From an optimization exercise on the open Yosys and OpenROAD flow, aimed at small area, a short achievable clock period and few clock cycles; shortcuts taken in it are not production practice.
In this exercise RTL edits were held to simulation tests only and were not proved equivalent to the original.
The series may have gaps, and a smaller design here may also do less where the tests do not look.
Power and IR-drop figures of this design are not reliable: the tool's default activity estimate is inflated in some of its runs.

**flow/config.mk**
```make
export PLATFORM = sky130hd
export DESIGN_NAME = matrix_mult
export DESIGN_NICKNAME = matrix_mult
export VERILOG_FILES = /design/flow/design.v
export SDC_FILE = /design/flow/constraint.sdc
export NUM_CORES = 4
export LEC_CHECK = 0
export CAP_MARGIN = 20
export CORE_MARGIN = 2
export CORE_UTILIZATION = 40
export PLACE_DENSITY = 0.6
export SETUP_SLACK_MARGIN = 5
export SLEW_MARGIN = 20
export SYNTH_HIERARCHICAL = 1
export SYNTH_MINIMUM_KEEP_SIZE = 0
```
**flow/constraint.sdc**
```tcl
create_clock -name core_clock -period 8.0 [get_ports {clk}]
set_input_delay 1.6000 -clock core_clock [delete_from_list [all_inputs] [get_ports {clk}]]
set_output_delay 1.6000 -clock core_clock [all_outputs]
set_load 0.01 [all_outputs]
```
**flow/design.v**
```verilog
module dot8 (
  input clk,
  input [63:0] a,    
  input [63:0] b,    
  output reg [15:0] dot
);
  wire [63:0] pp0;
  genvar g0, h0;
  generate for (g0 = 0; g0 < 8; g0 = g0 + 1) begin : ppx0
    for (h0 = 0; h0 < 8; h0 = h0 + 1) begin : ppy0
      assign pp0[g0*8+h0] = a[8*0+g0] & b[8*0+h0];
    end
  end endgenerate
  wire [63:0] pp1;
  genvar g1, h1;
  generate for (g1 = 0; g1 < 8; g1 = g1 + 1) begin : ppx1
    for (h1 = 0; h1 < 8; h1 = h1 + 1) begin : ppy1
      assign pp1[g1*8+h1] = a[8*1+g1] & b[8*1+h1];
    end
  end endgenerate
  wire [63:0] pp2;
  genvar g2, h2;
  generate for (g2 = 0; g2 < 8; g2 = g2 + 1) begin : ppx2
    for (h2 = 0; h2 < 8; h2 = h2 + 1) begin : ppy2
      assign pp2[g2*8+h2] = a[8*2+g2] & b[8*2+h2];
    end
  end endgenerate
  wire [63:0] pp3;
  genvar g3, h3;
  generate for (g3 = 0; g3 < 8; g3 = g3 + 1) begin : ppx3
    for (h3 = 0; h3 < 8; h3 = h3 + 1) begin : ppy3
      assign pp3[g3*8+h3] = a[8*3+g3] & b[8*3+h3];
    end
  end endgenerate
  wire [63:0] pp4;
  genvar g4, h4;
  generate for (g4 = 0; g4 < 8; g4 = g4 + 1) begin : ppx4
    for (h4 = 0; h4 < 8; h4 = h4 + 1) begin : ppy4
      assign pp4[g4*8+h4] = a[8*4+g4] & b[8*4+h4];
    end
  end endgenerate
  wire [63:0] pp5;
  genvar g5, h5;
  generate for (g5 = 0; g5 < 8; g5 = g5 + 1) begin : ppx5
    for (h5 = 0; h5 < 8; h5 = h5 + 1) begin : ppy5
      assign pp5[g5*8+h5] = a[8*5+g5] & b[8*5+h5];
    end
  end endgenerate
  wire [63:0] pp6;
  genvar g6, h6;
  generate for (g6 = 0; g6 < 8; g6 = g6 + 1) begin : ppx6
    for (h6 = 0; h6 < 8; h6 = h6 + 1) begin : ppy6
      assign pp6[g6*8+h6] = a[8*6+g6] & b[8*6+h6];
    end
  end endgenerate
  wire [63:0] pp7;
  genvar g7, h7;
  generate for (g7 = 0; g7 < 8; g7 = g7 + 1) begin : ppx7
    for (h7 = 0; h7 < 8; h7 = h7 + 1) begin : ppy7
      assign pp7[g7*8+h7] = a[8*7+g7] & b[8*7+h7];
    end
  end endgenerate
  reg [192:0] st1;
  reg [63:0] st2;
  wire s1, c2, s3, c4, s5, c6, s7, c8, s9, c10, s11, c12, s13, c14, s15, c16;
  wire s17, c18, s19, c20, s21, c22, s23, c24, s25, c26, s27, c28, s29, c30, s31, c32;
  wire s33, c34, s35, c36, s37, c38, s39, c40, s41, c42, s43, c44, s45, c46, s47, c48;
  wire s49, c50, s51, c52, s53, c54, s55, c56, s57, c58, s59, c60, s61, c62, s63, c64;
  wire s65, c66, s67, c68, s69, c70, s71, c72, s73, c74, s75, c76, s77, c78, s79, c80;
  wire s81, c82, s83, c84, s85, c86, s87, c88, s89, c90, s91, c92, s93, c94, s95, c96;
  wire s97, c98, s99, c100, s101, c102, s103, c104, s105, c106, s107, c108, s109, c110, s111, c112;
  wire s113, c114, s115, c116, s117, c118, s119, c120, s121, c122, s123, c124, s125, c126, s127, c128;
  wire s129, c130, s131, c132, s133, c134, s135, c136, s137, c138, s139, c140, s141, c142, s143, c144;
  wire s145, c146, s147, c148, s149, c150, s151, c152, s153, c154, s155, c156, s157, c158, s159, c160;
  wire s161, c162, s163, c164, s165, c166, s167, c168, s169, c170, s171, c172, s173, c174, s175, c176;
  wire s177, c178, s179, c180, s181, c182, s183, c184, s185, c186, s187, c188, s189, c190, s191, c192;
  wire s193, c194, s195, c196, s197, c198, s199, c200, s201, c202, s203, c204, s205, c206, s207, c208;
  wire s209, c210, s211, c212, s213, c214, s215, c216, s217, c218, s219, c220, s221, c222, s223, c224;
  wire s225, c226, s227, c228, s229, c230, s231, c232, s233, c234, s235, c236, s237, c238, s239, c240;
  wire s241, c242, s243, c244, s245, c246, s247, c248, s249, c250, s251, c252, s253, c254, s255, c256;
  wire s257, c258, s259, c260, s261, c262, s263, c264, s265, c266, s267, c268, s269, c270, s271, c272;
  wire s273, c274, s275, c276, s277, c278, s279, c280, s281, c282, s283, c284, s285, c286, s287, c288;
  wire s289, c290, s291, c292, s293, c294, s295, c296, s297, c298, s299, c300, s301, c302, s303, c304;
  wire s305, c306, s307, c308, s309, c310, s311, c312, s313, c314, s315, c316, s317, c318, s319, c320;
  wire s321, c322, s323, c324, s325, c326, s327, c328, s329, c330, s331, c332, s333, c334, s335, c336;
  wire s337, c338, s339, c340, s341, c342, s343, c344, s345, c346, s347, c348, s349, c350, s351, c352;
  wire s353, c354, s355, c356, s357, c358, s359, c360, s361, c362, s363, c364, s365, c366, s367, c368;
  wire s369, c370, s371, c372, s373, c374, s375, c376, s377, c378, s379, c380, s381, c382, s383, c384;
  wire s385, c386, s387, c388, s389, c390, s391, c392, s393, c394, s395, c396, s397, c398, s399, c400;
  wire s401, c402, s403, c404, s405, c406, s407, c408, s409, c410, s411, c412, s413, c414, s415, c416;
  wire s417, c418, s419, c420, s421, c422, s423, c424, s425, c426, s427, c428, s429, c430, s431, c432;
  wire s433, c434, s435, c436, s437, c438, s439, c440, s441, c442, s443, c444, s445, c446, s447, c448;
  wire s449, c450, s451, c452, s453, c454, s455, c456, s457, c458, s459, c460, s461, c462, s463, c464;
  wire s465, c466, s467, c468, s469, c470, s471, c472, s473, c474, s475, c476, s477, c478, s479, c480;
  wire s481, c482, s483, c484, s485, c486, s487, c488, s489, c490, s491, c492, s493, c494, s495, c496;
  wire s497, c498, s499, c500, s501, c502, s503, c504, s505, c506, s507, c508, s509, c510, s511, c512;
  wire s513, c514, s515, c516, s517, c518, s519, c520, s521, c522, s523, c524, s525, c526, s527, c528;
  wire s529, c530, s531, c532, s533, c534, s535, c536, s537, c538, s539, c540, s541, c542, s543, c544;
  wire s545, c546, s547, c548, s549, c550, s551, c552, s553, c554, s555, c556, s557, c558, s559, c560;
  wire s561, c562, s563, c564, s565, c566, s567, c568, s569, c570, s571, c572, s573, c574, s575, c576;
  wire s577, c578, s579, c580, s581, c582, s583, c584, s585, c586, s587, c588, s589, c590, s591, c592;
  wire s593, c594, s595, c596, s597, c598, s599, c600, s601, c602, s603, c604, s605, c606, s607, c608;
  wire s609, c610, s611, c612, s613, c614, s615, c616, s617, c618, s619, c620, s621, c622, s623, c624;
  wire s625, c626, s627, c628, s629, c630, s631, c632, s633, c634, s635, c636, s637, c638, s639, c640;
  wire s641, c642, s643, c644, s645, c646, s647, c648, s649, c650, s651, c652, s653, c654, s655, c656;
  wire s657, c658, s659, c660, s661, c662, s663, c664, s665, c666, s667, c668, s669, c670, s671, c672;
  wire s673, c674, s675, c676, s677, c678, s679, c680, s681, c682, s683, c684, s685, c686, s687, c688;
  wire s689, c690, s691, c692, s693, c694, s695, c696, s697, c698, s699, c700, s701, c702, s703, c704;
  wire s705, c706, s707, c708, s709, c710, s711, c712, s713, c714, s715, c716, s717, c718, s719, c720;
  wire s721, c722, s723, c724, s725, c726, s727, c728, s729, c730, s731, c732, s733, c734, s735, c736;
  wire s737, c738, s739, c740, s741, c742, s743, c744, s745, c746, s747, c748, s749, c750, s751, c752;
  wire s753, c754, s755, c756, s757, c758, s759, c760, s761, c762, s763, c764, s765, c766, s767, c768;
  wire s769, c770, s771, c772, s773, c774, s775, c776, s777, c778, s779, c780, s781, c782, s783, c784;
  wire s785, c786, s787, c788, s789, c790, s791, c792, s793, c794, s795, c796, s797, c798, s799, c800;
  wire s801, c802, s803, c804, s805, c806, s807, c808, s809, c810, s811, c812, s813, c814, s815, c816;
  wire s817, c818, s819, c820, s821, c822, s823, c824, s825, c826, s827, c828, s829, c830, s831, c832;
  wire s833, c834, s835, c836, s837, c838, s839, c840, s841, c842, s843, c844, s845, c846, s847, c848;
  wire s849, c850, s851, c852, s853, c854, s855, s856, s857, c858, s859, c860, s861, c862, s863, c864;
  wire s865, c866, s867, c868, s869, c870, s871, c872, s873, c874, s875, c876, s877, c878, s879, c880;
  wire s881, c882, s883, c884, s885, c886, s887, c888, s889, c890, s891, c892, s893, c894, s895, c896;
  wire s897, c898, s899, c900, s901, c902, s903, c904, s905, c906, s907, c908, s909, c910, s911, c912;
  wire s913, c914, s915, s916, s917, c918, s919, c920, s921, c922, s923, c924, s925, c926, s927, c928;
  wire s929, c930, s931, c932, s933, c934, s935, c936, s937, c938, s939, c940, s941, c942, s943, c944;
  wire s945, c946, s947, s948, c949, s950, c951, s952, c953, s954, c955, s956, c957, s958, c959, s960;
  wire c961, s962, c963, s964, c965, s966, c967, s968, c969, s970, c971, s972, c973, s974, c975, s976;
  wire c977, s978;
  csa_ha s1_ha (.a(pp0[7]), .b(pp0[14]), .s(s1), .co(c2));
  csa_fa s3_fa (.a(pp0[5]), .b(pp0[12]), .c(pp0[19]), .s(s3), .co(c4));
  csa_fa s5_fa (.a(pp0[26]), .b(pp0[33]), .c(pp0[40]), .s(s5), .co(c6));
  csa_fa s7_fa (.a(pp1[5]), .b(pp1[12]), .c(pp1[19]), .s(s7), .co(c8));
  csa_fa s9_fa (.a(pp0[6]), .b(pp0[13]), .c(pp0[20]), .s(s9), .co(c10));
  csa_fa s11_fa (.a(pp0[27]), .b(pp0[34]), .c(pp0[41]), .s(s11), .co(c12));
  csa_fa s13_fa (.a(pp0[48]), .b(pp1[6]), .c(pp1[13]), .s(s13), .co(c14));
  csa_fa s15_fa (.a(pp1[20]), .b(pp1[27]), .c(pp1[34]), .s(s15), .co(c16));
  csa_fa s17_fa (.a(pp1[41]), .b(pp1[48]), .c(pp2[6]), .s(s17), .co(c18));
  csa_fa s19_fa (.a(pp2[13]), .b(pp2[20]), .c(pp2[27]), .s(s19), .co(c20));
  csa_fa s21_fa (.a(pp2[34]), .b(pp2[41]), .c(pp2[48]), .s(s21), .co(c22));
  csa_fa s23_fa (.a(pp3[6]), .b(pp3[13]), .c(pp3[20]), .s(s23), .co(c24));
  csa_ha s25_ha (.a(pp3[27]), .b(pp3[34]), .s(s25), .co(c26));
  csa_fa s27_fa (.a(s1), .b(pp0[21]), .c(pp0[28]), .s(s27), .co(c28));
  csa_fa s29_fa (.a(pp0[35]), .b(pp0[42]), .c(pp0[49]), .s(s29), .co(c30));
  csa_fa s31_fa (.a(pp0[56]), .b(pp1[7]), .c(pp1[14]), .s(s31), .co(c32));
  csa_fa s33_fa (.a(pp1[21]), .b(pp1[28]), .c(pp1[35]), .s(s33), .co(c34));
  csa_fa s35_fa (.a(pp1[42]), .b(pp1[49]), .c(pp1[56]), .s(s35), .co(c36));
  csa_fa s37_fa (.a(pp2[7]), .b(pp2[14]), .c(pp2[21]), .s(s37), .co(c38));
  csa_fa s39_fa (.a(pp2[28]), .b(pp2[35]), .c(pp2[42]), .s(s39), .co(c40));
  csa_fa s41_fa (.a(pp2[49]), .b(pp2[56]), .c(pp3[7]), .s(s41), .co(c42));
  csa_fa s43_fa (.a(pp3[14]), .b(pp3[21]), .c(pp3[28]), .s(s43), .co(c44));
  csa_fa s45_fa (.a(pp3[35]), .b(pp3[42]), .c(pp3[49]), .s(s45), .co(c46));
  csa_fa s47_fa (.a(pp3[56]), .b(pp4[7]), .c(pp4[14]), .s(s47), .co(c48));
  csa_fa s49_fa (.a(pp4[21]), .b(pp4[28]), .c(pp4[35]), .s(s49), .co(c50));
  csa_fa s51_fa (.a(pp4[42]), .b(pp4[49]), .c(pp4[56]), .s(s51), .co(c52));
  csa_fa s53_fa (.a(pp5[7]), .b(pp5[14]), .c(pp5[21]), .s(s53), .co(c54));
  csa_fa s55_fa (.a(pp5[28]), .b(pp5[35]), .c(pp5[42]), .s(s55), .co(c56));
  csa_fa s57_fa (.a(pp0[15]), .b(pp0[22]), .c(pp0[29]), .s(s57), .co(c58));
  csa_fa s59_fa (.a(pp0[36]), .b(pp0[43]), .c(pp0[50]), .s(s59), .co(c60));
  csa_fa s61_fa (.a(pp0[57]), .b(pp1[15]), .c(pp1[22]), .s(s61), .co(c62));
  csa_fa s63_fa (.a(pp1[29]), .b(pp1[36]), .c(pp1[43]), .s(s63), .co(c64));
  csa_fa s65_fa (.a(pp1[50]), .b(pp1[57]), .c(pp2[15]), .s(s65), .co(c66));
  csa_fa s67_fa (.a(pp2[22]), .b(pp2[29]), .c(pp2[36]), .s(s67), .co(c68));
  csa_fa s69_fa (.a(pp2[43]), .b(pp2[50]), .c(pp2[57]), .s(s69), .co(c70));
  csa_fa s71_fa (.a(pp3[15]), .b(pp3[22]), .c(pp3[29]), .s(s71), .co(c72));
  csa_fa s73_fa (.a(pp3[36]), .b(pp3[43]), .c(pp3[50]), .s(s73), .co(c74));
  csa_fa s75_fa (.a(pp3[57]), .b(pp4[15]), .c(pp4[22]), .s(s75), .co(c76));
  csa_fa s77_fa (.a(pp4[29]), .b(pp4[36]), .c(pp4[43]), .s(s77), .co(c78));
  csa_fa s79_fa (.a(pp4[50]), .b(pp4[57]), .c(pp5[15]), .s(s79), .co(c80));
  csa_fa s81_fa (.a(pp5[22]), .b(pp5[29]), .c(pp5[36]), .s(s81), .co(c82));
  csa_fa s83_fa (.a(pp5[43]), .b(pp5[50]), .c(pp5[57]), .s(s83), .co(c84));
  csa_fa s85_fa (.a(pp6[15]), .b(pp6[22]), .c(pp6[29]), .s(s85), .co(c86));
  csa_fa s87_fa (.a(pp0[23]), .b(pp0[30]), .c(pp0[37]), .s(s87), .co(c88));
  csa_fa s89_fa (.a(pp0[44]), .b(pp0[51]), .c(pp0[58]), .s(s89), .co(c90));
  csa_fa s91_fa (.a(pp1[23]), .b(pp1[30]), .c(pp1[37]), .s(s91), .co(c92));
  csa_fa s93_fa (.a(pp1[44]), .b(pp1[51]), .c(pp1[58]), .s(s93), .co(c94));
  csa_fa s95_fa (.a(pp2[23]), .b(pp2[30]), .c(pp2[37]), .s(s95), .co(c96));
  csa_fa s97_fa (.a(pp2[44]), .b(pp2[51]), .c(pp2[58]), .s(s97), .co(c98));
  csa_fa s99_fa (.a(pp3[23]), .b(pp3[30]), .c(pp3[37]), .s(s99), .co(c100));
  csa_fa s101_fa (.a(pp3[44]), .b(pp3[51]), .c(pp3[58]), .s(s101), .co(c102));
  csa_fa s103_fa (.a(pp4[23]), .b(pp4[30]), .c(pp4[37]), .s(s103), .co(c104));
  csa_fa s105_fa (.a(pp4[44]), .b(pp4[51]), .c(pp4[58]), .s(s105), .co(c106));
  csa_ha s107_ha (.a(pp5[23]), .b(pp5[30]), .s(s107), .co(c108));
  csa_fa s109_fa (.a(pp0[31]), .b(pp0[38]), .c(pp0[45]), .s(s109), .co(c110));
  csa_fa s111_fa (.a(pp0[52]), .b(pp0[59]), .c(pp1[31]), .s(s111), .co(c112));
  csa_fa s113_fa (.a(pp1[38]), .b(pp1[45]), .c(pp1[52]), .s(s113), .co(c114));
  csa_fa s115_fa (.a(pp1[59]), .b(pp2[31]), .c(pp2[38]), .s(s115), .co(c116));
  csa_ha s117_ha (.a(pp2[45]), .b(pp2[52]), .s(s117), .co(c118));
  csa_fa s119_fa (.a(pp0[3]), .b(pp0[10]), .c(pp0[17]), .s(s119), .co(c120));
  csa_fa s121_fa (.a(pp0[24]), .b(pp1[3]), .c(pp1[10]), .s(s121), .co(c122));
  csa_fa s123_fa (.a(pp0[4]), .b(pp0[11]), .c(pp0[18]), .s(s123), .co(c124));
  csa_fa s125_fa (.a(pp0[25]), .b(pp0[32]), .c(pp1[4]), .s(s125), .co(c126));
  csa_fa s127_fa (.a(pp1[11]), .b(pp1[18]), .c(pp1[25]), .s(s127), .co(c128));
  csa_fa s129_fa (.a(pp1[32]), .b(pp2[4]), .c(pp2[11]), .s(s129), .co(c130));
  csa_fa s131_fa (.a(pp2[18]), .b(pp2[25]), .c(pp2[32]), .s(s131), .co(c132));
  csa_fa s133_fa (.a(pp3[4]), .b(pp3[11]), .c(pp3[18]), .s(s133), .co(c134));
  csa_fa s135_fa (.a(pp3[25]), .b(pp3[32]), .c(pp4[4]), .s(s135), .co(c136));
  csa_fa s137_fa (.a(s3), .b(s5), .c(s7), .s(s137), .co(c138));
  csa_fa s139_fa (.a(pp1[26]), .b(pp1[33]), .c(pp1[40]), .s(s139), .co(c140));
  csa_fa s141_fa (.a(pp2[5]), .b(pp2[12]), .c(pp2[19]), .s(s141), .co(c142));
  csa_fa s143_fa (.a(pp2[26]), .b(pp2[33]), .c(pp2[40]), .s(s143), .co(c144));
  csa_fa s145_fa (.a(pp3[5]), .b(pp3[12]), .c(pp3[19]), .s(s145), .co(c146));
  csa_fa s147_fa (.a(pp3[26]), .b(pp3[33]), .c(pp3[40]), .s(s147), .co(c148));
  csa_fa s149_fa (.a(pp4[5]), .b(pp4[12]), .c(pp4[19]), .s(s149), .co(c150));
  csa_fa s151_fa (.a(pp4[26]), .b(pp4[33]), .c(pp4[40]), .s(s151), .co(c152));
  csa_fa s153_fa (.a(pp5[5]), .b(pp5[12]), .c(pp5[19]), .s(s153), .co(c154));
  csa_fa s155_fa (.a(pp5[26]), .b(pp5[33]), .c(pp5[40]), .s(s155), .co(c156));
  csa_ha s157_ha (.a(pp6[5]), .b(pp6[12]), .s(s157), .co(c158));
  csa_fa s159_fa (.a(s9), .b(s11), .c(s13), .s(s159), .co(c160));
  csa_fa s161_fa (.a(s15), .b(s17), .c(s19), .s(s161), .co(c162));
  csa_fa s163_fa (.a(s21), .b(s23), .c(s25), .s(s163), .co(c164));
  csa_fa s165_fa (.a(pp3[41]), .b(pp3[48]), .c(pp4[6]), .s(s165), .co(c166));
  csa_fa s167_fa (.a(pp4[13]), .b(pp4[20]), .c(pp4[27]), .s(s167), .co(c168));
  csa_fa s169_fa (.a(pp4[34]), .b(pp4[41]), .c(pp4[48]), .s(s169), .co(c170));
  csa_fa s171_fa (.a(pp5[6]), .b(pp5[13]), .c(pp5[20]), .s(s171), .co(c172));
  csa_fa s173_fa (.a(pp5[27]), .b(pp5[34]), .c(pp5[41]), .s(s173), .co(c174));
  csa_fa s175_fa (.a(pp5[48]), .b(pp6[6]), .c(pp6[13]), .s(s175), .co(c176));
  csa_fa s177_fa (.a(pp6[20]), .b(pp6[27]), .c(pp6[34]), .s(s177), .co(c178));
  csa_fa s179_fa (.a(pp6[41]), .b(pp6[48]), .c(pp7[6]), .s(s179), .co(c180));
  csa_fa s181_fa (.a(pp7[13]), .b(pp7[20]), .c(pp7[27]), .s(s181), .co(c182));
  csa_ha s183_ha (.a(pp7[34]), .b(pp7[41]), .s(s183), .co(c184));
  csa_fa s185_fa (.a(s27), .b(s29), .c(s31), .s(s185), .co(c186));
  csa_fa s187_fa (.a(s33), .b(s35), .c(s37), .s(s187), .co(c188));
  csa_fa s189_fa (.a(s39), .b(s41), .c(s43), .s(s189), .co(c190));
  csa_fa s191_fa (.a(s45), .b(s47), .c(s49), .s(s191), .co(c192));
  csa_fa s193_fa (.a(s51), .b(s53), .c(s55), .s(s193), .co(c194));
  csa_fa s195_fa (.a(pp5[49]), .b(pp5[56]), .c(pp6[7]), .s(s195), .co(c196));
  csa_fa s197_fa (.a(pp6[14]), .b(pp6[21]), .c(pp6[28]), .s(s197), .co(c198));
  csa_fa s199_fa (.a(pp6[35]), .b(pp6[42]), .c(pp6[49]), .s(s199), .co(c200));
  csa_fa s201_fa (.a(pp6[56]), .b(pp7[7]), .c(pp7[14]), .s(s201), .co(c202));
  csa_fa s203_fa (.a(pp7[21]), .b(pp7[28]), .c(pp7[35]), .s(s203), .co(c204));
  csa_fa s205_fa (.a(pp7[42]), .b(pp7[49]), .c(pp7[56]), .s(s205), .co(c206));
  csa_fa s207_fa (.a(c10), .b(c12), .c(c14), .s(s207), .co(c208));
  csa_fa s209_fa (.a(c16), .b(c18), .c(c20), .s(s209), .co(c210));
  csa_ha s211_ha (.a(c22), .b(c24), .s(s211), .co(c212));
  csa_fa s213_fa (.a(s57), .b(s59), .c(s61), .s(s213), .co(c214));
  csa_fa s215_fa (.a(s63), .b(s65), .c(s67), .s(s215), .co(c216));
  csa_fa s217_fa (.a(s69), .b(s71), .c(s73), .s(s217), .co(c218));
  csa_fa s219_fa (.a(s75), .b(s77), .c(s79), .s(s219), .co(c220));
  csa_fa s221_fa (.a(s81), .b(s83), .c(s85), .s(s221), .co(c222));
  csa_fa s223_fa (.a(pp6[36]), .b(pp6[43]), .c(pp6[50]), .s(s223), .co(c224));
  csa_fa s225_fa (.a(pp6[57]), .b(pp7[15]), .c(pp7[22]), .s(s225), .co(c226));
  csa_fa s227_fa (.a(pp7[29]), .b(pp7[36]), .c(pp7[43]), .s(s227), .co(c228));
  csa_fa s229_fa (.a(pp7[50]), .b(pp7[57]), .c(c2), .s(s229), .co(c230));
  csa_fa s231_fa (.a(c28), .b(c30), .c(c32), .s(s231), .co(c232));
  csa_fa s233_fa (.a(c34), .b(c36), .c(c38), .s(s233), .co(c234));
  csa_fa s235_fa (.a(c40), .b(c42), .c(c44), .s(s235), .co(c236));
  csa_fa s237_fa (.a(c46), .b(c48), .c(c50), .s(s237), .co(c238));
  csa_fa s239_fa (.a(c52), .b(c54), .c(c56), .s(s239), .co(c240));
  csa_fa s241_fa (.a(s87), .b(s89), .c(s91), .s(s241), .co(c242));
  csa_fa s243_fa (.a(s93), .b(s95), .c(s97), .s(s243), .co(c244));
  csa_fa s245_fa (.a(s99), .b(s101), .c(s103), .s(s245), .co(c246));
  csa_fa s247_fa (.a(s105), .b(s107), .c(pp5[37]), .s(s247), .co(c248));
  csa_fa s249_fa (.a(pp5[44]), .b(pp5[51]), .c(pp5[58]), .s(s249), .co(c250));
  csa_fa s251_fa (.a(pp6[23]), .b(pp6[30]), .c(pp6[37]), .s(s251), .co(c252));
  csa_fa s253_fa (.a(pp6[44]), .b(pp6[51]), .c(pp6[58]), .s(s253), .co(c254));
  csa_fa s255_fa (.a(pp7[23]), .b(pp7[30]), .c(pp7[37]), .s(s255), .co(c256));
  csa_fa s257_fa (.a(pp7[44]), .b(pp7[51]), .c(pp7[58]), .s(s257), .co(c258));
  csa_fa s259_fa (.a(c58), .b(c60), .c(c62), .s(s259), .co(c260));
  csa_fa s261_fa (.a(c64), .b(c66), .c(c68), .s(s261), .co(c262));
  csa_fa s263_fa (.a(c70), .b(c72), .c(c74), .s(s263), .co(c264));
  csa_fa s265_fa (.a(c76), .b(c78), .c(c80), .s(s265), .co(c266));
  csa_fa s267_fa (.a(c82), .b(c84), .c(c86), .s(s267), .co(c268));
  csa_fa s269_fa (.a(s109), .b(s111), .c(s113), .s(s269), .co(c270));
  csa_fa s271_fa (.a(s115), .b(s117), .c(pp2[59]), .s(s271), .co(c272));
  csa_fa s273_fa (.a(pp3[31]), .b(pp3[38]), .c(pp3[45]), .s(s273), .co(c274));
  csa_fa s275_fa (.a(pp3[52]), .b(pp3[59]), .c(pp4[31]), .s(s275), .co(c276));
  csa_fa s277_fa (.a(pp4[38]), .b(pp4[45]), .c(pp4[52]), .s(s277), .co(c278));
  csa_fa s279_fa (.a(pp4[59]), .b(pp5[31]), .c(pp5[38]), .s(s279), .co(c280));
  csa_fa s281_fa (.a(pp5[45]), .b(pp5[52]), .c(pp5[59]), .s(s281), .co(c282));
  csa_fa s283_fa (.a(pp6[31]), .b(pp6[38]), .c(pp6[45]), .s(s283), .co(c284));
  csa_fa s285_fa (.a(pp6[52]), .b(pp6[59]), .c(pp7[31]), .s(s285), .co(c286));
  csa_fa s287_fa (.a(pp7[38]), .b(pp7[45]), .c(pp7[52]), .s(s287), .co(c288));
  csa_fa s289_fa (.a(pp7[59]), .b(c88), .c(c90), .s(s289), .co(c290));
  csa_fa s291_fa (.a(c92), .b(c94), .c(c96), .s(s291), .co(c292));
  csa_fa s293_fa (.a(c98), .b(c100), .c(c102), .s(s293), .co(c294));
  csa_fa s295_fa (.a(c104), .b(c106), .c(c108), .s(s295), .co(c296));
  csa_fa s297_fa (.a(pp0[39]), .b(pp0[46]), .c(pp0[53]), .s(s297), .co(c298));
  csa_fa s299_fa (.a(pp0[60]), .b(pp1[39]), .c(pp1[46]), .s(s299), .co(c300));
  csa_fa s301_fa (.a(pp1[53]), .b(pp1[60]), .c(pp2[39]), .s(s301), .co(c302));
  csa_fa s303_fa (.a(pp2[46]), .b(pp2[53]), .c(pp2[60]), .s(s303), .co(c304));
  csa_fa s305_fa (.a(pp3[39]), .b(pp3[46]), .c(pp3[53]), .s(s305), .co(c306));
  csa_fa s307_fa (.a(pp3[60]), .b(pp4[39]), .c(pp4[46]), .s(s307), .co(c308));
  csa_fa s309_fa (.a(pp4[53]), .b(pp4[60]), .c(pp5[39]), .s(s309), .co(c310));
  csa_fa s311_fa (.a(pp5[46]), .b(pp5[53]), .c(pp5[60]), .s(s311), .co(c312));
  csa_fa s313_fa (.a(pp6[39]), .b(pp6[46]), .c(pp6[53]), .s(s313), .co(c314));
  csa_fa s315_fa (.a(pp6[60]), .b(pp7[39]), .c(pp7[46]), .s(s315), .co(c316));
  csa_fa s317_fa (.a(pp7[53]), .b(pp7[60]), .c(c110), .s(s317), .co(c318));
  csa_ha s319_ha (.a(c112), .b(c114), .s(s319), .co(c320));
  csa_fa s321_fa (.a(pp0[47]), .b(pp0[54]), .c(pp0[61]), .s(s321), .co(c322));
  csa_fa s323_fa (.a(pp1[47]), .b(pp1[54]), .c(pp1[61]), .s(s323), .co(c324));
  csa_fa s325_fa (.a(pp2[47]), .b(pp2[54]), .c(pp2[61]), .s(s325), .co(c326));
  csa_fa s327_fa (.a(pp3[47]), .b(pp3[54]), .c(pp3[61]), .s(s327), .co(c328));
  csa_fa s329_fa (.a(pp0[2]), .b(pp0[9]), .c(pp0[16]), .s(s329), .co(c330));
  csa_fa s331_fa (.a(pp1[2]), .b(pp1[9]), .c(pp1[16]), .s(s331), .co(c332));
  csa_ha s333_ha (.a(pp2[2]), .b(pp2[9]), .s(s333), .co(c334));
  csa_fa s335_fa (.a(s119), .b(s121), .c(pp1[17]), .s(s335), .co(c336));
  csa_fa s337_fa (.a(pp1[24]), .b(pp2[3]), .c(pp2[10]), .s(s337), .co(c338));
  csa_fa s339_fa (.a(pp2[17]), .b(pp2[24]), .c(pp3[3]), .s(s339), .co(c340));
  csa_fa s341_fa (.a(pp3[10]), .b(pp3[17]), .c(pp3[24]), .s(s341), .co(c342));
  csa_fa s343_fa (.a(pp4[3]), .b(pp4[10]), .c(pp4[17]), .s(s343), .co(c344));
  csa_fa s345_fa (.a(pp4[24]), .b(pp5[3]), .c(pp5[10]), .s(s345), .co(c346));
  csa_fa s347_fa (.a(s123), .b(s125), .c(s127), .s(s347), .co(c348));
  csa_fa s349_fa (.a(s129), .b(s131), .c(s133), .s(s349), .co(c350));
  csa_fa s351_fa (.a(s135), .b(pp4[11]), .c(pp4[18]), .s(s351), .co(c352));
  csa_fa s353_fa (.a(pp4[25]), .b(pp4[32]), .c(pp5[4]), .s(s353), .co(c354));
  csa_fa s355_fa (.a(pp5[11]), .b(pp5[18]), .c(pp5[25]), .s(s355), .co(c356));
  csa_fa s357_fa (.a(pp5[32]), .b(pp6[4]), .c(pp6[11]), .s(s357), .co(c358));
  csa_fa s359_fa (.a(pp6[18]), .b(pp6[25]), .c(pp6[32]), .s(s359), .co(c360));
  csa_ha s361_ha (.a(pp7[4]), .b(pp7[11]), .s(s361), .co(c362));
  csa_fa s363_fa (.a(s137), .b(s139), .c(s141), .s(s363), .co(c364));
  csa_fa s365_fa (.a(s143), .b(s145), .c(s147), .s(s365), .co(c366));
  csa_fa s367_fa (.a(s149), .b(s151), .c(s153), .s(s367), .co(c368));
  csa_fa s369_fa (.a(s155), .b(s157), .c(pp6[19]), .s(s369), .co(c370));
  csa_fa s371_fa (.a(pp6[26]), .b(pp6[33]), .c(pp6[40]), .s(s371), .co(c372));
  csa_fa s373_fa (.a(pp7[5]), .b(pp7[12]), .c(pp7[19]), .s(s373), .co(c374));
  csa_fa s375_fa (.a(pp7[26]), .b(pp7[33]), .c(pp7[40]), .s(s375), .co(c376));
  csa_fa s377_fa (.a(c124), .b(c126), .c(c128), .s(s377), .co(c378));
  csa_ha s379_ha (.a(c130), .b(c132), .s(s379), .co(c380));
  csa_fa s381_fa (.a(s159), .b(s161), .c(s163), .s(s381), .co(c382));
  csa_fa s383_fa (.a(s165), .b(s167), .c(s169), .s(s383), .co(c384));
  csa_fa s385_fa (.a(s171), .b(s173), .c(s175), .s(s385), .co(c386));
  csa_fa s387_fa (.a(s177), .b(s179), .c(s181), .s(s387), .co(c388));
  csa_fa s389_fa (.a(s183), .b(pp7[48]), .c(c4), .s(s389), .co(c390));
  csa_fa s391_fa (.a(c6), .b(c8), .c(c138), .s(s391), .co(c392));
  csa_fa s393_fa (.a(c140), .b(c142), .c(c144), .s(s393), .co(c394));
  csa_fa s395_fa (.a(c146), .b(c148), .c(c150), .s(s395), .co(c396));
  csa_fa s397_fa (.a(c152), .b(c154), .c(c156), .s(s397), .co(c398));
  csa_fa s399_fa (.a(s185), .b(s187), .c(s189), .s(s399), .co(c400));
  csa_fa s401_fa (.a(s191), .b(s193), .c(s195), .s(s401), .co(c402));
  csa_fa s403_fa (.a(s197), .b(s199), .c(s201), .s(s403), .co(c404));
  csa_fa s405_fa (.a(s203), .b(s205), .c(s207), .s(s405), .co(c406));
  csa_fa s407_fa (.a(s209), .b(s211), .c(c26), .s(s407), .co(c408));
  csa_fa s409_fa (.a(c160), .b(c162), .c(c164), .s(s409), .co(c410));
  csa_fa s411_fa (.a(c166), .b(c168), .c(c170), .s(s411), .co(c412));
  csa_fa s413_fa (.a(c172), .b(c174), .c(c176), .s(s413), .co(c414));
  csa_fa s415_fa (.a(c178), .b(c180), .c(c182), .s(s415), .co(c416));
  csa_fa s417_fa (.a(s213), .b(s215), .c(s217), .s(s417), .co(c418));
  csa_fa s419_fa (.a(s219), .b(s221), .c(s223), .s(s419), .co(c420));
  csa_fa s421_fa (.a(s225), .b(s227), .c(s229), .s(s421), .co(c422));
  csa_fa s423_fa (.a(s231), .b(s233), .c(s235), .s(s423), .co(c424));
  csa_fa s425_fa (.a(s237), .b(s239), .c(c186), .s(s425), .co(c426));
  csa_fa s427_fa (.a(c188), .b(c190), .c(c192), .s(s427), .co(c428));
  csa_fa s429_fa (.a(c194), .b(c196), .c(c198), .s(s429), .co(c430));
  csa_fa s431_fa (.a(c200), .b(c202), .c(c204), .s(s431), .co(c432));
  csa_fa s433_fa (.a(c206), .b(c208), .c(c210), .s(s433), .co(c434));
  csa_fa s435_fa (.a(s241), .b(s243), .c(s245), .s(s435), .co(c436));
  csa_fa s437_fa (.a(s247), .b(s249), .c(s251), .s(s437), .co(c438));
  csa_fa s439_fa (.a(s253), .b(s255), .c(s257), .s(s439), .co(c440));
  csa_fa s441_fa (.a(s259), .b(s261), .c(s263), .s(s441), .co(c442));
  csa_fa s443_fa (.a(s265), .b(s267), .c(c214), .s(s443), .co(c444));
  csa_fa s445_fa (.a(c216), .b(c218), .c(c220), .s(s445), .co(c446));
  csa_fa s447_fa (.a(c222), .b(c224), .c(c226), .s(s447), .co(c448));
  csa_fa s449_fa (.a(c228), .b(c230), .c(c232), .s(s449), .co(c450));
  csa_fa s451_fa (.a(c234), .b(c236), .c(c238), .s(s451), .co(c452));
  csa_fa s453_fa (.a(s269), .b(s271), .c(s273), .s(s453), .co(c454));
  csa_fa s455_fa (.a(s275), .b(s277), .c(s279), .s(s455), .co(c456));
  csa_fa s457_fa (.a(s281), .b(s283), .c(s285), .s(s457), .co(c458));
  csa_fa s459_fa (.a(s287), .b(s289), .c(s291), .s(s459), .co(c460));
  csa_fa s461_fa (.a(s293), .b(s295), .c(c242), .s(s461), .co(c462));
  csa_fa s463_fa (.a(c244), .b(c246), .c(c248), .s(s463), .co(c464));
  csa_fa s465_fa (.a(c250), .b(c252), .c(c254), .s(s465), .co(c466));
  csa_fa s467_fa (.a(c256), .b(c258), .c(c260), .s(s467), .co(c468));
  csa_fa s469_fa (.a(c262), .b(c264), .c(c266), .s(s469), .co(c470));
  csa_fa s471_fa (.a(s297), .b(s299), .c(s301), .s(s471), .co(c472));
  csa_fa s473_fa (.a(s303), .b(s305), .c(s307), .s(s473), .co(c474));
  csa_fa s475_fa (.a(s309), .b(s311), .c(s313), .s(s475), .co(c476));
  csa_fa s477_fa (.a(s315), .b(s317), .c(s319), .s(s477), .co(c478));
  csa_fa s479_fa (.a(c116), .b(c118), .c(c270), .s(s479), .co(c480));
  csa_fa s481_fa (.a(c272), .b(c274), .c(c276), .s(s481), .co(c482));
  csa_fa s483_fa (.a(c278), .b(c280), .c(c282), .s(s483), .co(c484));
  csa_fa s485_fa (.a(c284), .b(c286), .c(c288), .s(s485), .co(c486));
  csa_fa s487_fa (.a(c290), .b(c292), .c(c294), .s(s487), .co(c488));
  csa_fa s489_fa (.a(s321), .b(s323), .c(s325), .s(s489), .co(c490));
  csa_fa s491_fa (.a(s327), .b(pp4[47]), .c(pp4[54]), .s(s491), .co(c492));
  csa_fa s493_fa (.a(pp4[61]), .b(pp5[47]), .c(pp5[54]), .s(s493), .co(c494));
  csa_fa s495_fa (.a(pp5[61]), .b(pp6[47]), .c(pp6[54]), .s(s495), .co(c496));
  csa_fa s497_fa (.a(pp6[61]), .b(pp7[47]), .c(pp7[54]), .s(s497), .co(c498));
  csa_fa s499_fa (.a(pp7[61]), .b(c298), .c(c300), .s(s499), .co(c500));
  csa_fa s501_fa (.a(c302), .b(c304), .c(c306), .s(s501), .co(c502));
  csa_fa s503_fa (.a(c308), .b(c310), .c(c312), .s(s503), .co(c504));
  csa_fa s505_fa (.a(c314), .b(c316), .c(c318), .s(s505), .co(c506));
  csa_fa s507_fa (.a(pp0[55]), .b(pp0[62]), .c(pp1[55]), .s(s507), .co(c508));
  csa_fa s509_fa (.a(pp1[62]), .b(pp2[55]), .c(pp2[62]), .s(s509), .co(c510));
  csa_fa s511_fa (.a(pp3[55]), .b(pp3[62]), .c(pp4[55]), .s(s511), .co(c512));
  csa_fa s513_fa (.a(pp4[62]), .b(pp5[55]), .c(pp5[62]), .s(s513), .co(c514));
  csa_fa s515_fa (.a(pp6[55]), .b(pp6[62]), .c(pp7[55]), .s(s515), .co(c516));
  csa_fa s517_fa (.a(pp0[1]), .b(pp0[8]), .c(pp1[1]), .s(s517), .co(c518));
  csa_ha s519_ha (.a(pp1[8]), .b(pp2[1]), .s(s519), .co(c520));
  csa_fa s521_fa (.a(s329), .b(s331), .c(s333), .s(s521), .co(c522));
  csa_fa s523_fa (.a(pp2[16]), .b(pp3[2]), .c(pp3[9]), .s(s523), .co(c524));
  csa_fa s525_fa (.a(pp3[16]), .b(pp4[2]), .c(pp4[9]), .s(s525), .co(c526));
  csa_fa s527_fa (.a(pp4[16]), .b(pp5[2]), .c(pp5[9]), .s(s527), .co(c528));
  csa_fa s529_fa (.a(s335), .b(s337), .c(s339), .s(s529), .co(c530));
  csa_fa s531_fa (.a(s341), .b(s343), .c(s345), .s(s531), .co(c532));
  csa_fa s533_fa (.a(pp5[17]), .b(pp5[24]), .c(pp6[3]), .s(s533), .co(c534));
  csa_fa s535_fa (.a(pp6[10]), .b(pp6[17]), .c(pp6[24]), .s(s535), .co(c536));
  csa_fa s537_fa (.a(pp7[3]), .b(pp7[10]), .c(pp7[17]), .s(s537), .co(c538));
  csa_fa s539_fa (.a(s347), .b(s349), .c(s351), .s(s539), .co(c540));
  csa_fa s541_fa (.a(s353), .b(s355), .c(s357), .s(s541), .co(c542));
  csa_fa s543_fa (.a(s359), .b(s361), .c(pp7[18]), .s(s543), .co(c544));
  csa_fa s545_fa (.a(pp7[25]), .b(pp7[32]), .c(c120), .s(s545), .co(c546));
  csa_fa s547_fa (.a(c122), .b(c336), .c(c338), .s(s547), .co(c548));
  csa_ha s549_ha (.a(c340), .b(c342), .s(s549), .co(c550));
  csa_fa s551_fa (.a(s363), .b(s365), .c(s367), .s(s551), .co(c552));
  csa_fa s553_fa (.a(s369), .b(s371), .c(s373), .s(s553), .co(c554));
  csa_fa s555_fa (.a(s375), .b(s377), .c(s379), .s(s555), .co(c556));
  csa_fa s557_fa (.a(c134), .b(c136), .c(c348), .s(s557), .co(c558));
  csa_fa s559_fa (.a(c350), .b(c352), .c(c354), .s(s559), .co(c560));
  csa_fa s561_fa (.a(c356), .b(c358), .c(c360), .s(s561), .co(c562));
  csa_fa s563_fa (.a(s381), .b(s383), .c(s385), .s(s563), .co(c564));
  csa_fa s565_fa (.a(s387), .b(s389), .c(s391), .s(s565), .co(c566));
  csa_fa s567_fa (.a(s393), .b(s395), .c(s397), .s(s567), .co(c568));
  csa_fa s569_fa (.a(c158), .b(c364), .c(c366), .s(s569), .co(c570));
  csa_fa s571_fa (.a(c368), .b(c370), .c(c372), .s(s571), .co(c572));
  csa_fa s573_fa (.a(c374), .b(c376), .c(c378), .s(s573), .co(c574));
  csa_fa s575_fa (.a(s399), .b(s401), .c(s403), .s(s575), .co(c576));
  csa_fa s577_fa (.a(s405), .b(s407), .c(s409), .s(s577), .co(c578));
  csa_fa s579_fa (.a(s411), .b(s413), .c(s415), .s(s579), .co(c580));
  csa_fa s581_fa (.a(c184), .b(c382), .c(c384), .s(s581), .co(c582));
  csa_fa s583_fa (.a(c386), .b(c388), .c(c390), .s(s583), .co(c584));
  csa_fa s585_fa (.a(c392), .b(c394), .c(c396), .s(s585), .co(c586));
  csa_fa s587_fa (.a(s417), .b(s419), .c(s421), .s(s587), .co(c588));
  csa_fa s589_fa (.a(s423), .b(s425), .c(s427), .s(s589), .co(c590));
  csa_fa s591_fa (.a(s429), .b(s431), .c(s433), .s(s591), .co(c592));
  csa_fa s593_fa (.a(c212), .b(c400), .c(c402), .s(s593), .co(c594));
  csa_fa s595_fa (.a(c404), .b(c406), .c(c408), .s(s595), .co(c596));
  csa_fa s597_fa (.a(c410), .b(c412), .c(c414), .s(s597), .co(c598));
  csa_fa s599_fa (.a(s435), .b(s437), .c(s439), .s(s599), .co(c600));
  csa_fa s601_fa (.a(s441), .b(s443), .c(s445), .s(s601), .co(c602));
  csa_fa s603_fa (.a(s447), .b(s449), .c(s451), .s(s603), .co(c604));
  csa_fa s605_fa (.a(c240), .b(c418), .c(c420), .s(s605), .co(c606));
  csa_fa s607_fa (.a(c422), .b(c424), .c(c426), .s(s607), .co(c608));
  csa_fa s609_fa (.a(c428), .b(c430), .c(c432), .s(s609), .co(c610));
  csa_fa s611_fa (.a(s453), .b(s455), .c(s457), .s(s611), .co(c612));
  csa_fa s613_fa (.a(s459), .b(s461), .c(s463), .s(s613), .co(c614));
  csa_fa s615_fa (.a(s465), .b(s467), .c(s469), .s(s615), .co(c616));
  csa_fa s617_fa (.a(c268), .b(c436), .c(c438), .s(s617), .co(c618));
  csa_fa s619_fa (.a(c440), .b(c442), .c(c444), .s(s619), .co(c620));
  csa_fa s621_fa (.a(c446), .b(c448), .c(c450), .s(s621), .co(c622));
  csa_fa s623_fa (.a(s471), .b(s473), .c(s475), .s(s623), .co(c624));
  csa_fa s625_fa (.a(s477), .b(s479), .c(s481), .s(s625), .co(c626));
  csa_fa s627_fa (.a(s483), .b(s485), .c(s487), .s(s627), .co(c628));
  csa_fa s629_fa (.a(c296), .b(c454), .c(c456), .s(s629), .co(c630));
  csa_fa s631_fa (.a(c458), .b(c460), .c(c462), .s(s631), .co(c632));
  csa_fa s633_fa (.a(c464), .b(c466), .c(c468), .s(s633), .co(c634));
  csa_fa s635_fa (.a(s489), .b(s491), .c(s493), .s(s635), .co(c636));
  csa_fa s637_fa (.a(s495), .b(s497), .c(s499), .s(s637), .co(c638));
  csa_fa s639_fa (.a(s501), .b(s503), .c(s505), .s(s639), .co(c640));
  csa_fa s641_fa (.a(c320), .b(c472), .c(c474), .s(s641), .co(c642));
  csa_fa s643_fa (.a(c476), .b(c478), .c(c480), .s(s643), .co(c644));
  csa_fa s645_fa (.a(c482), .b(c484), .c(c486), .s(s645), .co(c646));
  csa_fa s647_fa (.a(s507), .b(s509), .c(s511), .s(s647), .co(c648));
  csa_fa s649_fa (.a(s513), .b(s515), .c(pp7[62]), .s(s649), .co(c650));
  csa_fa s651_fa (.a(c322), .b(c324), .c(c326), .s(s651), .co(c652));
  csa_fa s653_fa (.a(c328), .b(c490), .c(c492), .s(s653), .co(c654));
  csa_fa s655_fa (.a(c494), .b(c496), .c(c498), .s(s655), .co(c656));
  csa_fa s657_fa (.a(c500), .b(c502), .c(c504), .s(s657), .co(c658));
  csa_fa s659_fa (.a(pp0[63]), .b(pp1[63]), .c(pp2[63]), .s(s659), .co(c660));
  csa_fa s661_fa (.a(pp3[63]), .b(pp4[63]), .c(pp5[63]), .s(s661), .co(c662));
  csa_fa s663_fa (.a(pp6[63]), .b(pp7[63]), .c(c508), .s(s663), .co(c664));
  always @(posedge clk) begin
      st1[0] <= pp0[0];
      st1[1] <= pp1[0];
      st1[2] <= pp2[0];
      st1[3] <= pp3[0];
      st1[4] <= pp4[0];
      st1[5] <= pp5[0];
      st1[6] <= pp6[0];
      st1[7] <= pp7[0];
      st1[8] <= s517;
      st1[9] <= s519;
      st1[10] <= pp2[8];
      st1[11] <= pp3[1];
      st1[12] <= pp3[8];
      st1[13] <= pp4[1];
      st1[14] <= pp4[8];
      st1[15] <= pp5[1];
      st1[16] <= pp5[8];
      st1[17] <= pp6[1];
      st1[18] <= pp6[8];
      st1[19] <= pp7[1];
      st1[20] <= pp7[8];
      st1[21] <= s521;
      st1[22] <= s523;
      st1[23] <= s525;
      st1[24] <= s527;
      st1[25] <= pp5[16];
      st1[26] <= pp6[2];
      st1[27] <= pp6[9];
      st1[28] <= pp6[16];
      st1[29] <= pp7[2];
      st1[30] <= pp7[9];
      st1[31] <= pp7[16];
      st1[32] <= c518;
      st1[33] <= c520;
      st1[34] <= s529;
      st1[35] <= s531;
      st1[36] <= s533;
      st1[37] <= s535;
      st1[38] <= s537;
      st1[39] <= pp7[24];
      st1[40] <= c330;
      st1[41] <= c332;
      st1[42] <= c334;
      st1[43] <= c522;
      st1[44] <= c524;
      st1[45] <= c526;
      st1[46] <= c528;
      st1[47] <= s539;
      st1[48] <= s541;
      st1[49] <= s543;
      st1[50] <= s545;
      st1[51] <= s547;
      st1[52] <= s549;
      st1[53] <= c344;
      st1[54] <= c346;
      st1[55] <= c530;
      st1[56] <= c532;
      st1[57] <= c534;
      st1[58] <= c536;
      st1[59] <= c538;
      st1[60] <= s551;
      st1[61] <= s553;
      st1[62] <= s555;
      st1[63] <= s557;
      st1[64] <= s559;
      st1[65] <= s561;
      st1[66] <= c362;
      st1[67] <= c540;
      st1[68] <= c542;
      st1[69] <= c544;
      st1[70] <= c546;
      st1[71] <= c548;
      st1[72] <= c550;
      st1[73] <= s563;
      st1[74] <= s565;
      st1[75] <= s567;
      st1[76] <= s569;
      st1[77] <= s571;
      st1[78] <= s573;
      st1[79] <= c380;
      st1[80] <= c552;
      st1[81] <= c554;
      st1[82] <= c556;
      st1[83] <= c558;
      st1[84] <= c560;
      st1[85] <= c562;
      st1[86] <= s575;
      st1[87] <= s577;
      st1[88] <= s579;
      st1[89] <= s581;
      st1[90] <= s583;
      st1[91] <= s585;
      st1[92] <= c398;
      st1[93] <= c564;
      st1[94] <= c566;
      st1[95] <= c568;
      st1[96] <= c570;
      st1[97] <= c572;
      st1[98] <= c574;
      st1[99] <= s587;
      st1[100] <= s589;
      st1[101] <= s591;
      st1[102] <= s593;
      st1[103] <= s595;
      st1[104] <= s597;
      st1[105] <= c416;
      st1[106] <= c576;
      st1[107] <= c578;
      st1[108] <= c580;
      st1[109] <= c582;
      st1[110] <= c584;
      st1[111] <= c586;
      st1[112] <= s599;
      st1[113] <= s601;
      st1[114] <= s603;
      st1[115] <= s605;
      st1[116] <= s607;
      st1[117] <= s609;
      st1[118] <= c434;
      st1[119] <= c588;
      st1[120] <= c590;
      st1[121] <= c592;
      st1[122] <= c594;
      st1[123] <= c596;
      st1[124] <= c598;
      st1[125] <= s611;
      st1[126] <= s613;
      st1[127] <= s615;
      st1[128] <= s617;
      st1[129] <= s619;
      st1[130] <= s621;
      st1[131] <= c452;
      st1[132] <= c600;
      st1[133] <= c602;
      st1[134] <= c604;
      st1[135] <= c606;
      st1[136] <= c608;
      st1[137] <= c610;
      st1[138] <= s623;
      st1[139] <= s625;
      st1[140] <= s627;
      st1[141] <= s629;
      st1[142] <= s631;
      st1[143] <= s633;
      st1[144] <= c470;
      st1[145] <= c612;
      st1[146] <= c614;
      st1[147] <= c616;
      st1[148] <= c618;
      st1[149] <= c620;
      st1[150] <= c622;
      st1[151] <= s635;
      st1[152] <= s637;
      st1[153] <= s639;
      st1[154] <= s641;
      st1[155] <= s643;
      st1[156] <= s645;
      st1[157] <= c488;
      st1[158] <= c624;
      st1[159] <= c626;
      st1[160] <= c628;
      st1[161] <= c630;
      st1[162] <= c632;
      st1[163] <= c634;
      st1[164] <= s647;
      st1[165] <= s649;
      st1[166] <= s651;
      st1[167] <= s653;
      st1[168] <= s655;
      st1[169] <= s657;
      st1[170] <= c506;
      st1[171] <= c636;
      st1[172] <= c638;
      st1[173] <= c640;
      st1[174] <= c642;
      st1[175] <= c644;
      st1[176] <= c646;
      st1[177] <= s659;
      st1[178] <= s661;
      st1[179] <= s663;
      st1[180] <= c510;
      st1[181] <= c512;
      st1[182] <= c514;
      st1[183] <= c516;
      st1[184] <= c648;
      st1[185] <= c650;
      st1[186] <= c652;
      st1[187] <= c654;
      st1[188] <= c656;
      st1[189] <= c658;
      st1[190] <= c660;
      st1[191] <= c662;
      st1[192] <= c664;
  end
  csa_fa s665_fa (.a(st1[8]), .b(st1[9]), .c(st1[10]), .s(s665), .co(c666));
  csa_fa s667_fa (.a(st1[11]), .b(st1[12]), .c(st1[13]), .s(s667), .co(c668));
  csa_fa s669_fa (.a(st1[21]), .b(st1[22]), .c(st1[23]), .s(s669), .co(c670));
  csa_fa s671_fa (.a(st1[24]), .b(st1[25]), .c(st1[26]), .s(s671), .co(c672));
  csa_fa s673_fa (.a(st1[27]), .b(st1[28]), .c(st1[29]), .s(s673), .co(c674));
  csa_fa s675_fa (.a(st1[34]), .b(st1[35]), .c(st1[36]), .s(s675), .co(c676));
  csa_fa s677_fa (.a(st1[37]), .b(st1[38]), .c(st1[39]), .s(s677), .co(c678));
  csa_fa s679_fa (.a(st1[40]), .b(st1[41]), .c(st1[42]), .s(s679), .co(c680));
  csa_ha s681_ha (.a(st1[43]), .b(st1[44]), .s(s681), .co(c682));
  csa_fa s683_fa (.a(st1[47]), .b(st1[48]), .c(st1[49]), .s(s683), .co(c684));
  csa_fa s685_fa (.a(st1[50]), .b(st1[51]), .c(st1[52]), .s(s685), .co(c686));
  csa_fa s687_fa (.a(st1[53]), .b(st1[54]), .c(st1[55]), .s(s687), .co(c688));
  csa_fa s689_fa (.a(st1[56]), .b(st1[57]), .c(st1[58]), .s(s689), .co(c690));
  csa_fa s691_fa (.a(st1[60]), .b(st1[61]), .c(st1[62]), .s(s691), .co(c692));
  csa_fa s693_fa (.a(st1[63]), .b(st1[64]), .c(st1[65]), .s(s693), .co(c694));
  csa_fa s695_fa (.a(st1[66]), .b(st1[67]), .c(st1[68]), .s(s695), .co(c696));
  csa_fa s697_fa (.a(st1[69]), .b(st1[70]), .c(st1[71]), .s(s697), .co(c698));
  csa_fa s699_fa (.a(st1[73]), .b(st1[74]), .c(st1[75]), .s(s699), .co(c700));
  csa_fa s701_fa (.a(st1[76]), .b(st1[77]), .c(st1[78]), .s(s701), .co(c702));
  csa_fa s703_fa (.a(st1[79]), .b(st1[80]), .c(st1[81]), .s(s703), .co(c704));
  csa_fa s705_fa (.a(st1[82]), .b(st1[83]), .c(st1[84]), .s(s705), .co(c706));
  csa_fa s707_fa (.a(st1[86]), .b(st1[87]), .c(st1[88]), .s(s707), .co(c708));
  csa_fa s709_fa (.a(st1[89]), .b(st1[90]), .c(st1[91]), .s(s709), .co(c710));
  csa_fa s711_fa (.a(st1[92]), .b(st1[93]), .c(st1[94]), .s(s711), .co(c712));
  csa_fa s713_fa (.a(st1[95]), .b(st1[96]), .c(st1[97]), .s(s713), .co(c714));
  csa_fa s715_fa (.a(st1[99]), .b(st1[100]), .c(st1[101]), .s(s715), .co(c716));
  csa_fa s717_fa (.a(st1[102]), .b(st1[103]), .c(st1[104]), .s(s717), .co(c718));
  csa_fa s719_fa (.a(st1[105]), .b(st1[106]), .c(st1[107]), .s(s719), .co(c720));
  csa_fa s721_fa (.a(st1[108]), .b(st1[109]), .c(st1[110]), .s(s721), .co(c722));
  csa_fa s723_fa (.a(st1[112]), .b(st1[113]), .c(st1[114]), .s(s723), .co(c724));
  csa_fa s725_fa (.a(st1[115]), .b(st1[116]), .c(st1[117]), .s(s725), .co(c726));
  csa_fa s727_fa (.a(st1[118]), .b(st1[119]), .c(st1[120]), .s(s727), .co(c728));
  csa_fa s729_fa (.a(st1[121]), .b(st1[122]), .c(st1[123]), .s(s729), .co(c730));
  csa_fa s731_fa (.a(st1[125]), .b(st1[126]), .c(st1[127]), .s(s731), .co(c732));
  csa_fa s733_fa (.a(st1[128]), .b(st1[129]), .c(st1[130]), .s(s733), .co(c734));
  csa_fa s735_fa (.a(st1[131]), .b(st1[132]), .c(st1[133]), .s(s735), .co(c736));
  csa_fa s737_fa (.a(st1[134]), .b(st1[135]), .c(st1[136]), .s(s737), .co(c738));
  csa_fa s739_fa (.a(st1[138]), .b(st1[139]), .c(st1[140]), .s(s739), .co(c740));
  csa_fa s741_fa (.a(st1[141]), .b(st1[142]), .c(st1[143]), .s(s741), .co(c742));
  csa_fa s743_fa (.a(st1[144]), .b(st1[145]), .c(st1[146]), .s(s743), .co(c744));
  csa_fa s745_fa (.a(st1[147]), .b(st1[148]), .c(st1[149]), .s(s745), .co(c746));
  csa_fa s747_fa (.a(st1[151]), .b(st1[152]), .c(st1[153]), .s(s747), .co(c748));
  csa_fa s749_fa (.a(st1[154]), .b(st1[155]), .c(st1[156]), .s(s749), .co(c750));
  csa_fa s751_fa (.a(st1[157]), .b(st1[158]), .c(st1[159]), .s(s751), .co(c752));
  csa_fa s753_fa (.a(st1[160]), .b(st1[161]), .c(st1[162]), .s(s753), .co(c754));
  csa_fa s755_fa (.a(st1[164]), .b(st1[165]), .c(st1[166]), .s(s755), .co(c756));
  csa_fa s757_fa (.a(st1[167]), .b(st1[168]), .c(st1[169]), .s(s757), .co(c758));
  csa_fa s759_fa (.a(st1[170]), .b(st1[171]), .c(st1[172]), .s(s759), .co(c760));
  csa_fa s761_fa (.a(st1[173]), .b(st1[174]), .c(st1[175]), .s(s761), .co(c762));
  csa_fa s763_fa (.a(st1[177]), .b(st1[178]), .c(st1[179]), .s(s763), .co(c764));
  csa_fa s765_fa (.a(st1[180]), .b(st1[181]), .c(st1[182]), .s(s765), .co(c766));
  csa_fa s767_fa (.a(st1[183]), .b(st1[184]), .c(st1[185]), .s(s767), .co(c768));
  csa_fa s769_fa (.a(st1[186]), .b(st1[187]), .c(st1[188]), .s(s769), .co(c770));
  csa_fa s771_fa (.a(st1[0]), .b(st1[1]), .c(st1[2]), .s(s771), .co(c772));
  csa_fa s773_fa (.a(s665), .b(s667), .c(st1[14]), .s(s773), .co(c774));
  csa_fa s775_fa (.a(st1[15]), .b(st1[16]), .c(st1[17]), .s(s775), .co(c776));
  csa_fa s777_fa (.a(s669), .b(s671), .c(s673), .s(s777), .co(c778));
  csa_fa s779_fa (.a(st1[30]), .b(st1[31]), .c(st1[32]), .s(s779), .co(c780));
  csa_ha s781_ha (.a(st1[33]), .b(c666), .s(s781), .co(c782));
  csa_fa s783_fa (.a(s675), .b(s677), .c(s679), .s(s783), .co(c784));
  csa_fa s785_fa (.a(s681), .b(st1[45]), .c(st1[46]), .s(s785), .co(c786));
  csa_fa s787_fa (.a(c670), .b(c672), .c(c674), .s(s787), .co(c788));
  csa_fa s789_fa (.a(s683), .b(s685), .c(s687), .s(s789), .co(c790));
  csa_fa s791_fa (.a(s689), .b(st1[59]), .c(c676), .s(s791), .co(c792));
  csa_fa s793_fa (.a(c678), .b(c680), .c(c682), .s(s793), .co(c794));
  csa_fa s795_fa (.a(s691), .b(s693), .c(s695), .s(s795), .co(c796));
  csa_fa s797_fa (.a(s697), .b(st1[72]), .c(c684), .s(s797), .co(c798));
  csa_fa s799_fa (.a(c686), .b(c688), .c(c690), .s(s799), .co(c800));
  csa_fa s801_fa (.a(s699), .b(s701), .c(s703), .s(s801), .co(c802));
  csa_fa s803_fa (.a(s705), .b(st1[85]), .c(c692), .s(s803), .co(c804));
  csa_fa s805_fa (.a(c694), .b(c696), .c(c698), .s(s805), .co(c806));
  csa_fa s807_fa (.a(s707), .b(s709), .c(s711), .s(s807), .co(c808));
  csa_fa s809_fa (.a(s713), .b(st1[98]), .c(c700), .s(s809), .co(c810));
  csa_fa s811_fa (.a(c702), .b(c704), .c(c706), .s(s811), .co(c812));
  csa_fa s813_fa (.a(s715), .b(s717), .c(s719), .s(s813), .co(c814));
  csa_fa s815_fa (.a(s721), .b(st1[111]), .c(c708), .s(s815), .co(c816));
  csa_fa s817_fa (.a(c710), .b(c712), .c(c714), .s(s817), .co(c818));
  csa_fa s819_fa (.a(s723), .b(s725), .c(s727), .s(s819), .co(c820));
  csa_fa s821_fa (.a(s729), .b(st1[124]), .c(c716), .s(s821), .co(c822));
  csa_fa s823_fa (.a(c718), .b(c720), .c(c722), .s(s823), .co(c824));
  csa_fa s825_fa (.a(s731), .b(s733), .c(s735), .s(s825), .co(c826));
  csa_fa s827_fa (.a(s737), .b(st1[137]), .c(c724), .s(s827), .co(c828));
  csa_fa s829_fa (.a(c726), .b(c728), .c(c730), .s(s829), .co(c830));
  csa_fa s831_fa (.a(s739), .b(s741), .c(s743), .s(s831), .co(c832));
  csa_fa s833_fa (.a(s745), .b(st1[150]), .c(c732), .s(s833), .co(c834));
  csa_fa s835_fa (.a(c734), .b(c736), .c(c738), .s(s835), .co(c836));
  csa_fa s837_fa (.a(s747), .b(s749), .c(s751), .s(s837), .co(c838));
  csa_fa s839_fa (.a(s753), .b(st1[163]), .c(c740), .s(s839), .co(c840));
  csa_fa s841_fa (.a(c742), .b(c744), .c(c746), .s(s841), .co(c842));
  csa_fa s843_fa (.a(s755), .b(s757), .c(s759), .s(s843), .co(c844));
  csa_fa s845_fa (.a(s761), .b(st1[176]), .c(c748), .s(s845), .co(c846));
  csa_fa s847_fa (.a(c750), .b(c752), .c(c754), .s(s847), .co(c848));
  csa_fa s849_fa (.a(s763), .b(s765), .c(s767), .s(s849), .co(c850));
  csa_fa s851_fa (.a(s769), .b(st1[189]), .c(c756), .s(s851), .co(c852));
  csa_fa s853_fa (.a(c758), .b(c760), .c(c762), .s(s853), .co(c854));
  assign s855 = st1[190] ^ st1[191] ^ st1[192];
  assign s856 = c764 ^ c766 ^ c768;
  csa_fa s857_fa (.a(s771), .b(st1[3]), .c(st1[4]), .s(s857), .co(c858));
  csa_fa s859_fa (.a(s773), .b(s775), .c(st1[18]), .s(s859), .co(c860));
  csa_ha s861_ha (.a(st1[19]), .b(st1[20]), .s(s861), .co(c862));
  csa_fa s863_fa (.a(s777), .b(s779), .c(s781), .s(s863), .co(c864));
  csa_fa s865_fa (.a(c668), .b(c774), .c(c776), .s(s865), .co(c866));
  csa_fa s867_fa (.a(s783), .b(s785), .c(s787), .s(s867), .co(c868));
  csa_fa s869_fa (.a(c778), .b(c780), .c(c782), .s(s869), .co(c870));
  csa_fa s871_fa (.a(s789), .b(s791), .c(s793), .s(s871), .co(c872));
  csa_fa s873_fa (.a(c784), .b(c786), .c(c788), .s(s873), .co(c874));
  csa_fa s875_fa (.a(s795), .b(s797), .c(s799), .s(s875), .co(c876));
  csa_fa s877_fa (.a(c790), .b(c792), .c(c794), .s(s877), .co(c878));
  csa_fa s879_fa (.a(s801), .b(s803), .c(s805), .s(s879), .co(c880));
  csa_fa s881_fa (.a(c796), .b(c798), .c(c800), .s(s881), .co(c882));
  csa_fa s883_fa (.a(s807), .b(s809), .c(s811), .s(s883), .co(c884));
  csa_fa s885_fa (.a(c802), .b(c804), .c(c806), .s(s885), .co(c886));
  csa_fa s887_fa (.a(s813), .b(s815), .c(s817), .s(s887), .co(c888));
  csa_fa s889_fa (.a(c808), .b(c810), .c(c812), .s(s889), .co(c890));
  csa_fa s891_fa (.a(s819), .b(s821), .c(s823), .s(s891), .co(c892));
  csa_fa s893_fa (.a(c814), .b(c816), .c(c818), .s(s893), .co(c894));
  csa_fa s895_fa (.a(s825), .b(s827), .c(s829), .s(s895), .co(c896));
  csa_fa s897_fa (.a(c820), .b(c822), .c(c824), .s(s897), .co(c898));
  csa_fa s899_fa (.a(s831), .b(s833), .c(s835), .s(s899), .co(c900));
  csa_fa s901_fa (.a(c826), .b(c828), .c(c830), .s(s901), .co(c902));
  csa_fa s903_fa (.a(s837), .b(s839), .c(s841), .s(s903), .co(c904));
  csa_fa s905_fa (.a(c832), .b(c834), .c(c836), .s(s905), .co(c906));
  csa_fa s907_fa (.a(s843), .b(s845), .c(s847), .s(s907), .co(c908));
  csa_fa s909_fa (.a(c838), .b(c840), .c(c842), .s(s909), .co(c910));
  csa_fa s911_fa (.a(s849), .b(s851), .c(s853), .s(s911), .co(c912));
  csa_fa s913_fa (.a(c844), .b(c846), .c(c848), .s(s913), .co(c914));
  assign s915 = s855 ^ s856 ^ c770;
  assign s916 = c850 ^ c852 ^ c854;
  always @(posedge clk) begin
      st2[0] <= s857;
      st2[1] <= st1[5];
      st2[2] <= st1[6];
      st2[3] <= st1[7];
      st2[4] <= s859;
      st2[5] <= s861;
      st2[6] <= c772;
      st2[7] <= c858;
      st2[8] <= s863;
      st2[9] <= s865;
      st2[10] <= c860;
      st2[11] <= c862;
      st2[12] <= s867;
      st2[13] <= s869;
      st2[14] <= c864;
      st2[15] <= c866;
      st2[16] <= s871;
      st2[17] <= s873;
      st2[18] <= c868;
      st2[19] <= c870;
      st2[20] <= s875;
      st2[21] <= s877;
      st2[22] <= c872;
      st2[23] <= c874;
      st2[24] <= s879;
      st2[25] <= s881;
      st2[26] <= c876;
      st2[27] <= c878;
      st2[28] <= s883;
      st2[29] <= s885;
      st2[30] <= c880;
      st2[31] <= c882;
      st2[32] <= s887;
      st2[33] <= s889;
      st2[34] <= c884;
      st2[35] <= c886;
      st2[36] <= s891;
      st2[37] <= s893;
      st2[38] <= c888;
      st2[39] <= c890;
      st2[40] <= s895;
      st2[41] <= s897;
      st2[42] <= c892;
      st2[43] <= c894;
      st2[44] <= s899;
      st2[45] <= s901;
      st2[46] <= c896;
      st2[47] <= c898;
      st2[48] <= s903;
      st2[49] <= s905;
      st2[50] <= c900;
      st2[51] <= c902;
      st2[52] <= s907;
      st2[53] <= s909;
      st2[54] <= c904;
      st2[55] <= c906;
      st2[56] <= s911;
      st2[57] <= s913;
      st2[58] <= c908;
      st2[59] <= c910;
      st2[60] <= s915;
      st2[61] <= s916;
      st2[62] <= c912;
      st2[63] <= c914;
  end
  csa_ha s917_ha (.a(st2[0]), .b(st2[1]), .s(s917), .co(c918));
  csa_fa s919_fa (.a(st2[4]), .b(st2[5]), .c(st2[6]), .s(s919), .co(c920));
  csa_fa s921_fa (.a(st2[8]), .b(st2[9]), .c(st2[10]), .s(s921), .co(c922));
  csa_fa s923_fa (.a(st2[12]), .b(st2[13]), .c(st2[14]), .s(s923), .co(c924));
  csa_fa s925_fa (.a(st2[16]), .b(st2[17]), .c(st2[18]), .s(s925), .co(c926));
  csa_fa s927_fa (.a(st2[20]), .b(st2[21]), .c(st2[22]), .s(s927), .co(c928));
  csa_fa s929_fa (.a(st2[24]), .b(st2[25]), .c(st2[26]), .s(s929), .co(c930));
  csa_fa s931_fa (.a(st2[28]), .b(st2[29]), .c(st2[30]), .s(s931), .co(c932));
  csa_fa s933_fa (.a(st2[32]), .b(st2[33]), .c(st2[34]), .s(s933), .co(c934));
  csa_fa s935_fa (.a(st2[36]), .b(st2[37]), .c(st2[38]), .s(s935), .co(c936));
  csa_fa s937_fa (.a(st2[40]), .b(st2[41]), .c(st2[42]), .s(s937), .co(c938));
  csa_fa s939_fa (.a(st2[44]), .b(st2[45]), .c(st2[46]), .s(s939), .co(c940));
  csa_fa s941_fa (.a(st2[48]), .b(st2[49]), .c(st2[50]), .s(s941), .co(c942));
  csa_fa s943_fa (.a(st2[52]), .b(st2[53]), .c(st2[54]), .s(s943), .co(c944));
  csa_fa s945_fa (.a(st2[56]), .b(st2[57]), .c(st2[58]), .s(s945), .co(c946));
  assign s947 = st2[60] ^ st2[61] ^ st2[62];
  csa_ha s948_ha (.a(s917), .b(st2[2]), .s(s948), .co(c949));
  csa_fa s950_fa (.a(s919), .b(st2[7]), .c(c918), .s(s950), .co(c951));
  csa_fa s952_fa (.a(s921), .b(st2[11]), .c(c920), .s(s952), .co(c953));
  csa_fa s954_fa (.a(s923), .b(st2[15]), .c(c922), .s(s954), .co(c955));
  csa_fa s956_fa (.a(s925), .b(st2[19]), .c(c924), .s(s956), .co(c957));
  csa_fa s958_fa (.a(s927), .b(st2[23]), .c(c926), .s(s958), .co(c959));
  csa_fa s960_fa (.a(s929), .b(st2[27]), .c(c928), .s(s960), .co(c961));
  csa_fa s962_fa (.a(s931), .b(st2[31]), .c(c930), .s(s962), .co(c963));
  csa_fa s964_fa (.a(s933), .b(st2[35]), .c(c932), .s(s964), .co(c965));
  csa_fa s966_fa (.a(s935), .b(st2[39]), .c(c934), .s(s966), .co(c967));
  csa_fa s968_fa (.a(s937), .b(st2[43]), .c(c936), .s(s968), .co(c969));
  csa_fa s970_fa (.a(s939), .b(st2[47]), .c(c938), .s(s970), .co(c971));
  csa_fa s972_fa (.a(s941), .b(st2[51]), .c(c940), .s(s972), .co(c973));
  csa_fa s974_fa (.a(s943), .b(st2[55]), .c(c942), .s(s974), .co(c975));
  csa_fa s976_fa (.a(s945), .b(st2[59]), .c(c944), .s(s976), .co(c977));
  assign s978 = s947 ^ st2[63] ^ c946;
  wire [15:0] row0 = {s978, s976, s974, s972, s970, s968, s966, s964, s962, s960, s958, s956, s954, s952, s950, s948};
  wire [15:0] row1 = {c977, c975, c973, c971, c969, c967, c965, c963, c961, c959, c957, c955, c953, c951, c949, st2[3]};
  always @(posedge clk) dot <= row0 + row1;
endmodule
module csa_fa (input a, input b, input c, output s, output co);
  assign s = a ^ b ^ c;
  assign co = (a & b) | (a & c) | (b & c);
endmodule
module csa_ha (input a, input b, output s, output co);
  assign s = a ^ b;
  assign co = a & b;
endmodule
module matrix_mult #(parameter DW = 8, m = 8, n = 8)(
    input clk,
    input reset,
    input [DW-1:0] data_in,
    input start,
    output [2*DW-1:0] data_out,
    output reg done
);
  localparam S = 3;
  localparam LAST = 186 + S;
  reg [7:0] cnt;
  wire idle = (cnt == 8'd0) || (cnt == LAST);
  always @(posedge clk) begin
    if (reset)
      cnt <= 8'd0;
    else if (idle)
      cnt <= start ? 8'd1 : 8'd0;
    else
      cnt <= cnt + 8'd1;
  end
  always @(posedge clk) begin
    if (reset)
      done <= 1'b0;
    else
      done <= (cnt >= 122 + S) && (cnt <= 185 + S);
  end
  wire load_a = (cnt >= 8'd2) && (cnt <= 8'd65);
  reg [7:0] ar [0:63];
  integer p;
  always @(posedge clk) begin
    ar[0] <= load_a ? data_in : ar[63];
    for (p = 1; p < 64; p = p + 1)
      ar[p] <= ar[p-1];
  end
  reg [63:0] arow;
  wire load_row = (cnt[2:0] == 3'd2);
  integer q;
  always @(posedge clk) begin
    if (load_row)
      for (q = 0; q < 8; q = q + 1)
        arow[8*q +: 8] <= ar[55 - q];
  end
  wire [6:0] bidx = cnt[6:0] - 7'd2;    
  wire load_b_any = (cnt >= 8'd66) && (cnt <= 8'd129);
  reg [7:0] bl [0:63];
  integer k, r;
  always @(posedge clk) begin
    for (k = 0; k < 8; k = k + 1) begin
      bl[8*k] <= (load_b_any && bidx[5:3] == k) ? data_in : bl[8*k+7];
      for (r = 1; r < 8; r = r + 1)
        bl[8*k+r] <= bl[8*k+r-1];
    end
  end
  wire [63:0] bcol;
  genvar g;
  generate for (g = 0; g < 8; g = g + 1) begin : bc
    assign bcol[8*g +: 8] = bl[8*g];
  end endgenerate
  dot8 u_dot (.clk(clk), .a(arow), .b(bcol), .dot(data_out));
endmodule
```
**flow/run.sh**
```bash
#!/bin/bash
# synth_recipe.tcl (not shown) runs the flow's synth.tcl, then flattens the netlist and writes it again
# the make line also repeats each setting of config.mk as NAME=value (left out here)
make -C /OpenROAD-flow-scripts/flow DESIGN_CONFIG=/design/flow/config.mk WORK_HOME=/design/flow/orfs CLKGATE_MAP_FILE= SYNTH_SCRIPT=/design/flow/synth_recipe.tcl finish
```
==> results.yml, run 1 <==
routing:
  wl_met1_um: 41250
  highest_layer: "met5"
  wl_met2_um: 42490
  post_drt_wl_per_cell_um: 20.70
  drtPass1Iterations: 5
  met3_length_um: 3940
  routed_wl_um: 90070
  routed-via-count: 19530
  ant_nets: 0
  drc_errors: 0
finish:
  nets: 3358
  postLayoutCellArea_sq_mm: 0.05029
  final_layout_size_suffix_gt1_share_pct: 14.49
  final_common_cell: "dfxtp_1"
  fillers: 9070
  final_cell_mix: "1278 x dfxtp_1, 481 x and2_1, 457 x fa_1"
  area_delta_synth_final_pct: 16.43
yosys:
  synth_flop_cell: "dfxtp_1"
  syn_avg_cell_area_sq_um: 16.32
  synth-seq-cells: 1370
  synth_edf_count: 64
  synth.distinct_cells: 55
  synthCells: 2647
  synth-async-reset-ratio_pct: 0
  syn_area_sq_mm: 0.04320
  ys_seq_area_share_pct: 64.98
  yosys_warnings: 10
die:
  rows: 120
  fp.dieW_um: 332.6
  start_util_pct: 40.35
  ios: 28
  fp.dieH_um: 332.6
  die_area_sq_mm: 0.1106
clock_network:
  cts_tree: "yes"
  cts_made_buffers: 132
  clockBufferDepth: 3
  clock_latency_ns: 0.74
  htreeDepth: 4
  cts-root-buf: "clkbuf_16"
  ctsHoldBuffers: 0
job:
  maxCapViolations: 0
setup_path:
  cp_num_buf_inv: 0
  cp-start-kind: "flop"
  critPathRequiredTime_ns: 8.61
  reg2reg_depth: 5
  reg2reg_from: "arow[11]$_DFFE_PN_"
  reg2reg_to: "u_dot.st1[99]$_DFF_P_"
  crit_chain: "and2_4, fa_1, fa_2, fa_2, fa_1"
  r2r_setup_slack_ns: 4.99
  critPathMaxFanout: 8
  worst_setup_path_end_kind: "flop"
  path_delay_family: "adder cells"
outcome:
  status: "timing/DRC/antenna clean"
timing:
  worst_slack_ns: 4.994
  rsz0062_at_grt: "yes"
  skew_ns: 0.03853
  clock.fmax_mhz: 332.7
  whs_ns: 0.2949
  finalSetupViolations: 0
  tns_ns: 0
worst_hold_path:
  hp-start: "bl[10][1]$_DFF_P_"
  worstHoldEndpoint: "bl[11][1]$_DFF_P_"
  whs_path_depth: 0
global_routing:
  antenna_found_initial: 7
  grt_max_degree: 39
  grt_pass1_wl_um: 136100
placement:
  post-place-ws_ns: 4.721
  dp.cells: 4072
  io_buffers: 27
  hpwl_um: 67430
  place_area_sq_mm: 0.04523
Testbench counts for the RTL of run 1, summed over its fixed seeds: cycles 6,056.
-- run 1: cells by family after synthesis --
group,share of synthesized area [%]
adders and majority gates,22.84
and+or+nand+nor,8.334
DFF,64.98
AOI/OAI and AO/OA,0.9964
buffers and inverters,0.2144
xor gates and xnor gates,0.6488
muxes,1.993
-- run 1: routing by layer --
layer	vias up	global-route usage [%]
met5	-	0
met4	6	5.803
met3	185	3.166
met2	463	27.23
met1	10100	22.31
li1	8776	-
-- run 1: Yosys stat by module, one instance, submodules excluded --
module | flip-flops and latches | copies in the design | area (sq um)
dot8 | 273 | 1 | 9619
csa_fa | 0 | 468 | 20.02
csa_ha | 0 | 18 | 12.51
matrix_mult | 1097 | 1 | 23980
-- run 1: cells in the mapped netlist, types with 3 or more instances --
cell	n	area (sq um)
a21oi_1	19	95.09
clkbuf_1	5	18.77
and2_1	512	3203
dfxtp_1	1306	26150
nor3_1	6	30.03
mux2_2	64	720.7
mux2_4	8	120.1
o21ai_1	5	25.02
xnor2_1	22	192.7
nand2_1	10	37.54
nor2_1	21	78.83
ha_1	38	475.5
a21o_1	3	22.52
nor4_1	3	18.77
nand3_1	7	35.03
buf_2	5	25.02
and4_1	3	26.28
inv_1	11	41.29
fa_1	469	9389
nand4_1	3	18.77
xor2_1	10	87.58
o21ai_0	7	35.03
edfxtp_1	64	1922
-- run 1: flip-flops by register name, indices dropped and copies added (netlist names) --
| name | cells |
|---|---|
| cnt | 8 |
| u_dot.st2 | 64 |
| bl | 512 |
| done | 1 |
| ar | 512 |
| arow | 64 |
| u_dot.dot | 16 |
| u_dot.st1 | 193 |
-- run 1: worst max path at each step --
stage / startpoint / endpoint / cells after the start
3_5_place_dp: arow[1]$_DFFE_PN_ / u_dot.st1[86]$_DFF_P_ / 6
6_report: arow[11]$_DFFE_PN_ / u_dot.st1[99]$_DFF_P_ / 5
3_3_place_gp: arow[1]$_DFFE_PN_ / u_dot.st1[86]$_DFF_P_ / 6
4_1_cts: arow[0]$_DFFE_PN_ / u_dot.st1[86]$_DFF_P_ / 6
2_1_floorplan: arow[1]$_DFFE_PN_ / u_dot.st1[86]$_DFF_P_ / 6
5_1_grt: arow[26]$_DFFE_PN_ / u_dot.st1[86]$_DFF_P_ / 5
-- run 1: timing repair --
item                                    CTS  global route
endpoints found under the setup margin   48            24
hold endpoints to repair                  0             0
pin swaps                                 9            30
setup buffers                            20            17
gates resized for setup                  50            45
-- run 1: cell type report --
class	instances	area, sq um	share of cell area, %
Antenna cell	3	7.507	0.01493
Clock buffer	180	3746	7.449
Clock inverter	60	862.1	1.714
Inverter	11	41.29	0.08210
Multi-Input combinational cell	1255	15210	30.24
Sequential cell	1370	28100	55.88
Tap cell	1403	1755	3.490
Timing Repair Buffer	70	571.8	1.137
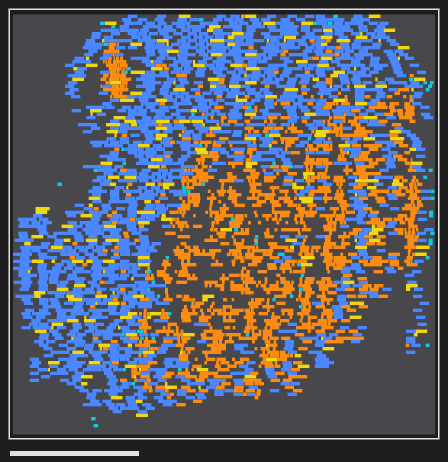
**Above:** run 1 (placed cells, one color a class).
Bar = 100 um. Fill, decap, tap and diode cells in gray.
legend:
  blue:
    class: flip-flops
    cells: 1370
    share_of_their_area: 58%
  yellow:
    class: clock drivers and dummy loads
    cells: 240
    share_of_their_area: 9.5%
  cyan:
    class: other buffers and delay cells
    cells: 70
    share_of_their_area: 1.2%
  orange:
    class: all other logic
    cells: 1266
    share_of_their_area: 31%

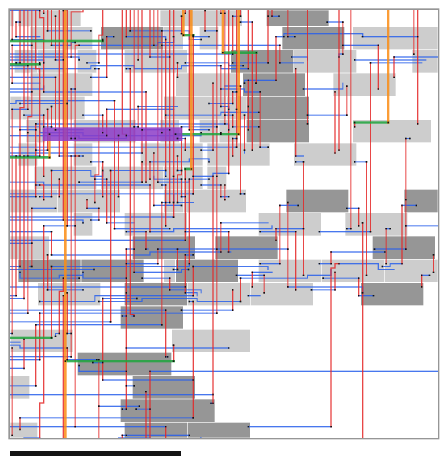
**Above:** run 1 (zoomed window).
Bar = 20 um. Window x 224 to 274, y 58 to 108 um. Cells in gray, sequential cells in the stronger gray; small squares are vias.
legend:
  blue:
    layer: met1
  purple:
    layer: met5
  red:
    layer: met2
  green:
    layer: met3
  orange:
    layer: met4
cells with their middle in the window: 76
sequential cells in the window: 23
most frequent: fa_1 (30), dfxtp_1 (21), and2_1 (17)
netlist names of flops here include: u_dot.st1 (13), u_dot.st2 (5), ar (3)

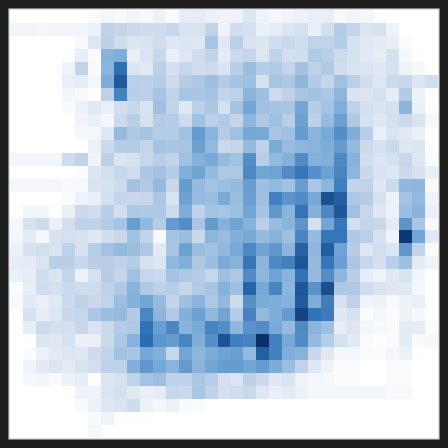
**Above:** run 1 (wire density map).
33 x 33 tiles, from white (low) to dark blue (high), scaled to the fullest tile. Values are wire area over tile area, all layers added.
tiles over half the peak: 12%
mean over tiles: 0.13
fullest tile: 0.53
densest ninth of the die: center

**Run 1: where the registers sit**

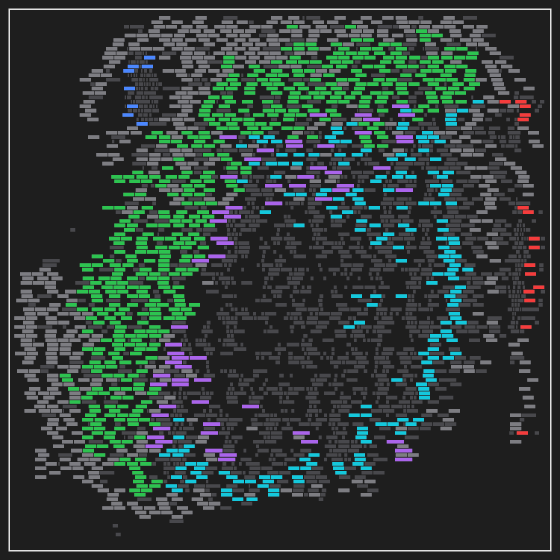

--- run 2 (diff from run 1) ---
--- a/flow/config.mk
+++ b/flow/config.mk
@@ -9,4 +9,6 @@
 export CORE_MARGIN = 2
 export CORE_UTILIZATION = 40
+export CTS_BUF_LIST = sky130_fd_sc_hd__clkbuf_8
+export CTS_CLUSTER_SIZE = 40
 export PLACE_DENSITY = 0.6
 export SETUP_SLACK_MARGIN = 5
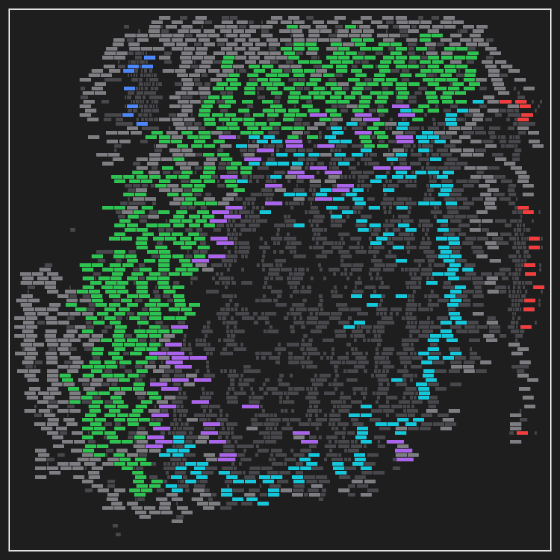
**Above:** run 2 (where the registers sit).
legend:
  green:
    netlist_name: bl
    flops: 512
  cyan:
    netlist_name: u_dot.st1
    flops: 193
  purple:
    netlist_name: arow
    flops: 64
  blue:
    netlist_name: cnt
    flops: 8
    where: north-west
  red:
    netlist_name: u_dot.dot
    flops: 16
not colored: 577

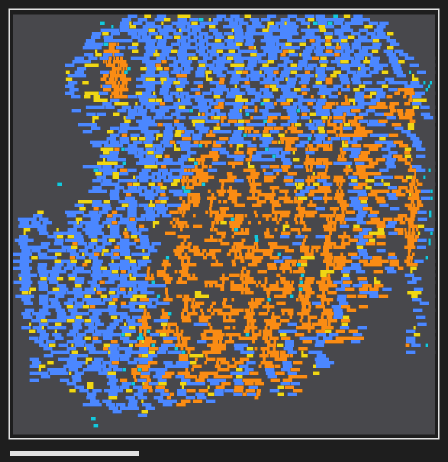
**Above:** run 2 (placed cells, one color a class).
Bar = 100 um. Fill, decap, tap and diode cells in gray.
legend:
  orange:
    class: all other logic
    cells: 1266
    share_of_their_area: 32%
  cyan:
    class: other buffers and delay cells
    cells: 73
    share_of_their_area: 1.1%
  blue:
    class: flip-flops
    cells: 1370
    share_of_their_area: 58%
  yellow:
    class: clock drivers and dummy loads
    cells: 365
    share_of_their_area: 9.0%

==> run 2 against run 1 <==
- maximum frequency barely moved
- non-clock buffer count up 3
- count of clock-buffer cells in the layout rose by 68
- worst setup slack lost 0.00076 ns
- sequential cell count unchanged
- die area unchanged
- cell count rose by 2.9%
- cell area decreased by 0.51%
- worst hold slack got worse by 0.0081 ns
- synthesized area unchanged
==> results.yml, run 2 <==
global_routing:
  met3_usage_pct: 3.621
  grt_max_degree: 39
  gr-usage-met1_pct: 22.20
  grt_pass1_wl_um: 137700
  grt_usage_pct: 16.91
  top_usage_layer: "met2"
  antenna_found_initial: 5
  grtUsageMet2_pct: 27.48
yosys:
  synth_top_cell_area_share_pct: 60.53
  synth_edf_count: 64
  synthTopCellsByArea: "dfxtp_1 61%, fa_1 22%, and2_1 7.4%"
  syn_avg_cell_area_sq_um: 16.32
  synth_flop_cell: "dfxtp_1"
  yosysMostFrequentCell: "dfxtp_1"
  syn_area_sq_mm: 0.04320
  yosysTopAreaCell: "dfxtp_1"
  synth-async-reset-ratio_pct: 0
  synth.distinct_cells: 55
  yosys_warnings: 10
  ys_seq_area_share_pct: 64.98
  synth-seq-cells: 1370
  synthCells: 2647
  synthTopCellsByCount: "1306 x dfxtp_1, 512 x and2_1, 469 x fa_1"
clock_network:
  clockBufferDepth: 3
  clock-sinks: 1370
  cts-root-buf: "clkbuf_8"
  htreeDepth: 4
  clock_latency_ns: 0.90
  cts_tree: "yes"
  ctsHoldBuffers: 0
  cts_made_buffers: 200
die:
  die_area_sq_mm: 0.1106
  start_util_pct: 40.35
  fp.dieH_um: 332.6
  ios: 28
  fp.dieW_um: 332.6
  core_area_sq_mm: 0.1071
  rows: 120
timing:
  worst_slack_ns: 4.993
  clock.fmax_mhz: 332.6
  whs_ns: 0.2868
  rsz0062_at_grt: "yes"
  hold_viol_final: 0
  fin_crit_sh_pct: 37.59
  tns_ns: 0
  slew_viol_final: 0
  skew_ns: 0.07738
  finalSetupViolations: 0
routing:
  drc_errors: 0
  post_drt_wl_per_cell_um: 20.39
  drtPass1Iterations: 5
  routed_wl_um: 91330
  drt_iter0_drc: 893
  ant_nets: 0
  routed-via-count: 19870
worst_hold_path:
  hold_class: "reg -> reg"
finish:
  final_common_cell: "dfxtp_1"
  fin_util_pct: 46.74
  area_delta_synth_final_pct: 15.84
  final_layout_size_suffix_gt1_share_pct: 18.05
  reg_top3: "ar: 512 flops, bl: 512 flops, u_dot.st1: 193 flops"
  fillers: 9177
  final_cell_mix: "1269 x dfxtp_1, 461 x and2_1, 455 x fa_1"
  nets: 3429
setup_path:
  critical_path_arrival_ns: 3.75
  critPathMaxFanout: 8
  worst_setup_path_end_kind: "flop"
  r2r_setup_slack_ns: 4.99
  critPathRequiredTime_ns: 8.75
  cp-start-kind: "flop"
job:
  maxCapViolations: 0
placement:
  io_buffers: 27
  post-place-ws_ns: 4.721
  hpwl_um: 67430
outcome:
  status: "timing/DRC/antenna clean"
==> run 2: final timing paths <==
path,start,to,cells past startpoint
setup reg to reg,arow[13]$_DFFE_PN_,u_dot.st1[99]$_DFF_P_,5
hold / removal,bl[1][5]$_DFF_P_,bl[2][5]$_DFF_P_,0
hold reg to reg,bl[1][5]$_DFF_P_,bl[2][5]$_DFF_P_,0
setup / recovery,arow[13]$_DFFE_PN_,u_dot.st1[99]$_DFF_P_,5
==> run 2: cell families (layout without fill, tap and decap cells) <==
logic type	Yosys count	count (layout)	share of synthesized area [%]
adder cells (fa/ha/maj)	507	507	22.84
multiplexers	74	74	1.993
other	0	3	0
AO/OA/AOI/OAI	57	57	0.9964
AND/OR/NAND/NOR	585	585	8.334
flip-flops	1370	1370	64.98
XOR/XNOR	32	32	0.6488
buffers and inverters	22	449	0.2144
==> run 2: stage by stage <==
stage,area [sq um],cells
after global placement,45230,4072
after floorplan,43200,2647
final,50040,4480
after CTS,49780,4463
after detailed placement,45230,4072
after global routing,50030,4479
==> run 2: modules after synthesis (local to each module, per instance) <==
| module | cell area [sq um] | flops+latches |
|---|---|---|
| csa_fa | 20.02 | 0 |
| csa_ha | 12.51 | 0 |
| dot8 | 9619 | 273 |
| matrix_mult | 23980 | 1097 |
==> run 2: final cells by class <==
cell class / count / area, sq um / area share [%]
Antenna cell: 3 / 7.507 / 0.01500
Clock buffer: 248 / 3413 / 6.822
Clock inverter: 117 / 930.9 / 1.860
Sequential cell: 1370 / 28110 / 56.19
Multi-Input combinational cell: 1255 / 15240 / 30.47
Timing Repair Buffer: 73 / 530.5 / 1.060
Tap cell: 1403 / 1755 / 3.508
Inverter: 11 / 41.29 / 0.08252
==> run 2: layer usage <==
metal | up-vias | part of all wire, % | wire [um]
li1 | 8962 | - | -
met1 | 10250 | 45 | 41510
met2 | 469 | 47 | 43140
met3 | 191 | 4.6 | 4212
met4 | 2 | 2.7 | 2455
met5 | - | 0.013 | 12
==> run 2: critical path: stages, from the launching register on <==
cell and delay, ns:
edfxtp_1 0.57, and2_4 0.22, fa_1 0.49, fa_2 0.61, fa_2 0.49, fa_1 0.49
==> run 2: repair_timing <==
item	4_1_cts	5_1_grt
setup endpoints to repair	48	31
pin swaps	9	43
gates resized for setup	111	65
buffers inserted	26	14
cloned	0	0
==> run 3: a larger rewrite; changed files in full <==
==> flow/design.v <==
module dot8 (
  input clk,
  input [63:0] a,    
  input [63:0] b,    
  output reg [15:0] dot
);
  wire [63:0] pp0;   
  genvar x0, y0;
  generate for (x0 = 0; x0 < 8; x0 = x0 + 1) begin : px0
    for (y0 = 0; y0 < 8; y0 = y0 + 1) begin : py0
      assign pp0[x0*8+y0] = ~(a[8*0+x0] & b[8*0+y0]);
    end
  end endgenerate
  wire [63:0] pp1;   
  genvar x1, y1;
  generate for (x1 = 0; x1 < 8; x1 = x1 + 1) begin : px1
    for (y1 = 0; y1 < 8; y1 = y1 + 1) begin : py1
      assign pp1[x1*8+y1] = ~(a[8*1+x1] & b[8*1+y1]);
    end
  end endgenerate
  wire [63:0] pp2;   
  genvar x2, y2;
  generate for (x2 = 0; x2 < 8; x2 = x2 + 1) begin : px2
    for (y2 = 0; y2 < 8; y2 = y2 + 1) begin : py2
      assign pp2[x2*8+y2] = ~(a[8*2+x2] & b[8*2+y2]);
    end
  end endgenerate
  wire [63:0] pp3;   
  genvar x3, y3;
  generate for (x3 = 0; x3 < 8; x3 = x3 + 1) begin : px3
    for (y3 = 0; y3 < 8; y3 = y3 + 1) begin : py3
      assign pp3[x3*8+y3] = ~(a[8*3+x3] & b[8*3+y3]);
    end
  end endgenerate
  wire [63:0] pp4;   
  genvar x4, y4;
  generate for (x4 = 0; x4 < 8; x4 = x4 + 1) begin : px4
    for (y4 = 0; y4 < 8; y4 = y4 + 1) begin : py4
      assign pp4[x4*8+y4] = ~(a[8*4+x4] & b[8*4+y4]);
    end
  end endgenerate
  wire [63:0] pp5;   
  genvar x5, y5;
  generate for (x5 = 0; x5 < 8; x5 = x5 + 1) begin : px5
    for (y5 = 0; y5 < 8; y5 = y5 + 1) begin : py5
      assign pp5[x5*8+y5] = ~(a[8*5+x5] & b[8*5+y5]);
    end
  end endgenerate
  wire [63:0] pp6;   
  genvar x6, y6;
  generate for (x6 = 0; x6 < 8; x6 = x6 + 1) begin : px6
    for (y6 = 0; y6 < 8; y6 = y6 + 1) begin : py6
      assign pp6[x6*8+y6] = ~(a[8*6+x6] & b[8*6+y6]);
    end
  end endgenerate
  wire [63:0] pp7;   
  genvar x7, y7;
  generate for (x7 = 0; x7 < 8; x7 = x7 + 1) begin : px7
    for (y7 = 0; y7 < 8; y7 = y7 + 1) begin : py7
      assign pp7[x7*8+y7] = ~(a[8*7+x7] & b[8*7+y7]);
    end
  end endgenerate
  reg [113:0] st1;
  reg [35:0] st2;
  wire s1, c2, s3, c4, s5, c6, s7, c8, s9, c10, s11, c12, s13, c14, s15, c16;
  wire s17, c18, s19, c20, s21, c22, s23, c24, s25, c26, s27, c28, s29, c30, s31, c32;
  wire s33, c34, s35, c36, s37, c38, s39, c40, s41, c42, s43, c44, s45, c46, s47, c48;
  wire s49, c50, s51, c52, s53, c54, s55, c56, s57, c58, s59, c60, s61, c62, s63, c64;
  wire s65, c66, s67, c68, s69, c70, s71, c72, s73, c74, s75, c76, s77, c78, s79, c80;
  wire s81, c82, s83, c84, s85, c86, s87, c88, s89, c90, s91, c92, s93, c94, s95, c96;
  wire s97, c98, s99, c100, s101, c102, s103, c104, s105, c106, s107, c108, s109, c110, s111, c112;
  wire s113, c114, s115, c116, s117, c118, s119, c120, s121, c122, s123, c124, s125, c126, s127, c128;
  wire s129, c130, s131, c132, s133, c134, s135, c136, s137, c138, s139, c140, s141, c142, s143, c144;
  wire s145, c146, s147, c148, s149, c150, s151, c152, s153, c154, s155, c156, s157, c158, s159, c160;
  wire s161, c162, s163, c164, s165, c166, s167, c168, s169, c170, s171, c172, s173, c174, s175, c176;
  wire s177, c178, s179, c180, s181, c182, s183, c184, s185, c186, s187, c188, s189, c190, s191, c192;
  wire s193, c194, s195, c196, s197, c198, s199, c200, s201, c202, s203, c204, s205, c206, s207, c208;
  wire s209, c210, s211, c212, s213, c214, s215, c216, s217, c218, s219, c220, s221, c222, s223, c224;
  wire s225, c226, s227, c228, s229, c230, s231, c232, s233, c234, s235, c236, s237, c238, s239, c240;
  wire s241, c242, s243, c244, s245, c246, s247, c248, s249, c250, s251, c252, s253, c254, s255, c256;
  wire s257, c258, s259, c260, s261, c262, s263, c264, s265, c266, s267, c268, s269, c270, s271, c272;
  wire s273, c274, s275, c276, s277, c278, s279, c280, s281, c282, s283, c284, s285, c286, s287, c288;
  wire s289, c290, s291, c292, s293, c294, s295, c296, s297, c298, s299, c300, s301, c302, s303, c304;
  wire s305, c306, s307, c308, s309, c310, s311, c312, s313, c314, s315, c316, s317, c318, s319, c320;
  wire s321, c322, s323, c324, s325, c326, s327, c328, s329, c330, s331, c332, s333, c334, s335, c336;
  wire s337, c338, s339, c340, s341, c342, s343, c344, s345, c346, s347, c348, s349, c350, s351, c352;
  wire s353, c354, s355, c356, s357, c358, s359, c360, s361, c362, s363, c364, s365, c366, s367, c368;
  wire s369, c370, s371, c372, s373, c374, s375, c376, s377, c378, s379, c380, s381, c382, s383, c384;
  wire s385, c386, s387, c388, s389, c390, s391, c392, s393, c394, s395, c396, s397, c398, s399, c400;
  wire s401, c402, s403, c404, s405, c406, s407, c408, s409, c410, s411, c412, s413, c414, s415, c416;
  wire s417, c418, s419, c420, s421, c422, s423, c424, s425, c426, s427, c428, s429, c430, s431, c432;
  wire s433, c434, s435, c436, s437, c438, s439, c440, s441, c442, s443, c444, s445, c446, s447, c448;
  wire s449, c450, s451, c452, s453, c454, s455, c456, s457, c458, s459, c460, s461, c462, s463, c464;
  wire s465, c466, s467, c468, s469, c470, s471, c472, s473, c474, s475, c476, s477, c478, s479, c480;
  wire s481, c482, s483, c484, s485, c486, s487, c488, s489, c490, s491, c492, s493, c494, s495, c496;
  wire s497, c498, s499, c500, s501, c502, s503, c504, s505, c506, s507, c508, s509, c510, s511, c512;
  wire s513, c514, s515, c516, s517, c518, s519, c520, s521, c522, s523, c524, s525, c526, s527, c528;
  wire s529, c530, s531, c532, s533, c534, s535, c536, s537, c538, s539, c540, s541, c542, s543, c544;
  wire s545, c546, s547, c548, s549, c550, s551, c552, s553, c554, s555, c556, s557, c558, s559, c560;
  wire s561, c562, s563, c564, s565, c566, s567, c568, s569, c570, s571, c572, s573, c574, s575, c576;
  wire s577, c578, s579, c580, s581, c582, s583, c584, s585, c586, s587, c588, s589, c590, s591, c592;
  wire s593, c594, s595, c596, s597, c598, s599, c600, s601, c602, s603, c604, s605, c606, s607, c608;
  wire s609, c610, s611, c612, s613, c614, s615, c616, s617, c618, s619, c620, s621, c622, s623, c624;
  wire s625, c626, s627, c628, s629, c630, s631, c632, s633, c634, s635, c636, s637, c638, s639, c640;
  wire s641, c642, s643, c644, s645, c646, s647, c648, s649, c650, s651, c652, s653, c654, s655, c656;
  wire s657, c658, s659, c660, s661, c662, s663, c664, s665, c666, s667, c668, s669, c670, s671, c672;
  wire s673, c674, s675, c676, s677, c678, s679, c680, s681, c682, s683, c684, s685, c686, s687, c688;
  wire s689, c690, s691, c692, s693, c694, s695, c696, s697, c698, s699, c700, s701, c702, s703, c704;
  wire s705, c706, s707, c708, s709, c710, s711, c712, s713, c714, s715, c716, s717, c718, s719, c720;
  wire s721, c722, s723, c724, s725, c726, s727, c728, s729, c730, s731, c732, s733, c734, s735, c736;
  wire s737, c738, s739, c740, s741, c742, s743, c744, s745, c746, s747, c748, s749, c750, s751, c752;
  wire s753, c754, s755, c756, s757, c758, s759, c760, s761, c762, s763, c764, s765, c766, s767, c768;
  wire s769, c770, s771, c772, s773, c774, s775, c776, s777, c778, s779, c780, s781, c782, s783, c784;
  wire s785, c786, s787, c788, s789, c790, s791, c792, s793, c794, s795, c796, s797, c798, s799, c800;
  wire s801, c802, s803, c804, s805, c806, s807, c808, s809, s810, s811, c812, s813, c814, s815, c816;
  wire s817, c818, s819, c820, s821, c822, s823, c824, s825, c826, s827, c828, s829, c830, s831, c832;
  wire s833, c834, s835, c836, s837, c838, s839, c840, s841, c842, s843, c844, s845, c846, s847, c848;
  wire s849, c850, s851, c852, s853, c854, s855, c856, s857, c858, s859, c860, s861, c862, s863, c864;
  wire s865, c866, s867, c868, s869, c870, s871, c872, s873, c874, s875, c876, s877, c878, s879, c880;
  wire s881, c882, s883, c884, s885, c886, s887, c888, s889, c890, s891, c892, s893, c894, s895, c896;
  wire s897, c898, s899, c900, s901, c902, s903, c904, s905, c906, s907, c908, s909, c910, s911, c912;
  wire s913, c914, s915, c916, s917, c918, s919, c920, s921, c922, s923, c924, s925, c926, s927, c928;
  wire s929, c930, s931, c932, s933, c934, s935, c936, s937, c938, s939, c940, s941, c942, s943, c944;
  wire s945, c946, s947, c948, s949, c950, s951, s952, s953, s954, s955, c956, s957, c958, s959, c960;
  wire s961, c962;
  csa_fa u_s1 (.a(pp0[0]), .b(pp1[0]), .c(pp2[0]), .s(s1), .co(c2));
  csa_fa u_s3 (.a(pp3[0]), .b(pp4[0]), .c(pp5[0]), .s(s3), .co(c4));
  csa_fa u_s5 (.a(pp6[0]), .b(pp7[0]), .c(s1), .s(s5), .co(c6));
  assign s7 = ~(pp0[1] ^ pp0[8]);
  assign c8 = pp0[1] | pp0[8];
  csa_fa u_s9 (.a(pp1[1]), .b(pp1[8]), .c(pp2[1]), .s(s9), .co(c10));
  csa_fa u_s11 (.a(pp2[8]), .b(pp3[1]), .c(pp3[8]), .s(s11), .co(c12));
  csa_fa u_s13 (.a(pp4[1]), .b(pp4[8]), .c(pp5[1]), .s(s13), .co(c14));
  csa_fa u_s15 (.a(pp5[8]), .b(pp6[1]), .c(pp6[8]), .s(s15), .co(c16));
  csa_fa u_s17 (.a(pp7[1]), .b(pp7[8]), .c(s7), .s(s17), .co(c18));
  csa_fa u_s19 (.a(c2), .b(c4), .c(s11), .s(s19), .co(c20));
  csa_fa u_s21 (.a(s13), .b(s15), .c(s9), .s(s21), .co(c22));
  csa_fa u_s23 (.a(s17), .b(c6), .c(s19), .s(s23), .co(c24));
  assign s25 = ~(pp0[16] ^ pp0[2]);
  assign c26 = pp0[16] | pp0[2];
  csa_fa u_s27 (.a(pp0[9]), .b(pp1[16]), .c(pp1[2]), .s(s27), .co(c28));
  csa_fa u_s29 (.a(pp1[9]), .b(pp2[16]), .c(pp2[2]), .s(s29), .co(c30));
  csa_fa u_s31 (.a(pp2[9]), .b(pp3[16]), .c(pp3[2]), .s(s31), .co(c32));
  csa_fa u_s33 (.a(pp3[9]), .b(pp4[16]), .c(pp4[2]), .s(s33), .co(c34));
  csa_fa u_s35 (.a(pp4[9]), .b(pp5[16]), .c(pp5[2]), .s(s35), .co(c36));
  csa_fa u_s37 (.a(pp5[9]), .b(pp6[16]), .c(pp6[2]), .s(s37), .co(c38));
  csa_fa u_s39 (.a(pp6[9]), .b(pp7[16]), .c(pp7[2]), .s(s39), .co(c40));
  csa_fa u_s41 (.a(pp7[9]), .b(c8), .c(s25), .s(s41), .co(c42));
  csa_fa u_s43 (.a(c10), .b(c12), .c(c14), .s(s43), .co(c44));
  csa_fa u_s45 (.a(c16), .b(s27), .c(s29), .s(s45), .co(c46));
  csa_fa u_s47 (.a(s31), .b(s33), .c(s35), .s(s47), .co(c48));
  csa_fa u_s49 (.a(s37), .b(s39), .c(c18), .s(s49), .co(c50));
  csa_fa u_s51 (.a(s41), .b(c20), .c(c22), .s(s51), .co(c52));
  csa_fa u_s53 (.a(s43), .b(s45), .c(s47), .s(s53), .co(c54));
  csa_fa u_s55 (.a(s49), .b(c24), .c(s51), .s(s55), .co(c56));
  csa_fa u_s57 (.a(pp0[10]), .b(pp0[17]), .c(pp0[24]), .s(s57), .co(c58));
  csa_fa u_s59 (.a(pp0[3]), .b(pp1[10]), .c(pp1[17]), .s(s59), .co(c60));
  csa_fa u_s61 (.a(pp1[24]), .b(pp1[3]), .c(pp2[10]), .s(s61), .co(c62));
  csa_fa u_s63 (.a(pp2[17]), .b(pp2[24]), .c(pp2[3]), .s(s63), .co(c64));
  csa_fa u_s65 (.a(pp3[10]), .b(pp3[17]), .c(pp3[24]), .s(s65), .co(c66));
  csa_fa u_s67 (.a(pp3[3]), .b(pp4[10]), .c(pp4[17]), .s(s67), .co(c68));
  csa_fa u_s69 (.a(pp4[24]), .b(pp4[3]), .c(pp5[10]), .s(s69), .co(c70));
  csa_fa u_s71 (.a(pp5[17]), .b(pp5[24]), .c(pp5[3]), .s(s71), .co(c72));
  csa_fa u_s73 (.a(pp6[10]), .b(pp6[17]), .c(pp6[24]), .s(s73), .co(c74));
  csa_fa u_s75 (.a(pp6[3]), .b(pp7[10]), .c(pp7[17]), .s(s75), .co(c76));
  csa_fa u_s77 (.a(pp7[24]), .b(pp7[3]), .c(c26), .s(s77), .co(c78));
  csa_fa u_s79 (.a(c28), .b(c30), .c(c32), .s(s79), .co(c80));
  csa_fa u_s81 (.a(c34), .b(c36), .c(c38), .s(s81), .co(c82));
  csa_fa u_s83 (.a(c40), .b(s57), .c(s59), .s(s83), .co(c84));
  csa_fa u_s85 (.a(s61), .b(s63), .c(s65), .s(s85), .co(c86));
  csa_fa u_s87 (.a(s67), .b(s69), .c(s71), .s(s87), .co(c88));
  csa_fa u_s89 (.a(s73), .b(s75), .c(c42), .s(s89), .co(c90));
  csa_fa u_s91 (.a(s77), .b(c44), .c(c46), .s(s91), .co(c92));
  csa_fa u_s93 (.a(c48), .b(s79), .c(s81), .s(s93), .co(c94));
  csa_fa u_s95 (.a(s83), .b(s85), .c(s87), .s(s95), .co(c96));
  csa_fa u_s97 (.a(c50), .b(s89), .c(c52), .s(s97), .co(c98));
  csa_fa u_s99 (.a(c54), .b(s91), .c(s93), .s(s99), .co(c100));
  assign s101 = ~(pp0[11] ^ pp0[18]);
  assign c102 = pp0[11] | pp0[18];
  csa_fa u_s103 (.a(pp0[25]), .b(pp0[32]), .c(pp0[4]), .s(s103), .co(c104));
  csa_fa u_s105 (.a(pp1[11]), .b(pp1[18]), .c(pp1[25]), .s(s105), .co(c106));
  csa_fa u_s107 (.a(pp1[32]), .b(pp1[4]), .c(pp2[11]), .s(s107), .co(c108));
  csa_fa u_s109 (.a(pp2[18]), .b(pp2[25]), .c(pp2[32]), .s(s109), .co(c110));
  csa_fa u_s111 (.a(pp2[4]), .b(pp3[11]), .c(pp3[18]), .s(s111), .co(c112));
  csa_fa u_s113 (.a(pp3[25]), .b(pp3[32]), .c(pp3[4]), .s(s113), .co(c114));
  csa_fa u_s115 (.a(pp4[11]), .b(pp4[18]), .c(pp4[25]), .s(s115), .co(c116));
  csa_fa u_s117 (.a(pp4[32]), .b(pp4[4]), .c(pp5[11]), .s(s117), .co(c118));
  csa_fa u_s119 (.a(pp5[18]), .b(pp5[25]), .c(pp5[32]), .s(s119), .co(c120));
  csa_fa u_s121 (.a(pp5[4]), .b(pp6[11]), .c(pp6[18]), .s(s121), .co(c122));
  csa_fa u_s123 (.a(pp6[25]), .b(pp6[32]), .c(pp6[4]), .s(s123), .co(c124));
  csa_fa u_s125 (.a(pp7[11]), .b(pp7[18]), .c(pp7[25]), .s(s125), .co(c126));
  csa_fa u_s127 (.a(pp7[32]), .b(pp7[4]), .c(s101), .s(s127), .co(c128));
  csa_fa u_s129 (.a(c58), .b(c60), .c(c62), .s(s129), .co(c130));
  csa_fa u_s131 (.a(c64), .b(c66), .c(c68), .s(s131), .co(c132));
  csa_fa u_s133 (.a(c70), .b(c72), .c(c74), .s(s133), .co(c134));
  csa_fa u_s135 (.a(c76), .b(s103), .c(s105), .s(s135), .co(c136));
  csa_fa u_s137 (.a(s107), .b(s109), .c(s111), .s(s137), .co(c138));
  csa_fa u_s139 (.a(s113), .b(s115), .c(s117), .s(s139), .co(c140));
  csa_fa u_s141 (.a(s119), .b(s121), .c(s123), .s(s141), .co(c142));
  csa_fa u_s143 (.a(s125), .b(c78), .c(s127), .s(s143), .co(c144));
  csa_fa u_s145 (.a(c80), .b(c82), .c(c84), .s(s145), .co(c146));
  csa_fa u_s147 (.a(c86), .b(c88), .c(s129), .s(s147), .co(c148));
  csa_fa u_s149 (.a(s131), .b(s133), .c(s135), .s(s149), .co(c150));
  csa_fa u_s151 (.a(s137), .b(s139), .c(s141), .s(s151), .co(c152));
  csa_fa u_s153 (.a(c90), .b(s143), .c(c92), .s(s153), .co(c154));
  csa_fa u_s155 (.a(c94), .b(c96), .c(s145), .s(s155), .co(c156));
  csa_fa u_s157 (.a(s147), .b(s149), .c(s151), .s(s157), .co(c158));
  assign s159 = ~(pp0[12] ^ pp0[19]);
  assign c160 = pp0[12] | pp0[19];
  csa_fa u_s161 (.a(pp0[26]), .b(pp0[33]), .c(pp0[40]), .s(s161), .co(c162));
  csa_fa u_s163 (.a(pp0[5]), .b(pp1[12]), .c(pp1[19]), .s(s163), .co(c164));
  csa_fa u_s165 (.a(pp1[26]), .b(pp1[33]), .c(pp1[40]), .s(s165), .co(c166));
  csa_fa u_s167 (.a(pp1[5]), .b(pp2[12]), .c(pp2[19]), .s(s167), .co(c168));
  csa_fa u_s169 (.a(pp2[26]), .b(pp2[33]), .c(pp2[40]), .s(s169), .co(c170));
  csa_fa u_s171 (.a(pp2[5]), .b(pp3[12]), .c(pp3[19]), .s(s171), .co(c172));
  csa_fa u_s173 (.a(pp3[26]), .b(pp3[33]), .c(pp3[40]), .s(s173), .co(c174));
  csa_fa u_s175 (.a(pp3[5]), .b(pp4[12]), .c(pp4[19]), .s(s175), .co(c176));
  csa_fa u_s177 (.a(pp4[26]), .b(pp4[33]), .c(pp4[40]), .s(s177), .co(c178));
  csa_fa u_s179 (.a(pp4[5]), .b(pp5[12]), .c(pp5[19]), .s(s179), .co(c180));
  csa_fa u_s181 (.a(pp5[26]), .b(pp5[33]), .c(pp5[40]), .s(s181), .co(c182));
  csa_fa u_s183 (.a(pp5[5]), .b(pp6[12]), .c(pp6[19]), .s(s183), .co(c184));
  csa_fa u_s185 (.a(pp6[26]), .b(pp6[33]), .c(pp6[40]), .s(s185), .co(c186));
  csa_fa u_s187 (.a(pp6[5]), .b(pp7[12]), .c(pp7[19]), .s(s187), .co(c188));
  csa_fa u_s189 (.a(pp7[26]), .b(pp7[33]), .c(pp7[40]), .s(s189), .co(c190));
  csa_fa u_s191 (.a(pp7[5]), .b(c102), .c(s159), .s(s191), .co(c192));
  csa_fa u_s193 (.a(c104), .b(c106), .c(c108), .s(s193), .co(c194));
  csa_fa u_s195 (.a(c110), .b(c112), .c(c114), .s(s195), .co(c196));
  csa_fa u_s197 (.a(c116), .b(c118), .c(c120), .s(s197), .co(c198));
  csa_fa u_s199 (.a(c122), .b(c124), .c(c126), .s(s199), .co(c200));
  csa_fa u_s201 (.a(s161), .b(s163), .c(s165), .s(s201), .co(c202));
  csa_fa u_s203 (.a(s167), .b(s169), .c(s171), .s(s203), .co(c204));
  csa_fa u_s205 (.a(s173), .b(s175), .c(s177), .s(s205), .co(c206));
  csa_fa u_s207 (.a(s179), .b(s181), .c(s183), .s(s207), .co(c208));
  csa_fa u_s209 (.a(s185), .b(s187), .c(s189), .s(s209), .co(c210));
  csa_fa u_s211 (.a(c128), .b(s191), .c(c130), .s(s211), .co(c212));
  csa_fa u_s213 (.a(c132), .b(c134), .c(c136), .s(s213), .co(c214));
  csa_fa u_s215 (.a(c138), .b(c140), .c(c142), .s(s215), .co(c216));
  csa_fa u_s217 (.a(s193), .b(s195), .c(s197), .s(s217), .co(c218));
  csa_fa u_s219 (.a(s199), .b(s201), .c(s203), .s(s219), .co(c220));
  csa_fa u_s221 (.a(s205), .b(s207), .c(s209), .s(s221), .co(c222));
  csa_fa u_s223 (.a(c144), .b(c146), .c(c148), .s(s223), .co(c224));
  csa_fa u_s225 (.a(s211), .b(c150), .c(c152), .s(s225), .co(c226));
  csa_fa u_s227 (.a(s213), .b(s215), .c(s217), .s(s227), .co(c228));
  assign s229 = ~(pp0[13] ^ pp0[20]);
  assign c230 = pp0[13] | pp0[20];
  csa_fa u_s231 (.a(pp0[27]), .b(pp0[34]), .c(pp0[41]), .s(s231), .co(c232));
  csa_fa u_s233 (.a(pp0[48]), .b(pp0[6]), .c(pp1[13]), .s(s233), .co(c234));
  csa_fa u_s235 (.a(pp1[20]), .b(pp1[27]), .c(pp1[34]), .s(s235), .co(c236));
  csa_fa u_s237 (.a(pp1[41]), .b(pp1[48]), .c(pp1[6]), .s(s237), .co(c238));
  csa_fa u_s239 (.a(pp2[13]), .b(pp2[20]), .c(pp2[27]), .s(s239), .co(c240));
  csa_fa u_s241 (.a(pp2[34]), .b(pp2[41]), .c(pp2[48]), .s(s241), .co(c242));
  csa_fa u_s243 (.a(pp2[6]), .b(pp3[13]), .c(pp3[20]), .s(s243), .co(c244));
  csa_fa u_s245 (.a(pp3[27]), .b(pp3[34]), .c(pp3[41]), .s(s245), .co(c246));
  csa_fa u_s247 (.a(pp3[48]), .b(pp3[6]), .c(pp4[13]), .s(s247), .co(c248));
  csa_fa u_s249 (.a(pp4[20]), .b(pp4[27]), .c(pp4[34]), .s(s249), .co(c250));
  csa_fa u_s251 (.a(pp4[41]), .b(pp4[48]), .c(pp4[6]), .s(s251), .co(c252));
  csa_fa u_s253 (.a(pp5[13]), .b(pp5[20]), .c(pp5[27]), .s(s253), .co(c254));
  csa_fa u_s255 (.a(pp5[34]), .b(pp5[41]), .c(pp5[48]), .s(s255), .co(c256));
  csa_fa u_s257 (.a(pp5[6]), .b(pp6[13]), .c(pp6[20]), .s(s257), .co(c258));
  csa_fa u_s259 (.a(pp6[27]), .b(pp6[34]), .c(pp6[41]), .s(s259), .co(c260));
  csa_fa u_s261 (.a(pp6[48]), .b(pp6[6]), .c(pp7[13]), .s(s261), .co(c262));
  csa_fa u_s263 (.a(pp7[20]), .b(pp7[27]), .c(pp7[34]), .s(s263), .co(c264));
  csa_fa u_s265 (.a(pp7[41]), .b(pp7[48]), .c(pp7[6]), .s(s265), .co(c266));
  csa_fa u_s267 (.a(c160), .b(s229), .c(c162), .s(s267), .co(c268));
  csa_fa u_s269 (.a(c164), .b(c166), .c(c168), .s(s269), .co(c270));
  csa_fa u_s271 (.a(c170), .b(c172), .c(c174), .s(s271), .co(c272));
  csa_fa u_s273 (.a(c176), .b(c178), .c(c180), .s(s273), .co(c274));
  csa_fa u_s275 (.a(c182), .b(c184), .c(c186), .s(s275), .co(c276));
  csa_fa u_s277 (.a(c188), .b(c190), .c(s231), .s(s277), .co(c278));
  csa_fa u_s279 (.a(s233), .b(s235), .c(s237), .s(s279), .co(c280));
  csa_fa u_s281 (.a(s239), .b(s241), .c(s243), .s(s281), .co(c282));
  csa_fa u_s283 (.a(s245), .b(s247), .c(s249), .s(s283), .co(c284));
  csa_fa u_s285 (.a(s251), .b(s253), .c(s255), .s(s285), .co(c286));
  csa_fa u_s287 (.a(s257), .b(s259), .c(s261), .s(s287), .co(c288));
  csa_fa u_s289 (.a(s263), .b(s265), .c(c192), .s(s289), .co(c290));
  csa_fa u_s291 (.a(c194), .b(c196), .c(c198), .s(s291), .co(c292));
  csa_fa u_s293 (.a(c200), .b(c202), .c(c204), .s(s293), .co(c294));
  csa_fa u_s295 (.a(c206), .b(c208), .c(c210), .s(s295), .co(c296));
  csa_fa u_s297 (.a(s267), .b(s269), .c(s271), .s(s297), .co(c298));
  csa_fa u_s299 (.a(s273), .b(s275), .c(s277), .s(s299), .co(c300));
  csa_fa u_s301 (.a(s279), .b(s281), .c(s283), .s(s301), .co(c302));
  csa_fa u_s303 (.a(s285), .b(s287), .c(s289), .s(s303), .co(c304));
  csa_fa u_s305 (.a(c212), .b(c214), .c(c216), .s(s305), .co(c306));
  csa_fa u_s307 (.a(c218), .b(s291), .c(c220), .s(s307), .co(c308));
  csa_fa u_s309 (.a(c222), .b(s293), .c(s295), .s(s309), .co(c310));
  csa_fa u_s311 (.a(s297), .b(s299), .c(s301), .s(s311), .co(c312));
  assign s313 = ~(pp0[14] ^ pp0[21]);
  assign c314 = pp0[14] | pp0[21];
  csa_fa u_s315 (.a(pp0[28]), .b(pp0[35]), .c(pp0[42]), .s(s315), .co(c316));
  csa_fa u_s317 (.a(pp0[49]), .b(pp0[56]), .c(pp0[7]), .s(s317), .co(c318));
  csa_fa u_s319 (.a(pp1[14]), .b(pp1[21]), .c(pp1[28]), .s(s319), .co(c320));
  csa_fa u_s321 (.a(pp1[35]), .b(pp1[42]), .c(pp1[49]), .s(s321), .co(c322));
  csa_fa u_s323 (.a(pp1[56]), .b(pp1[7]), .c(pp2[14]), .s(s323), .co(c324));
  csa_fa u_s325 (.a(pp2[21]), .b(pp2[28]), .c(pp2[35]), .s(s325), .co(c326));
  csa_fa u_s327 (.a(pp2[42]), .b(pp2[49]), .c(pp2[56]), .s(s327), .co(c328));
  csa_fa u_s329 (.a(pp2[7]), .b(pp3[14]), .c(pp3[21]), .s(s329), .co(c330));
  csa_fa u_s331 (.a(pp3[28]), .b(pp3[35]), .c(pp3[42]), .s(s331), .co(c332));
  csa_fa u_s333 (.a(pp3[49]), .b(pp3[56]), .c(pp3[7]), .s(s333), .co(c334));
  csa_fa u_s335 (.a(pp4[14]), .b(pp4[21]), .c(pp4[28]), .s(s335), .co(c336));
  csa_fa u_s337 (.a(pp4[35]), .b(pp4[42]), .c(pp4[49]), .s(s337), .co(c338));
  csa_fa u_s339 (.a(pp4[56]), .b(pp4[7]), .c(pp5[14]), .s(s339), .co(c340));
  csa_fa u_s341 (.a(pp5[21]), .b(pp5[28]), .c(pp5[35]), .s(s341), .co(c342));
  csa_fa u_s343 (.a(pp5[42]), .b(pp5[49]), .c(pp5[56]), .s(s343), .co(c344));
  csa_fa u_s345 (.a(pp5[7]), .b(pp6[14]), .c(pp6[21]), .s(s345), .co(c346));
  csa_fa u_s347 (.a(pp6[28]), .b(pp6[35]), .c(pp6[42]), .s(s347), .co(c348));
  csa_fa u_s349 (.a(pp6[49]), .b(pp6[56]), .c(pp6[7]), .s(s349), .co(c350));
  csa_fa u_s351 (.a(pp7[14]), .b(pp7[21]), .c(pp7[28]), .s(s351), .co(c352));
  csa_fa u_s353 (.a(pp7[35]), .b(pp7[42]), .c(pp7[49]), .s(s353), .co(c354));
  csa_fa u_s355 (.a(pp7[56]), .b(pp7[7]), .c(c230), .s(s355), .co(c356));
  csa_fa u_s357 (.a(s313), .b(c232), .c(c234), .s(s357), .co(c358));
  csa_fa u_s359 (.a(c236), .b(c238), .c(c240), .s(s359), .co(c360));
  csa_fa u_s361 (.a(c242), .b(c244), .c(c246), .s(s361), .co(c362));
  csa_fa u_s363 (.a(c248), .b(c250), .c(c252), .s(s363), .co(c364));
  csa_fa u_s365 (.a(c254), .b(c256), .c(c258), .s(s365), .co(c366));
  csa_fa u_s367 (.a(c260), .b(c262), .c(c264), .s(s367), .co(c368));
  csa_fa u_s369 (.a(c266), .b(s315), .c(s317), .s(s369), .co(c370));
  csa_fa u_s371 (.a(s319), .b(s321), .c(s323), .s(s371), .co(c372));
  csa_fa u_s373 (.a(s325), .b(s327), .c(s329), .s(s373), .co(c374));
  csa_fa u_s375 (.a(s331), .b(s333), .c(s335), .s(s375), .co(c376));
  csa_fa u_s377 (.a(s337), .b(s339), .c(s341), .s(s377), .co(c378));
  csa_fa u_s379 (.a(s343), .b(s345), .c(s347), .s(s379), .co(c380));
  csa_fa u_s381 (.a(s349), .b(s351), .c(s353), .s(s381), .co(c382));
  csa_fa u_s383 (.a(s355), .b(c268), .c(c270), .s(s383), .co(c384));
  csa_fa u_s385 (.a(c272), .b(c274), .c(c276), .s(s385), .co(c386));
  csa_fa u_s387 (.a(c278), .b(c280), .c(c282), .s(s387), .co(c388));
  csa_fa u_s389 (.a(c284), .b(c286), .c(c288), .s(s389), .co(c390));
  csa_fa u_s391 (.a(s357), .b(s359), .c(s361), .s(s391), .co(c392));
  csa_fa u_s393 (.a(s363), .b(s365), .c(s367), .s(s393), .co(c394));
  csa_fa u_s395 (.a(s369), .b(s371), .c(s373), .s(s395), .co(c396));
  csa_fa u_s397 (.a(s375), .b(s377), .c(s379), .s(s397), .co(c398));
  csa_fa u_s399 (.a(s381), .b(c290), .c(c292), .s(s399), .co(c400));
  csa_fa u_s401 (.a(c294), .b(c296), .c(c298), .s(s401), .co(c402));
  csa_fa u_s403 (.a(s383), .b(s385), .c(c300), .s(s403), .co(c404));
  csa_fa u_s405 (.a(c302), .b(s387), .c(s389), .s(s405), .co(c406));
  csa_fa u_s407 (.a(s391), .b(s393), .c(s395), .s(s407), .co(c408));
  assign s409 = ~(pp0[15] ^ pp0[22]);
  assign c410 = pp0[15] | pp0[22];
  csa_fa u_s411 (.a(pp0[29]), .b(pp0[36]), .c(pp0[43]), .s(s411), .co(c412));
  csa_fa u_s413 (.a(pp0[50]), .b(pp0[57]), .c(pp1[15]), .s(s413), .co(c414));
  csa_fa u_s415 (.a(pp1[22]), .b(pp1[29]), .c(pp1[36]), .s(s415), .co(c416));
  csa_fa u_s417 (.a(pp1[43]), .b(pp1[50]), .c(pp1[57]), .s(s417), .co(c418));
  csa_fa u_s419 (.a(pp2[15]), .b(pp2[22]), .c(pp2[29]), .s(s419), .co(c420));
  csa_fa u_s421 (.a(pp2[36]), .b(pp2[43]), .c(pp2[50]), .s(s421), .co(c422));
  csa_fa u_s423 (.a(pp2[57]), .b(pp3[15]), .c(pp3[22]), .s(s423), .co(c424));
  csa_fa u_s425 (.a(pp3[29]), .b(pp3[36]), .c(pp3[43]), .s(s425), .co(c426));
  csa_fa u_s427 (.a(pp3[50]), .b(pp3[57]), .c(pp4[15]), .s(s427), .co(c428));
  csa_fa u_s429 (.a(pp4[22]), .b(pp4[29]), .c(pp4[36]), .s(s429), .co(c430));
  csa_fa u_s431 (.a(pp4[43]), .b(pp4[50]), .c(pp4[57]), .s(s431), .co(c432));
  csa_fa u_s433 (.a(pp5[15]), .b(pp5[22]), .c(pp5[29]), .s(s433), .co(c434));
  csa_fa u_s435 (.a(pp5[36]), .b(pp5[43]), .c(pp5[50]), .s(s435), .co(c436));
  csa_fa u_s437 (.a(pp5[57]), .b(pp6[15]), .c(pp6[22]), .s(s437), .co(c438));
  csa_fa u_s439 (.a(pp6[29]), .b(pp6[36]), .c(pp6[43]), .s(s439), .co(c440));
  csa_fa u_s441 (.a(pp6[50]), .b(pp6[57]), .c(pp7[15]), .s(s441), .co(c442));
  csa_fa u_s443 (.a(pp7[22]), .b(pp7[29]), .c(pp7[36]), .s(s443), .co(c444));
  csa_fa u_s445 (.a(pp7[43]), .b(pp7[50]), .c(pp7[57]), .s(s445), .co(c446));
  csa_fa u_s447 (.a(c314), .b(s409), .c(c316), .s(s447), .co(c448));
  csa_fa u_s449 (.a(c318), .b(c320), .c(c322), .s(s449), .co(c450));
  csa_fa u_s451 (.a(c324), .b(c326), .c(c328), .s(s451), .co(c452));
  csa_fa u_s453 (.a(c330), .b(c332), .c(c334), .s(s453), .co(c454));
  csa_fa u_s455 (.a(c336), .b(c338), .c(c340), .s(s455), .co(c456));
  csa_fa u_s457 (.a(c342), .b(c344), .c(c346), .s(s457), .co(c458));
  csa_fa u_s459 (.a(c348), .b(c350), .c(c352), .s(s459), .co(c460));
  csa_fa u_s461 (.a(c354), .b(s411), .c(s413), .s(s461), .co(c462));
  csa_fa u_s463 (.a(s415), .b(s417), .c(s419), .s(s463), .co(c464));
  csa_fa u_s465 (.a(s421), .b(s423), .c(s425), .s(s465), .co(c466));
  csa_fa u_s467 (.a(s427), .b(s429), .c(s431), .s(s467), .co(c468));
  csa_fa u_s469 (.a(s433), .b(s435), .c(s437), .s(s469), .co(c470));
  csa_fa u_s471 (.a(s439), .b(s441), .c(s443), .s(s471), .co(c472));
  csa_fa u_s473 (.a(s445), .b(c356), .c(c358), .s(s473), .co(c474));
  csa_fa u_s475 (.a(c360), .b(c362), .c(c364), .s(s475), .co(c476));
  csa_fa u_s477 (.a(c366), .b(c368), .c(c370), .s(s477), .co(c478));
  csa_fa u_s479 (.a(c372), .b(c374), .c(c376), .s(s479), .co(c480));
  csa_fa u_s481 (.a(c378), .b(c380), .c(c382), .s(s481), .co(c482));
  csa_fa u_s483 (.a(s447), .b(s449), .c(s451), .s(s483), .co(c484));
  csa_fa u_s485 (.a(s453), .b(s455), .c(s457), .s(s485), .co(c486));
  csa_fa u_s487 (.a(s459), .b(s461), .c(s463), .s(s487), .co(c488));
  csa_fa u_s489 (.a(s465), .b(s467), .c(s469), .s(s489), .co(c490));
  csa_fa u_s491 (.a(s471), .b(c384), .c(c386), .s(s491), .co(c492));
  csa_fa u_s493 (.a(c388), .b(c390), .c(c392), .s(s493), .co(c494));
  csa_fa u_s495 (.a(c394), .b(s473), .c(s475), .s(s495), .co(c496));
  csa_fa u_s497 (.a(c396), .b(c398), .c(s477), .s(s497), .co(c498));
  csa_fa u_s499 (.a(s479), .b(s481), .c(s483), .s(s499), .co(c500));
  csa_fa u_s501 (.a(s485), .b(s487), .c(s489), .s(s501), .co(c502));
  assign s503 = ~(pp0[23] ^ pp0[30]);
  assign c504 = pp0[23] | pp0[30];
  csa_fa u_s505 (.a(pp0[37]), .b(pp0[44]), .c(pp0[51]), .s(s505), .co(c506));
  csa_fa u_s507 (.a(pp0[58]), .b(pp1[23]), .c(pp1[30]), .s(s507), .co(c508));
  csa_fa u_s509 (.a(pp1[37]), .b(pp1[44]), .c(pp1[51]), .s(s509), .co(c510));
  csa_fa u_s511 (.a(pp1[58]), .b(pp2[23]), .c(pp2[30]), .s(s511), .co(c512));
  csa_fa u_s513 (.a(pp2[37]), .b(pp2[44]), .c(pp2[51]), .s(s513), .co(c514));
  csa_fa u_s515 (.a(pp2[58]), .b(pp3[23]), .c(pp3[30]), .s(s515), .co(c516));
  csa_fa u_s517 (.a(pp3[37]), .b(pp3[44]), .c(pp3[51]), .s(s517), .co(c518));
  csa_fa u_s519 (.a(pp3[58]), .b(pp4[23]), .c(pp4[30]), .s(s519), .co(c520));
  csa_fa u_s521 (.a(pp4[37]), .b(pp4[44]), .c(pp4[51]), .s(s521), .co(c522));
  csa_fa u_s523 (.a(pp4[58]), .b(pp5[23]), .c(pp5[30]), .s(s523), .co(c524));
  csa_fa u_s525 (.a(pp5[37]), .b(pp5[44]), .c(pp5[51]), .s(s525), .co(c526));
  csa_fa u_s527 (.a(pp5[58]), .b(pp6[23]), .c(pp6[30]), .s(s527), .co(c528));
  csa_fa u_s529 (.a(pp6[37]), .b(pp6[44]), .c(pp6[51]), .s(s529), .co(c530));
  csa_fa u_s531 (.a(pp6[58]), .b(pp7[23]), .c(pp7[30]), .s(s531), .co(c532));
  csa_fa u_s533 (.a(pp7[37]), .b(pp7[44]), .c(pp7[51]), .s(s533), .co(c534));
  csa_fa u_s535 (.a(pp7[58]), .b(c410), .c(s503), .s(s535), .co(c536));
  csa_fa u_s537 (.a(c412), .b(c414), .c(c416), .s(s537), .co(c538));
  csa_fa u_s539 (.a(c418), .b(c420), .c(c422), .s(s539), .co(c540));
  csa_fa u_s541 (.a(c424), .b(c426), .c(c428), .s(s541), .co(c542));
  csa_fa u_s543 (.a(c430), .b(c432), .c(c434), .s(s543), .co(c544));
  csa_fa u_s545 (.a(c436), .b(c438), .c(c440), .s(s545), .co(c546));
  csa_fa u_s547 (.a(c442), .b(c444), .c(c446), .s(s547), .co(c548));
  csa_fa u_s549 (.a(s505), .b(s507), .c(s509), .s(s549), .co(c550));
  csa_fa u_s551 (.a(s511), .b(s513), .c(s515), .s(s551), .co(c552));
  csa_fa u_s553 (.a(s517), .b(s519), .c(s521), .s(s553), .co(c554));
  csa_fa u_s555 (.a(s523), .b(s525), .c(s527), .s(s555), .co(c556));
  csa_fa u_s557 (.a(s529), .b(s531), .c(s533), .s(s557), .co(c558));
  csa_fa u_s559 (.a(s535), .b(c448), .c(c450), .s(s559), .co(c560));
  csa_fa u_s561 (.a(c452), .b(c454), .c(c456), .s(s561), .co(c562));
  csa_fa u_s563 (.a(c458), .b(c460), .c(c462), .s(s563), .co(c564));
  csa_fa u_s565 (.a(c464), .b(c466), .c(c468), .s(s565), .co(c566));
  csa_fa u_s567 (.a(c470), .b(c472), .c(s537), .s(s567), .co(c568));
  csa_fa u_s569 (.a(s539), .b(s541), .c(s543), .s(s569), .co(c570));
  csa_fa u_s571 (.a(s545), .b(s547), .c(s549), .s(s571), .co(c572));
  csa_fa u_s573 (.a(s551), .b(s553), .c(s555), .s(s573), .co(c574));
  csa_fa u_s575 (.a(s557), .b(c474), .c(c476), .s(s575), .co(c576));
  csa_fa u_s577 (.a(c478), .b(c480), .c(c482), .s(s577), .co(c578));
  csa_fa u_s579 (.a(c484), .b(c486), .c(s559), .s(s579), .co(c580));
  csa_fa u_s581 (.a(s561), .b(c488), .c(c490), .s(s581), .co(c582));
  csa_fa u_s583 (.a(s563), .b(s565), .c(s567), .s(s583), .co(c584));
  csa_fa u_s585 (.a(s569), .b(s571), .c(s573), .s(s585), .co(c586));
  assign s587 = ~(pp0[31] ^ pp0[38]);
  assign c588 = pp0[31] | pp0[38];
  csa_fa u_s589 (.a(pp0[45]), .b(pp0[52]), .c(pp0[59]), .s(s589), .co(c590));
  csa_fa u_s591 (.a(pp1[31]), .b(pp1[38]), .c(pp1[45]), .s(s591), .co(c592));
  csa_fa u_s593 (.a(pp1[52]), .b(pp1[59]), .c(pp2[31]), .s(s593), .co(c594));
  csa_fa u_s595 (.a(pp2[38]), .b(pp2[45]), .c(pp2[52]), .s(s595), .co(c596));
  csa_fa u_s597 (.a(pp2[59]), .b(pp3[31]), .c(pp3[38]), .s(s597), .co(c598));
  csa_fa u_s599 (.a(pp3[45]), .b(pp3[52]), .c(pp3[59]), .s(s599), .co(c600));
  csa_fa u_s601 (.a(pp4[31]), .b(pp4[38]), .c(pp4[45]), .s(s601), .co(c602));
  csa_fa u_s603 (.a(pp4[52]), .b(pp4[59]), .c(pp5[31]), .s(s603), .co(c604));
  csa_fa u_s605 (.a(pp5[38]), .b(pp5[45]), .c(pp5[52]), .s(s605), .co(c606));
  csa_fa u_s607 (.a(pp5[59]), .b(pp6[31]), .c(pp6[38]), .s(s607), .co(c608));
  csa_fa u_s609 (.a(pp6[45]), .b(pp6[52]), .c(pp6[59]), .s(s609), .co(c610));
  csa_fa u_s611 (.a(pp7[31]), .b(pp7[38]), .c(pp7[45]), .s(s611), .co(c612));
  csa_fa u_s613 (.a(pp7[52]), .b(pp7[59]), .c(c504), .s(s613), .co(c614));
  csa_fa u_s615 (.a(s587), .b(c506), .c(c508), .s(s615), .co(c616));
  csa_fa u_s617 (.a(c510), .b(c512), .c(c514), .s(s617), .co(c618));
  csa_fa u_s619 (.a(c516), .b(c518), .c(c520), .s(s619), .co(c620));
  csa_fa u_s621 (.a(c522), .b(c524), .c(c526), .s(s621), .co(c622));
  csa_fa u_s623 (.a(c528), .b(c530), .c(c532), .s(s623), .co(c624));
  csa_fa u_s625 (.a(c534), .b(s589), .c(s591), .s(s625), .co(c626));
  csa_fa u_s627 (.a(s593), .b(s595), .c(s597), .s(s627), .co(c628));
  csa_fa u_s629 (.a(s599), .b(s601), .c(s603), .s(s629), .co(c630));
  csa_fa u_s631 (.a(s605), .b(s607), .c(s609), .s(s631), .co(c632));
  csa_fa u_s633 (.a(s611), .b(c536), .c(s613), .s(s633), .co(c634));
  csa_fa u_s635 (.a(c538), .b(c540), .c(c542), .s(s635), .co(c636));
  csa_fa u_s637 (.a(c544), .b(c546), .c(c548), .s(s637), .co(c638));
  csa_fa u_s639 (.a(c550), .b(c552), .c(c554), .s(s639), .co(c640));
  csa_fa u_s641 (.a(c556), .b(c558), .c(s615), .s(s641), .co(c642));
  csa_fa u_s643 (.a(s617), .b(s619), .c(s621), .s(s643), .co(c644));
  csa_fa u_s645 (.a(s623), .b(s625), .c(s627), .s(s645), .co(c646));
  csa_fa u_s647 (.a(s629), .b(s631), .c(s633), .s(s647), .co(c648));
  csa_fa u_s649 (.a(c560), .b(c562), .c(c564), .s(s649), .co(c650));
  csa_fa u_s651 (.a(c566), .b(c568), .c(c570), .s(s651), .co(c652));
  csa_fa u_s653 (.a(s635), .b(s637), .c(c572), .s(s653), .co(c654));
  csa_fa u_s655 (.a(c574), .b(s639), .c(s641), .s(s655), .co(c656));
  assign s657 = ~(pp0[39] ^ pp0[46]);
  assign c658 = pp0[39] | pp0[46];
  csa_fa u_s659 (.a(pp0[53]), .b(pp0[60]), .c(pp1[39]), .s(s659), .co(c660));
  csa_fa u_s661 (.a(pp1[46]), .b(pp1[53]), .c(pp1[60]), .s(s661), .co(c662));
  csa_fa u_s663 (.a(pp2[39]), .b(pp2[46]), .c(pp2[53]), .s(s663), .co(c664));
  csa_fa u_s665 (.a(pp2[60]), .b(pp3[39]), .c(pp3[46]), .s(s665), .co(c666));
  csa_fa u_s667 (.a(pp3[53]), .b(pp3[60]), .c(pp4[39]), .s(s667), .co(c668));
  csa_fa u_s669 (.a(pp4[46]), .b(pp4[53]), .c(pp4[60]), .s(s669), .co(c670));
  csa_fa u_s671 (.a(pp5[39]), .b(pp5[46]), .c(pp5[53]), .s(s671), .co(c672));
  csa_fa u_s673 (.a(pp5[60]), .b(pp6[39]), .c(pp6[46]), .s(s673), .co(c674));
  csa_fa u_s675 (.a(pp6[53]), .b(pp6[60]), .c(pp7[39]), .s(s675), .co(c676));
  csa_fa u_s677 (.a(pp7[46]), .b(pp7[53]), .c(pp7[60]), .s(s677), .co(c678));
  csa_fa u_s679 (.a(c588), .b(s657), .c(c590), .s(s679), .co(c680));
  csa_fa u_s681 (.a(c592), .b(c594), .c(c596), .s(s681), .co(c682));
  csa_fa u_s683 (.a(c598), .b(c600), .c(c602), .s(s683), .co(c684));
  csa_fa u_s685 (.a(c604), .b(c606), .c(c608), .s(s685), .co(c686));
  csa_fa u_s687 (.a(c610), .b(c612), .c(s659), .s(s687), .co(c688));
  csa_fa u_s689 (.a(s661), .b(s663), .c(s665), .s(s689), .co(c690));
  csa_fa u_s691 (.a(s667), .b(s669), .c(s671), .s(s691), .co(c692));
  csa_fa u_s693 (.a(s673), .b(s675), .c(s677), .s(s693), .co(c694));
  csa_fa u_s695 (.a(c614), .b(c616), .c(c618), .s(s695), .co(c696));
  csa_fa u_s697 (.a(c620), .b(c622), .c(c624), .s(s697), .co(c698));
  csa_fa u_s699 (.a(c626), .b(c628), .c(c630), .s(s699), .co(c700));
  csa_fa u_s701 (.a(c632), .b(s679), .c(s681), .s(s701), .co(c702));
  csa_fa u_s703 (.a(s683), .b(s685), .c(s687), .s(s703), .co(c704));
  csa_fa u_s705 (.a(s689), .b(s691), .c(s693), .s(s705), .co(c706));
  csa_fa u_s707 (.a(c634), .b(c636), .c(c638), .s(s707), .co(c708));
  csa_fa u_s709 (.a(c640), .b(c642), .c(c644), .s(s709), .co(c710));
  csa_fa u_s711 (.a(s695), .b(s697), .c(c646), .s(s711), .co(c712));
  csa_fa u_s713 (.a(s699), .b(s701), .c(s703), .s(s713), .co(c714));
  csa_fa u_s715 (.a(pp0[47]), .b(pp0[54]), .c(pp0[61]), .s(s715), .co(c716));
  csa_fa u_s717 (.a(pp1[47]), .b(pp1[54]), .c(pp1[61]), .s(s717), .co(c718));
  csa_fa u_s719 (.a(pp2[47]), .b(pp2[54]), .c(pp2[61]), .s(s719), .co(c720));
  csa_fa u_s721 (.a(pp3[47]), .b(pp3[54]), .c(pp3[61]), .s(s721), .co(c722));
  csa_fa u_s723 (.a(pp4[47]), .b(pp4[54]), .c(pp4[61]), .s(s723), .co(c724));
  csa_fa u_s725 (.a(pp5[47]), .b(pp5[54]), .c(pp5[61]), .s(s725), .co(c726));
  csa_fa u_s727 (.a(pp6[47]), .b(pp6[54]), .c(pp6[61]), .s(s727), .co(c728));
  csa_fa u_s729 (.a(pp7[47]), .b(pp7[54]), .c(pp7[61]), .s(s729), .co(c730));
  csa_fa u_s731 (.a(c658), .b(c660), .c(c662), .s(s731), .co(c732));
  csa_fa u_s733 (.a(c664), .b(c666), .c(c668), .s(s733), .co(c734));
  csa_fa u_s735 (.a(c670), .b(c672), .c(c674), .s(s735), .co(c736));
  csa_fa u_s737 (.a(c676), .b(c678), .c(s715), .s(s737), .co(c738));
  csa_fa u_s739 (.a(s717), .b(s719), .c(s721), .s(s739), .co(c740));
  csa_fa u_s741 (.a(s723), .b(s725), .c(s727), .s(s741), .co(c742));
  csa_fa u_s743 (.a(s729), .b(c680), .c(c682), .s(s743), .co(c744));
  csa_fa u_s745 (.a(c684), .b(c686), .c(c688), .s(s745), .co(c746));
  csa_fa u_s747 (.a(c690), .b(c692), .c(c694), .s(s747), .co(c748));
  csa_fa u_s749 (.a(s731), .b(s733), .c(s735), .s(s749), .co(c750));
  csa_fa u_s751 (.a(s737), .b(s739), .c(s741), .s(s751), .co(c752));
  csa_fa u_s753 (.a(c696), .b(c698), .c(c700), .s(s753), .co(c754));
  csa_fa u_s755 (.a(c702), .b(s743), .c(c704), .s(s755), .co(c756));
  csa_fa u_s757 (.a(c706), .b(s745), .c(s747), .s(s757), .co(c758));
  csa_fa u_s759 (.a(pp0[55]), .b(pp0[62]), .c(pp1[55]), .s(s759), .co(c760));
  csa_fa u_s761 (.a(pp1[62]), .b(pp2[55]), .c(pp2[62]), .s(s761), .co(c762));
  csa_fa u_s763 (.a(pp3[55]), .b(pp3[62]), .c(pp4[55]), .s(s763), .co(c764));
  csa_fa u_s765 (.a(pp4[62]), .b(pp5[55]), .c(pp5[62]), .s(s765), .co(c766));
  csa_fa u_s767 (.a(pp6[55]), .b(pp6[62]), .c(pp7[55]), .s(s767), .co(c768));
  csa_fa u_s769 (.a(pp7[62]), .b(c716), .c(c718), .s(s769), .co(c770));
  csa_fa u_s771 (.a(c720), .b(c722), .c(c724), .s(s771), .co(c772));
  csa_fa u_s773 (.a(c726), .b(c728), .c(c730), .s(s773), .co(c774));
  csa_fa u_s775 (.a(s759), .b(s761), .c(s763), .s(s775), .co(c776));
  csa_fa u_s777 (.a(s765), .b(s767), .c(c732), .s(s777), .co(c778));
  csa_fa u_s779 (.a(c734), .b(c736), .c(c738), .s(s779), .co(c780));
  csa_fa u_s781 (.a(c740), .b(c742), .c(s769), .s(s781), .co(c782));
  csa_fa u_s783 (.a(s771), .b(s773), .c(s775), .s(s783), .co(c784));
  csa_fa u_s785 (.a(c744), .b(c746), .c(c748), .s(s785), .co(c786));
  csa_fa u_s787 (.a(c750), .b(s777), .c(c752), .s(s787), .co(c788));
  csa_fa u_s789 (.a(s779), .b(s781), .c(s783), .s(s789), .co(c790));
  csa_fa u_s791 (.a(pp0[63]), .b(pp1[63]), .c(pp2[63]), .s(s791), .co(c792));
  csa_fa u_s793 (.a(pp3[63]), .b(pp4[63]), .c(pp5[63]), .s(s793), .co(c794));
  csa_fa u_s795 (.a(pp6[63]), .b(pp7[63]), .c(c760), .s(s795), .co(c796));
  csa_fa u_s797 (.a(c762), .b(c764), .c(c766), .s(s797), .co(c798));
  csa_fa u_s799 (.a(c768), .b(s791), .c(s793), .s(s799), .co(c800));
  csa_fa u_s801 (.a(c770), .b(c772), .c(c774), .s(s801), .co(c802));
  csa_fa u_s803 (.a(c776), .b(s795), .c(s797), .s(s803), .co(c804));
  csa_fa u_s805 (.a(s799), .b(c778), .c(c780), .s(s805), .co(c806));
  csa_fa u_s807 (.a(c782), .b(s801), .c(c784), .s(s807), .co(c808));
  assign s809 = c792 ^ c794 ^ c796;
  assign s810 = c798 ^ c800 ^ c802;
  always @(posedge clk) begin
      st1[0] <= s3;
      st1[1] <= s5;
      st1[2] <= s21;
      st1[3] <= s23;
      st1[4] <= s53;
      st1[5] <= s55;
      st1[6] <= s95;
      st1[7] <= c56;
      st1[8] <= s97;
      st1[9] <= s99;
      st1[10] <= c98;
      st1[11] <= c100;
      st1[12] <= s153;
      st1[13] <= s155;
      st1[14] <= s157;
      st1[15] <= s219;
      st1[16] <= s221;
      st1[17] <= c154;
      st1[18] <= c156;
      st1[19] <= s223;
      st1[20] <= c158;
      st1[21] <= s225;
      st1[22] <= s227;
      st1[23] <= s303;
      st1[24] <= c224;
      st1[25] <= c226;
      st1[26] <= c228;
      st1[27] <= s305;
      st1[28] <= s307;
      st1[29] <= s309;
      st1[30] <= s311;
      st1[31] <= s397;
      st1[32] <= c304;
      st1[33] <= c306;
      st1[34] <= s399;
      st1[35] <= c308;
      st1[36] <= c310;
      st1[37] <= s401;
      st1[38] <= c312;
      st1[39] <= s403;
      st1[40] <= s405;
      st1[41] <= s407;
      st1[42] <= c400;
      st1[43] <= c402;
      st1[44] <= s491;
      st1[45] <= c404;
      st1[46] <= c406;
      st1[47] <= s493;
      st1[48] <= s495;
      st1[49] <= c408;
      st1[50] <= s497;
      st1[51] <= s499;
      st1[52] <= s501;
      st1[53] <= c492;
      st1[54] <= c494;
      st1[55] <= c496;
      st1[56] <= s575;
      st1[57] <= c498;
      st1[58] <= c500;
      st1[59] <= s577;
      st1[60] <= s579;
      st1[61] <= c502;
      st1[62] <= s581;
      st1[63] <= s583;
      st1[64] <= s585;
      st1[65] <= s643;
      st1[66] <= s645;
      st1[67] <= c576;
      st1[68] <= s647;
      st1[69] <= c578;
      st1[70] <= c580;
      st1[71] <= c582;
      st1[72] <= c584;
      st1[73] <= s649;
      st1[74] <= s651;
      st1[75] <= c586;
      st1[76] <= s653;
      st1[77] <= s655;
      st1[78] <= s705;
      st1[79] <= c648;
      st1[80] <= c650;
      st1[81] <= c652;
      st1[82] <= s707;
      st1[83] <= c654;
      st1[84] <= c656;
      st1[85] <= s709;
      st1[86] <= s711;
      st1[87] <= s713;
      st1[88] <= s749;
      st1[89] <= s751;
      st1[90] <= c708;
      st1[91] <= c710;
      st1[92] <= c712;
      st1[93] <= s753;
      st1[94] <= c714;
      st1[95] <= s755;
      st1[96] <= s757;
      st1[97] <= c754;
      st1[98] <= c756;
      st1[99] <= c758;
      st1[100] <= s785;
      st1[101] <= s787;
      st1[102] <= s789;
      st1[103] <= s803;
      st1[104] <= c786;
      st1[105] <= c788;
      st1[106] <= s805;
      st1[107] <= c790;
      st1[108] <= s807;
      st1[109] <= c804;
      st1[110] <= s809;
      st1[111] <= c806;
      st1[112] <= s810;
      st1[113] <= c808;
  end
  csa_fa u_s811 (.a(st1[6]), .b(st1[7]), .c(st1[8]), .s(s811), .co(c812));
  csa_fa u_s813 (.a(st1[10]), .b(st1[11]), .c(st1[12]), .s(s813), .co(c814));
  csa_fa u_s815 (.a(st1[13]), .b(st1[14]), .c(c812), .s(s815), .co(c816));
  csa_fa u_s817 (.a(st1[15]), .b(st1[16]), .c(st1[17]), .s(s817), .co(c818));
  csa_fa u_s819 (.a(st1[18]), .b(st1[19]), .c(st1[20]), .s(s819), .co(c820));
  csa_fa u_s821 (.a(st1[21]), .b(st1[22]), .c(c814), .s(s821), .co(c822));
  csa_fa u_s823 (.a(s817), .b(s819), .c(c816), .s(s823), .co(c824));
  csa_fa u_s825 (.a(st1[23]), .b(st1[24]), .c(st1[25]), .s(s825), .co(c826));
  csa_fa u_s827 (.a(st1[26]), .b(st1[27]), .c(st1[28]), .s(s827), .co(c828));
  csa_fa u_s829 (.a(st1[29]), .b(st1[30]), .c(c818), .s(s829), .co(c830));
  csa_fa u_s831 (.a(c820), .b(s825), .c(s827), .s(s831), .co(c832));
  csa_fa u_s833 (.a(c822), .b(s829), .c(s831), .s(s833), .co(c834));
  csa_fa u_s835 (.a(st1[31]), .b(st1[32]), .c(st1[33]), .s(s835), .co(c836));
  csa_fa u_s837 (.a(st1[34]), .b(st1[35]), .c(st1[36]), .s(s837), .co(c838));
  csa_fa u_s839 (.a(st1[37]), .b(st1[38]), .c(st1[39]), .s(s839), .co(c840));
  csa_fa u_s841 (.a(st1[40]), .b(st1[41]), .c(c826), .s(s841), .co(c842));
  csa_fa u_s843 (.a(c828), .b(s835), .c(s837), .s(s843), .co(c844));
  csa_fa u_s845 (.a(s839), .b(c830), .c(c832), .s(s845), .co(c846));
  csa_fa u_s847 (.a(s841), .b(s843), .c(c834), .s(s847), .co(c848));
  csa_fa u_s849 (.a(st1[42]), .b(st1[43]), .c(st1[44]), .s(s849), .co(c850));
  csa_fa u_s851 (.a(st1[45]), .b(st1[46]), .c(st1[47]), .s(s851), .co(c852));
  csa_fa u_s853 (.a(st1[48]), .b(st1[49]), .c(st1[50]), .s(s853), .co(c854));
  csa_fa u_s855 (.a(st1[51]), .b(st1[52]), .c(c836), .s(s855), .co(c856));
  csa_fa u_s857 (.a(c838), .b(c840), .c(s849), .s(s857), .co(c858));
  csa_fa u_s859 (.a(s851), .b(s853), .c(c842), .s(s859), .co(c860));
  csa_fa u_s861 (.a(c844), .b(s855), .c(s857), .s(s861), .co(c862));
  csa_fa u_s863 (.a(c846), .b(s859), .c(s861), .s(s863), .co(c864));
  csa_fa u_s865 (.a(st1[53]), .b(st1[54]), .c(st1[55]), .s(s865), .co(c866));
  csa_fa u_s867 (.a(st1[56]), .b(st1[57]), .c(st1[58]), .s(s867), .co(c868));
  csa_fa u_s869 (.a(st1[59]), .b(st1[60]), .c(st1[61]), .s(s869), .co(c870));
  csa_fa u_s871 (.a(st1[62]), .b(st1[63]), .c(st1[64]), .s(s871), .co(c872));
  csa_fa u_s873 (.a(c850), .b(c852), .c(c854), .s(s873), .co(c874));
  csa_fa u_s875 (.a(s865), .b(s867), .c(s869), .s(s875), .co(c876));
  csa_fa u_s877 (.a(s871), .b(c856), .c(c858), .s(s877), .co(c878));
  csa_fa u_s879 (.a(s873), .b(s875), .c(c860), .s(s879), .co(c880));
  csa_fa u_s881 (.a(c862), .b(s877), .c(s879), .s(s881), .co(c882));
  csa_fa u_s883 (.a(st1[65]), .b(st1[66]), .c(st1[67]), .s(s883), .co(c884));
  csa_fa u_s885 (.a(st1[68]), .b(st1[69]), .c(st1[70]), .s(s885), .co(c886));
  csa_fa u_s887 (.a(st1[71]), .b(st1[72]), .c(st1[73]), .s(s887), .co(c888));
  csa_fa u_s889 (.a(st1[74]), .b(st1[75]), .c(st1[76]), .s(s889), .co(c890));
  csa_fa u_s891 (.a(st1[77]), .b(c866), .c(c868), .s(s891), .co(c892));
  csa_fa u_s893 (.a(c870), .b(c872), .c(s883), .s(s893), .co(c894));
  csa_fa u_s895 (.a(s885), .b(s887), .c(s889), .s(s895), .co(c896));
  csa_fa u_s897 (.a(c874), .b(c876), .c(s891), .s(s897), .co(c898));
  csa_fa u_s899 (.a(s893), .b(s895), .c(c878), .s(s899), .co(c900));
  csa_fa u_s901 (.a(st1[78]), .b(st1[79]), .c(st1[80]), .s(s901), .co(c902));
  csa_fa u_s903 (.a(st1[81]), .b(st1[82]), .c(st1[83]), .s(s903), .co(c904));
  csa_fa u_s905 (.a(st1[84]), .b(st1[85]), .c(st1[86]), .s(s905), .co(c906));
  csa_fa u_s907 (.a(st1[87]), .b(c884), .c(c886), .s(s907), .co(c908));
  csa_fa u_s909 (.a(c888), .b(c890), .c(s901), .s(s909), .co(c910));
  csa_fa u_s911 (.a(s903), .b(s905), .c(c892), .s(s911), .co(c912));
  csa_fa u_s913 (.a(c894), .b(c896), .c(s907), .s(s913), .co(c914));
  csa_fa u_s915 (.a(s909), .b(c898), .c(s911), .s(s915), .co(c916));
  csa_fa u_s917 (.a(st1[88]), .b(st1[89]), .c(st1[90]), .s(s917), .co(c918));
  csa_fa u_s919 (.a(st1[91]), .b(st1[92]), .c(st1[93]), .s(s919), .co(c920));
  csa_fa u_s921 (.a(st1[94]), .b(st1[95]), .c(st1[96]), .s(s921), .co(c922));
  csa_fa u_s923 (.a(c902), .b(c904), .c(c906), .s(s923), .co(c924));
  csa_fa u_s925 (.a(s917), .b(s919), .c(s921), .s(s925), .co(c926));
  csa_fa u_s927 (.a(c908), .b(c910), .c(s923), .s(s927), .co(c928));
  csa_fa u_s929 (.a(s925), .b(c912), .c(c914), .s(s929), .co(c930));
  csa_fa u_s931 (.a(st1[100]), .b(st1[101]), .c(st1[102]), .s(s931), .co(c932));
  csa_fa u_s933 (.a(st1[97]), .b(st1[98]), .c(st1[99]), .s(s933), .co(c934));
  csa_fa u_s935 (.a(c918), .b(c920), .c(c922), .s(s935), .co(c936));
  csa_fa u_s937 (.a(s931), .b(s933), .c(c924), .s(s937), .co(c938));
  csa_fa u_s939 (.a(c926), .b(s935), .c(c928), .s(s939), .co(c940));
  csa_fa u_s941 (.a(st1[103]), .b(st1[104]), .c(st1[105]), .s(s941), .co(c942));
  csa_fa u_s943 (.a(st1[106]), .b(st1[107]), .c(st1[108]), .s(s943), .co(c944));
  csa_fa u_s945 (.a(c932), .b(c934), .c(s941), .s(s945), .co(c946));
  csa_fa u_s947 (.a(s943), .b(c936), .c(s945), .s(s947), .co(c948));
  csa_fa u_s949 (.a(c938), .b(s947), .c(c940), .s(s949), .co(c950));
  assign s951 = st1[109] ^ st1[110] ^ st1[111];
  assign s952 = st1[112] ^ st1[113] ^ c942;
  assign s953 = c944 ^ s951 ^ c946;
  assign s954 = s952 ^ c948 ^ s953;
  always @(posedge clk) begin
      st2[0] <= st1[0];
      st2[1] <= st1[1];
      st2[2] <= st1[2];
      st2[3] <= st1[3];
      st2[4] <= st1[4];
      st2[5] <= st1[5];
      st2[6] <= st1[9];
      st2[7] <= s811;
      st2[8] <= s813;
      st2[9] <= s815;
      st2[10] <= s821;
      st2[11] <= s823;
      st2[12] <= c824;
      st2[13] <= s833;
      st2[14] <= s845;
      st2[15] <= s847;
      st2[16] <= c848;
      st2[17] <= s863;
      st2[18] <= c864;
      st2[19] <= s881;
      st2[20] <= s897;
      st2[21] <= c880;
      st2[22] <= s899;
      st2[23] <= c882;
      st2[24] <= s913;
      st2[25] <= c900;
      st2[26] <= s915;
      st2[27] <= s927;
      st2[28] <= c916;
      st2[29] <= s929;
      st2[30] <= s937;
      st2[31] <= c930;
      st2[32] <= s939;
      st2[33] <= s949;
      st2[34] <= s954;
      st2[35] <= c950;
  end
  csa_fa u_s955 (.a(st2[20]), .b(st2[21]), .c(st2[22]), .s(s955), .co(c956));
  csa_fa u_s957 (.a(st2[24]), .b(st2[25]), .c(st2[26]), .s(s957), .co(c958));
  csa_fa u_s959 (.a(st2[27]), .b(st2[28]), .c(st2[29]), .s(s959), .co(c960));
  csa_fa u_s961 (.a(st2[30]), .b(st2[31]), .c(st2[32]), .s(s961), .co(c962));
  wire [15:0] row0 = {st2[34], st2[33], c960, c958, c956, st2[23], st2[18], st2[16], st2[14], st2[12], st2[10], st2[8], st2[6], st2[4], st2[2], st2[0]};
  wire [15:0] row1 = {st2[35], c962, s961, s959, s957, s955, st2[19], st2[17], st2[15], st2[13], st2[11], st2[9], st2[7], st2[5], st2[3], st2[1]};
  always @(posedge clk) dot <= ~row0 + ~row1;
endmodule
module csa_fa (input a, input b, input c, output s, output co);
  assign s = a ^ b ^ c;
  assign co = (a & b) | (a & c) | (b & c);
endmodule
module csa_ha (input a, input b, output s, output co);
  assign s = a ^ b;
  assign co = a & b;
endmodule
module matrix_mult #(parameter DW = 8, m = 8, n = 8)(
    input clk,
    input reset,
    input [DW-1:0] data_in,
    input start,
    output [2*DW-1:0] data_out,
    output reg done
);
  localparam S = 3;
  localparam LAST = 186 + S;
  reg [7:0] cnt;
  wire idle = (cnt == 8'd0) || (cnt == LAST);
  always @(posedge clk) begin
    if (reset)
      cnt <= 8'd0;
    else if (idle)
      cnt <= start ? 8'd1 : 8'd0;
    else
      cnt <= cnt + 8'd1;
  end
  always @(posedge clk) begin
    if (reset)
      done <= 1'b0;
    else
      done <= (cnt >= 122 + S) && (cnt <= 185 + S);
  end
  wire load_a = (cnt >= 8'd2) && (cnt <= 8'd65);
  reg [7:0] ar [0:63];
  integer p;
  always @(posedge clk) begin
    ar[0] <= load_a ? data_in : ar[63];
    for (p = 1; p < 64; p = p + 1)
      ar[p] <= ar[p-1];
  end
  reg [63:0] arow;
  wire load_row = (cnt[2:0] == 3'd2);
  integer q;
  always @(posedge clk) begin
    if (load_row)
      for (q = 0; q < 8; q = q + 1)
        arow[8*q +: 8] <= ar[55 - q];
  end
  wire [6:0] bidx = cnt[6:0] - 7'd2;    
  wire load_b_any = (cnt >= 8'd66) && (cnt <= 8'd129);
  reg [7:0] bl [0:63];
  integer k, r;
  always @(posedge clk) begin
    for (k = 0; k < 8; k = k + 1) begin
      bl[8*k] <= (load_b_any && bidx[5:3] == k) ? data_in : bl[8*k+7];
      for (r = 1; r < 8; r = r + 1)
        bl[8*k+r] <= bl[8*k+r-1];
    end
  end
  wire [63:0] bcol;
  genvar g;
  generate for (g = 0; g < 8; g = g + 1) begin : bc
    assign bcol[8*g +: 8] = bl[8*g];
  end endgenerate
  dot8 u_dot (.clk(clk), .a(arow), .b(bcol), .dot(data_out));
endmodule
==> flow/config.mk <==
export PLATFORM = sky130hd
export DESIGN_NAME = matrix_mult
export DESIGN_NICKNAME = matrix_mult
export VERILOG_FILES = /design/flow/design.v
export SDC_FILE = /design/flow/constraint.sdc
export NUM_CORES = 4
export LEC_CHECK = 0
export CAP_MARGIN = 20
export CORE_MARGIN = 2
export CORE_UTILIZATION = 40
export PLACE_DENSITY = 0.6
export SETUP_SLACK_MARGIN = 5
export SLEW_MARGIN = 20
export SYNTH_HIERARCHICAL = 1
export SYNTH_MINIMUM_KEEP_SIZE = 0
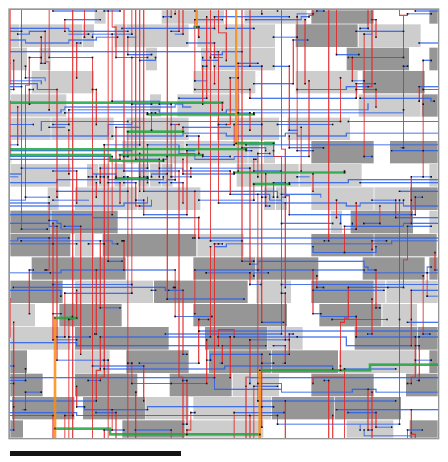
**Above:** run 3 (zoomed window).
Bar = 20 um. Window x 216 to 266, y 55 to 105 um. Cells in gray, sequential cells in the stronger gray; small squares are vias.
legend:
  blue:
    layer: met1
  red:
    layer: met2
  orange:
    layer: met4
  green:
    layer: met3
cells with their middle in the window: 100
netlist names of flops here include: bl (25), arow (5), ar (4)
sequential cells in the window: 38
most frequent: dfxtp_1 (30), fa_1 (25), nand2_1 (17)

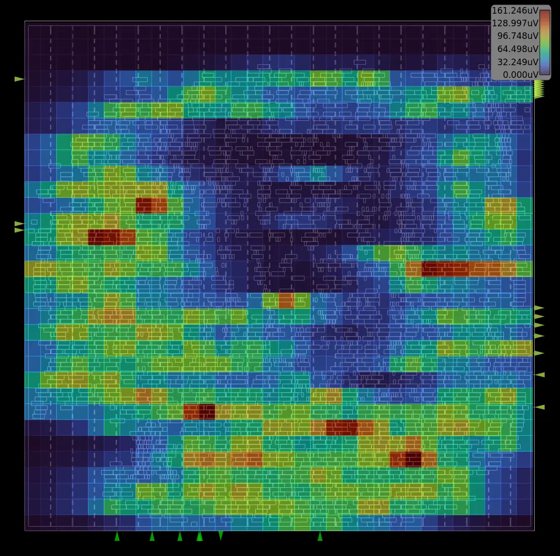
**Above:** run 3 (IR drop map).

==> run 3 against run 2 <==
- still clean on timing, DRC and antenna
- cell area decreased by 6.3%
- synthesized area decreased by 6.8%
- worst setup slack improved by 0.031 ns
- global-route usage increased by 2.1 points
- first-iteration DRC count increased by 48%
- maximum frequency increased by 1.0%
- die area decreased by 6.8%
- worst hold slack improved by 0.011 ns
- utilization increased by 0.21 points
- sequential cell count decreased by 107
==> results.yml, run 3 <==
clock_network:
  cts_tree: "yes"
  clock_latency_ns: 0.70
  htreeDepth: 3
  clockBufferDepth: 3
  cts-root-buf: "clkbuf_16"
  path_clk_slew_ns: 0.07
  cts_made_buffers: 115
  ctsHoldBuffers: 0
  clock-sinks: 1263
timing:
  max-slew-margin-rel_pct: 29.62
  tns_ns: 0
  skew_ns: 0.03151
  clock.fmax_mhz: 336.0
  post-route-min-period_ns: 2.976
  hold_viol_final: 0
  slew_viol_final: 0
  finalSetupViolations: 0
  fin_crit_sh_pct: 37.20
  rsz0062_at_grt: "yes"
  tightest_slew_ns: 1.053
setup_path:
  critPathRequiredTime_ns: 8.57
  cp-start-kind: "flop"
  critPathMaxFanout: 6
  reg2reg_depth: 6
  reg2reg_to: "u_dot.st1[52]$_DFF_P_"
  worstSetupPathType: "reg -> reg"
  reg2reg_from: "arow[10]$_DFFE_PN_"
  critical_path_arrival_ns: 3.55
  r2r_setup_slack_ns: 5.02
  worst_setup_path_end_kind: "flop"
yosys:
  synth_top_cell_area_share_pct: 59.65
  synth.distinct_cells: 58
  ys_seq_area_share_pct: 64.42
  synthCells: 2679
  yosys_warnings: 10
  synthTopCellsByArea: "dfxtp_1 60%, fa_1 23%, edfxtp_1 4.8%"
  synth-async-reset-ratio_pct: 0
  synth-seq-cells: 1263
  synthTopCellsByCount: "1199 x dfxtp_1, 503 x nand2_1, 469 x fa_1"
  yosysTopAreaCell: "dfxtp_1"
  yosysMostFrequentCell: "dfxtp_1"
  synth_flop_cell: "dfxtp_1"
  syn_area_sq_mm: 0.04024
  synth_edf_count: 64
  syn_avg_cell_area_sq_um: 15.02
outcome:
  status: "timing/DRC/antenna clean"
finish:
  reg_top3: "ar: 512 flops, bl: 512 flops, u_dot.st1: 114 flops"
  area_delta_synth_final_pct: 16.51
  final_layout_size_suffix_gt1_share_pct: 14.71
  final_cell_mix: "1147 x dfxtp_1, 503 x nand2_1, 457 x fa_1"
  multiInputGateArea_sq_mm: 0.01368
  instances_no_fill: 4169
  nets: 3280
  fillers: 8625
  final_common_cell: "dfxtp_1"
  final-seq-area_sq_mm: 0.02600
placement:
  io_buffers: 27
  place.gp.congestion: 0.9788
  dp.cells: 3886
  hpwl_um: 70410
die:
  rows: 116
  ios: 28
  start_util_pct: 40.30
  fp.dieH_um: 321.2
  core_area_sq_mm: 0.09986
  fp.dieW_um: 321.2
  die_area_sq_mm: 0.1032
routing:
  drc_errors: 0
  routed_wl_um: 95340
  drtPass1Iterations: 5
  drt_iter0_drc: 1326
  post_drt_wl_per_cell_um: 22.87
  routed-via-count: 19330
  viasPerCell: 4.637
  ant_nets: 0
worst_hold_path:
  hp-start: "bl[5][5]$_DFF_P_"
  hold_class: "reg -> reg"
  worstHoldEndpoint: "bl[6][5]$_DFF_P_"
  whs_path_depth: 0
global_routing:
  antenna_found_initial: 3
  grt_pass1_wl_um: 141400
  grt_pass1_vias: 21220
  grt_max_degree: 65
  grt_usage_pct: 19.01
  overflow: 0
job:
  maxCapViolations: 0
Testbench counts for the RTL of run 3, summed over its fixed seeds: cycles 6,056.
## run 3: metal layers
metal / global-route usage, % / share of wire, %
met5: 0 / 0
met2: 29.62 / 45
met1: 26.61 / 46
met3: 3.450 / 5.4
met4: 6.968 / 3.5
## run 3: cell families after synthesis
family                     Yosys count  share of synthesized area [%]
adders and majority gates          499                          24.26
xor gates and xnor gates            32                         0.6965
buffers and inverters              182                          1.716
muxes                               74                          2.139
AOI/OAI and AO/OA                   51                         0.9453
DFF                               1263                          64.42
and+or+nand+nor                    578                          5.814
## run 3: worst max path at each step
stage	start	end	slack, ns	depth (start not counted)
5_1_grt	arow[60]$_DFFE_PN_	u_dot.st1[87]$_DFF_P_	4.96	5
6_report	arow[10]$_DFFE_PN_	u_dot.st1[52]$_DFF_P_	5.02	6
2_1_floorplan	arow[20]$_DFFE_PN_	u_dot.st1[52]$_DFF_P_	5.28	6
3_3_place_gp	bl[32][5]$_DFF_P_	u_dot.st1[50]$_DFF_P_	4.69	5
4_1_cts	bl[24][0]$_DFF_P_	u_dot.st1[41]$_DFF_P_	5.00	5
3_5_place_dp	bl[32][5]$_DFF_P_	u_dot.st1[50]$_DFF_P_	4.72	5
## run 3: what timing repair did
item,CTS,global route
setup endpoints to repair,92,37
pin swaps,0,1
setup buffers,46,19
endpoints found under the hold margin,0,0
gates resized for setup,57,31
## run 3: layout make-up
| cell class | count | share of cell area, % |
|---|---|---|
| repair buffers | 98 | 2.655 |
| multi-input cells | 1234 | 29.17 |
| clock inverters | 60 | 1.695 |
| clock buffers | 156 | 7.077 |
| flip-flops and latches | 1263 | 55.46 |
| well taps | 1298 | 3.464 |
| diodes | 2 | 0.01067 |
| inverters | 58 | 0.4643 |
## run 3: per-stage QoR
step	setup WS (ns)	hold WS (ns)	area, sq um	utilization (%)
2_1_floorplan	5.279	0.3096	40240	-
3_3_place_gp	4.686	0.3096	41720	41.78
3_5_place_dp	4.718	0.3121	41720	41.78
4_1_cts	5.001	0.2980	46490	46.56
5_1_grt	4.961	0.3041	46880	46.95
6_report	5.024	0.2982	46890	46.95
## run 3: per-module statistics from Yosys (local to each module, per instance)
module	flip-flops and latches	cell area (sq um)	times used
dot8	166	6890	1
csa_fa	0	20.02	468
matrix_mult	1097	23980	1
## run 3: worst max-delay path, cell delays in order (launching register included)
cell and delay [ns]:
edfxtp_1 0.37, buf_12 0.14, nand2_1 0.08, fa_1 0.54, fa_1 0.75, fa_1 0.50, fa_1 0.47
--- run 4 (diff from run 3) ---
--- a/flow/config.mk
+++ b/flow/config.mk
@@ -8,6 +8,9 @@
 export CAP_MARGIN = 20
 export CORE_MARGIN = 2
-export CORE_UTILIZATION = 40
-export PLACE_DENSITY = 0.6
+export CORE_UTILIZATION = 65
+export CTS_BUF_LIST = sky130_fd_sc_hd__clkbuf_16
+export CTS_CLUSTER_DIAMETER = 80
+export CTS_CLUSTER_SIZE = 30
+export PLACE_DENSITY = 0.75
 export SETUP_SLACK_MARGIN = 5
 export SLEW_MARGIN = 20
==> run 4 against run 3 <==
- synthesized cell count is the same
- first-iteration DRC count up 40%
- critical path depth is 1 lower
- via count fell by 0.26%
- count of clock-buffer cells in the layout fell by 100
- worst hold slack got worse by 0.0043 ns
- still clean
- utilization up 25 points
- clock skew grew 0.029 ns
==> results.yml, run 4 <==
outcome:
  status: "timing/DRC/antenna clean"
routing:
  routed-via-count: 19280
  routed_wl_um: 97540
  viasPerCell: 5.446
  drtPass1Iterations: 5
  drc_errors: 0
  post_drt_wl_per_cell_um: 27.55
  ant_nets: 0
setup_path:
  worstSetupPathType: "reg -> reg"
  critPathMaxFanout: 9
  worst_setup_path_end_kind: "flop"
  cp-start-kind: "flop"
  critPathRequiredTime_ns: 8.51
clock_network:
  clockBufferDepth: 3
  ctsHoldBuffers: 0
  clock_latency_ns: 0.67
  clock-sinks: 1263
  cts_made_buffers: 55
  path_clk_slew_ns: 0.11
  cts-root-buf: "clkbuf_16"
  htreeDepth: 2
timing:
  rsz0062_at_grt: "yes"
  hold_viol_final: 0
  clock.fmax_mhz: 329.5
  tightest_slew_ns: 1.085
  max-slew-margin-rel_pct: 27.55
  post-route-min-period_ns: 3.035
  skew_ns: 0.06025
  tns_ns: 0
  slew_viol_final: 0
  whs_ns: 0.2939
  fin_crit_sh_pct: 37.93
  finalSetupViolations: 0
yosys:
  synth-seq-cells: 1263
  synthCells: 2679
  synth_edf_count: 64
  synthTopCellsByCount: "1199 x dfxtp_1, 503 x nand2_1, 469 x fa_1"
  synth.distinct_cells: 58
  synthTopCellsByArea: "dfxtp_1 60%, fa_1 23%, edfxtp_1 4.8%"
  synth_top_cell_area_share_pct: 59.65
  yosys_warnings: 10
  syn_avg_cell_area_sq_um: 15.02
  syn_area_sq_mm: 0.04024
  ys_seq_area_share_pct: 64.42
  synth-async-reset-ratio_pct: 0
  yosysTopAreaCell: "dfxtp_1"
  synth_flop_cell: "dfxtp_1"
  yosysMostFrequentCell: "dfxtp_1"
finish:
  fillers: 3659
  final_common_cell: "dfxtp_1"
  instances_no_fill: 3540
  antennaDiodeCount: 0
  final_layout_size_suffix_gt1_share_pct: 11.89
  area_delta_synth_final_pct: 9.776
  reg_top3: "ar: 512 flops, bl: 512 flops, u_dot.st1: 114 flops"
  final_cell_mix: "1142 x dfxtp_1, 502 x nand2_1, 446 x fa_1"
  multiInputGateArea_sq_mm: 0.01371
  nets: 3233
  final-seq-area_sq_mm: 0.02603
job:
  maxCapViolations: 0
global_routing:
  overflow: 0
  grt_max_degree: 65
  grt_pass1_vias: 20970
  grt_usage_pct: 31.06
  antenna_found_initial: 4
placement:
  hpwl_um: 69950
  place.gp.congestion: 0.9980
die:
  start_util_pct: 65.45
  ios: 28
  die_area_sq_mm: 0.06392
  rows: 91
  fp.dieH_um: 252.8
  core_area_sq_mm: 0.06148
  fp.dieW_um: 252.8
worst_hold_path:
  hold_class: "reg -> reg"
run 4: cell types whose count changed in the layout (fill, tap and decap cells not counted), moves of 10 or more:
cell / delta
bufinv_16: -13
fa_2: +11
inv_1: +10
clkbuf_16: -64
clkbuf_1: -18
fa_1: -11
clkbuf_8: -18
clkinv_2: -23
run 4: path summary, 6_finish.rpt:
kind / startpoint / to / slack (ns) / cells past startpoint
setup / recovery: bl[8][3]$_DFF_P_ / u_dot.st1[52]$_DFF_P_ / 4.97 / 5
hold / removal: bl[46][4]$_DFF_P_ / bl[47][4]$_DFF_P_ / 0.29 / 0
setup reg to reg: bl[8][3]$_DFF_P_ / u_dot.st1[52]$_DFF_P_ / 4.97 / 5
hold reg to reg: bl[46][4]$_DFF_P_ / bl[47][4]$_DFF_P_ / 0.29 / 0
run 4: final cells by class:
class                      count  area share [%]
tap                          790           2.238
sequential                  1263           58.92
inverter                      58          0.4928
multi-input combinational   1234           31.04
clock inverter                28          0.9488
clock buffer                  56           3.172
timing repair buffer         111           3.184
run 4: cells by family (layout without fill, tap and decap cells):
logic type                 Yosys count  count (layout)  synth area share (%)
xor gates and xnor gates            32              32                0.6965
and+or+nand+nor                    578             578                 5.814
DFF                               1263            1263                 64.42
muxes                               74              74                 2.139
buffers and inverters              182             253                 1.716
adders and majority gates          499             499                 24.26
AOI/OAI and AO/OA                   51              51                0.9453
run 4: repair_timing:
| action | in CTS | in global routing |
|---|---|---|
| gates resized for setup | 72 | 45 |
| pin swaps | 0 | 17 |
| gates cloned | 0 | 0 |
| endpoints found under the setup margin | 82 | 33 |
| buffers inserted | 45 | 35 |
run 4: routing by layer:
layer	vias to the layer above	part of all wire [%]	global-route usage, %
li1	8294	-	-
met4	0	3.6	10.06
met1	9989	42	42.74
met2	807	48	49.98
met3	190	7.1	6.600
met5	-	0	0
run 4: critical path: stages, from the launching register on:
cell and delay [ns]:
dfxtp_4 0.48, nand2_1 0.16, fa_1 0.62, fa_2 0.68, fa_1 0.46, fa_1 0.47
run 4: Yosys stat by module (local to each module, per instance):
module	cell area [sq um]	copies in the design	cells inside
matrix_mult	23980	1	1251
dot8	6890	1	960
csa_fa	20.02	468	1
run 4: stage by stage:
stage	util [%]	area, sq um
6_report	71.85	44170
5_1_grt	71.85	44170
4_1_cts	70.80	43530
3_5_place_dp	66.85	41100
3_3_place_gp	66.78	41060
2_1_floorplan	-	40240
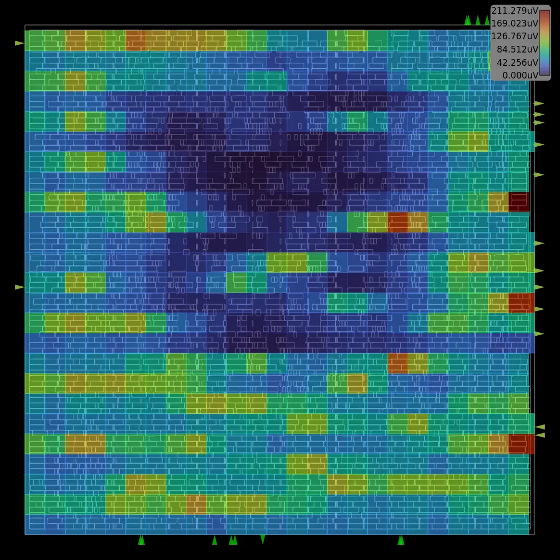
**Above:** run 4 (IR drop map).

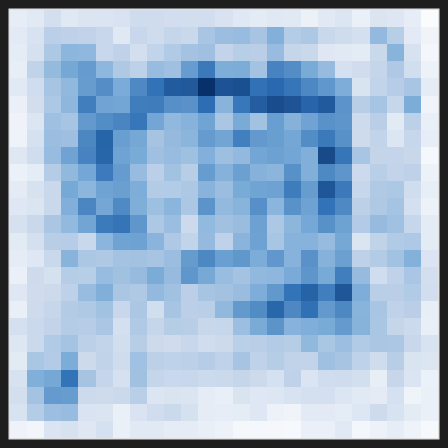
**Above:** run 4 (wire density map).
25 x 25 tiles, from white (low) to dark blue (high), scaled to the fullest tile. Values are wire area over tile area, all layers added.
mean over tiles: 0.25
tiles over half the peak: 21%
densest ninth of the die: north
fullest tile: 0.71

--- run 5: outline of the changes from run 4 ---
flow/design.v: 845 -> 954 lines; modules unchanged: 2
  dot8: edited, 777 -> 860 lines
  sel3: new, 3 lines
  matrix_mult: edited, 60 -> 83 lines
==> module sel3 as of run 5 <==
module sel3 (input s1, input s2, input s3, input u, input v, input w, output y);
  assign y = ~((s1 & u) | (s2 & v) | (s3 & w));
endmodule
==> module matrix_mult as of run 5 <==
module matrix_mult #(parameter DW = 8, m = 8, n = 8)(
    input clk,
    input reset,
    input [DW-1:0] data_in,
    input start,
    output [2*DW-1:0] data_out,
    output reg done
);
  localparam S = 3;
  localparam LAST = 186 + S;
  reg [7:0] cnt;
  wire idle = (cnt == 8'd0) || (cnt == LAST);
  always @(posedge clk) begin
    if (reset)
      cnt <= 8'd0;
    else if (idle)
      cnt <= start ? 8'd1 : 8'd0;
    else
      cnt <= cnt + 8'd1;
  end
  always @(posedge clk) begin
    if (reset)
      done <= 1'b0;
    else
      done <= (cnt >= 122 + S) && (cnt <= 185 + S);
  end
  reg load_a, load_row;
  reg [7:0] load_b;
  wire [6:0] bidx = cnt[6:0] - 7'd1;    
  integer lb;
  always @(posedge clk) begin
    load_a <= (cnt >= 8'd1) && (cnt <= 8'd64);
    load_row <= (cnt[2:0] == 3'd1);
    for (lb = 0; lb < 8; lb = lb + 1)
      load_b[lb] <= (cnt >= 8'd65) && (cnt <= 8'd128) && (bidx[5:3] == lb);
  end
  reg [7:0] ar [0:63];
  integer p;
  always @(posedge clk) begin
    ar[0] <= load_a ? data_in : ar[63];
    for (p = 1; p < 64; p = p + 1)
      ar[p] <= ar[p-1];
  end
  wire [8:0] psum [0:3];
  genvar pg, pb;
  generate for (pg = 0; pg < 4; pg = pg + 1) begin : pa
    wire [7:0] x = ar[55 - 2*pg];
    wire [7:0] y = ar[54 - 2*pg];
    wire [8:0] c;
    assign c[0] = 1'b0;
    csa_ha u_h0 (.a(x[0]), .b(y[0]), .s(psum[pg][0]), .co(c[1]));
    for (pb = 1; pb < 8; pb = pb + 1) begin : fb
      csa_fa u_f (.a(x[pb]), .b(y[pb]), .c(c[pb]), .s(psum[pg][pb]), .co(c[pb+1]));
    end
    assign psum[pg][8] = c[8];
  end endgenerate
  reg [63:0] arow;
  reg [35:0] arowp;
  integer q;
  always @(posedge clk) begin
    if (load_row) begin
      for (q = 0; q < 8; q = q + 1)
        arow[8*q +: 8] <= ar[55 - q];
      for (q = 0; q < 4; q = q + 1)
        arowp[9*q +: 9] <= psum[q];
    end
  end
  reg [7:0] bl [0:63];
  integer k, r;
  always @(posedge clk) begin
    for (k = 0; k < 8; k = k + 1) begin
      bl[8*k] <= load_b[k] ? data_in : bl[8*k+7];
      for (r = 1; r < 8; r = r + 1)
        bl[8*k+r] <= bl[8*k+r-1];
    end
  end
  wire [63:0] bcol;
  genvar g;
  generate for (g = 0; g < 8; g = g + 1) begin : bc
    assign bcol[8*g +: 8] = bl[8*g];
  end endgenerate
  dot8 u_dot (.clk(clk), .a(arow), .ap(arowp), .b(bcol), .dot(data_out));
endmodule
--- a/flow/config.mk
+++ b/flow/config.mk
@@ -11,5 +11,5 @@
 export CTS_BUF_LIST = sky130_fd_sc_hd__clkbuf_16
 export CTS_CLUSTER_DIAMETER = 80
-export CTS_CLUSTER_SIZE = 30
+export CTS_CLUSTER_SIZE = 25
 export PLACE_DENSITY = 0.75
 export SETUP_SLACK_MARGIN = 5
==> run 5 against run 4 <==
- still clean
- worst hold slack gained 0.0075 ns
- global-route usage decreased by 0.87 points
- count of clock-buffer cells in the layout grew 3
- synthesized area shrank 3.9%
- largest cell class unchanged
==> results.yml, run 5 <==
setup_path:
  cpPeakStageDelay_ns: 0.42
  crit_chain: "ha_4, fa_2, fa_2, fa_2, fa_2, fa_2, fa_2, fa_2"
  worst_setup_path_end_kind: "flop"
  critPathRequiredTime_ns: 8.43
  worstSetupPathType: "reg -> reg"
  reg2reg_depth: 8
  reg2reg_from: "ar[49][0]$_DFF_P_"
yosys:
  synthTopCellsByCount: "1202 x dfxtp_1, 288 x a222oi_1, 273 x fa_1"
  syn_area_sq_mm: 0.03868
  synth.distinct_cells: 64
  yosysTopAreaCell: "dfxtp_1"
  synth-seq-cells: 1302
  ys_seq_area_share_pct: 69.98
  synthTopCellsByArea: "dfxtp_1 62%, fa_1 14%, edfxtp_1 7.8%"
  syn_avg_cell_area_sq_um: 16.76
  synth_flop_cell: "dfxtp_1"
  synth_edf_count: 100
  yosysMostFrequentCell: "dfxtp_1"
  yosys_warnings: 12
  synthCells: 2307
clock_network:
  cts-root-buf: "clkbuf_16"
  clock-sinks: 1302
  path_clk_slew_ns: 0.10
  clockBufferDepth: 3
  cts_tree: "yes"
  ctsHoldBuffers: 0
placement:
  hpwl_um: 65110
  io_buffers: 27
  place.gp.congestion: 0.9975
global_routing:
  grt_max_degree: 52
  grt_usage_pct: 30.19
  grt_pass1_wl_um: 133900
routing:
  highest_layer: "met4"
  wl_met2_um: 42150
  drc_errors: 0
  drtPass1Iterations: 17
  met3_length_um: 7758
  wl_met1_um: 37590
  ant_nets: 0
  routed-via-count: 19910
finish:
  final_cell_mix: "1191 x dfxtp_1, 288 x a222oi_1, 241 x fa_1"
  final_layout_size_suffix_gt1_share_pct: 11.17
  reg_top3: "ar: 512 flops, bl: 512 flops, u_dot.st1: 107 flops"
  nets: 2773
timing:
  tns_ns: 0
  tightest_slew_ns: 1.016
  whs_ns: 0.3015
  finalSetupViolations: 0
  clock.fmax_mhz: 300.1
  max-slew-margin-rel_pct: 32.25
  rsz0062_at_grt: "yes"
  hold_viol_final: 0
  fin_crit_sh_pct: 41.66
worst_hold_path:
  hold_class: "reg -> reg"
  worstHoldEndpoint: "bl[22][6]$_DFF_P_"
  hp-start: "bl[21][6]$_DFF_P_"
die:
  start_util_pct: 65.65
  core_area_sq_mm: 0.05891
  die_area_sq_mm: 0.06147
  rows: 89
  fp.dieH_um: 247.9
outcome:
  status: "timing/DRC/antenna clean"
Testbench counts for the RTL of run 5, summed over its fixed seeds: cycles 6,056.
[run 5: per-layer routing]
metal,vias up,track usage (%)
li1,8607,-
met1,9997,42.23
met2,1092,48.28
met3,215,4.704
met4,0,11.08
met5,-,0
[run 5: critical path: cells and delay by family, from the launching register on]
family	cells	cell delay (ns)
adder cells (fa/ha/maj)	8	2.70
flip-flops	1	0.37
[run 5: worst max path at each step]
| stage | start | to | cells past startpoint |
|---|---|---|---|
| after global routing | ar[50][0]$_DFF_P_ | arowp[25]$_DFFE_PP_ | 8 |
| after CTS | ar[50][0]$_DFF_P_ | arowp[25]$_DFFE_PP_ | 8 |
| after floorplan | ar[53][0]$_DFF_P_ | arowp[16]$_DFFE_PP_ | 8 |
| final | ar[49][0]$_DFF_P_ | arowp[34]$_DFFE_PP_ | 8 |
| after detailed placement | ar[55][0]$_DFF_P_ | arowp[7]$_DFFE_PP_ | 8 |
| after global placement | ar[51][0]$_DFF_P_ | arowp[25]$_DFFE_PP_ | 8 |
[run 5: modules after synthesis (local to each module, per instance)]
| module | copies in the design | cells | flip-flops and latches | cell area, sq um |
|---|---|---|---|---|
| csa_fa | 272 | 1 | 0 | 20.02 |
| matrix_mult | 1 | 1305 | 1143 | 25310 |
| sel3 | 288 | 1 | 0 | 10.01 |
| csa_ha | 4 | 1 | 0 | 12.51 |
| dot8 | 1 | 438 | 159 | 4992 |
[run 5: cell type report]
class,instances,area [sq um]
inverters,76,285.3
diodes,1,2.502
well taps,773,967.2
repair buffers,39,339.1
flip-flops and latches,1302,27090
clock inverters,25,203.9
clock buffers,59,1476
multi-input cells,979,11800
fillers,3516,16740
[run 5: repair_timing]
item | 4_1_cts | 5_1_grt
gates resized for setup | 64 | 43
buffers inserted | 8 | 3
endpoints found under the hold margin | 0 | 0
endpoints found under the setup margin | 61 | 55
pin swaps | 3 | 15
[run 5: logic make-up after synthesis]
logic type,Yosys count,share of synthesized area (%)
xor+xnor,31,0.7020
fa+ha+maj,305,15.17
simple gates,159,2.498
buf+inv,89,0.8961
mux,74,2.148
compound gates,346,8.599
flops,1302,69.98
other cells,1,0.009696
[run 5: per-stage QoR]
| stage | std cells | utilization, % | area [sq um] | worst slack [ns] |
|---|---|---|---|---|
| after detailed placement | 3158 | 68.21 | 40180 | 4.621 |
| after global placement | 3158 | 68.21 | 40180 | 4.675 |
| after global routing | 3254 | 71.58 | 42160 | 4.632 |
| after CTS | 3250 | 71.35 | 42030 | 4.673 |
| after floorplan | 2370 | - | 38990 | 4.839 |
| final | 3254 | 71.58 | 42160 | 4.667 |
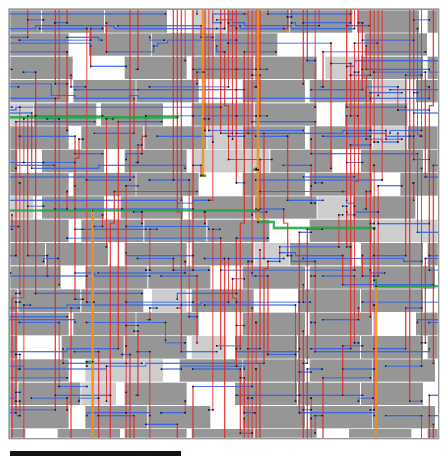
**Above:** run 5 (zoomed window).
Bar = 20 um. Window x 161 to 211, y 37 to 87 um. Cells in gray, sequential cells in the stronger gray; small squares are vias.
legend:
  red:
    layer: met2
  blue:
    layer: met1
  green:
    layer: met3
  orange:
    layer: met4
most frequent: dfxtp_1 (94), mux2_2 (10), clkbuf_16 (3)
sequential cells in the window: 94
netlist names of flops here include: bl (73), ar (20)
cells with their middle in the window: 107

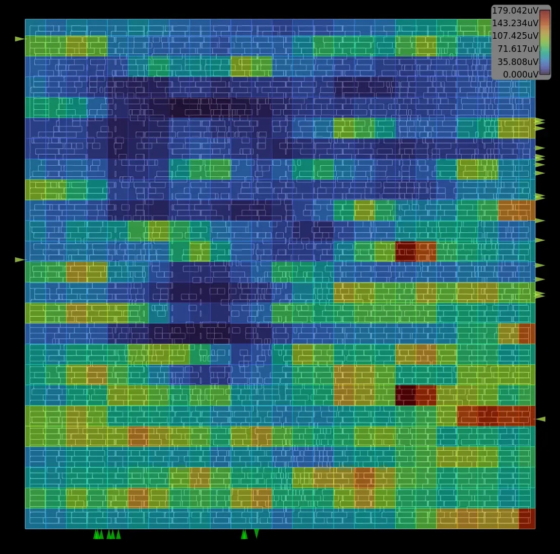
**Above:** run 5 (IR drop map).

==> run 6: too many edits to list; what changed since run 5 <==
flow/design.v: 954 -> 1015 lines; modules unchanged: 3
  dot8: edited, 860 -> 911 lines
  matrix_mult: edited, 83 -> 93 lines
==> module matrix_mult as of run 6 <==
module matrix_mult #(parameter DW = 8, m = 8, n = 8)(
    input clk,
    input reset,
    input [DW-1:0] data_in,
    input start,
    output [2*DW-1:0] data_out,
    output reg done
);
  localparam S = 3;
  localparam LAST = 186 + S;
  reg [7:0] cnt;
  wire idle = (cnt == 8'd0) || (cnt == LAST);
  always @(posedge clk) begin
    if (reset)
      cnt <= 8'd0;
    else if (idle)
      cnt <= start ? 8'd1 : 8'd0;
    else
      cnt <= cnt + 8'd1;
  end
  always @(posedge clk) begin
    if (reset)
      done <= 1'b0;
    else
      done <= (cnt >= 122 + S) && (cnt <= 185 + S);
  end
  reg load_a, load_row;
  reg [7:0] load_b;
  wire [6:0] bidx = cnt[6:0] - 7'd1;    
  integer lb;
  always @(posedge clk) begin
    load_a <= (cnt >= 8'd1) && (cnt <= 8'd64);
    load_row <= (cnt[2:0] == 3'd1);
    for (lb = 0; lb < 8; lb = lb + 1)
      load_b[lb] <= (cnt >= 8'd65) && (cnt <= 8'd128) && (bidx[5:3] == lb);
  end
  reg [7:0] ar [0:63];
  integer p;
  always @(posedge clk) begin
    ar[0] <= load_a ? data_in : ar[63];
    for (p = 1; p < 64; p = p + 1)
      ar[p] <= ar[p-1];
  end
  wire [8:0] psum [0:3];
  reg [4:0] plo [0:3];
  genvar pg, pb;
  generate for (pg = 0; pg < 4; pg = pg + 1) begin : pa
    wire [3:0] xl = ar[54 - 2*pg][3:0];
    wire [3:0] yl = ar[53 - 2*pg][3:0];
    wire [3:0] xh = ar[55 - 2*pg][7:4];
    wire [3:0] yh = ar[54 - 2*pg][7:4];
    wire [4:0] cl, ch;
    wire [3:0] sl;
    csa_ha u_hl (.a(xl[0]), .b(yl[0]), .s(sl[0]), .co(cl[1]));
    for (pb = 1; pb < 4; pb = pb + 1) begin : fl
      csa_fa u_f (.a(xl[pb]), .b(yl[pb]), .c(cl[pb]), .s(sl[pb]), .co(cl[pb+1]));
    end
    always @(posedge clk)
      plo[pg] <= {cl[4], sl};
    assign ch[0] = plo[pg][4];
    for (pb = 0; pb < 4; pb = pb + 1) begin : fh
      csa_fa u_f (.a(xh[pb]), .b(yh[pb]), .c(ch[pb]), .s(psum[pg][4+pb]), .co(ch[pb+1]));
    end
    assign psum[pg][3:0] = plo[pg][3:0];
    assign psum[pg][8] = ch[4];
  end endgenerate
  reg [63:0] arow;
  reg [35:0] arowp;
  integer q;
  always @(posedge clk) begin
    if (load_row) begin
      for (q = 0; q < 8; q = q + 1)
        arow[8*q +: 8] <= ar[55 - q];
      for (q = 0; q < 4; q = q + 1)
        arowp[9*q +: 9] <= psum[q];
    end
  end
  reg [7:0] bl [0:63];
  integer k, r;
  always @(posedge clk) begin
    for (k = 0; k < 8; k = k + 1) begin
      bl[8*k] <= load_b[k] ? data_in : bl[8*k+7];
      for (r = 1; r < 8; r = r + 1)
        bl[8*k+r] <= bl[8*k+r-1];
    end
  end
  wire [63:0] bcol;
  genvar g;
  generate for (g = 0; g < 8; g = g + 1) begin : bc
    assign bcol[8*g +: 8] = bl[8*g];
  end endgenerate
  dot8 u_dot (.clk(clk), .a(arow), .ap(arowp), .b(bcol), .dot(data_out));
endmodule
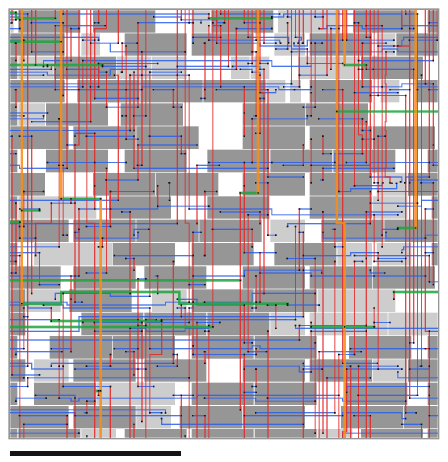
**Above:** run 6 (zoomed window).
Bar = 20 um. Window x 161 to 211, y 37 to 87 um. Cells in gray, sequential cells in the stronger gray; small squares are vias.
legend:
  red:
    layer: met2
  green:
    layer: met3
  orange:
    layer: met4
  blue:
    layer: met1
netlist names of flops here include: bl (75), ar (4)
most frequent: dfxtp_1 (79), mux2_2 (13), clkbuf_16 (6)
sequential cells in the window: 79
cells with their middle in the window: 111

==> run 6 against run 5 <==
- clock skew down 0.026 ns
- first-iteration DRC count up 21%
- global-route usage increased by 0.18 points
- critical path depth down 3
- worst setup slack better by 0.31 ns
- routed wire length is essentially flat
- register-to-register slack better by 0.31 ns
- count of clock-buffer cells in the layout grew 7
- critical endpoint is now u_dot.st1[5]$_DFF_P_
==> results.yml, run 6 <==
outcome:
  status: "timing/DRC/antenna clean"
clock_network:
  cts-root-buf: "clkbuf_16"
  cts_made_buffers: 66
  clock_latency_ns: 0.65
  clockBufferDepth: 3
  ctsHoldBuffers: 0
  htreeDepth: 3
  clock-sinks: 1318
  path_clk_slew_ns: 0.10
  cts_tree: "yes"
placement:
  place.gp.congestion: 1.015
  io_buffers: 27
  hpwl_um: 65740
die:
  fp.dieH_um: 247.8
  fp.dieW_um: 247.8
  start_util_pct: 65.58
  rows: 89
  ios: 28
  die_area_sq_mm: 0.06140
  core_area_sq_mm: 0.05891
worst_hold_path:
  hold_class: "reg -> reg"
  whs_path_depth: 0
yosys:
  ys_seq_area_share_pct: 70.89
  synth.distinct_cells: 53
  synth_edf_count: 100
  synth-seq-cells: 1318
  yosysMostFrequentCell: "dfxtp_1"
  yosys_warnings: 14
  syn_area_sq_mm: 0.03863
  yosysTopAreaCell: "dfxtp_1"
  synthCells: 2285
  synth_top_cell_area_share_pct: 63.11
  synth-async-reset-ratio_pct: 0
  synthTopCellsByArea: "dfxtp_1 63%, fa_1 15%, edfxtp_1 7.8%"
  syn_avg_cell_area_sq_um: 16.91
  synthTopCellsByCount: "1218 x dfxtp_1, 280 x fa_1, 256 x a222oi_1"
  synth_flop_cell: "dfxtp_1"
finish:
  fillers: 3584
  final_layout_size_suffix_gt1_share_pct: 9.057
  multiInputGateArea_sq_mm: 0.01100
  final-seq-area_sq_mm: 0.02739
  final_common_cell: "dfxtp_1"
  final_cell_mix: "1216 x dfxtp_1, 278 x fa_1, 256 x a222oi_1"
  reg_top3: "ar: 512 flops, bl: 512 flops, u_dot.st1: 107 flops"
  area_delta_synth_final_pct: 8.333
  nets: 2687
timing:
  slew_viol_final: 0
  whs_ns: 0.3125
  post-route-min-period_ns: 3.027
  rsz0062_at_grt: "yes"
  max-slew-margin-rel_pct: 34.54
  skew_ns: 0.03675
  tns_ns: 0
  clock.fmax_mhz: 330.4
  hold_viol_final: 0
  tightest_slew_ns: 0.9819
  finalSetupViolations: 0
  fin_crit_sh_pct: 37.84
setup_path:
  reg2reg_depth: 5
  worstSetupPathType: "reg -> reg"
  cp-start-kind: "flop"
  critPathRequiredTime_ns: 8.53
  critPathMaxFanout: 8
  worst_setup_path_end_kind: "flop"
  critical_path_arrival_ns: 3.56
global_routing:
  grt_pass1_wl_um: 133400
  grt_max_degree: 64
  grt_pass1_vias: 20100
  antenna_found_initial: 2
  grt_usage_pct: 30.37
  overflow: 0
job:
  maxCapViolations: 0
routing:
  ant_nets: 0
  viasPerCell: 6.193
  routed_wl_um: 91300
  drc_errors: 0
  drt_iter0_drc: 4285
  post_drt_wl_per_cell_um: 28.78
  routed-via-count: 19650
  drtPass1Iterations: 12
Testbench counts for the RTL of run 6, summed over its fixed seeds: cycles 6,056.
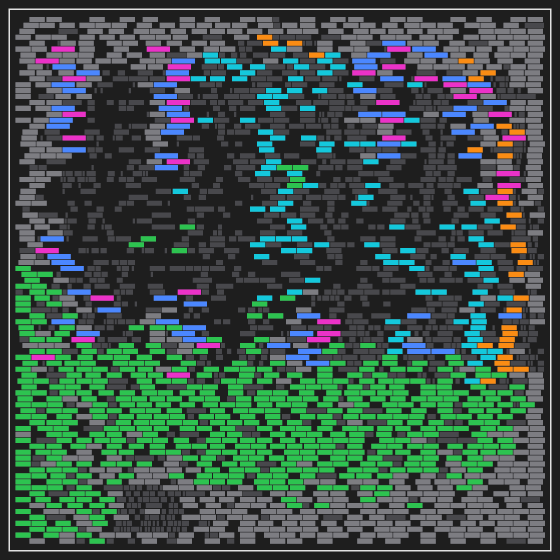
**Above:** run 6 (where the registers sit).
legend:
  orange:
    netlist_name: u_dot.st2
    flops: 32
  magenta:
    netlist_name: arowp
    flops: 36
  cyan:
    netlist_name: u_dot.st1
    flops: 107
  green:
    netlist_name: bl
    flops: 512
    where: a horizontal strip, bottom
  blue:
    netlist_name: arow
    flops: 64
not colored: 567

## run 6: worst max-delay path, cell delays in order (launching register included)
cell and delay [ns]:
dfxtp_1 0.48, nor2b_1 0.68, a222oi_1 0.28, fa_1 0.50, fa_1 0.55, fa_1 0.44
## run 6: per-stage QoR
| stage | setup slack (ns) | instance area [sq um] | utilization (%) | cells |
|---|---|---|---|---|
| 5_1_grt | 4.977 | 41850 | 71.04 | 3169 |
| 2_1_floorplan | 5.073 | 38630 | - | 2285 |
| 4_1_cts | 5.003 | 41740 | 70.85 | 3166 |
| 3_5_place_dp | 4.881 | 39790 | 67.54 | 3068 |
| 3_3_place_gp | 4.900 | 39790 | 67.54 | 3068 |
| 6_report | 4.973 | 41850 | 71.05 | 3172 |
## run 6: layout make-up
type | instances | area share (%)
sequential | 1318 | 65.45
timing repair buffer | 31 | 0.6666
multi-input combinational | 875 | 26.28
inverter | 74 | 0.6637
tap | 773 | 2.311
clock buffer | 66 | 3.946
clock inverter | 32 | 0.6726
antenna | 3 | 0.01794
## run 6: final timing paths
check / start / endpoint / slack, ns
setup / recovery: bl[40][1]$_DFF_P_ / u_dot.st1[5]$_DFF_P_ / 4.97
hold / removal: ar[7][5]$_DFF_P_ / ar[8][5]$_DFF_P_ / 0.31
setup reg to reg: bl[40][1]$_DFF_P_ / u_dot.st1[5]$_DFF_P_ / 4.97
hold reg to reg: ar[7][5]$_DFF_P_ / ar[8][5]$_DFF_P_ / 0.31
## run 6: modules after synthesis, one instance, submodules excluded
module,cells inside,flops+latches
sel3,1,0
matrix_mult,1325,1163
csa_fa,1,0
csa_ha,1,0
dot8,428,155
## run 6: what timing repair did
item | in CTS | in global routing
hold endpoints to repair | 0 | 0
pin swaps | 4 | 15
setup buffers | 0 | 3
endpoints found under the setup margin | 46 | 41
resized for setup | 31 | 38
## run 6: kinds of logic after synthesis
| kind of cell | after synthesis | synth area share [%] |
|---|---|---|
| simple gates | 171 | 2.584 |
| flops | 1318 | 70.89 |
| compound gates | 295 | 7.368 |
| buf+inv | 92 | 0.9651 |
| xor+xnor | 26 | 0.5894 |
| fa+ha+maj | 310 | 15.48 |
| mux | 73 | 2.128 |
## run 6: routing by layer
layer	part of all wire [%]	vias to the layer above	global-route usage [%]
li1	-	8330	-
met1	40	9876	41.02
met2	46	1188	48.63
met3	9.5	251	6.856
met4	4.0	0	11.11
met5	0	-	0
**Run 6: IR drop map**

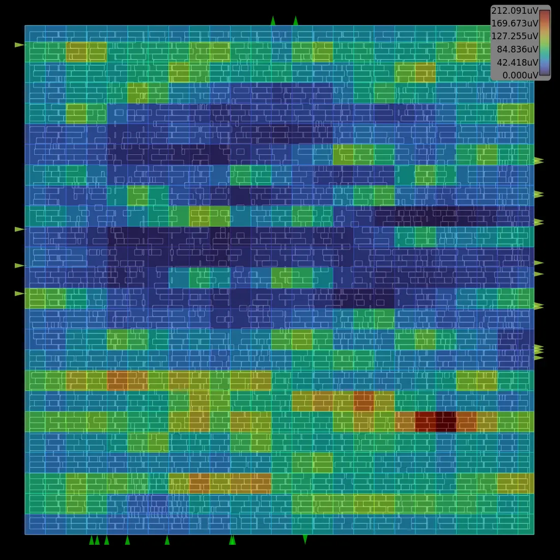

--- run 7 (diff from run 6) ---
--- a/flow/config.mk
+++ b/flow/config.mk
@@ -11,5 +11,5 @@
 export CTS_BUF_LIST = sky130_fd_sc_hd__clkbuf_16
 export CTS_CLUSTER_DIAMETER = 80
-export CTS_CLUSTER_SIZE = 25
+export CTS_CLUSTER_SIZE = 30
 export PLACE_DENSITY = 0.75
 export SETUP_SLACK_MARGIN = 5
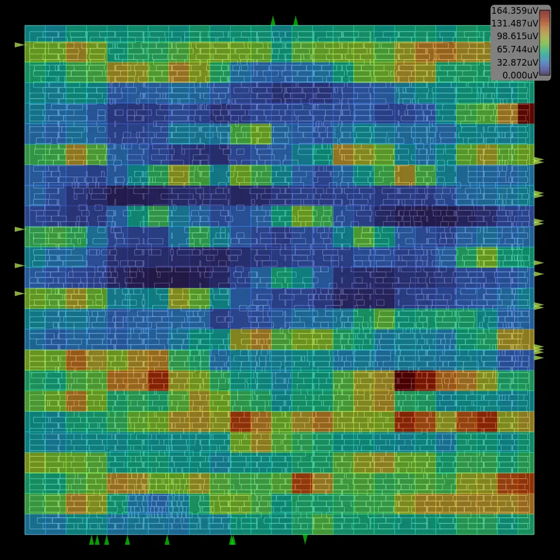
**Above:** run 7 (IR drop map).

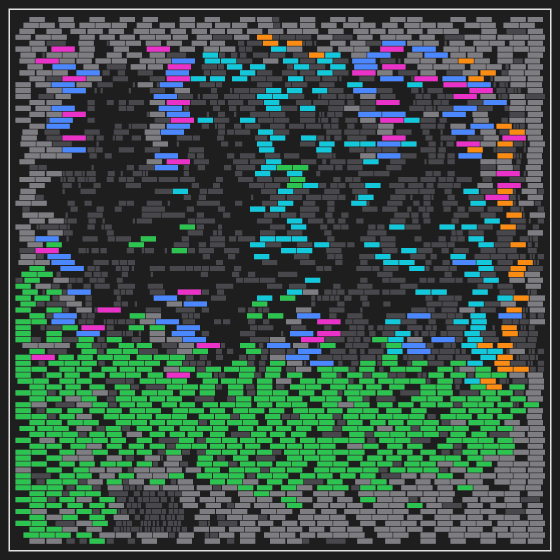
**Above:** run 7 (where the registers sit).
legend:
  blue:
    netlist_name: arow
    flops: 64
  green:
    netlist_name: bl
    flops: 512
    where: a horizontal strip, bottom
  orange:
    netlist_name: u_dot.st2
    flops: 32
  cyan:
    netlist_name: u_dot.st1
    flops: 107
  magenta:
    netlist_name: arowp
    flops: 36

==> run 7 against run 6 <==
- sequential share of layout area up 0.31 points
- worst setup slack better by 0.015 ns
- register-to-register slack about the same
- synthesized area unchanged
- first-iteration DRC count down 7.0%
- cell area down 0.48%
- critical path depth unchanged
- worst hold slack better by 0.0059 ns
- non-clock buffer count unchanged
- critical path type unchanged
- largest cell class unchanged
==> results.yml, run 7 <==
finish:
  area_delta_synth_final_pct: 7.818
  reg_top3: "ar: 512 flops, bl: 512 flops, u_dot.st1: 107 flops"
  final_common_cell: "dfxtp_1"
  nets: 2676
  fillers: 3579
  final_cell_mix: "1216 x dfxtp_1, 274 x fa_1, 256 x a222oi_1"
  postLayoutCellArea_sq_mm: 0.04166
  final_layout_size_suffix_gt1_share_pct: 8.938
setup_path:
  reg2reg_depth: 5
  r2r_setup_slack_ns: 4.99
  cp-start-kind: "flop"
  worstSetupPathType: "reg -> reg"
  reg2reg_to: "u_dot.st1[5]$_DFF_P_"
  critPathRequiredTime_ns: 8.55
  worst_setup_path_end_kind: "flop"
  critical_path_arrival_ns: 3.57
  cp_slowest_cell: "nor2b_1"
  critPathMaxFanout: 8
  crit_chain: "nor2b_1, a222oi_1, fa_1, fa_1, fa_1"
  reg2reg_from: "bl[40][1]$_DFF_P_"
  cp_num_buf_inv: 0
  path_delay_family: "adder cells"
  crit_top_cell: "fa_1"
  cpPeakStageDelay_ns: 0.68
yosys:
  synth.distinct_cells: 53
  synth-async-reset-ratio_pct: 0
  ys_seq_area_share_pct: 70.89
  synthTopCellsByArea: "dfxtp_1 63%, fa_1 15%, edfxtp_1 7.8%"
  synth_edf_count: 100
  yosysMostFrequentCell: "dfxtp_1"
  synth_top_cell_area_share_pct: 63.11
  synthTopCellsByCount: "1218 x dfxtp_1, 280 x fa_1, 256 x a222oi_1"
  syn_area_sq_mm: 0.03863
  syn_avg_cell_area_sq_um: 16.91
  synth_flop_cell: "dfxtp_1"
  synth-seq-cells: 1318
  yosys_warnings: 14
  yosysTopAreaCell: "dfxtp_1"
  synthCells: 2285
routing:
  drc_errors: 0
  viasPerCell: 6.186
  drt_iter0_drc: 3984
  post_drt_wl_per_cell_um: 28.71
  ant_nets: 0
  routed_wl_um: 90670
  drtPass1Iterations: 12
  routed-via-count: 19540
timing:
  clock.fmax_mhz: 332.0
  slew_viol_final: 0
  max-slew-margin-rel_pct: 34.19
  tns_ns: 0
  hold_viol_final: 0
  skew_ns: 0.04990
  finalSetupViolations: 0
  fin_crit_sh_pct: 37.65
  worst_slack_ns: 4.988
  tightest_slew_ns: 0.9871
  post-route-min-period_ns: 3.012
  rsz0062_at_grt: "yes"
clock_network:
  cts_made_buffers: 55
  clock_latency_ns: 0.67
  cts-root-buf: "clkbuf_16"
  htreeDepth: 2
  path_clk_slew_ns: 0.11
  cts_tree: "yes"
  clockBufferDepth: 3
  clock-sinks: 1318
placement:
  io_buffers: 27
  place.gp.congestion: 1.015
  post-place-ws_ns: 4.881
  hpwl_um: 65740
  place_area_sq_mm: 0.03979
die:
  fp.dieW_um: 247.8
  ios: 28
  rows: 89
  die_area_sq_mm: 0.06140
  core_area_sq_mm: 0.05891
  start_util_pct: 65.58
  fp.dieH_um: 247.8
global_routing:
  grt_pass1_vias: 19880
  grt_pass1_wl_um: 132800
  grt_usage_pct: 30.11
  antenna_found_initial: 2
  grt_max_degree: 64
  overflow: 0
job:
  maxCapViolations: 0
worst_hold_path:
  worstHoldEndpoint: "bl[59][1]$_DFF_P_"
  hp-start: "bl[58][1]$_DFF_P_"
  whs_path_depth: 0
  hold_class: "reg -> reg"
outcome:
  status: "timing/DRC/antenna clean"
## run 7: routing by layer
layer | routed length, um | vias up | global-route usage (%)
li1 | - | 8309 | -
met1 | 36490 | 9808 | 40.80
met2 | 41970 | 1179 | 48.39
met3 | 8943 | 237 | 7.310
met4 | 3255 | 2 | 9.493
met5 | 13 | - | 0
## run 7: cell type report
| type | instances | area (sq um) | share of cell area [%] |
|---|---|---|---|
| multi-input combinational | 875 | 11010 | 26.43 |
| inverter | 74 | 277.8 | 0.6668 |
| antenna | 2 | 5.005 | 0.01201 |
| sequential | 1318 | 27390 | 65.76 |
| tap | 773 | 967.2 | 2.322 |
| timing repair buffer | 31 | 279.0 | 0.6698 |
| clock inverter | 29 | 324.1 | 0.7780 |
| clock buffer | 56 | 1401 | 3.364 |
## run 7: modules after synthesis, one instance, submodules excluded
| module | flops+latches | copies in the design | area (sq um) | cells inside |
|---|---|---|---|---|
| csa_fa | 0 | 272 | 20.02 | 1 |
| csa_ha | 0 | 4 | 12.51 | 1 |
| sel3 | 0 | 256 | 10.01 | 1 |
| dot8 | 155 | 1 | 4872 | 428 |
| matrix_mult | 1163 | 1 | 25700 | 1325 |
## run 7: kinds of logic (layout without fill, tap and decap cells)
logic type,Yosys count,after routing,synth area share (%)
DFF,1318,1318,70.89
adders and majority gates,310,310,15.48
AOI/OAI and AO/OA,295,295,7.368
and+or+nand+nor,171,171,2.584
buffers and inverters,92,190,0.9651
muxes,73,73,2.128
xor gates and xnor gates,26,26,0.5894
other,0,2,0
## run 7: worst reg2reg max path, cell delays in order (launching register included)
cell      delay, ns
dfxtp_1        0.47
nor2b_1        0.68
a222oi_1       0.26
fa_1           0.50
fa_1           0.56
fa_1           0.44
## run 7: through the flow
stage                     utilization [%]  std cells  hold WS, ns
after floorplan                         -       2285       0.3096
after global placement              67.54       3068       0.3095
after detailed placement            67.54       3068       0.3121
after CTS                           70.53       3153       0.3282
after global routing                70.70       3156       0.3294
final                               70.71       3158       0.3184
## run 7: repair_timing
action                     in CTS  in global routing
pin swaps                       3                 15
resized for setup              40                 34
setup buffers                   0                  3
setup endpoints to repair      52                 36
hold buffers                    0                  0
## run 7: how the worst max path moves through the flow
| stage | startpoint | endpoint | slack [ns] | cells past startpoint |
|---|---|---|---|---|
| 6_report | bl[40][1]$_DFF_P_ | u_dot.st1[5]$_DFF_P_ | 4.99 | 5 |
| 5_1_grt | bl[56][4]$_DFF_P_ | u_dot.st1[91]$_DFF_P_ | 5.00 | 5 |
| 4_1_cts | bl[0][7]$_DFF_P_ | u_dot.st1[72]$_DFF_P_ | 5.00 | 5 |
| 3_5_place_dp | bl[0][3]$_DFF_P_ | u_dot.st1[23]$_DFF_P_ | 4.88 | 5 |
| 3_3_place_gp | bl[0][7]$_DFF_P_ | u_dot.st1[72]$_DFF_P_ | 4.90 | 5 |
| 2_1_floorplan | load_row$_DFF_P_ | arow[0]$_DFFE_PP_ | 5.07 | 0 |
--- run 8 (diff from run 7) ---
--- a/flow/config.mk
+++ b/flow/config.mk
@@ -8,9 +8,9 @@
 export CAP_MARGIN = 20
 export CORE_MARGIN = 2
-export CORE_UTILIZATION = 65
+export CORE_UTILIZATION = 70
 export CTS_BUF_LIST = sky130_fd_sc_hd__clkbuf_16
 export CTS_CLUSTER_DIAMETER = 80
 export CTS_CLUSTER_SIZE = 30
-export PLACE_DENSITY = 0.75
+export PLACE_DENSITY = 0.8
 export SETUP_SLACK_MARGIN = 5
 export SLEW_MARGIN = 20
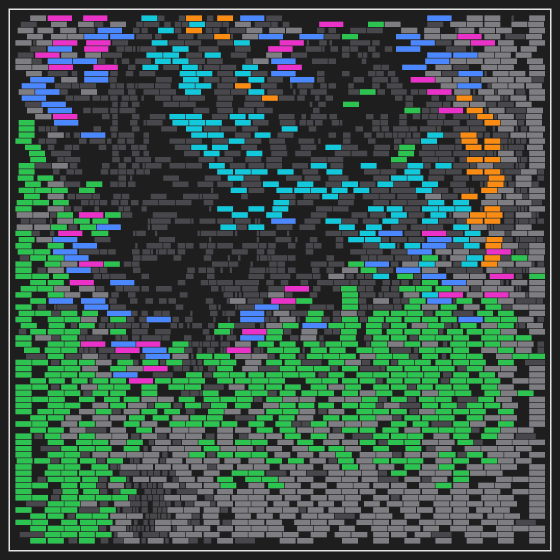
**Above:** run 8 (where the registers sit).
legend:
  green:
    netlist_name: bl
    flops: 512
  magenta:
    netlist_name: arowp
    flops: 36
  orange:
    netlist_name: u_dot.st2
    flops: 32
  blue:
    netlist_name: arow
    flops: 64
  cyan:
    netlist_name: u_dot.st1
    flops: 107
not colored: 567

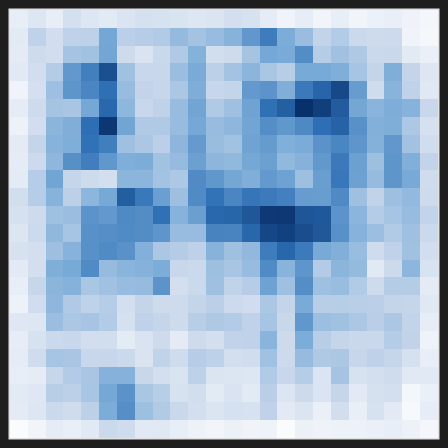
**Above:** run 8 (wire density map).
24 x 24 tiles, from white (low) to dark blue (high), scaled to the fullest tile. Values are wire area over tile area, all layers added.
tiles over half the peak: 22%
mean over tiles: 0.30
fullest tile: 0.85
densest ninth of the die: center

==> run 8 against run 7 <==
- register-to-register slack worse by 0.16 ns
- synthesized cell count stayed put
- sequential cell count stayed put
- non-clock buffer count is 9 higher
- maximum frequency is 5.1% lower
- die area is 7.0% lower
- sequential share of layout area is 0.22 points higher
- count of clock-buffer cells in the layout is 3 lower
- via count is 3.5% higher
==> results.yml, run 8 <==
routing:
  ant_nets: 0
  drt_iter0_drc: 4339
  routed_wl_um: 100900
  drc_errors: 0
  post_drt_wl_per_cell_um: 32.64
  viasPerCell: 6.538
  routed-via-count: 20210
job:
  maxCapViolations: 0
global_routing:
  antenna_found_initial: 3
  grt_usage_pct: 36.22
  grt_pass1_vias: 21090
  grt_pass1_wl_um: 145900
  grt_max_degree: 52
die:
  rows: 86
  die_area_sq_mm: 0.05709
  core_area_sq_mm: 0.05488
  fp.dieH_um: 238.9
  fp.dieW_um: 238.9
  ios: 28
  start_util_pct: 70.40
timing:
  max-slew-margin-rel_pct: 27.79
  rsz0062_at_grt: "yes"
  slew_viol_final: 0
  skew_ns: 0.05622
  finalSetupViolations: 0
  hold_viol_final: 0
  fin_crit_sh_pct: 39.67
  tns_ns: 0
  clock.fmax_mhz: 315.1
  tightest_slew_ns: 1.083
  whs_ns: 0.3024
yosys:
  yosys_warnings: 14
  synth.distinct_cells: 53
  syn_area_sq_mm: 0.03863
  synth_flop_cell: "dfxtp_1"
  synth-async-reset-ratio_pct: 0
  synthTopCellsByCount: "1218 x dfxtp_1, 280 x fa_1, 256 x a222oi_1"
  synth-seq-cells: 1318
  yosysTopAreaCell: "dfxtp_1"
  synthCells: 2285
  synth_edf_count: 100
  synthTopCellsByArea: "dfxtp_1 63%, fa_1 15%, edfxtp_1 7.8%"
  yosysMostFrequentCell: "dfxtp_1"
  synth_top_cell_area_share_pct: 63.11
  ys_seq_area_share_pct: 70.89
  syn_avg_cell_area_sq_um: 16.91
clock_network:
  cts_tree: "yes"
  cts-root-buf: "clkbuf_16"
  htreeDepth: 2
  clock-sinks: 1318
  path_clk_slew_ns: 0.11
  ctsHoldBuffers: 0
  cts_made_buffers: 53
  clock_latency_ns: 0.67
finish:
  final_layout_size_suffix_gt1_share_pct: 9.556
  reg_top3: "ar: 512 flops, bl: 512 flops, u_dot.st1: 107 flops"
  final_common_cell: "dfxtp_1"
  area_delta_synth_final_pct: 7.487
  fillers: 2939
  final_cell_mix: "1210 x dfxtp_1, 278 x fa_1, 256 x a222oi_1"
  nets: 2683
setup_path:
  critPathRequiredTime_ns: 8.52
  worstSetupPathType: "reg -> reg"
  critPathMaxFanout: 8
  worst_setup_path_end_kind: "flop"
  critical_path_arrival_ns: 3.69
  cp-start-kind: "flop"
placement:
  io_buffers: 27
  hpwl_um: 71330
  place.gp.congestion: 1.022
outcome:
  status: "timing/DRC/antenna clean"
worst_hold_path:
  hold_class: "reg -> reg"
[run 8: cell counts after synthesis]
Identical to the previous run, type by type.
[run 8: per-stage QoR]
step           cell area [sq um]  std cells  worst slack, ns
4_1_cts                    41370       3081            4.916
5_1_grt                    41520       3090            4.926
3_5_place_dp               39720       3001            4.781
3_3_place_gp               39720       3001            4.748
6_report                   41530       3091            4.827
2_1_floorplan              38630       2285            5.073
[run 8: final cells by class]
type	instances	area [sq um]	area share (%)
Multi-Input combinational cell	875	11030	26.57
Clock inverter	26	261.5	0.6297
Clock buffer	53	1326	3.194
Tap cell	704	880.8	2.121
Antenna cell	1	2.502	0.006026
Sequential cell	1318	27400	65.98
Inverter	74	277.8	0.6689
Timing Repair Buffer	40	346.6	0.8346
[run 8: final timing paths]
check                           start                    end  slack [ns]  depth (start not counted)
hold reg to reg     bl[38][2]$_DFF_P_      bl[39][2]$_DFF_P_        0.30                          0
hold / removal      bl[38][2]$_DFF_P_      bl[39][2]$_DFF_P_        0.30                          0
setup reg to reg  arowp[13]$_DFFE_PP_  u_dot.st1[23]$_DFF_P_        4.83                          4
setup / recovery  arowp[13]$_DFFE_PP_  u_dot.st1[23]$_DFF_P_        4.83                          4
[run 8: critical path, cell delays in order, from the launching register on]
cell and delay [ns]:
edfxtp_1 0.60, a222oi_1 0.97, fa_1 0.61, fa_2 0.37, fa_1 0.48
[run 8: timing repair]
action | in CTS | in global routing
endpoints found under the setup margin | 32 | 36
resized for setup | 50 | 39
buffers inserted | 1 | 9
endpoints found under the hold margin | 0 | 0
pin swaps | 6 | 22
[run 8: logic make-up (layout without fill, tap and decap cells)]
group                    Yosys count  count (layout)  share of synthesized area, %
flip-flops                      1318            1318                         70.89
multiplexers                      73              73                         2.128
AO/OA/AOI/OAI                    295             295                         7.368
buffers and inverters             92             193                        0.9651
other                              0               1                             0
XOR/XNOR                          26              26                        0.5894
adder cells (fa/ha/maj)          310             310                         15.48
AND/OR/NAND/NOR                  171             171                         2.584
[run 8: per-layer routing]
layer	GRT usage [%]	routed length [um]
met1	46.09	36490
met2	59.02	47790
met3	8.141	10040
met4	18.14	6576
met5	0	0
[run 8: per-module statistics from Yosys (local to each module, per instance)]
module	cells inside	copies in the design	area [sq um]	flops+latches
csa_fa	1	272	20.02	0
csa_ha	1	4	12.51	0
dot8	428	1	4872	155
matrix_mult	1325	1	25700	1163
sel3	1	256	10.01	0
**Run 8: placed cells, one color a class**

Bar = 50 um. Fill, decap, tap and diode cells in gray.
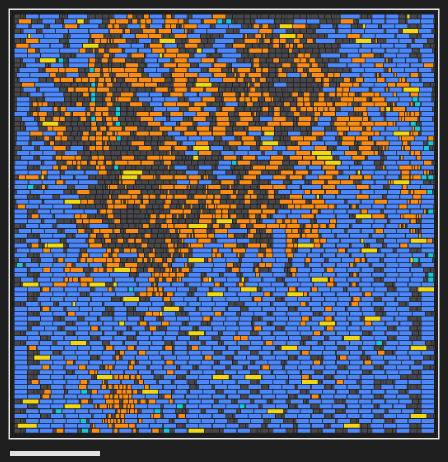

--- run 9 (diff from run 8) ---
--- a/flow/config.mk
+++ b/flow/config.mk
@@ -8,9 +8,9 @@
 export CAP_MARGIN = 20
 export CORE_MARGIN = 2
-export CORE_UTILIZATION = 70
-export CTS_BUF_LIST = sky130_fd_sc_hd__clkbuf_16
+export CORE_UTILIZATION = 65
+export CTS_BUF_LIST = sky130_fd_sc_hd__clkbuf_8 sky130_fd_sc_hd__clkbuf_16
 export CTS_CLUSTER_DIAMETER = 80
 export CTS_CLUSTER_SIZE = 30
-export PLACE_DENSITY = 0.8
+export PLACE_DENSITY = 0.75
 export SETUP_SLACK_MARGIN = 5
 export SLEW_MARGIN = 20
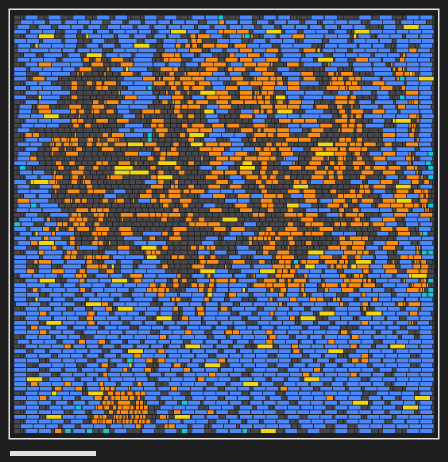
**Above:** run 9 (placed cells, one color a class).
Bar = 50 um. Fill, decap, tap and diode cells in gray.
legend:
  cyan:
    class: other buffers and delay cells
    cells: 31
    share_of_their_area: 0.69%
  yellow:
    class: clock drivers and dummy loads
    cells: 85
    share_of_their_area: 4.2%
  blue:
    class: flip-flops
    cells: 1318
    share_of_their_area: 67%
  orange:
    class: all other logic
    cells: 949
    share_of_their_area: 28%

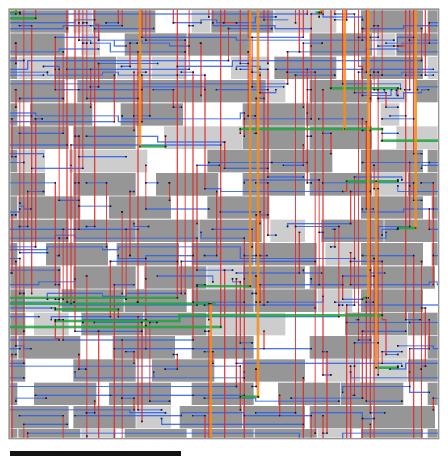
**Above:** run 9 (zoomed window).
Bar = 20 um. Window x 161 to 211, y 37 to 87 um. Cells in gray, sequential cells in the stronger gray; small squares are vias.
legend:
  green:
    layer: met3
  orange:
    layer: met4
  red:
    layer: met2
  blue:
    layer: met1
sequential cells in the window: 80
cells with their middle in the window: 109
most frequent: dfxtp_1 (80), mux2_2 (14), nor2b_1 (5)
netlist names of flops here include: bl (76), ar (4)

==> run 9 against run 8 <==
- maximum frequency increased by 5.3%
- worst hold slack improved by 0.016 ns
- clock skew decreased by 0.0063 ns
- die area increased by 7.6%
- global-route usage decreased by 6.1 points
- first-iteration DRC count decreased by 8.2%
- synthesized cell count unchanged
- via count decreased by 3.3%
- count of clock-buffer cells in the layout increased by 3
- highest routed layer is now met5
==> results.yml, run 9 <==
outcome:
  status: "timing/DRC/antenna clean"
timing:
  skew_ns: 0.04990
  finalSetupViolations: 0
  tightest_slew_ns: 0.9871
  max-slew-margin-rel_pct: 34.19
  post-route-min-period_ns: 3.012
  fin_crit_sh_pct: 37.65
  slew_viol_final: 0
  rsz0062_at_grt: "yes"
  whs_ns: 0.3184
  tns_ns: 0
  hold_viol_final: 0
  clock.fmax_mhz: 332.0
clock_network:
  clock-sinks: 1318
  cts_made_buffers: 55
  clock_latency_ns: 0.67
  cts-root-buf: "clkbuf_16"
  cts_tree: "yes"
  path_clk_slew_ns: 0.11
  clockBufferDepth: 3
  htreeDepth: 2
yosys:
  yosysTopAreaCell: "dfxtp_1"
  synth-async-reset-ratio_pct: 0
  synthTopCellsByCount: "1218 x dfxtp_1, 280 x fa_1, 256 x a222oi_1"
  synth.distinct_cells: 53
  ys_seq_area_share_pct: 70.89
  yosysMostFrequentCell: "dfxtp_1"
  synth_flop_cell: "dfxtp_1"
  syn_area_sq_mm: 0.03863
  synth-seq-cells: 1318
  synthCells: 2285
  synth_top_cell_area_share_pct: 63.11
  synth_edf_count: 100
  syn_avg_cell_area_sq_um: 16.91
  synthTopCellsByArea: "dfxtp_1 63%, fa_1 15%, edfxtp_1 7.8%"
  yosys_warnings: 14
finish:
  final-seq-area_sq_mm: 0.02739
  area_delta_synth_final_pct: 7.818
  final_common_cell: "dfxtp_1"
  fillers: 3579
  reg_top3: "ar: 512 flops, bl: 512 flops, u_dot.st1: 107 flops"
  nets: 2676
  final_cell_mix: "1216 x dfxtp_1, 274 x fa_1, 256 x a222oi_1"
  final_layout_size_suffix_gt1_share_pct: 8.938
  multiInputGateArea_sq_mm: 0.01101
placement:
  io_buffers: 27
  hpwl_um: 65740
  place.gp.congestion: 1.015
routing:
  ant_nets: 0
  drtPass1Iterations: 12
  drc_errors: 0
  routed_wl_um: 90670
  drt_iter0_drc: 3984
  routed-via-count: 19540
  viasPerCell: 6.186
  post_drt_wl_per_cell_um: 28.71
global_routing:
  overflow: 0
  grt_pass1_wl_um: 132800
  grt_usage_pct: 30.11
  antenna_found_initial: 2
  grt_max_degree: 64
  grt_pass1_vias: 19880
die:
  fp.dieW_um: 247.8
  core_area_sq_mm: 0.05891
  fp.dieH_um: 247.8
  ios: 28
  rows: 89
  die_area_sq_mm: 0.06140
  start_util_pct: 65.58
worst_hold_path:
  hold_class: "reg -> reg"
setup_path:
  worst_setup_path_end_kind: "flop"
  critical_path_arrival_ns: 3.57
  critPathMaxFanout: 8
  cp-start-kind: "flop"
  worstSetupPathType: "reg -> reg"
  critPathRequiredTime_ns: 8.55
job:
  maxCapViolations: 0
[run 9: timing repair]
action / in CTS / in global routing
pin swaps: 3 / 15
hold buffers: 0 / 0
setup buffers: 0 / 3
gates resized for setup: 40 / 34
endpoints found under the setup margin: 52 / 36
[run 9: critical path: stages, from the launching register on]
cell and delay, ns:
dfxtp_1 0.47, nor2b_1 0.68, a222oi_1 0.26, fa_1 0.50, fa_1 0.56, fa_1 0.44
[run 9: metrics by stage]
stage / util [%] / instances / area [sq um] / worst slack, ns
finish: 70.71 / 3158 / 41660 / 4.988
global route: 70.70 / 3156 / 41650 / 4.995
CTS: 70.53 / 3153 / 41550 / 5.001
detailed placement: 67.54 / 3068 / 39790 / 4.881
global placement: 67.54 / 3068 / 39790 / 4.900
floorplan: - / 2285 / 38630 / 5.073
[run 9: cells by family (layout without fill, tap and decap cells)]
group / Yosys count / after routing / share of synthesized area, %
DFF: 1318 / 1318 / 70.89
adders and majority gates: 310 / 310 / 15.48
AOI/OAI and AO/OA: 295 / 295 / 7.368
and+or+nand+nor: 171 / 171 / 2.584
buffers and inverters: 92 / 190 / 0.9651
muxes: 73 / 73 / 2.128
xor gates and xnor gates: 26 / 26 / 0.5894
other: 0 / 2 / 0
[run 9: path summary, 6_finish.rpt]
path,start,to,slack (ns),depth (start not counted)
setup / recovery,bl[40][1]$_DFF_P_,u_dot.st1[5]$_DFF_P_,4.99,5
setup reg to reg,bl[40][1]$_DFF_P_,u_dot.st1[5]$_DFF_P_,4.99,5
hold / removal,bl[58][1]$_DFF_P_,bl[59][1]$_DFF_P_,0.32,0
hold reg to reg,bl[58][1]$_DFF_P_,bl[59][1]$_DFF_P_,0.32,0
[run 9: final cells by class]
class / count / area share (%)
Clock buffer: 56 / 3.364
Multi-Input combinational cell: 875 / 26.43
Clock inverter: 29 / 0.7780
Timing Repair Buffer: 31 / 0.6698
Tap cell: 773 / 2.322
Antenna cell: 2 / 0.01201
Sequential cell: 1318 / 65.76
Inverter: 74 / 0.6668
[run 9: modules after synthesis (local to each module, per instance)]
| module | cell area [sq um] | copies in the design |
|---|---|---|
| matrix_mult | 25700 | 1 |
| dot8 | 4872 | 1 |
| csa_fa | 20.02 | 272 |
| csa_ha | 12.51 | 4 |
| sel3 | 10.01 | 256 |
[run 9: routing by layer]
metal,vias up,share of wire (%),global-route usage [%]
li1,8309,-,-
met1,9808,40,40.80
met2,1179,46,48.39
met3,237,9.9,7.310
met4,2,3.6,9.493
met5,-,0.014,0
--- run 10 (diff from run 9) ---
==> flow/flow/run.sh (new file) <==
#!/bin/bash
set -euo pipefail
sed 's/SETUP_SLACK_MARGIN=[0-9.]*/SETUP_SLACK_MARGIN=5.15/' standard.sh > standard_tight.sh
grep -q 'SETUP_SLACK_MARGIN=5.15' standard_tight.sh
bash standard_tight.sh > standard_tight.log 2>&1
==> flow/standard.sh (new file) <==
#!/bin/bash
# synth_recipe.tcl (not shown) runs the flow's synth.tcl, then flattens the netlist and writes it again
# the make line also repeats each setting of config.mk as NAME=value (left out here)
make -C /OpenROAD-flow-scripts/flow DESIGN_CONFIG=/design/flow/config.mk WORK_HOME=/design/flow/orfs CLKGATE_MAP_FILE= SYNTH_SCRIPT=/design/flow/synth_recipe.tcl "${@:-finish}"
--- a/flow/config.mk
+++ b/flow/config.mk
@@ -9,7 +9,7 @@
 export CORE_MARGIN = 2
 export CORE_UTILIZATION = 65
-export CTS_BUF_LIST = sky130_fd_sc_hd__clkbuf_8 sky130_fd_sc_hd__clkbuf_16
+export CTS_BUF_LIST = sky130_fd_sc_hd__clkbuf_16
 export CTS_CLUSTER_DIAMETER = 80
-export CTS_CLUSTER_SIZE = 30
+export CTS_CLUSTER_SIZE = 25
 export PLACE_DENSITY = 0.75
 export SETUP_SLACK_MARGIN = 5
removed: flow/run.sh
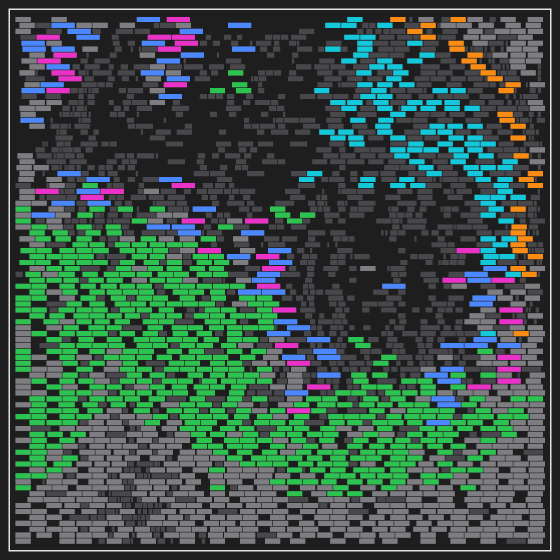
**Above:** run 10 (where the registers sit).
legend:
  orange:
    netlist_name: u_dot.st2
    flops: 32
  green:
    netlist_name: bl
    flops: 512
  magenta:
    netlist_name: arowp
    flops: 36
    where: all over the die
  blue:
    netlist_name: arow
    flops: 64
    where: all over the die
  cyan:
    netlist_name: u_dot.st1
    flops: 107
    where: north-east
not colored: 567

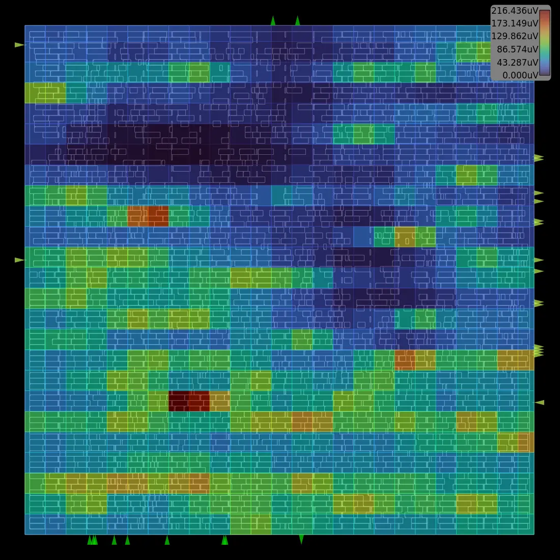
**Above:** run 10 (IR drop map).

==> run 10 against run 9 <==
- still clean on timing, DRC and antenna
- cell area grew 1.8%
- die area unchanged
- first-iteration DRC count is 2.6% higher
- synthesized cell count is the same
- highest routed layer unchanged
==> results.yml, run 10 <==
yosys:
  yosys_warnings: 14
  synth.distinct_cells: 53
  synth_edf_count: 100
  yosysTopAreaCell: "dfxtp_1"
  synth_xor_area_share_pct: 0.5894
  synthCells: 2285
  synth-seq-cells: 1318
  yosysMostFrequentCell: "dfxtp_1"
  synthTopCellsByCount: "1218 x dfxtp_1, 280 x fa_1, 256 x a222oi_1"
  synth_top_family_by_area: "adder cells"
  synthSimpleGateAreaFrac_pct: 2.584
  muxShareOfSynthArea_pct: 2.128
  syn_area_sq_mm: 0.03863
  synth_top_cell_area_share_pct: 63.11
  syn_avg_cell_area_sq_um: 16.91
  synthTopCellsByArea: "dfxtp_1 63%, fa_1 15%, edfxtp_1 7.8%"
  synth_adder_area_share_pct: 15.48
  ys_seq_area_share_pct: 70.89
  synth_compound_area_share_pct: 7.368
  synth-async-reset-ratio_pct: 0
  synth_flop_cell: "dfxtp_1"
setup_path:
  crit_top_cell: "fa_1"
  worstSetupPathType: "reg -> reg"
  critPathRequiredTime_ns: 8.51
  critical_path_arrival_ns: 3.60
  cpPeakStageDelay_ns: 0.97
  critPathMaxFanout: 5
  crit_chain: "nor2b_4, a222oi_1, fa_1, fa_2, fa_1"
  worst_setup_path_end_kind: "flop"
  cp-start-kind: "flop"
  cp_slowest_cell: "a222oi_1"
global_routing:
  grt_usage_pct: 32.70
  antenna_found_initial: 6
  grt_pass1_vias: 20790
  overflow: 0
  grt_max_degree: 71
  grt_pass1_wl_um: 141700
clock_network:
  clockBufferDepth: 3
  htreeDepth: 2
  cts-root-buf: "clkbuf_16"
  clock-sinks: 1318
  clock_latency_ns: 0.69
  ctsHoldBuffers: 0
  path_clk_slew_ns: 0.10
  cts_tree: "yes"
  cts_made_buffers: 61
timing:
  tightest_slew_ns: 1.137
  finalSetupViolations: 0
  rsz0062_at_grt: "yes"
  slew_viol_final: 0
  tns_ns: 0
  skew_ns: 0.07436
  post-route-min-period_ns: 3.092
  clock.fmax_mhz: 323.4
  hold_viol_final: 0
  fin_crit_sh_pct: 38.65
  max-slew-margin-rel_pct: 24.18
  whs_ns: 0.3231
die:
  fp.dieW_um: 247.8
  start_util_pct: 65.58
  rows: 89
  fp.dieH_um: 247.8
  core_area_sq_mm: 0.05891
  die_area_sq_mm: 0.06140
  ios: 28
finish:
  final_cell_mix: "1192 x dfxtp_1, 256 x a222oi_1, 247 x fa_1"
  fillers: 3434
  final_layout_size_suffix_gt1_share_pct: 15.25
  final_common_cell: "dfxtp_1"
  instances_no_fill: 3208
  reg_top3: "ar: 512 flops, bl: 512 flops, u_dot.st1: 107 flops"
  fin_util_pct: 71.99
  nets: 2728
  multiInputGateArea_sq_mm: 0.01138
  final-seq-area_sq_mm: 0.02743
  area_delta_synth_final_pct: 9.761
placement:
  dp.cells: 3068
  place.gp.congestion: 1.087
  io_buffers: 27
  hpwl_um: 68960
routing:
  drc_errors: 0
  drt_iter0_drc: 4089
  post_drt_wl_per_cell_um: 31.08
  drtPass1Iterations: 15
  ant_nets: 0
  routed_wl_um: 99690
  routed-via-count: 20060
  viasPerCell: 6.253
worst_hold_path:
  hold_class: "reg -> reg"
job:
  maxCapViolations: 0
outcome:
  status: "timing/DRC/antenna clean"
## run 10: changes by cell type in the layout (fill, tap and decap cells not counted), moves of 22 or more
cell,previous run,this run
nor2b_4,0,40
fa_1,274,247
nor2b_2,45,22
buf_4,4,48
fa_2,6,33
and2_1,30,8
dfxtp_1,1216,1192
## run 10: layout make-up
class	count	share of cell area [%]
antenna	3	0.01770
clock buffer	61	3.600
clock inverter	27	0.5163
inverter	74	0.6550
multi-input combinational	875	26.85
sequential	1318	64.69
tap	773	2.281
timing repair buffer	77	1.390
## run 10: modules after synthesis, one instance, submodules excluded
module	cells inside	area, sq um	flops+latches
csa_fa	1	20.02	0
sel3	1	10.01	0
matrix_mult	1325	25700	1163
csa_ha	1	12.51	0
dot8	428	4872	155
## run 10: per-layer routing
metal | routed length [um] | GRT usage (%)
met4 | 4791 | 12.50
met5 | 27 | 0
met1 | 38430 | 42.31
met3 | 9685 | 8.564
met2 | 46760 | 53.22
## run 10: worst max-delay path: cells and delay by family (launching register included)
kind | cells | cell delay (ns)
AND/OR/NAND/NOR | 1 | 0.15
adder cells (fa/ha/maj) | 3 | 1.41
flip-flops | 1 | 0.39
AO/OA/AOI/OAI | 1 | 0.97
## run 10: worst paths after layout
check | start | end | slack, ns | depth (start not counted)
max | bl[32][6]$_DFF_P_ | u_dot.st1[62]$_DFF_P_ | 4.91 | 5
min | bl[10][2]$_DFF_P_ | bl[11][2]$_DFF_P_ | 0.32 | 0
max reg2reg | bl[32][6]$_DFF_P_ | u_dot.st1[62]$_DFF_P_ | 4.91 | 5
min reg2reg | bl[10][2]$_DFF_P_ | bl[11][2]$_DFF_P_ | 0.32 | 0
## run 10: timing repair
| action | CTS | global route |
|---|---|---|
| resized for setup | 172 | 100 |
| setup buffers | 24 | 25 |
| pin swaps | 69 | 71 |
| endpoints found under the setup margin | 70 | 60 |
## run 10: kinds of logic (layout without fill, tap and decap cells)
| group | count (synthesis) | count (layout) |
|---|---|---|
| fa+ha+maj | 310 | 310 |
| flops | 1318 | 1318 |
| mux | 73 | 73 |
| other cells | 0 | 3 |
| simple gates | 171 | 171 |
| xor+xnor | 26 | 26 |
| buf+inv | 92 | 239 |
| compound gates | 295 | 295 |
## run 10: stage by stage
step           instance area (sq um)  setup slack, ns
3_3_place_gp                   39790            4.843
5_1_grt                        42400            4.972
2_1_floorplan                  38640            5.405
4_1_cts                        42020            5.131
6_report                       42410            4.908
3_5_place_dp                   39790            4.876
==> run 11: too many edits to list; what changed since run 10 <==
flow/design.v: 1015 -> 984 lines; modules unchanged: 3
  dot8: edited, 911 -> 890 lines
  matrix_mult: edited, 93 -> 83 lines
==> module matrix_mult as of run 11 <==
module matrix_mult #(parameter DW = 8, m = 8, n = 8)(
    input clk,
    input reset,
    input [DW-1:0] data_in,
    input start,
    output [2*DW-1:0] data_out,
    output reg done
);
  localparam S = 3;
  localparam LAST = 186 + S;
  reg [7:0] cnt;
  wire idle = (cnt == 8'd0) || (cnt == LAST);
  always @(posedge clk) begin
    if (reset)
      cnt <= 8'd0;
    else if (idle)
      cnt <= start ? 8'd1 : 8'd0;
    else
      cnt <= cnt + 8'd1;
  end
  always @(posedge clk) begin
    if (reset)
      done <= 1'b0;
    else
      done <= (cnt >= 122 + S) && (cnt <= 185 + S);
  end
  reg load_a, load_row;
  reg [7:0] load_b;
  wire [6:0] bidx = cnt[6:0] - 7'd1;    
  integer lb;
  always @(posedge clk) begin
    load_a <= (cnt >= 8'd1) && (cnt <= 8'd64);
    load_row <= (cnt[2:0] == 3'd1);
    for (lb = 0; lb < 8; lb = lb + 1)
      load_b[lb] <= (cnt >= 8'd65) && (cnt <= 8'd128) && (bidx[5:3] == lb);
  end
  reg [7:0] ar [0:63];
  integer p;
  always @(posedge clk) begin
    ar[0] <= load_a ? data_in : ar[63];
    for (p = 1; p < 64; p = p + 1)
      ar[p] <= ar[p-1];
  end
  wire [8:0] psum [0:3];
  genvar pg, pb;
  generate for (pg = 0; pg < 4; pg = pg + 1) begin : pa
    wire [7:0] x = ar[55 - 2*pg];
    wire [7:0] y = ar[54 - 2*pg];
    wire [8:0] c;
    assign c[0] = 1'b0;
    csa_ha u_h0 (.a(x[0]), .b(y[0]), .s(psum[pg][0]), .co(c[1]));
    for (pb = 1; pb < 8; pb = pb + 1) begin : fb
      csa_fa u_f (.a(x[pb]), .b(y[pb]), .c(c[pb]), .s(psum[pg][pb]), .co(c[pb+1]));
    end
    assign psum[pg][8] = c[8];
  end endgenerate
  reg [63:0] arow;
  reg [35:0] arowp;
  integer q;
  always @(posedge clk) begin
    if (load_row) begin
      for (q = 0; q < 8; q = q + 1)
        arow[8*q +: 8] <= ar[55 - q];
      for (q = 0; q < 4; q = q + 1)
        arowp[9*q +: 9] <= psum[q];
    end
  end
  reg [7:0] bl [0:63];
  integer k, r;
  always @(posedge clk) begin
    for (k = 0; k < 8; k = k + 1) begin
      bl[8*k] <= load_b[k] ? data_in : bl[8*k+7];
      for (r = 1; r < 8; r = r + 1)
        bl[8*k+r] <= bl[8*k+r-1];
    end
  end
  wire [63:0] bcol;
  genvar g;
  generate for (g = 0; g < 8; g = g + 1) begin : bc
    assign bcol[8*g +: 8] = bl[8*g];
  end endgenerate
  dot8 u_dot (.clk(clk), .a(arow), .ap(arowp), .b(bcol), .dot(data_out));
endmodule
==> flow/run.sh (new file) <==
#!/bin/bash
# synth_recipe.tcl (not shown) runs the flow's synth.tcl, then flattens the netlist and writes it again
# the make line also repeats each setting of config.mk as NAME=value (left out here)
make -C /OpenROAD-flow-scripts/flow DESIGN_CONFIG=/design/flow/config.mk WORK_HOME=/design/flow/orfs CLKGATE_MAP_FILE= SYNTH_SCRIPT=/design/flow/synth_recipe.tcl finish
removed: flow/flow/run.sh
removed: flow/standard.sh
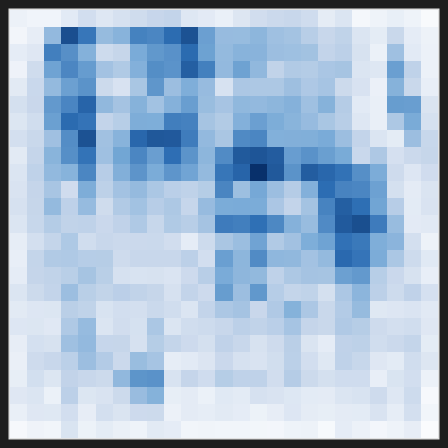
**Above:** run 11 (wire density map).
25 x 25 tiles, from white (low) to dark blue (high), scaled to the fullest tile. Values are wire area over tile area, all layers added.
fullest tile: 0.79
tiles over half the peak: 17%
mean over tiles: 0.26
emptiest ninth of the die: south-east

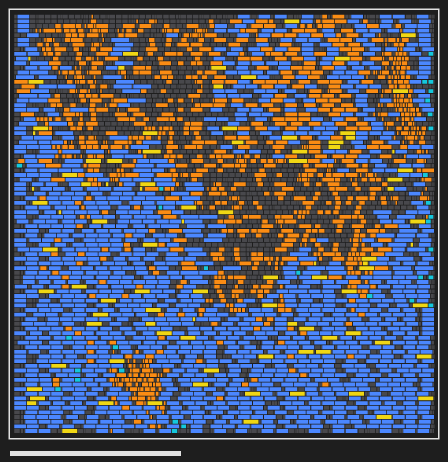
**Above:** run 11 (placed cells, one color a class).
Bar = 100 um. Fill, decap, tap and diode cells in gray.
legend:
  yellow:
    class: clock drivers and dummy loads
    cells: 92
    share_of_their_area: 4.7%
  orange:
    class: all other logic
    cells: 1071
    share_of_their_area: 29%
  blue:
    class: flip-flops
    cells: 1332
    share_of_their_area: 66%
  cyan:
    class: other buffers and delay cells
    cells: 31
    share_of_their_area: 0.67%

==> run 11 against run 10 <==
- worst setup slack worse by 0.26 ns
- routed wire length down 4.0%
- cell area up 1.2%
- count of clock-buffer cells in the layout up 7
- maximum frequency down 7.7%
- via count up 1.7%
==> results.yml, run 11 <==
setup_path:
  worstSetupPathType: "reg -> reg"
  r2r_setup_slack_ns: 4.65
  cp-start-kind: "flop"
  critPathMaxFanout: 2
  critical_path_arrival_ns: 3.74
yosys:
  synth-seq-cells: 1332
  yosysTopAreaCell: "dfxtp_1"
  syn_avg_cell_area_sq_um: 16.72
  synth_top_cell_area_share_pct: 62.67
  synthCells: 2354
  synth_adder_area_share_pct: 14.90
  synthTopCellsByCount: "1232 x dfxtp_1, 288 x a222oi_1, 273 x fa_1"
  synth-async-reset-ratio_pct: 0
  ys_seq_area_share_pct: 70.30
  muxShareOfSynthArea_pct: 2.191
  synth_compound_area_share_pct: 8.441
  synth_flop_cell: "dfxtp_1"
  yosysMostFrequentCell: "dfxtp_1"
  synthTopCellsByArea: "dfxtp_1 63%, fa_1 14%, edfxtp_1 7.6%"
  syn_area_sq_mm: 0.03936
outcome:
  status: "timing/DRC/antenna clean"
global_routing:
  grt_pass1_vias: 20680
  grt_usage_pct: 31.06
finish:
  reg_top3: "ar: 512 flops, bl: 512 flops, u_dot.st1: 135 flops"
  final_layout_size_suffix_gt1_share_pct: 8.472
  postLayoutCellArea_sq_mm: 0.04290
clock_network:
  clockBufferDepth: 3
  clock-sinks: 1332
  path_clk_slew_ns: 0.10
routing:
  drc_errors: 0
  viasPerCell: 6.170
  post_drt_wl_per_cell_um: 28.92
  routed_wl_um: 95670
  drt_iter0_drc: 4145
  drtPass1Iterations: 15
placement:
  io_buffers: 27
  hpwl_um: 66860
  place.gp.congestion: 0.9419
timing:
  max-slew-margin-rel_pct: 27.43
  tightest_slew_ns: 1.086
  fin_crit_sh_pct: 41.86
  hold_viol_final: 0
  finalSetupViolations: 0
  skew_ns: 0.03236
  slew_viol_final: 0
die:
  start_util_pct: 65.45
  rows: 90
  ios: 28
job:
  maxCapViolations: 0
Testbench counts for the RTL of run 11, summed over its fixed seeds: cycles 6,056.
-- run 11: cell types whose count changed after synthesis, moves of 4 or more --
cell	before	now
inv_1	74	78
nor2b_1	68	72
a211oi_1	10	2
nor2_1	7	21
mux2i_1	0	4
nand2_1	33	10
a222oi_1	256	288
or3_1	4	0
fa_1	280	273
a21oi_1	8	23
dfxtp_1	1218	1232
-- run 11: cell type report --
cell class | instances | area share (%)
inverters | 78 | 0.6825
multi-input cells | 993 | 27.25
clock inverters | 24 | 0.6329
repair buffers | 31 | 0.6504
well taps | 782 | 2.281
clock buffers | 68 | 3.967
flip-flops and latches | 1332 | 64.54
-- run 11: final timing paths --
| check | startpoint | end | cells after the start |
|---|---|---|---|
| hold reg to reg | ar[20][0]$_DFF_P_ | ar[21][0]$_DFF_P_ | 0 |
| setup / recovery | ar[49][0]$_DFF_P_ | arowp[34]$_DFFE_PP_ | 8 |
| hold / removal | ar[20][0]$_DFF_P_ | ar[21][0]$_DFF_P_ | 0 |
| setup reg to reg | ar[49][0]$_DFF_P_ | arowp[34]$_DFFE_PP_ | 8 |
-- run 11: per-layer routing --
metal | wire, um | vias to the layer above | global-route usage (%)
met5 | 35 | - | 0
met4 | 3317 | 6 | 9.564
met3 | 9111 | 198 | 8.376
met2 | 45210 | 1181 | 50.39
met1 | 37990 | 10260 | 41.32
li1 | - | 8766 | -
-- run 11: worst max-delay path: stages, from the launching register on --
cell and delay, ns:
dfxtp_2 0.35, ha_4 0.16, fa_2 0.35, fa_2 0.38, fa_2 0.36, fa_2 0.36, fa_2 0.37, fa_2 0.37
fa_2 0.40
-- run 11: cell families (layout without fill, tap and decap cells) --
logic type,count (synthesis),after routing
flip-flops,1332,1332
AO/OA/AOI/OAI,349,349
adder cells (fa/ha/maj),305,305
AND/OR/NAND/NOR,171,171
buffers and inverters,92,201
multiplexers,77,77
XOR/XNOR,27,27
other,1,64
-- run 11: timing repair --
| action | CTS | global route |
|---|---|---|
| gates resized for setup | 30 | 2 |
| endpoints found under the setup margin | 26 | 10 |
| cloned | 0 | 0 |
| buffers inserted | 3 | 0 |
-- run 11: through the flow --
step                      hold WS [ns]  worst slack (ns)  instances
final                           0.3053             4.651       3308
after global routing            0.3234             4.634       3308
after CTS                       0.3043             4.675       3308
after detailed placement        0.3121             4.668       3213
after global placement          0.3095             4.707       3213
after floorplan                 0.3096             4.839       2417
-- run 11: modules after synthesis, one instance, submodules excluded --
module,flip-flops and latches,times used,cells inside,area (sq um)
dot8,189,1,485,5672
csa_ha,0,4,1,12.51
csa_fa,0,272,1,20.02
sel3,0,288,1,10.01
matrix_mult,1143,1,1305,25310
--- run 12 (diff from run 11) ---
--- a/flow/design.v
+++ b/flow/design.v
@@ -407,5 +407,5 @@
   sel3 u_sel3_7_8 (.s1(e3_7_1), .s2(e3_7_2), .s3(e3_7_3), .u(u3[8]), .v(v3[8]), .w(w3[8]), .y(pq3[71]));
   reg [134:0] st1;
-  reg [37:0] st2;
+  reg [31:0] st2;
   wire s1, c2, s3, c4, s5, c6, s7, c8, s9, c10, s11, c12, s13, c14, s15, c16;
   wire s17, c18, s19, c20, s21, c22, s23, c24, s25, c26, s27, c28, s29, c30, s31, c32;
@@ -439,5 +439,5 @@
   wire s465, c466, s467, c468, s469, c470, s471, c472, s473, c474, s475, c476, s477, c478, s479, c480;
   wire s481, c482, s483, c484, s485, c486, s487, c488, s489, c490, s491, c492, s493, c494, s495, c496;
-  wire s497, s498, s499, s500, s501, c502, s503, c504, s505, c506, s507, c508, s509, c510, s511, c512;
+  wire s497, c498, s499, c500, s501, c502, s503, c504, s505, c506, s507, c508, s509, s510, s511, s512;
   csa_fa u_s1 (.a(pq0[0]), .b(pq1[0]), .c(pq2[0]), .s(s1), .co(c2));
   assign s3 = ~(pq0[1] ^ pq0[9]);
@@ -797,46 +797,52 @@
   csa_fa u_s417 (.a(c392), .b(s409), .c(s411), .s(s417), .co(c418));
   csa_fa u_s419 (.a(s413), .b(c394), .c(s415), .s(s419), .co(c420));
-  csa_fa u_s421 (.a(st1[84]), .b(st1[85]), .c(st1[86]), .s(s421), .co(c422));
-  csa_fa u_s423 (.a(st1[87]), .b(st1[88]), .c(st1[89]), .s(s423), .co(c424));
-  csa_fa u_s425 (.a(st1[90]), .b(st1[91]), .c(st1[92]), .s(s425), .co(c426));
-  csa_fa u_s427 (.a(st1[93]), .b(st1[94]), .c(st1[95]), .s(s427), .co(c428));
-  csa_fa u_s429 (.a(c400), .b(c402), .c(c404), .s(s429), .co(c430));
-  csa_fa u_s431 (.a(c406), .b(c408), .c(s421), .s(s431), .co(c432));
-  csa_fa u_s433 (.a(s423), .b(s425), .c(s427), .s(s433), .co(c434));
-  csa_fa u_s435 (.a(c410), .b(c412), .c(c414), .s(s435), .co(c436));
-  csa_fa u_s437 (.a(s429), .b(s431), .c(s433), .s(s437), .co(c438));
-  csa_fa u_s439 (.a(c416), .b(c418), .c(s435), .s(s439), .co(c440));
-  csa_fa u_s441 (.a(st1[100]), .b(st1[101]), .c(st1[102]), .s(s441), .co(c442));
-  csa_fa u_s443 (.a(st1[103]), .b(st1[104]), .c(st1[105]), .s(s443), .co(c444));
-  csa_fa u_s445 (.a(st1[106]), .b(st1[96]), .c(st1[97]), .s(s445), .co(c446));
-  csa_fa u_s447 (.a(st1[98]), .b(st1[99]), .c(c422), .s(s447), .co(c448));
-  csa_fa u_s449 (.a(c424), .b(c426), .c(c428), .s(s449), .co(c450));
-  csa_fa u_s451 (.a(s441), .b(s443), .c(s445), .s(s451), .co(c452));
-  csa_fa u_s453 (.a(c430), .b(c432), .c(c434), .s(s453), .co(c454));
-  csa_fa u_s455 (.a(s447), .b(s449), .c(s451), .s(s455), .co(c456));
-  csa_fa u_s457 (.a(c436), .b(c438), .c(s453), .s(s457), .co(c458));
-  csa_fa u_s459 (.a(st1[107]), .b(st1[108]), .c(st1[109]), .s(s459), .co(c460));
-  csa_fa u_s461 (.a(st1[110]), .b(st1[111]), .c(st1[112]), .s(s461), .co(c462));
-  csa_fa u_s463 (.a(st1[113]), .b(st1[114]), .c(st1[115]), .s(s463), .co(c464));
-  csa_fa u_s465 (.a(st1[116]), .b(c442), .c(c444), .s(s465), .co(c466));
-  csa_fa u_s467 (.a(c446), .b(s459), .c(s461), .s(s467), .co(c468));
-  csa_fa u_s469 (.a(s463), .b(c448), .c(c450), .s(s469), .co(c470));
-  csa_fa u_s471 (.a(c452), .b(s465), .c(s467), .s(s471), .co(c472));
-  csa_fa u_s473 (.a(c454), .b(s469), .c(c456), .s(s473), .co(c474));
-  csa_fa u_s475 (.a(st1[117]), .b(st1[118]), .c(st1[119]), .s(s475), .co(c476));
-  csa_fa u_s477 (.a(st1[120]), .b(st1[121]), .c(st1[122]), .s(s477), .co(c478));
-  csa_fa u_s479 (.a(st1[123]), .b(c460), .c(c462), .s(s479), .co(c480));
-  csa_fa u_s481 (.a(c464), .b(s475), .c(s477), .s(s481), .co(c482));
-  csa_fa u_s483 (.a(c466), .b(c468), .c(s479), .s(s483), .co(c484));
-  csa_fa u_s485 (.a(s481), .b(c470), .c(c472), .s(s485), .co(c486));
-  csa_fa u_s487 (.a(st1[124]), .b(st1[125]), .c(st1[126]), .s(s487), .co(c488));
-  csa_fa u_s489 (.a(st1[127]), .b(st1[128]), .c(st1[129]), .s(s489), .co(c490));
-  csa_fa u_s491 (.a(st1[130]), .b(c476), .c(c478), .s(s491), .co(c492));
-  csa_fa u_s493 (.a(s487), .b(s489), .c(c480), .s(s493), .co(c494));
-  csa_fa u_s495 (.a(c482), .b(s491), .c(c484), .s(s495), .co(c496));
-  assign s497 = st1[131] ^ st1[132] ^ st1[133];
-  assign s498 = st1[134] ^ c488 ^ c490;
-  assign s499 = s497 ^ c492 ^ s498;
-  assign s500 = c494 ^ s499 ^ c496;
+  csa_fa u_s421 (.a(s417), .b(c396), .c(s419), .s(s421), .co(c422));
+  csa_fa u_s423 (.a(st1[84]), .b(st1[85]), .c(st1[86]), .s(s423), .co(c424));
+  csa_fa u_s425 (.a(st1[87]), .b(st1[88]), .c(st1[89]), .s(s425), .co(c426));
+  csa_fa u_s427 (.a(st1[90]), .b(st1[91]), .c(st1[92]), .s(s427), .co(c428));
+  csa_fa u_s429 (.a(st1[93]), .b(st1[94]), .c(st1[95]), .s(s429), .co(c430));
+  csa_fa u_s431 (.a(c400), .b(c402), .c(c404), .s(s431), .co(c432));
+  csa_fa u_s433 (.a(c406), .b(c408), .c(s423), .s(s433), .co(c434));
+  csa_fa u_s435 (.a(s425), .b(s427), .c(s429), .s(s435), .co(c436));
+  csa_fa u_s437 (.a(c410), .b(c412), .c(c414), .s(s437), .co(c438));
+  csa_fa u_s439 (.a(s431), .b(s433), .c(s435), .s(s439), .co(c440));
+  csa_fa u_s441 (.a(c416), .b(c418), .c(s437), .s(s441), .co(c442));
+  csa_fa u_s443 (.a(s439), .b(c420), .c(s441), .s(s443), .co(c444));
+  csa_fa u_s445 (.a(st1[100]), .b(st1[101]), .c(st1[102]), .s(s445), .co(c446));
+  csa_fa u_s447 (.a(st1[103]), .b(st1[104]), .c(st1[105]), .s(s447), .co(c448));
+  csa_fa u_s449 (.a(st1[106]), .b(st1[96]), .c(st1[97]), .s(s449), .co(c450));
+  csa_fa u_s451 (.a(st1[98]), .b(st1[99]), .c(c424), .s(s451), .co(c452));
+  csa_fa u_s453 (.a(c426), .b(c428), .c(c430), .s(s453), .co(c454));
+  csa_fa u_s455 (.a(s445), .b(s447), .c(s449), .s(s455), .co(c456));
+  csa_fa u_s457 (.a(c432), .b(c434), .c(c436), .s(s457), .co(c458));
+  csa_fa u_s459 (.a(s451), .b(s453), .c(s455), .s(s459), .co(c460));
+  csa_fa u_s461 (.a(c438), .b(c440), .c(s457), .s(s461), .co(c462));
+  csa_fa u_s463 (.a(s459), .b(c442), .c(s461), .s(s463), .co(c464));
+  csa_fa u_s465 (.a(st1[107]), .b(st1[108]), .c(st1[109]), .s(s465), .co(c466));
+  csa_fa u_s467 (.a(st1[110]), .b(st1[111]), .c(st1[112]), .s(s467), .co(c468));
+  csa_fa u_s469 (.a(st1[113]), .b(st1[114]), .c(st1[115]), .s(s469), .co(c470));
+  csa_fa u_s471 (.a(st1[116]), .b(c446), .c(c448), .s(s471), .co(c472));
+  csa_fa u_s473 (.a(c450), .b(s465), .c(s467), .s(s473), .co(c474));
+  csa_fa u_s475 (.a(s469), .b(c452), .c(c454), .s(s475), .co(c476));
+  csa_fa u_s477 (.a(c456), .b(s471), .c(s473), .s(s477), .co(c478));
+  csa_fa u_s479 (.a(c458), .b(s475), .c(c460), .s(s479), .co(c480));
+  csa_fa u_s481 (.a(s477), .b(c462), .c(s479), .s(s481), .co(c482));
+  csa_fa u_s483 (.a(st1[117]), .b(st1[118]), .c(st1[119]), .s(s483), .co(c484));
+  csa_fa u_s485 (.a(st1[120]), .b(st1[121]), .c(st1[122]), .s(s485), .co(c486));
+  csa_fa u_s487 (.a(st1[123]), .b(c466), .c(c468), .s(s487), .co(c488));
+  csa_fa u_s489 (.a(c470), .b(s483), .c(s485), .s(s489), .co(c490));
+  csa_fa u_s491 (.a(c472), .b(c474), .c(s487), .s(s491), .co(c492));
+  csa_fa u_s493 (.a(s489), .b(c476), .c(c478), .s(s493), .co(c494));
+  csa_fa u_s495 (.a(s491), .b(c480), .c(s493), .s(s495), .co(c496));
+  csa_fa u_s497 (.a(st1[124]), .b(st1[125]), .c(st1[126]), .s(s497), .co(c498));
+  csa_fa u_s499 (.a(st1[127]), .b(st1[128]), .c(st1[129]), .s(s499), .co(c500));
+  csa_fa u_s501 (.a(st1[130]), .b(c484), .c(c486), .s(s501), .co(c502));
+  csa_fa u_s503 (.a(s497), .b(s499), .c(c488), .s(s503), .co(c504));
+  csa_fa u_s505 (.a(c490), .b(s501), .c(c492), .s(s505), .co(c506));
+  csa_fa u_s507 (.a(s503), .b(c494), .c(s505), .s(s507), .co(c508));
+  assign s509 = st1[131] ^ st1[132] ^ st1[133];
+  assign s510 = st1[134] ^ c498 ^ c500;
+  assign s511 = s509 ^ c502 ^ s510;
+  assign s512 = c504 ^ s511 ^ c506;
   always @(posedge clk) begin
       st2[0] <= st1[0];
@@ -858,33 +864,21 @@
       st2[16] <= c376;
       st2[17] <= s397;
-      st2[18] <= s417;
-      st2[19] <= c396;
-      st2[20] <= s419;
-      st2[21] <= c398;
-      st2[22] <= s437;
-      st2[23] <= c420;
-      st2[24] <= s439;
-      st2[25] <= s455;
-      st2[26] <= c440;
-      st2[27] <= s457;
-      st2[28] <= s471;
-      st2[29] <= c458;
-      st2[30] <= s473;
-      st2[31] <= s483;
-      st2[32] <= c474;
-      st2[33] <= s485;
-      st2[34] <= s493;
-      st2[35] <= c486;
-      st2[36] <= s495;
-      st2[37] <= s500;
+      st2[18] <= c398;
+      st2[19] <= s421;
+      st2[20] <= c422;
+      st2[21] <= s443;
+      st2[22] <= c444;
+      st2[23] <= s463;
+      st2[24] <= c464;
+      st2[25] <= s481;
+      st2[26] <= c482;
+      st2[27] <= s495;
+      st2[28] <= c496;
+      st2[29] <= s507;
+      st2[30] <= c508;
+      st2[31] <= s512;
   end
-  csa_fa u_s501 (.a(st2[18]), .b(st2[19]), .c(st2[20]), .s(s501), .co(c502));
-  csa_fa u_s503 (.a(st2[22]), .b(st2[23]), .c(st2[24]), .s(s503), .co(c504));
-  csa_fa u_s505 (.a(st2[25]), .b(st2[26]), .c(st2[27]), .s(s505), .co(c506));
-  csa_fa u_s507 (.a(st2[28]), .b(st2[29]), .c(st2[30]), .s(s507), .co(c508));
-  csa_fa u_s509 (.a(st2[31]), .b(st2[32]), .c(st2[33]), .s(s509), .co(c510));
-  csa_fa u_s511 (.a(st2[34]), .b(st2[35]), .c(st2[36]), .s(s511), .co(c512));
-  wire [15:0] row0 = {st2[37], c510, c508, c506, c504, c502, st2[21], st2[16], st2[14], st2[12], st2[10], st2[8], st2[6], st2[4], st2[2], st2[0]};
-  wire [15:0] row1 = {c512, s511, s509, s507, s505, s503, s501, st2[17], st2[15], st2[13], st2[11], st2[9], st2[7], st2[5], st2[3], st2[1]};
+  wire [15:0] row0 = {st2[30], st2[28], st2[26], st2[24], st2[22], st2[20], st2[18], st2[16], st2[14], st2[12], st2[10], st2[8], st2[6], st2[4], st2[2], st2[0]};
+  wire [15:0] row1 = {st2[31], st2[29], st2[27], st2[25], st2[23], st2[21], st2[19], st2[17], st2[15], st2[13], st2[11], st2[9], st2[7], st2[5], st2[3], st2[1]};
   always @(posedge clk) dot <= ~row0 + ~row1;
 endmodule
@@ -944,15 +938,7 @@
   end
   wire [8:0] psum [0:3];
-  genvar pg, pb;
+  genvar pg;
   generate for (pg = 0; pg < 4; pg = pg + 1) begin : pa
-    wire [7:0] x = ar[55 - 2*pg];
-    wire [7:0] y = ar[54 - 2*pg];
-    wire [8:0] c;
-    assign c[0] = 1'b0;
-    csa_ha u_h0 (.a(x[0]), .b(y[0]), .s(psum[pg][0]), .co(c[1]));
-    for (pb = 1; pb < 8; pb = pb + 1) begin : fb
-      csa_fa u_f (.a(x[pb]), .b(y[pb]), .c(c[pb]), .s(psum[pg][pb]), .co(c[pb+1]));
-    end
-    assign psum[pg][8] = c[8];
+    add8 u_add (.x(ar[55 - 2*pg]), .y(ar[54 - 2*pg]), .s(psum[pg]));
   end endgenerate
   reg [63:0] arow;
@@ -983,2 +969,5 @@
   dot8 u_dot (.clk(clk), .a(arow), .ap(arowp), .b(bcol), .dot(data_out));
 endmodule
+module add8 (input [7:0] x, input [7:0] y, output [8:0] s);
+  assign s = {1'b0, x} + {1'b0, y};
+endmodule
--- a/flow/config.mk
+++ b/flow/config.mk
@@ -8,9 +8,9 @@
 export CAP_MARGIN = 20
 export CORE_MARGIN = 2
-export CORE_UTILIZATION = 65
+export CORE_UTILIZATION = 60
 export CTS_BUF_LIST = sky130_fd_sc_hd__clkbuf_16
 export CTS_CLUSTER_DIAMETER = 80
 export CTS_CLUSTER_SIZE = 25
-export PLACE_DENSITY = 0.75
+export PLACE_DENSITY = 0.65
 export SETUP_SLACK_MARGIN = 5
 export SLEW_MARGIN = 20
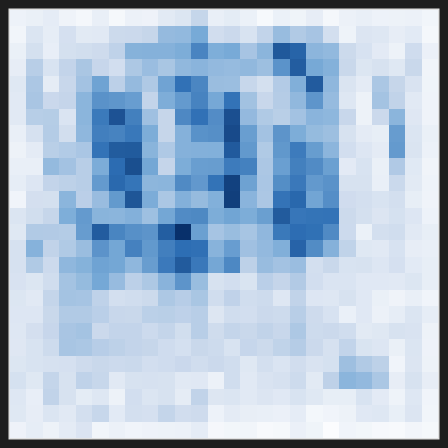
**Above:** run 12 (wire density map).
26 x 26 tiles, from white (low) to dark blue (high), scaled to the fullest tile. Values are wire area over tile area, all layers added.
fullest tile: 0.76
tiles over half the peak: 17%
emptiest ninth of the die: south-east
nearly empty tiles: 0.10%

==> run 12 against run 11 <==
- synthesized area increased by 1.3%
- sequential cell count decreased by 6
- register-to-register slack improved by 0.39 ns
- utilization decreased by 5.4 points
- highest routed layer unchanged
- worst setup slack improved by 0.39 ns
- critical endpoint is now u_dot.st1[123]$_DFF_P_
- critical path depth decreased by 4
- cell count increased by 6.5%
- first-iteration DRC count decreased by 13%
- global-route usage decreased by 3.3 points
==> results.yml, run 12 <==
yosys:
  synth.distinct_cells: 64
  synthCells: 2485
  synth_xor_area_share_pct: 0.9668
  syn_area_sq_mm: 0.03986
  synthTopCellsByCount: "1226 x dfxtp_1, 288 x a222oi_1, 249 x fa_1"
  yosysTopAreaCell: "dfxtp_1"
  ys_seq_area_share_pct: 69.10
  yosysMostFrequentCell: "dfxtp_1"
global_routing:
  overflow: 0
  antenna_found_initial: 6
  grt_usage_pct: 27.73
timing:
  worst_slack_ns: 5.038
  max-slew-margin-rel_pct: 27.10
  tightest_slew_ns: 1.091
  post-route-min-period_ns: 2.962
  fin_crit_sh_pct: 37.02
die:
  die_area_sq_mm: 0.06852
  ios: 28
  rows: 94
finish:
  instances_no_fill: 3522
  fillers: 4555
  postLayoutCellArea_sq_mm: 0.04333
  nets: 2950
  final_layout_size_suffix_gt1_share_pct: 6.438
placement:
  place.gp.congestion: 0.9901
  hpwl_um: 68520
  io_buffers: 27
routing:
  drtPass1Iterations: 17
  routed-via-count: 21230
  routed_wl_um: 93630
setup_path:
  cp-start-kind: "flop"
  reg2reg_depth: 4
  crit_top_cell: "fa_1"
  critical_path_arrival_ns: 3.48
  crit_chain: "nor2b_1, a222oi_1, fa_1, fa_1"
  path_depth: 4
clock_network:
  path_clk_slew_ns: 0.09
  ctsHoldBuffers: 0
  post_cts_buffers: 0
  htreeDepth: 3
  cts-root-buf: "clkbuf_16"
  clock-sinks: 1326
outcome:
  status: "timing/DRC/antenna clean"
Testbench counts for the RTL of run 12, summed over its fixed seeds: cycles 6,056.
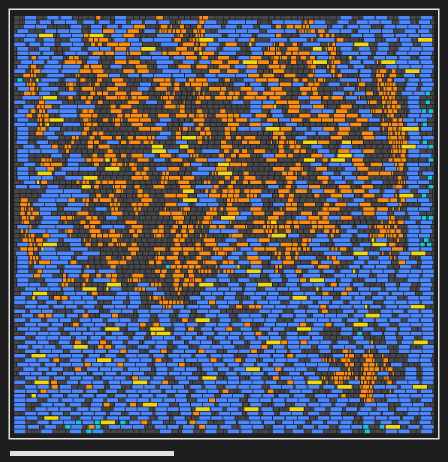
**Above:** run 12 (placed cells, one color a class).
Bar = 100 um. Fill, decap, tap and diode cells in gray.
legend:
  blue:
    class: flip-flops
    cells: 1326
    share_of_their_area: 65%
  yellow:
    class: clock drivers and dummy loads
    cells: 94
    share_of_their_area: 4.6%
  cyan:
    class: other buffers and delay cells
    cells: 28
    share_of_their_area: 0.61%
  orange:
    class: all other logic
    cells: 1208
    share_of_their_area: 30%

-- run 12: changes by cell type after synthesis, sizes merged, moves of 8 or more --
cell   change
inv       +10
xor2      +10
a311o      +8
fa        -24
a21oi     +19
nand2     +14
nor3       +9
nor2      +14
ha        +28
a21o       +8
-- run 12: worst reg2reg max path, delay by kind of cell, from the launching register on --
| kind | cells | cell delay (ns) |
|---|---|---|
| adders and majority gates | 2 | 1.15 |
| and+or+nand+nor | 1 | 0.80 |
| DFF | 1 | 0.60 |
| AOI/OAI and AO/OA | 1 | 0.30 |
-- run 12: cell type report --
| cell class | count | share of cell area (%) |
|---|---|---|
| multi-input combinational | 1120 | 28.11 |
| clock inverter | 28 | 0.6267 |
| timing repair buffer | 28 | 0.5920 |
| clock buffer | 66 | 3.812 |
| sequential | 1326 | 63.59 |
| antenna | 2 | 0.01155 |
| tap | 864 | 2.495 |
| inverter | 88 | 0.7624 |
-- run 12: layer usage --
layer	vias up	global-route usage (%)	share of wire (%)
met5	-	0	0.011
met4	2	10.45	4.2
met3	210	5.498	9.5
met2	1222	42.63	44
met1	10500	39.31	43
li1	9298	-	-
-- run 12: timing repair --
item                                    4_1_cts  5_1_grt
pin swaps                                     0        2
resized for setup                            18        4
endpoints found under the setup margin       18        2
-- run 12: per-module statistics from Yosys, one instance, submodules excluded --
module	times used	cells
add8	4	42
matrix_mult	1	1306
csa_fa	244	1
sel3	288	1
dot8	1	479
-- run 12: logic make-up after synthesis --
kind of cell               count (synthesis)
adders and majority gates                309
DFF                                     1326
and+or+nand+nor                          222
xor gates and xnor gates                  44
buffers and inverters                    102
other                                      1
muxes                                     80
AOI/OAI and AO/OA                        401
-- run 12: worst max-delay path by stage --
stage	start	endpoint	slack (ns)
6_report	bl[48][6]$_DFF_P_	u_dot.st1[123]$_DFF_P_	5.04
5_1_grt	u_dot.st1[107]$_DFF_P_	u_dot.st2[31]$_DFF_P_	4.98
4_1_cts	u_dot.st1[107]$_DFF_P_	u_dot.st2[31]$_DFF_P_	4.97
3_5_place_dp	u_dot.st1[107]$_DFF_P_	u_dot.st2[31]$_DFF_P_	4.90
3_3_place_gp	u_dot.st1[107]$_DFF_P_	u_dot.st2[31]$_DFF_P_	4.92
2_1_floorplan	load_row$_DFF_P_	arow[0]$_DFFE_PP_	5.07

==> screenshots <==
Placed cells, one color a class.
panel A
Bar = 100 um. Fill, decap, tap and diode cells in gray.
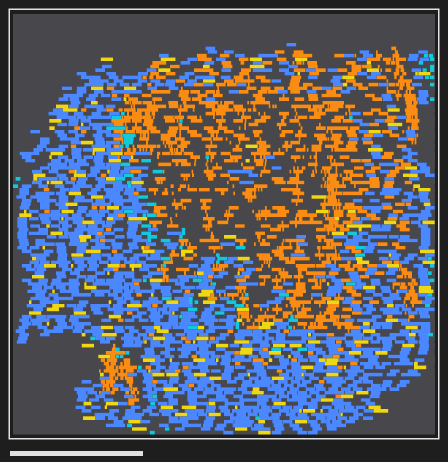
panel B
Bar = 50 um. Fill, decap, tap and diode cells in gray.
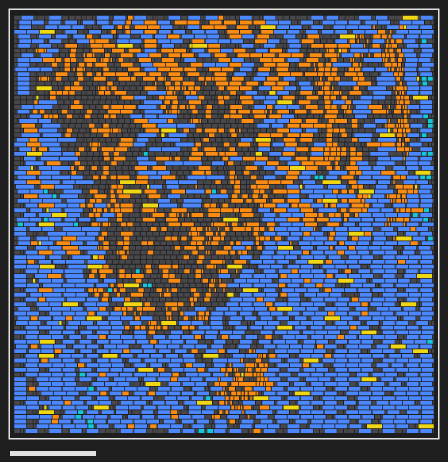
panel C
Bar = 50 um. Fill, decap, tap and diode cells in gray.
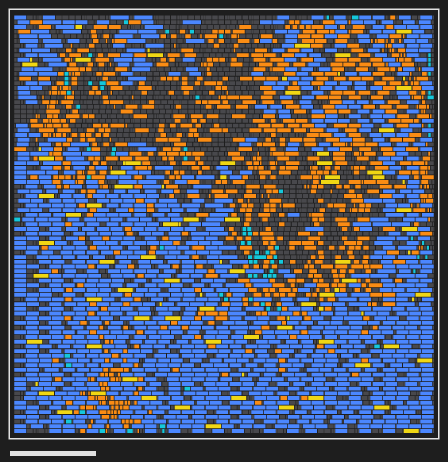
Of these, most cells: panel A
Of these, lowest utilization: panel A
run 10 -> panel C
run 5 -> panel B
run 3 -> panel A

Key to panel C:
legend:
  yellow:
    class: clock drivers and dummy loads
    cells: 88
    share_of_their_area: 4.2%
  orange:
    class: all other logic
    cells: 949
    share_of_their_area: 28%
  blue:
    class: flip-flops
    cells: 1318
    share_of_their_area: 66%
  cyan:
    class: other buffers and delay cells
    cells: 77
    share_of_their_area: 1.4%

## port drivers added, routing unchanged
How much do the figures lean on ideal ports? The routed layouts below were timed once more, with nothing changed but the port constraints.
Step 1, drivers: a clkbuf_16 drives clk and a buf_2 each remaining input, both assumed.
Step 2, shift: input delay + t, output delay - t, t = (earliest + latest rising clock arrival at the registers) / 2. This alone moves slack from input paths to output paths.
Slacks: ideal ports / drivers / drivers and shift; pairs: ideal ports / drivers.
run	shift t [ns]	slack for setup (ns)	hold slack, ns	worst setup path at the end	pins driven straight from the clock port
run 1	0.795	4.994 / 4.994 / 4.994	0.295 / 0.295 / 0.295	register to register	1
run 2	0.921	4.993 / 4.993 / 4.993	0.287 / 0.287 / 0.287	register to register	1
run 3	0.744	5.024 / 5.024 / 4.845	0.298 / 0.298 / 0.298	input to register	1
run 4	0.704	4.965 / 4.965 / 4.861	0.294 / 0.294 / 0.294	input to register	1
run 5	0.716	4.667 / 4.667 / 4.667	0.301 / 0.301 / 0.301	register to register	1
run 6	0.695	4.973 / 4.973 / 4.969	0.312 / 0.312 / 0.312	input to register	1
run 7	0.708	4.988 / 4.988 / 4.931	0.318 / 0.318 / 0.318	input to register	1
run 8	0.713	4.827 / 4.827 / 4.827	0.302 / 0.302 / 0.302	register to register	1
run 9	0.708	4.988 / 4.988 / 4.931	0.318 / 0.318 / 0.318	input to register	1
run 10	0.720	4.908 / 4.908 / 4.866	0.323 / 0.323 / 0.323	input to register	1
run 11	0.701	4.651 / 4.651 / 4.651	0.305 / 0.305 / 0.305	register to register	1
run 12	0.688	5.038 / 5.038 / 5.038	0.319 / 0.319 / 0.319	register to register	1
After both steps every run listed still meets setup and hold. For run 3, which loses most, drivers alone change the setup slack by 0.000 ns; drivers and shift together by -0.179 ns.
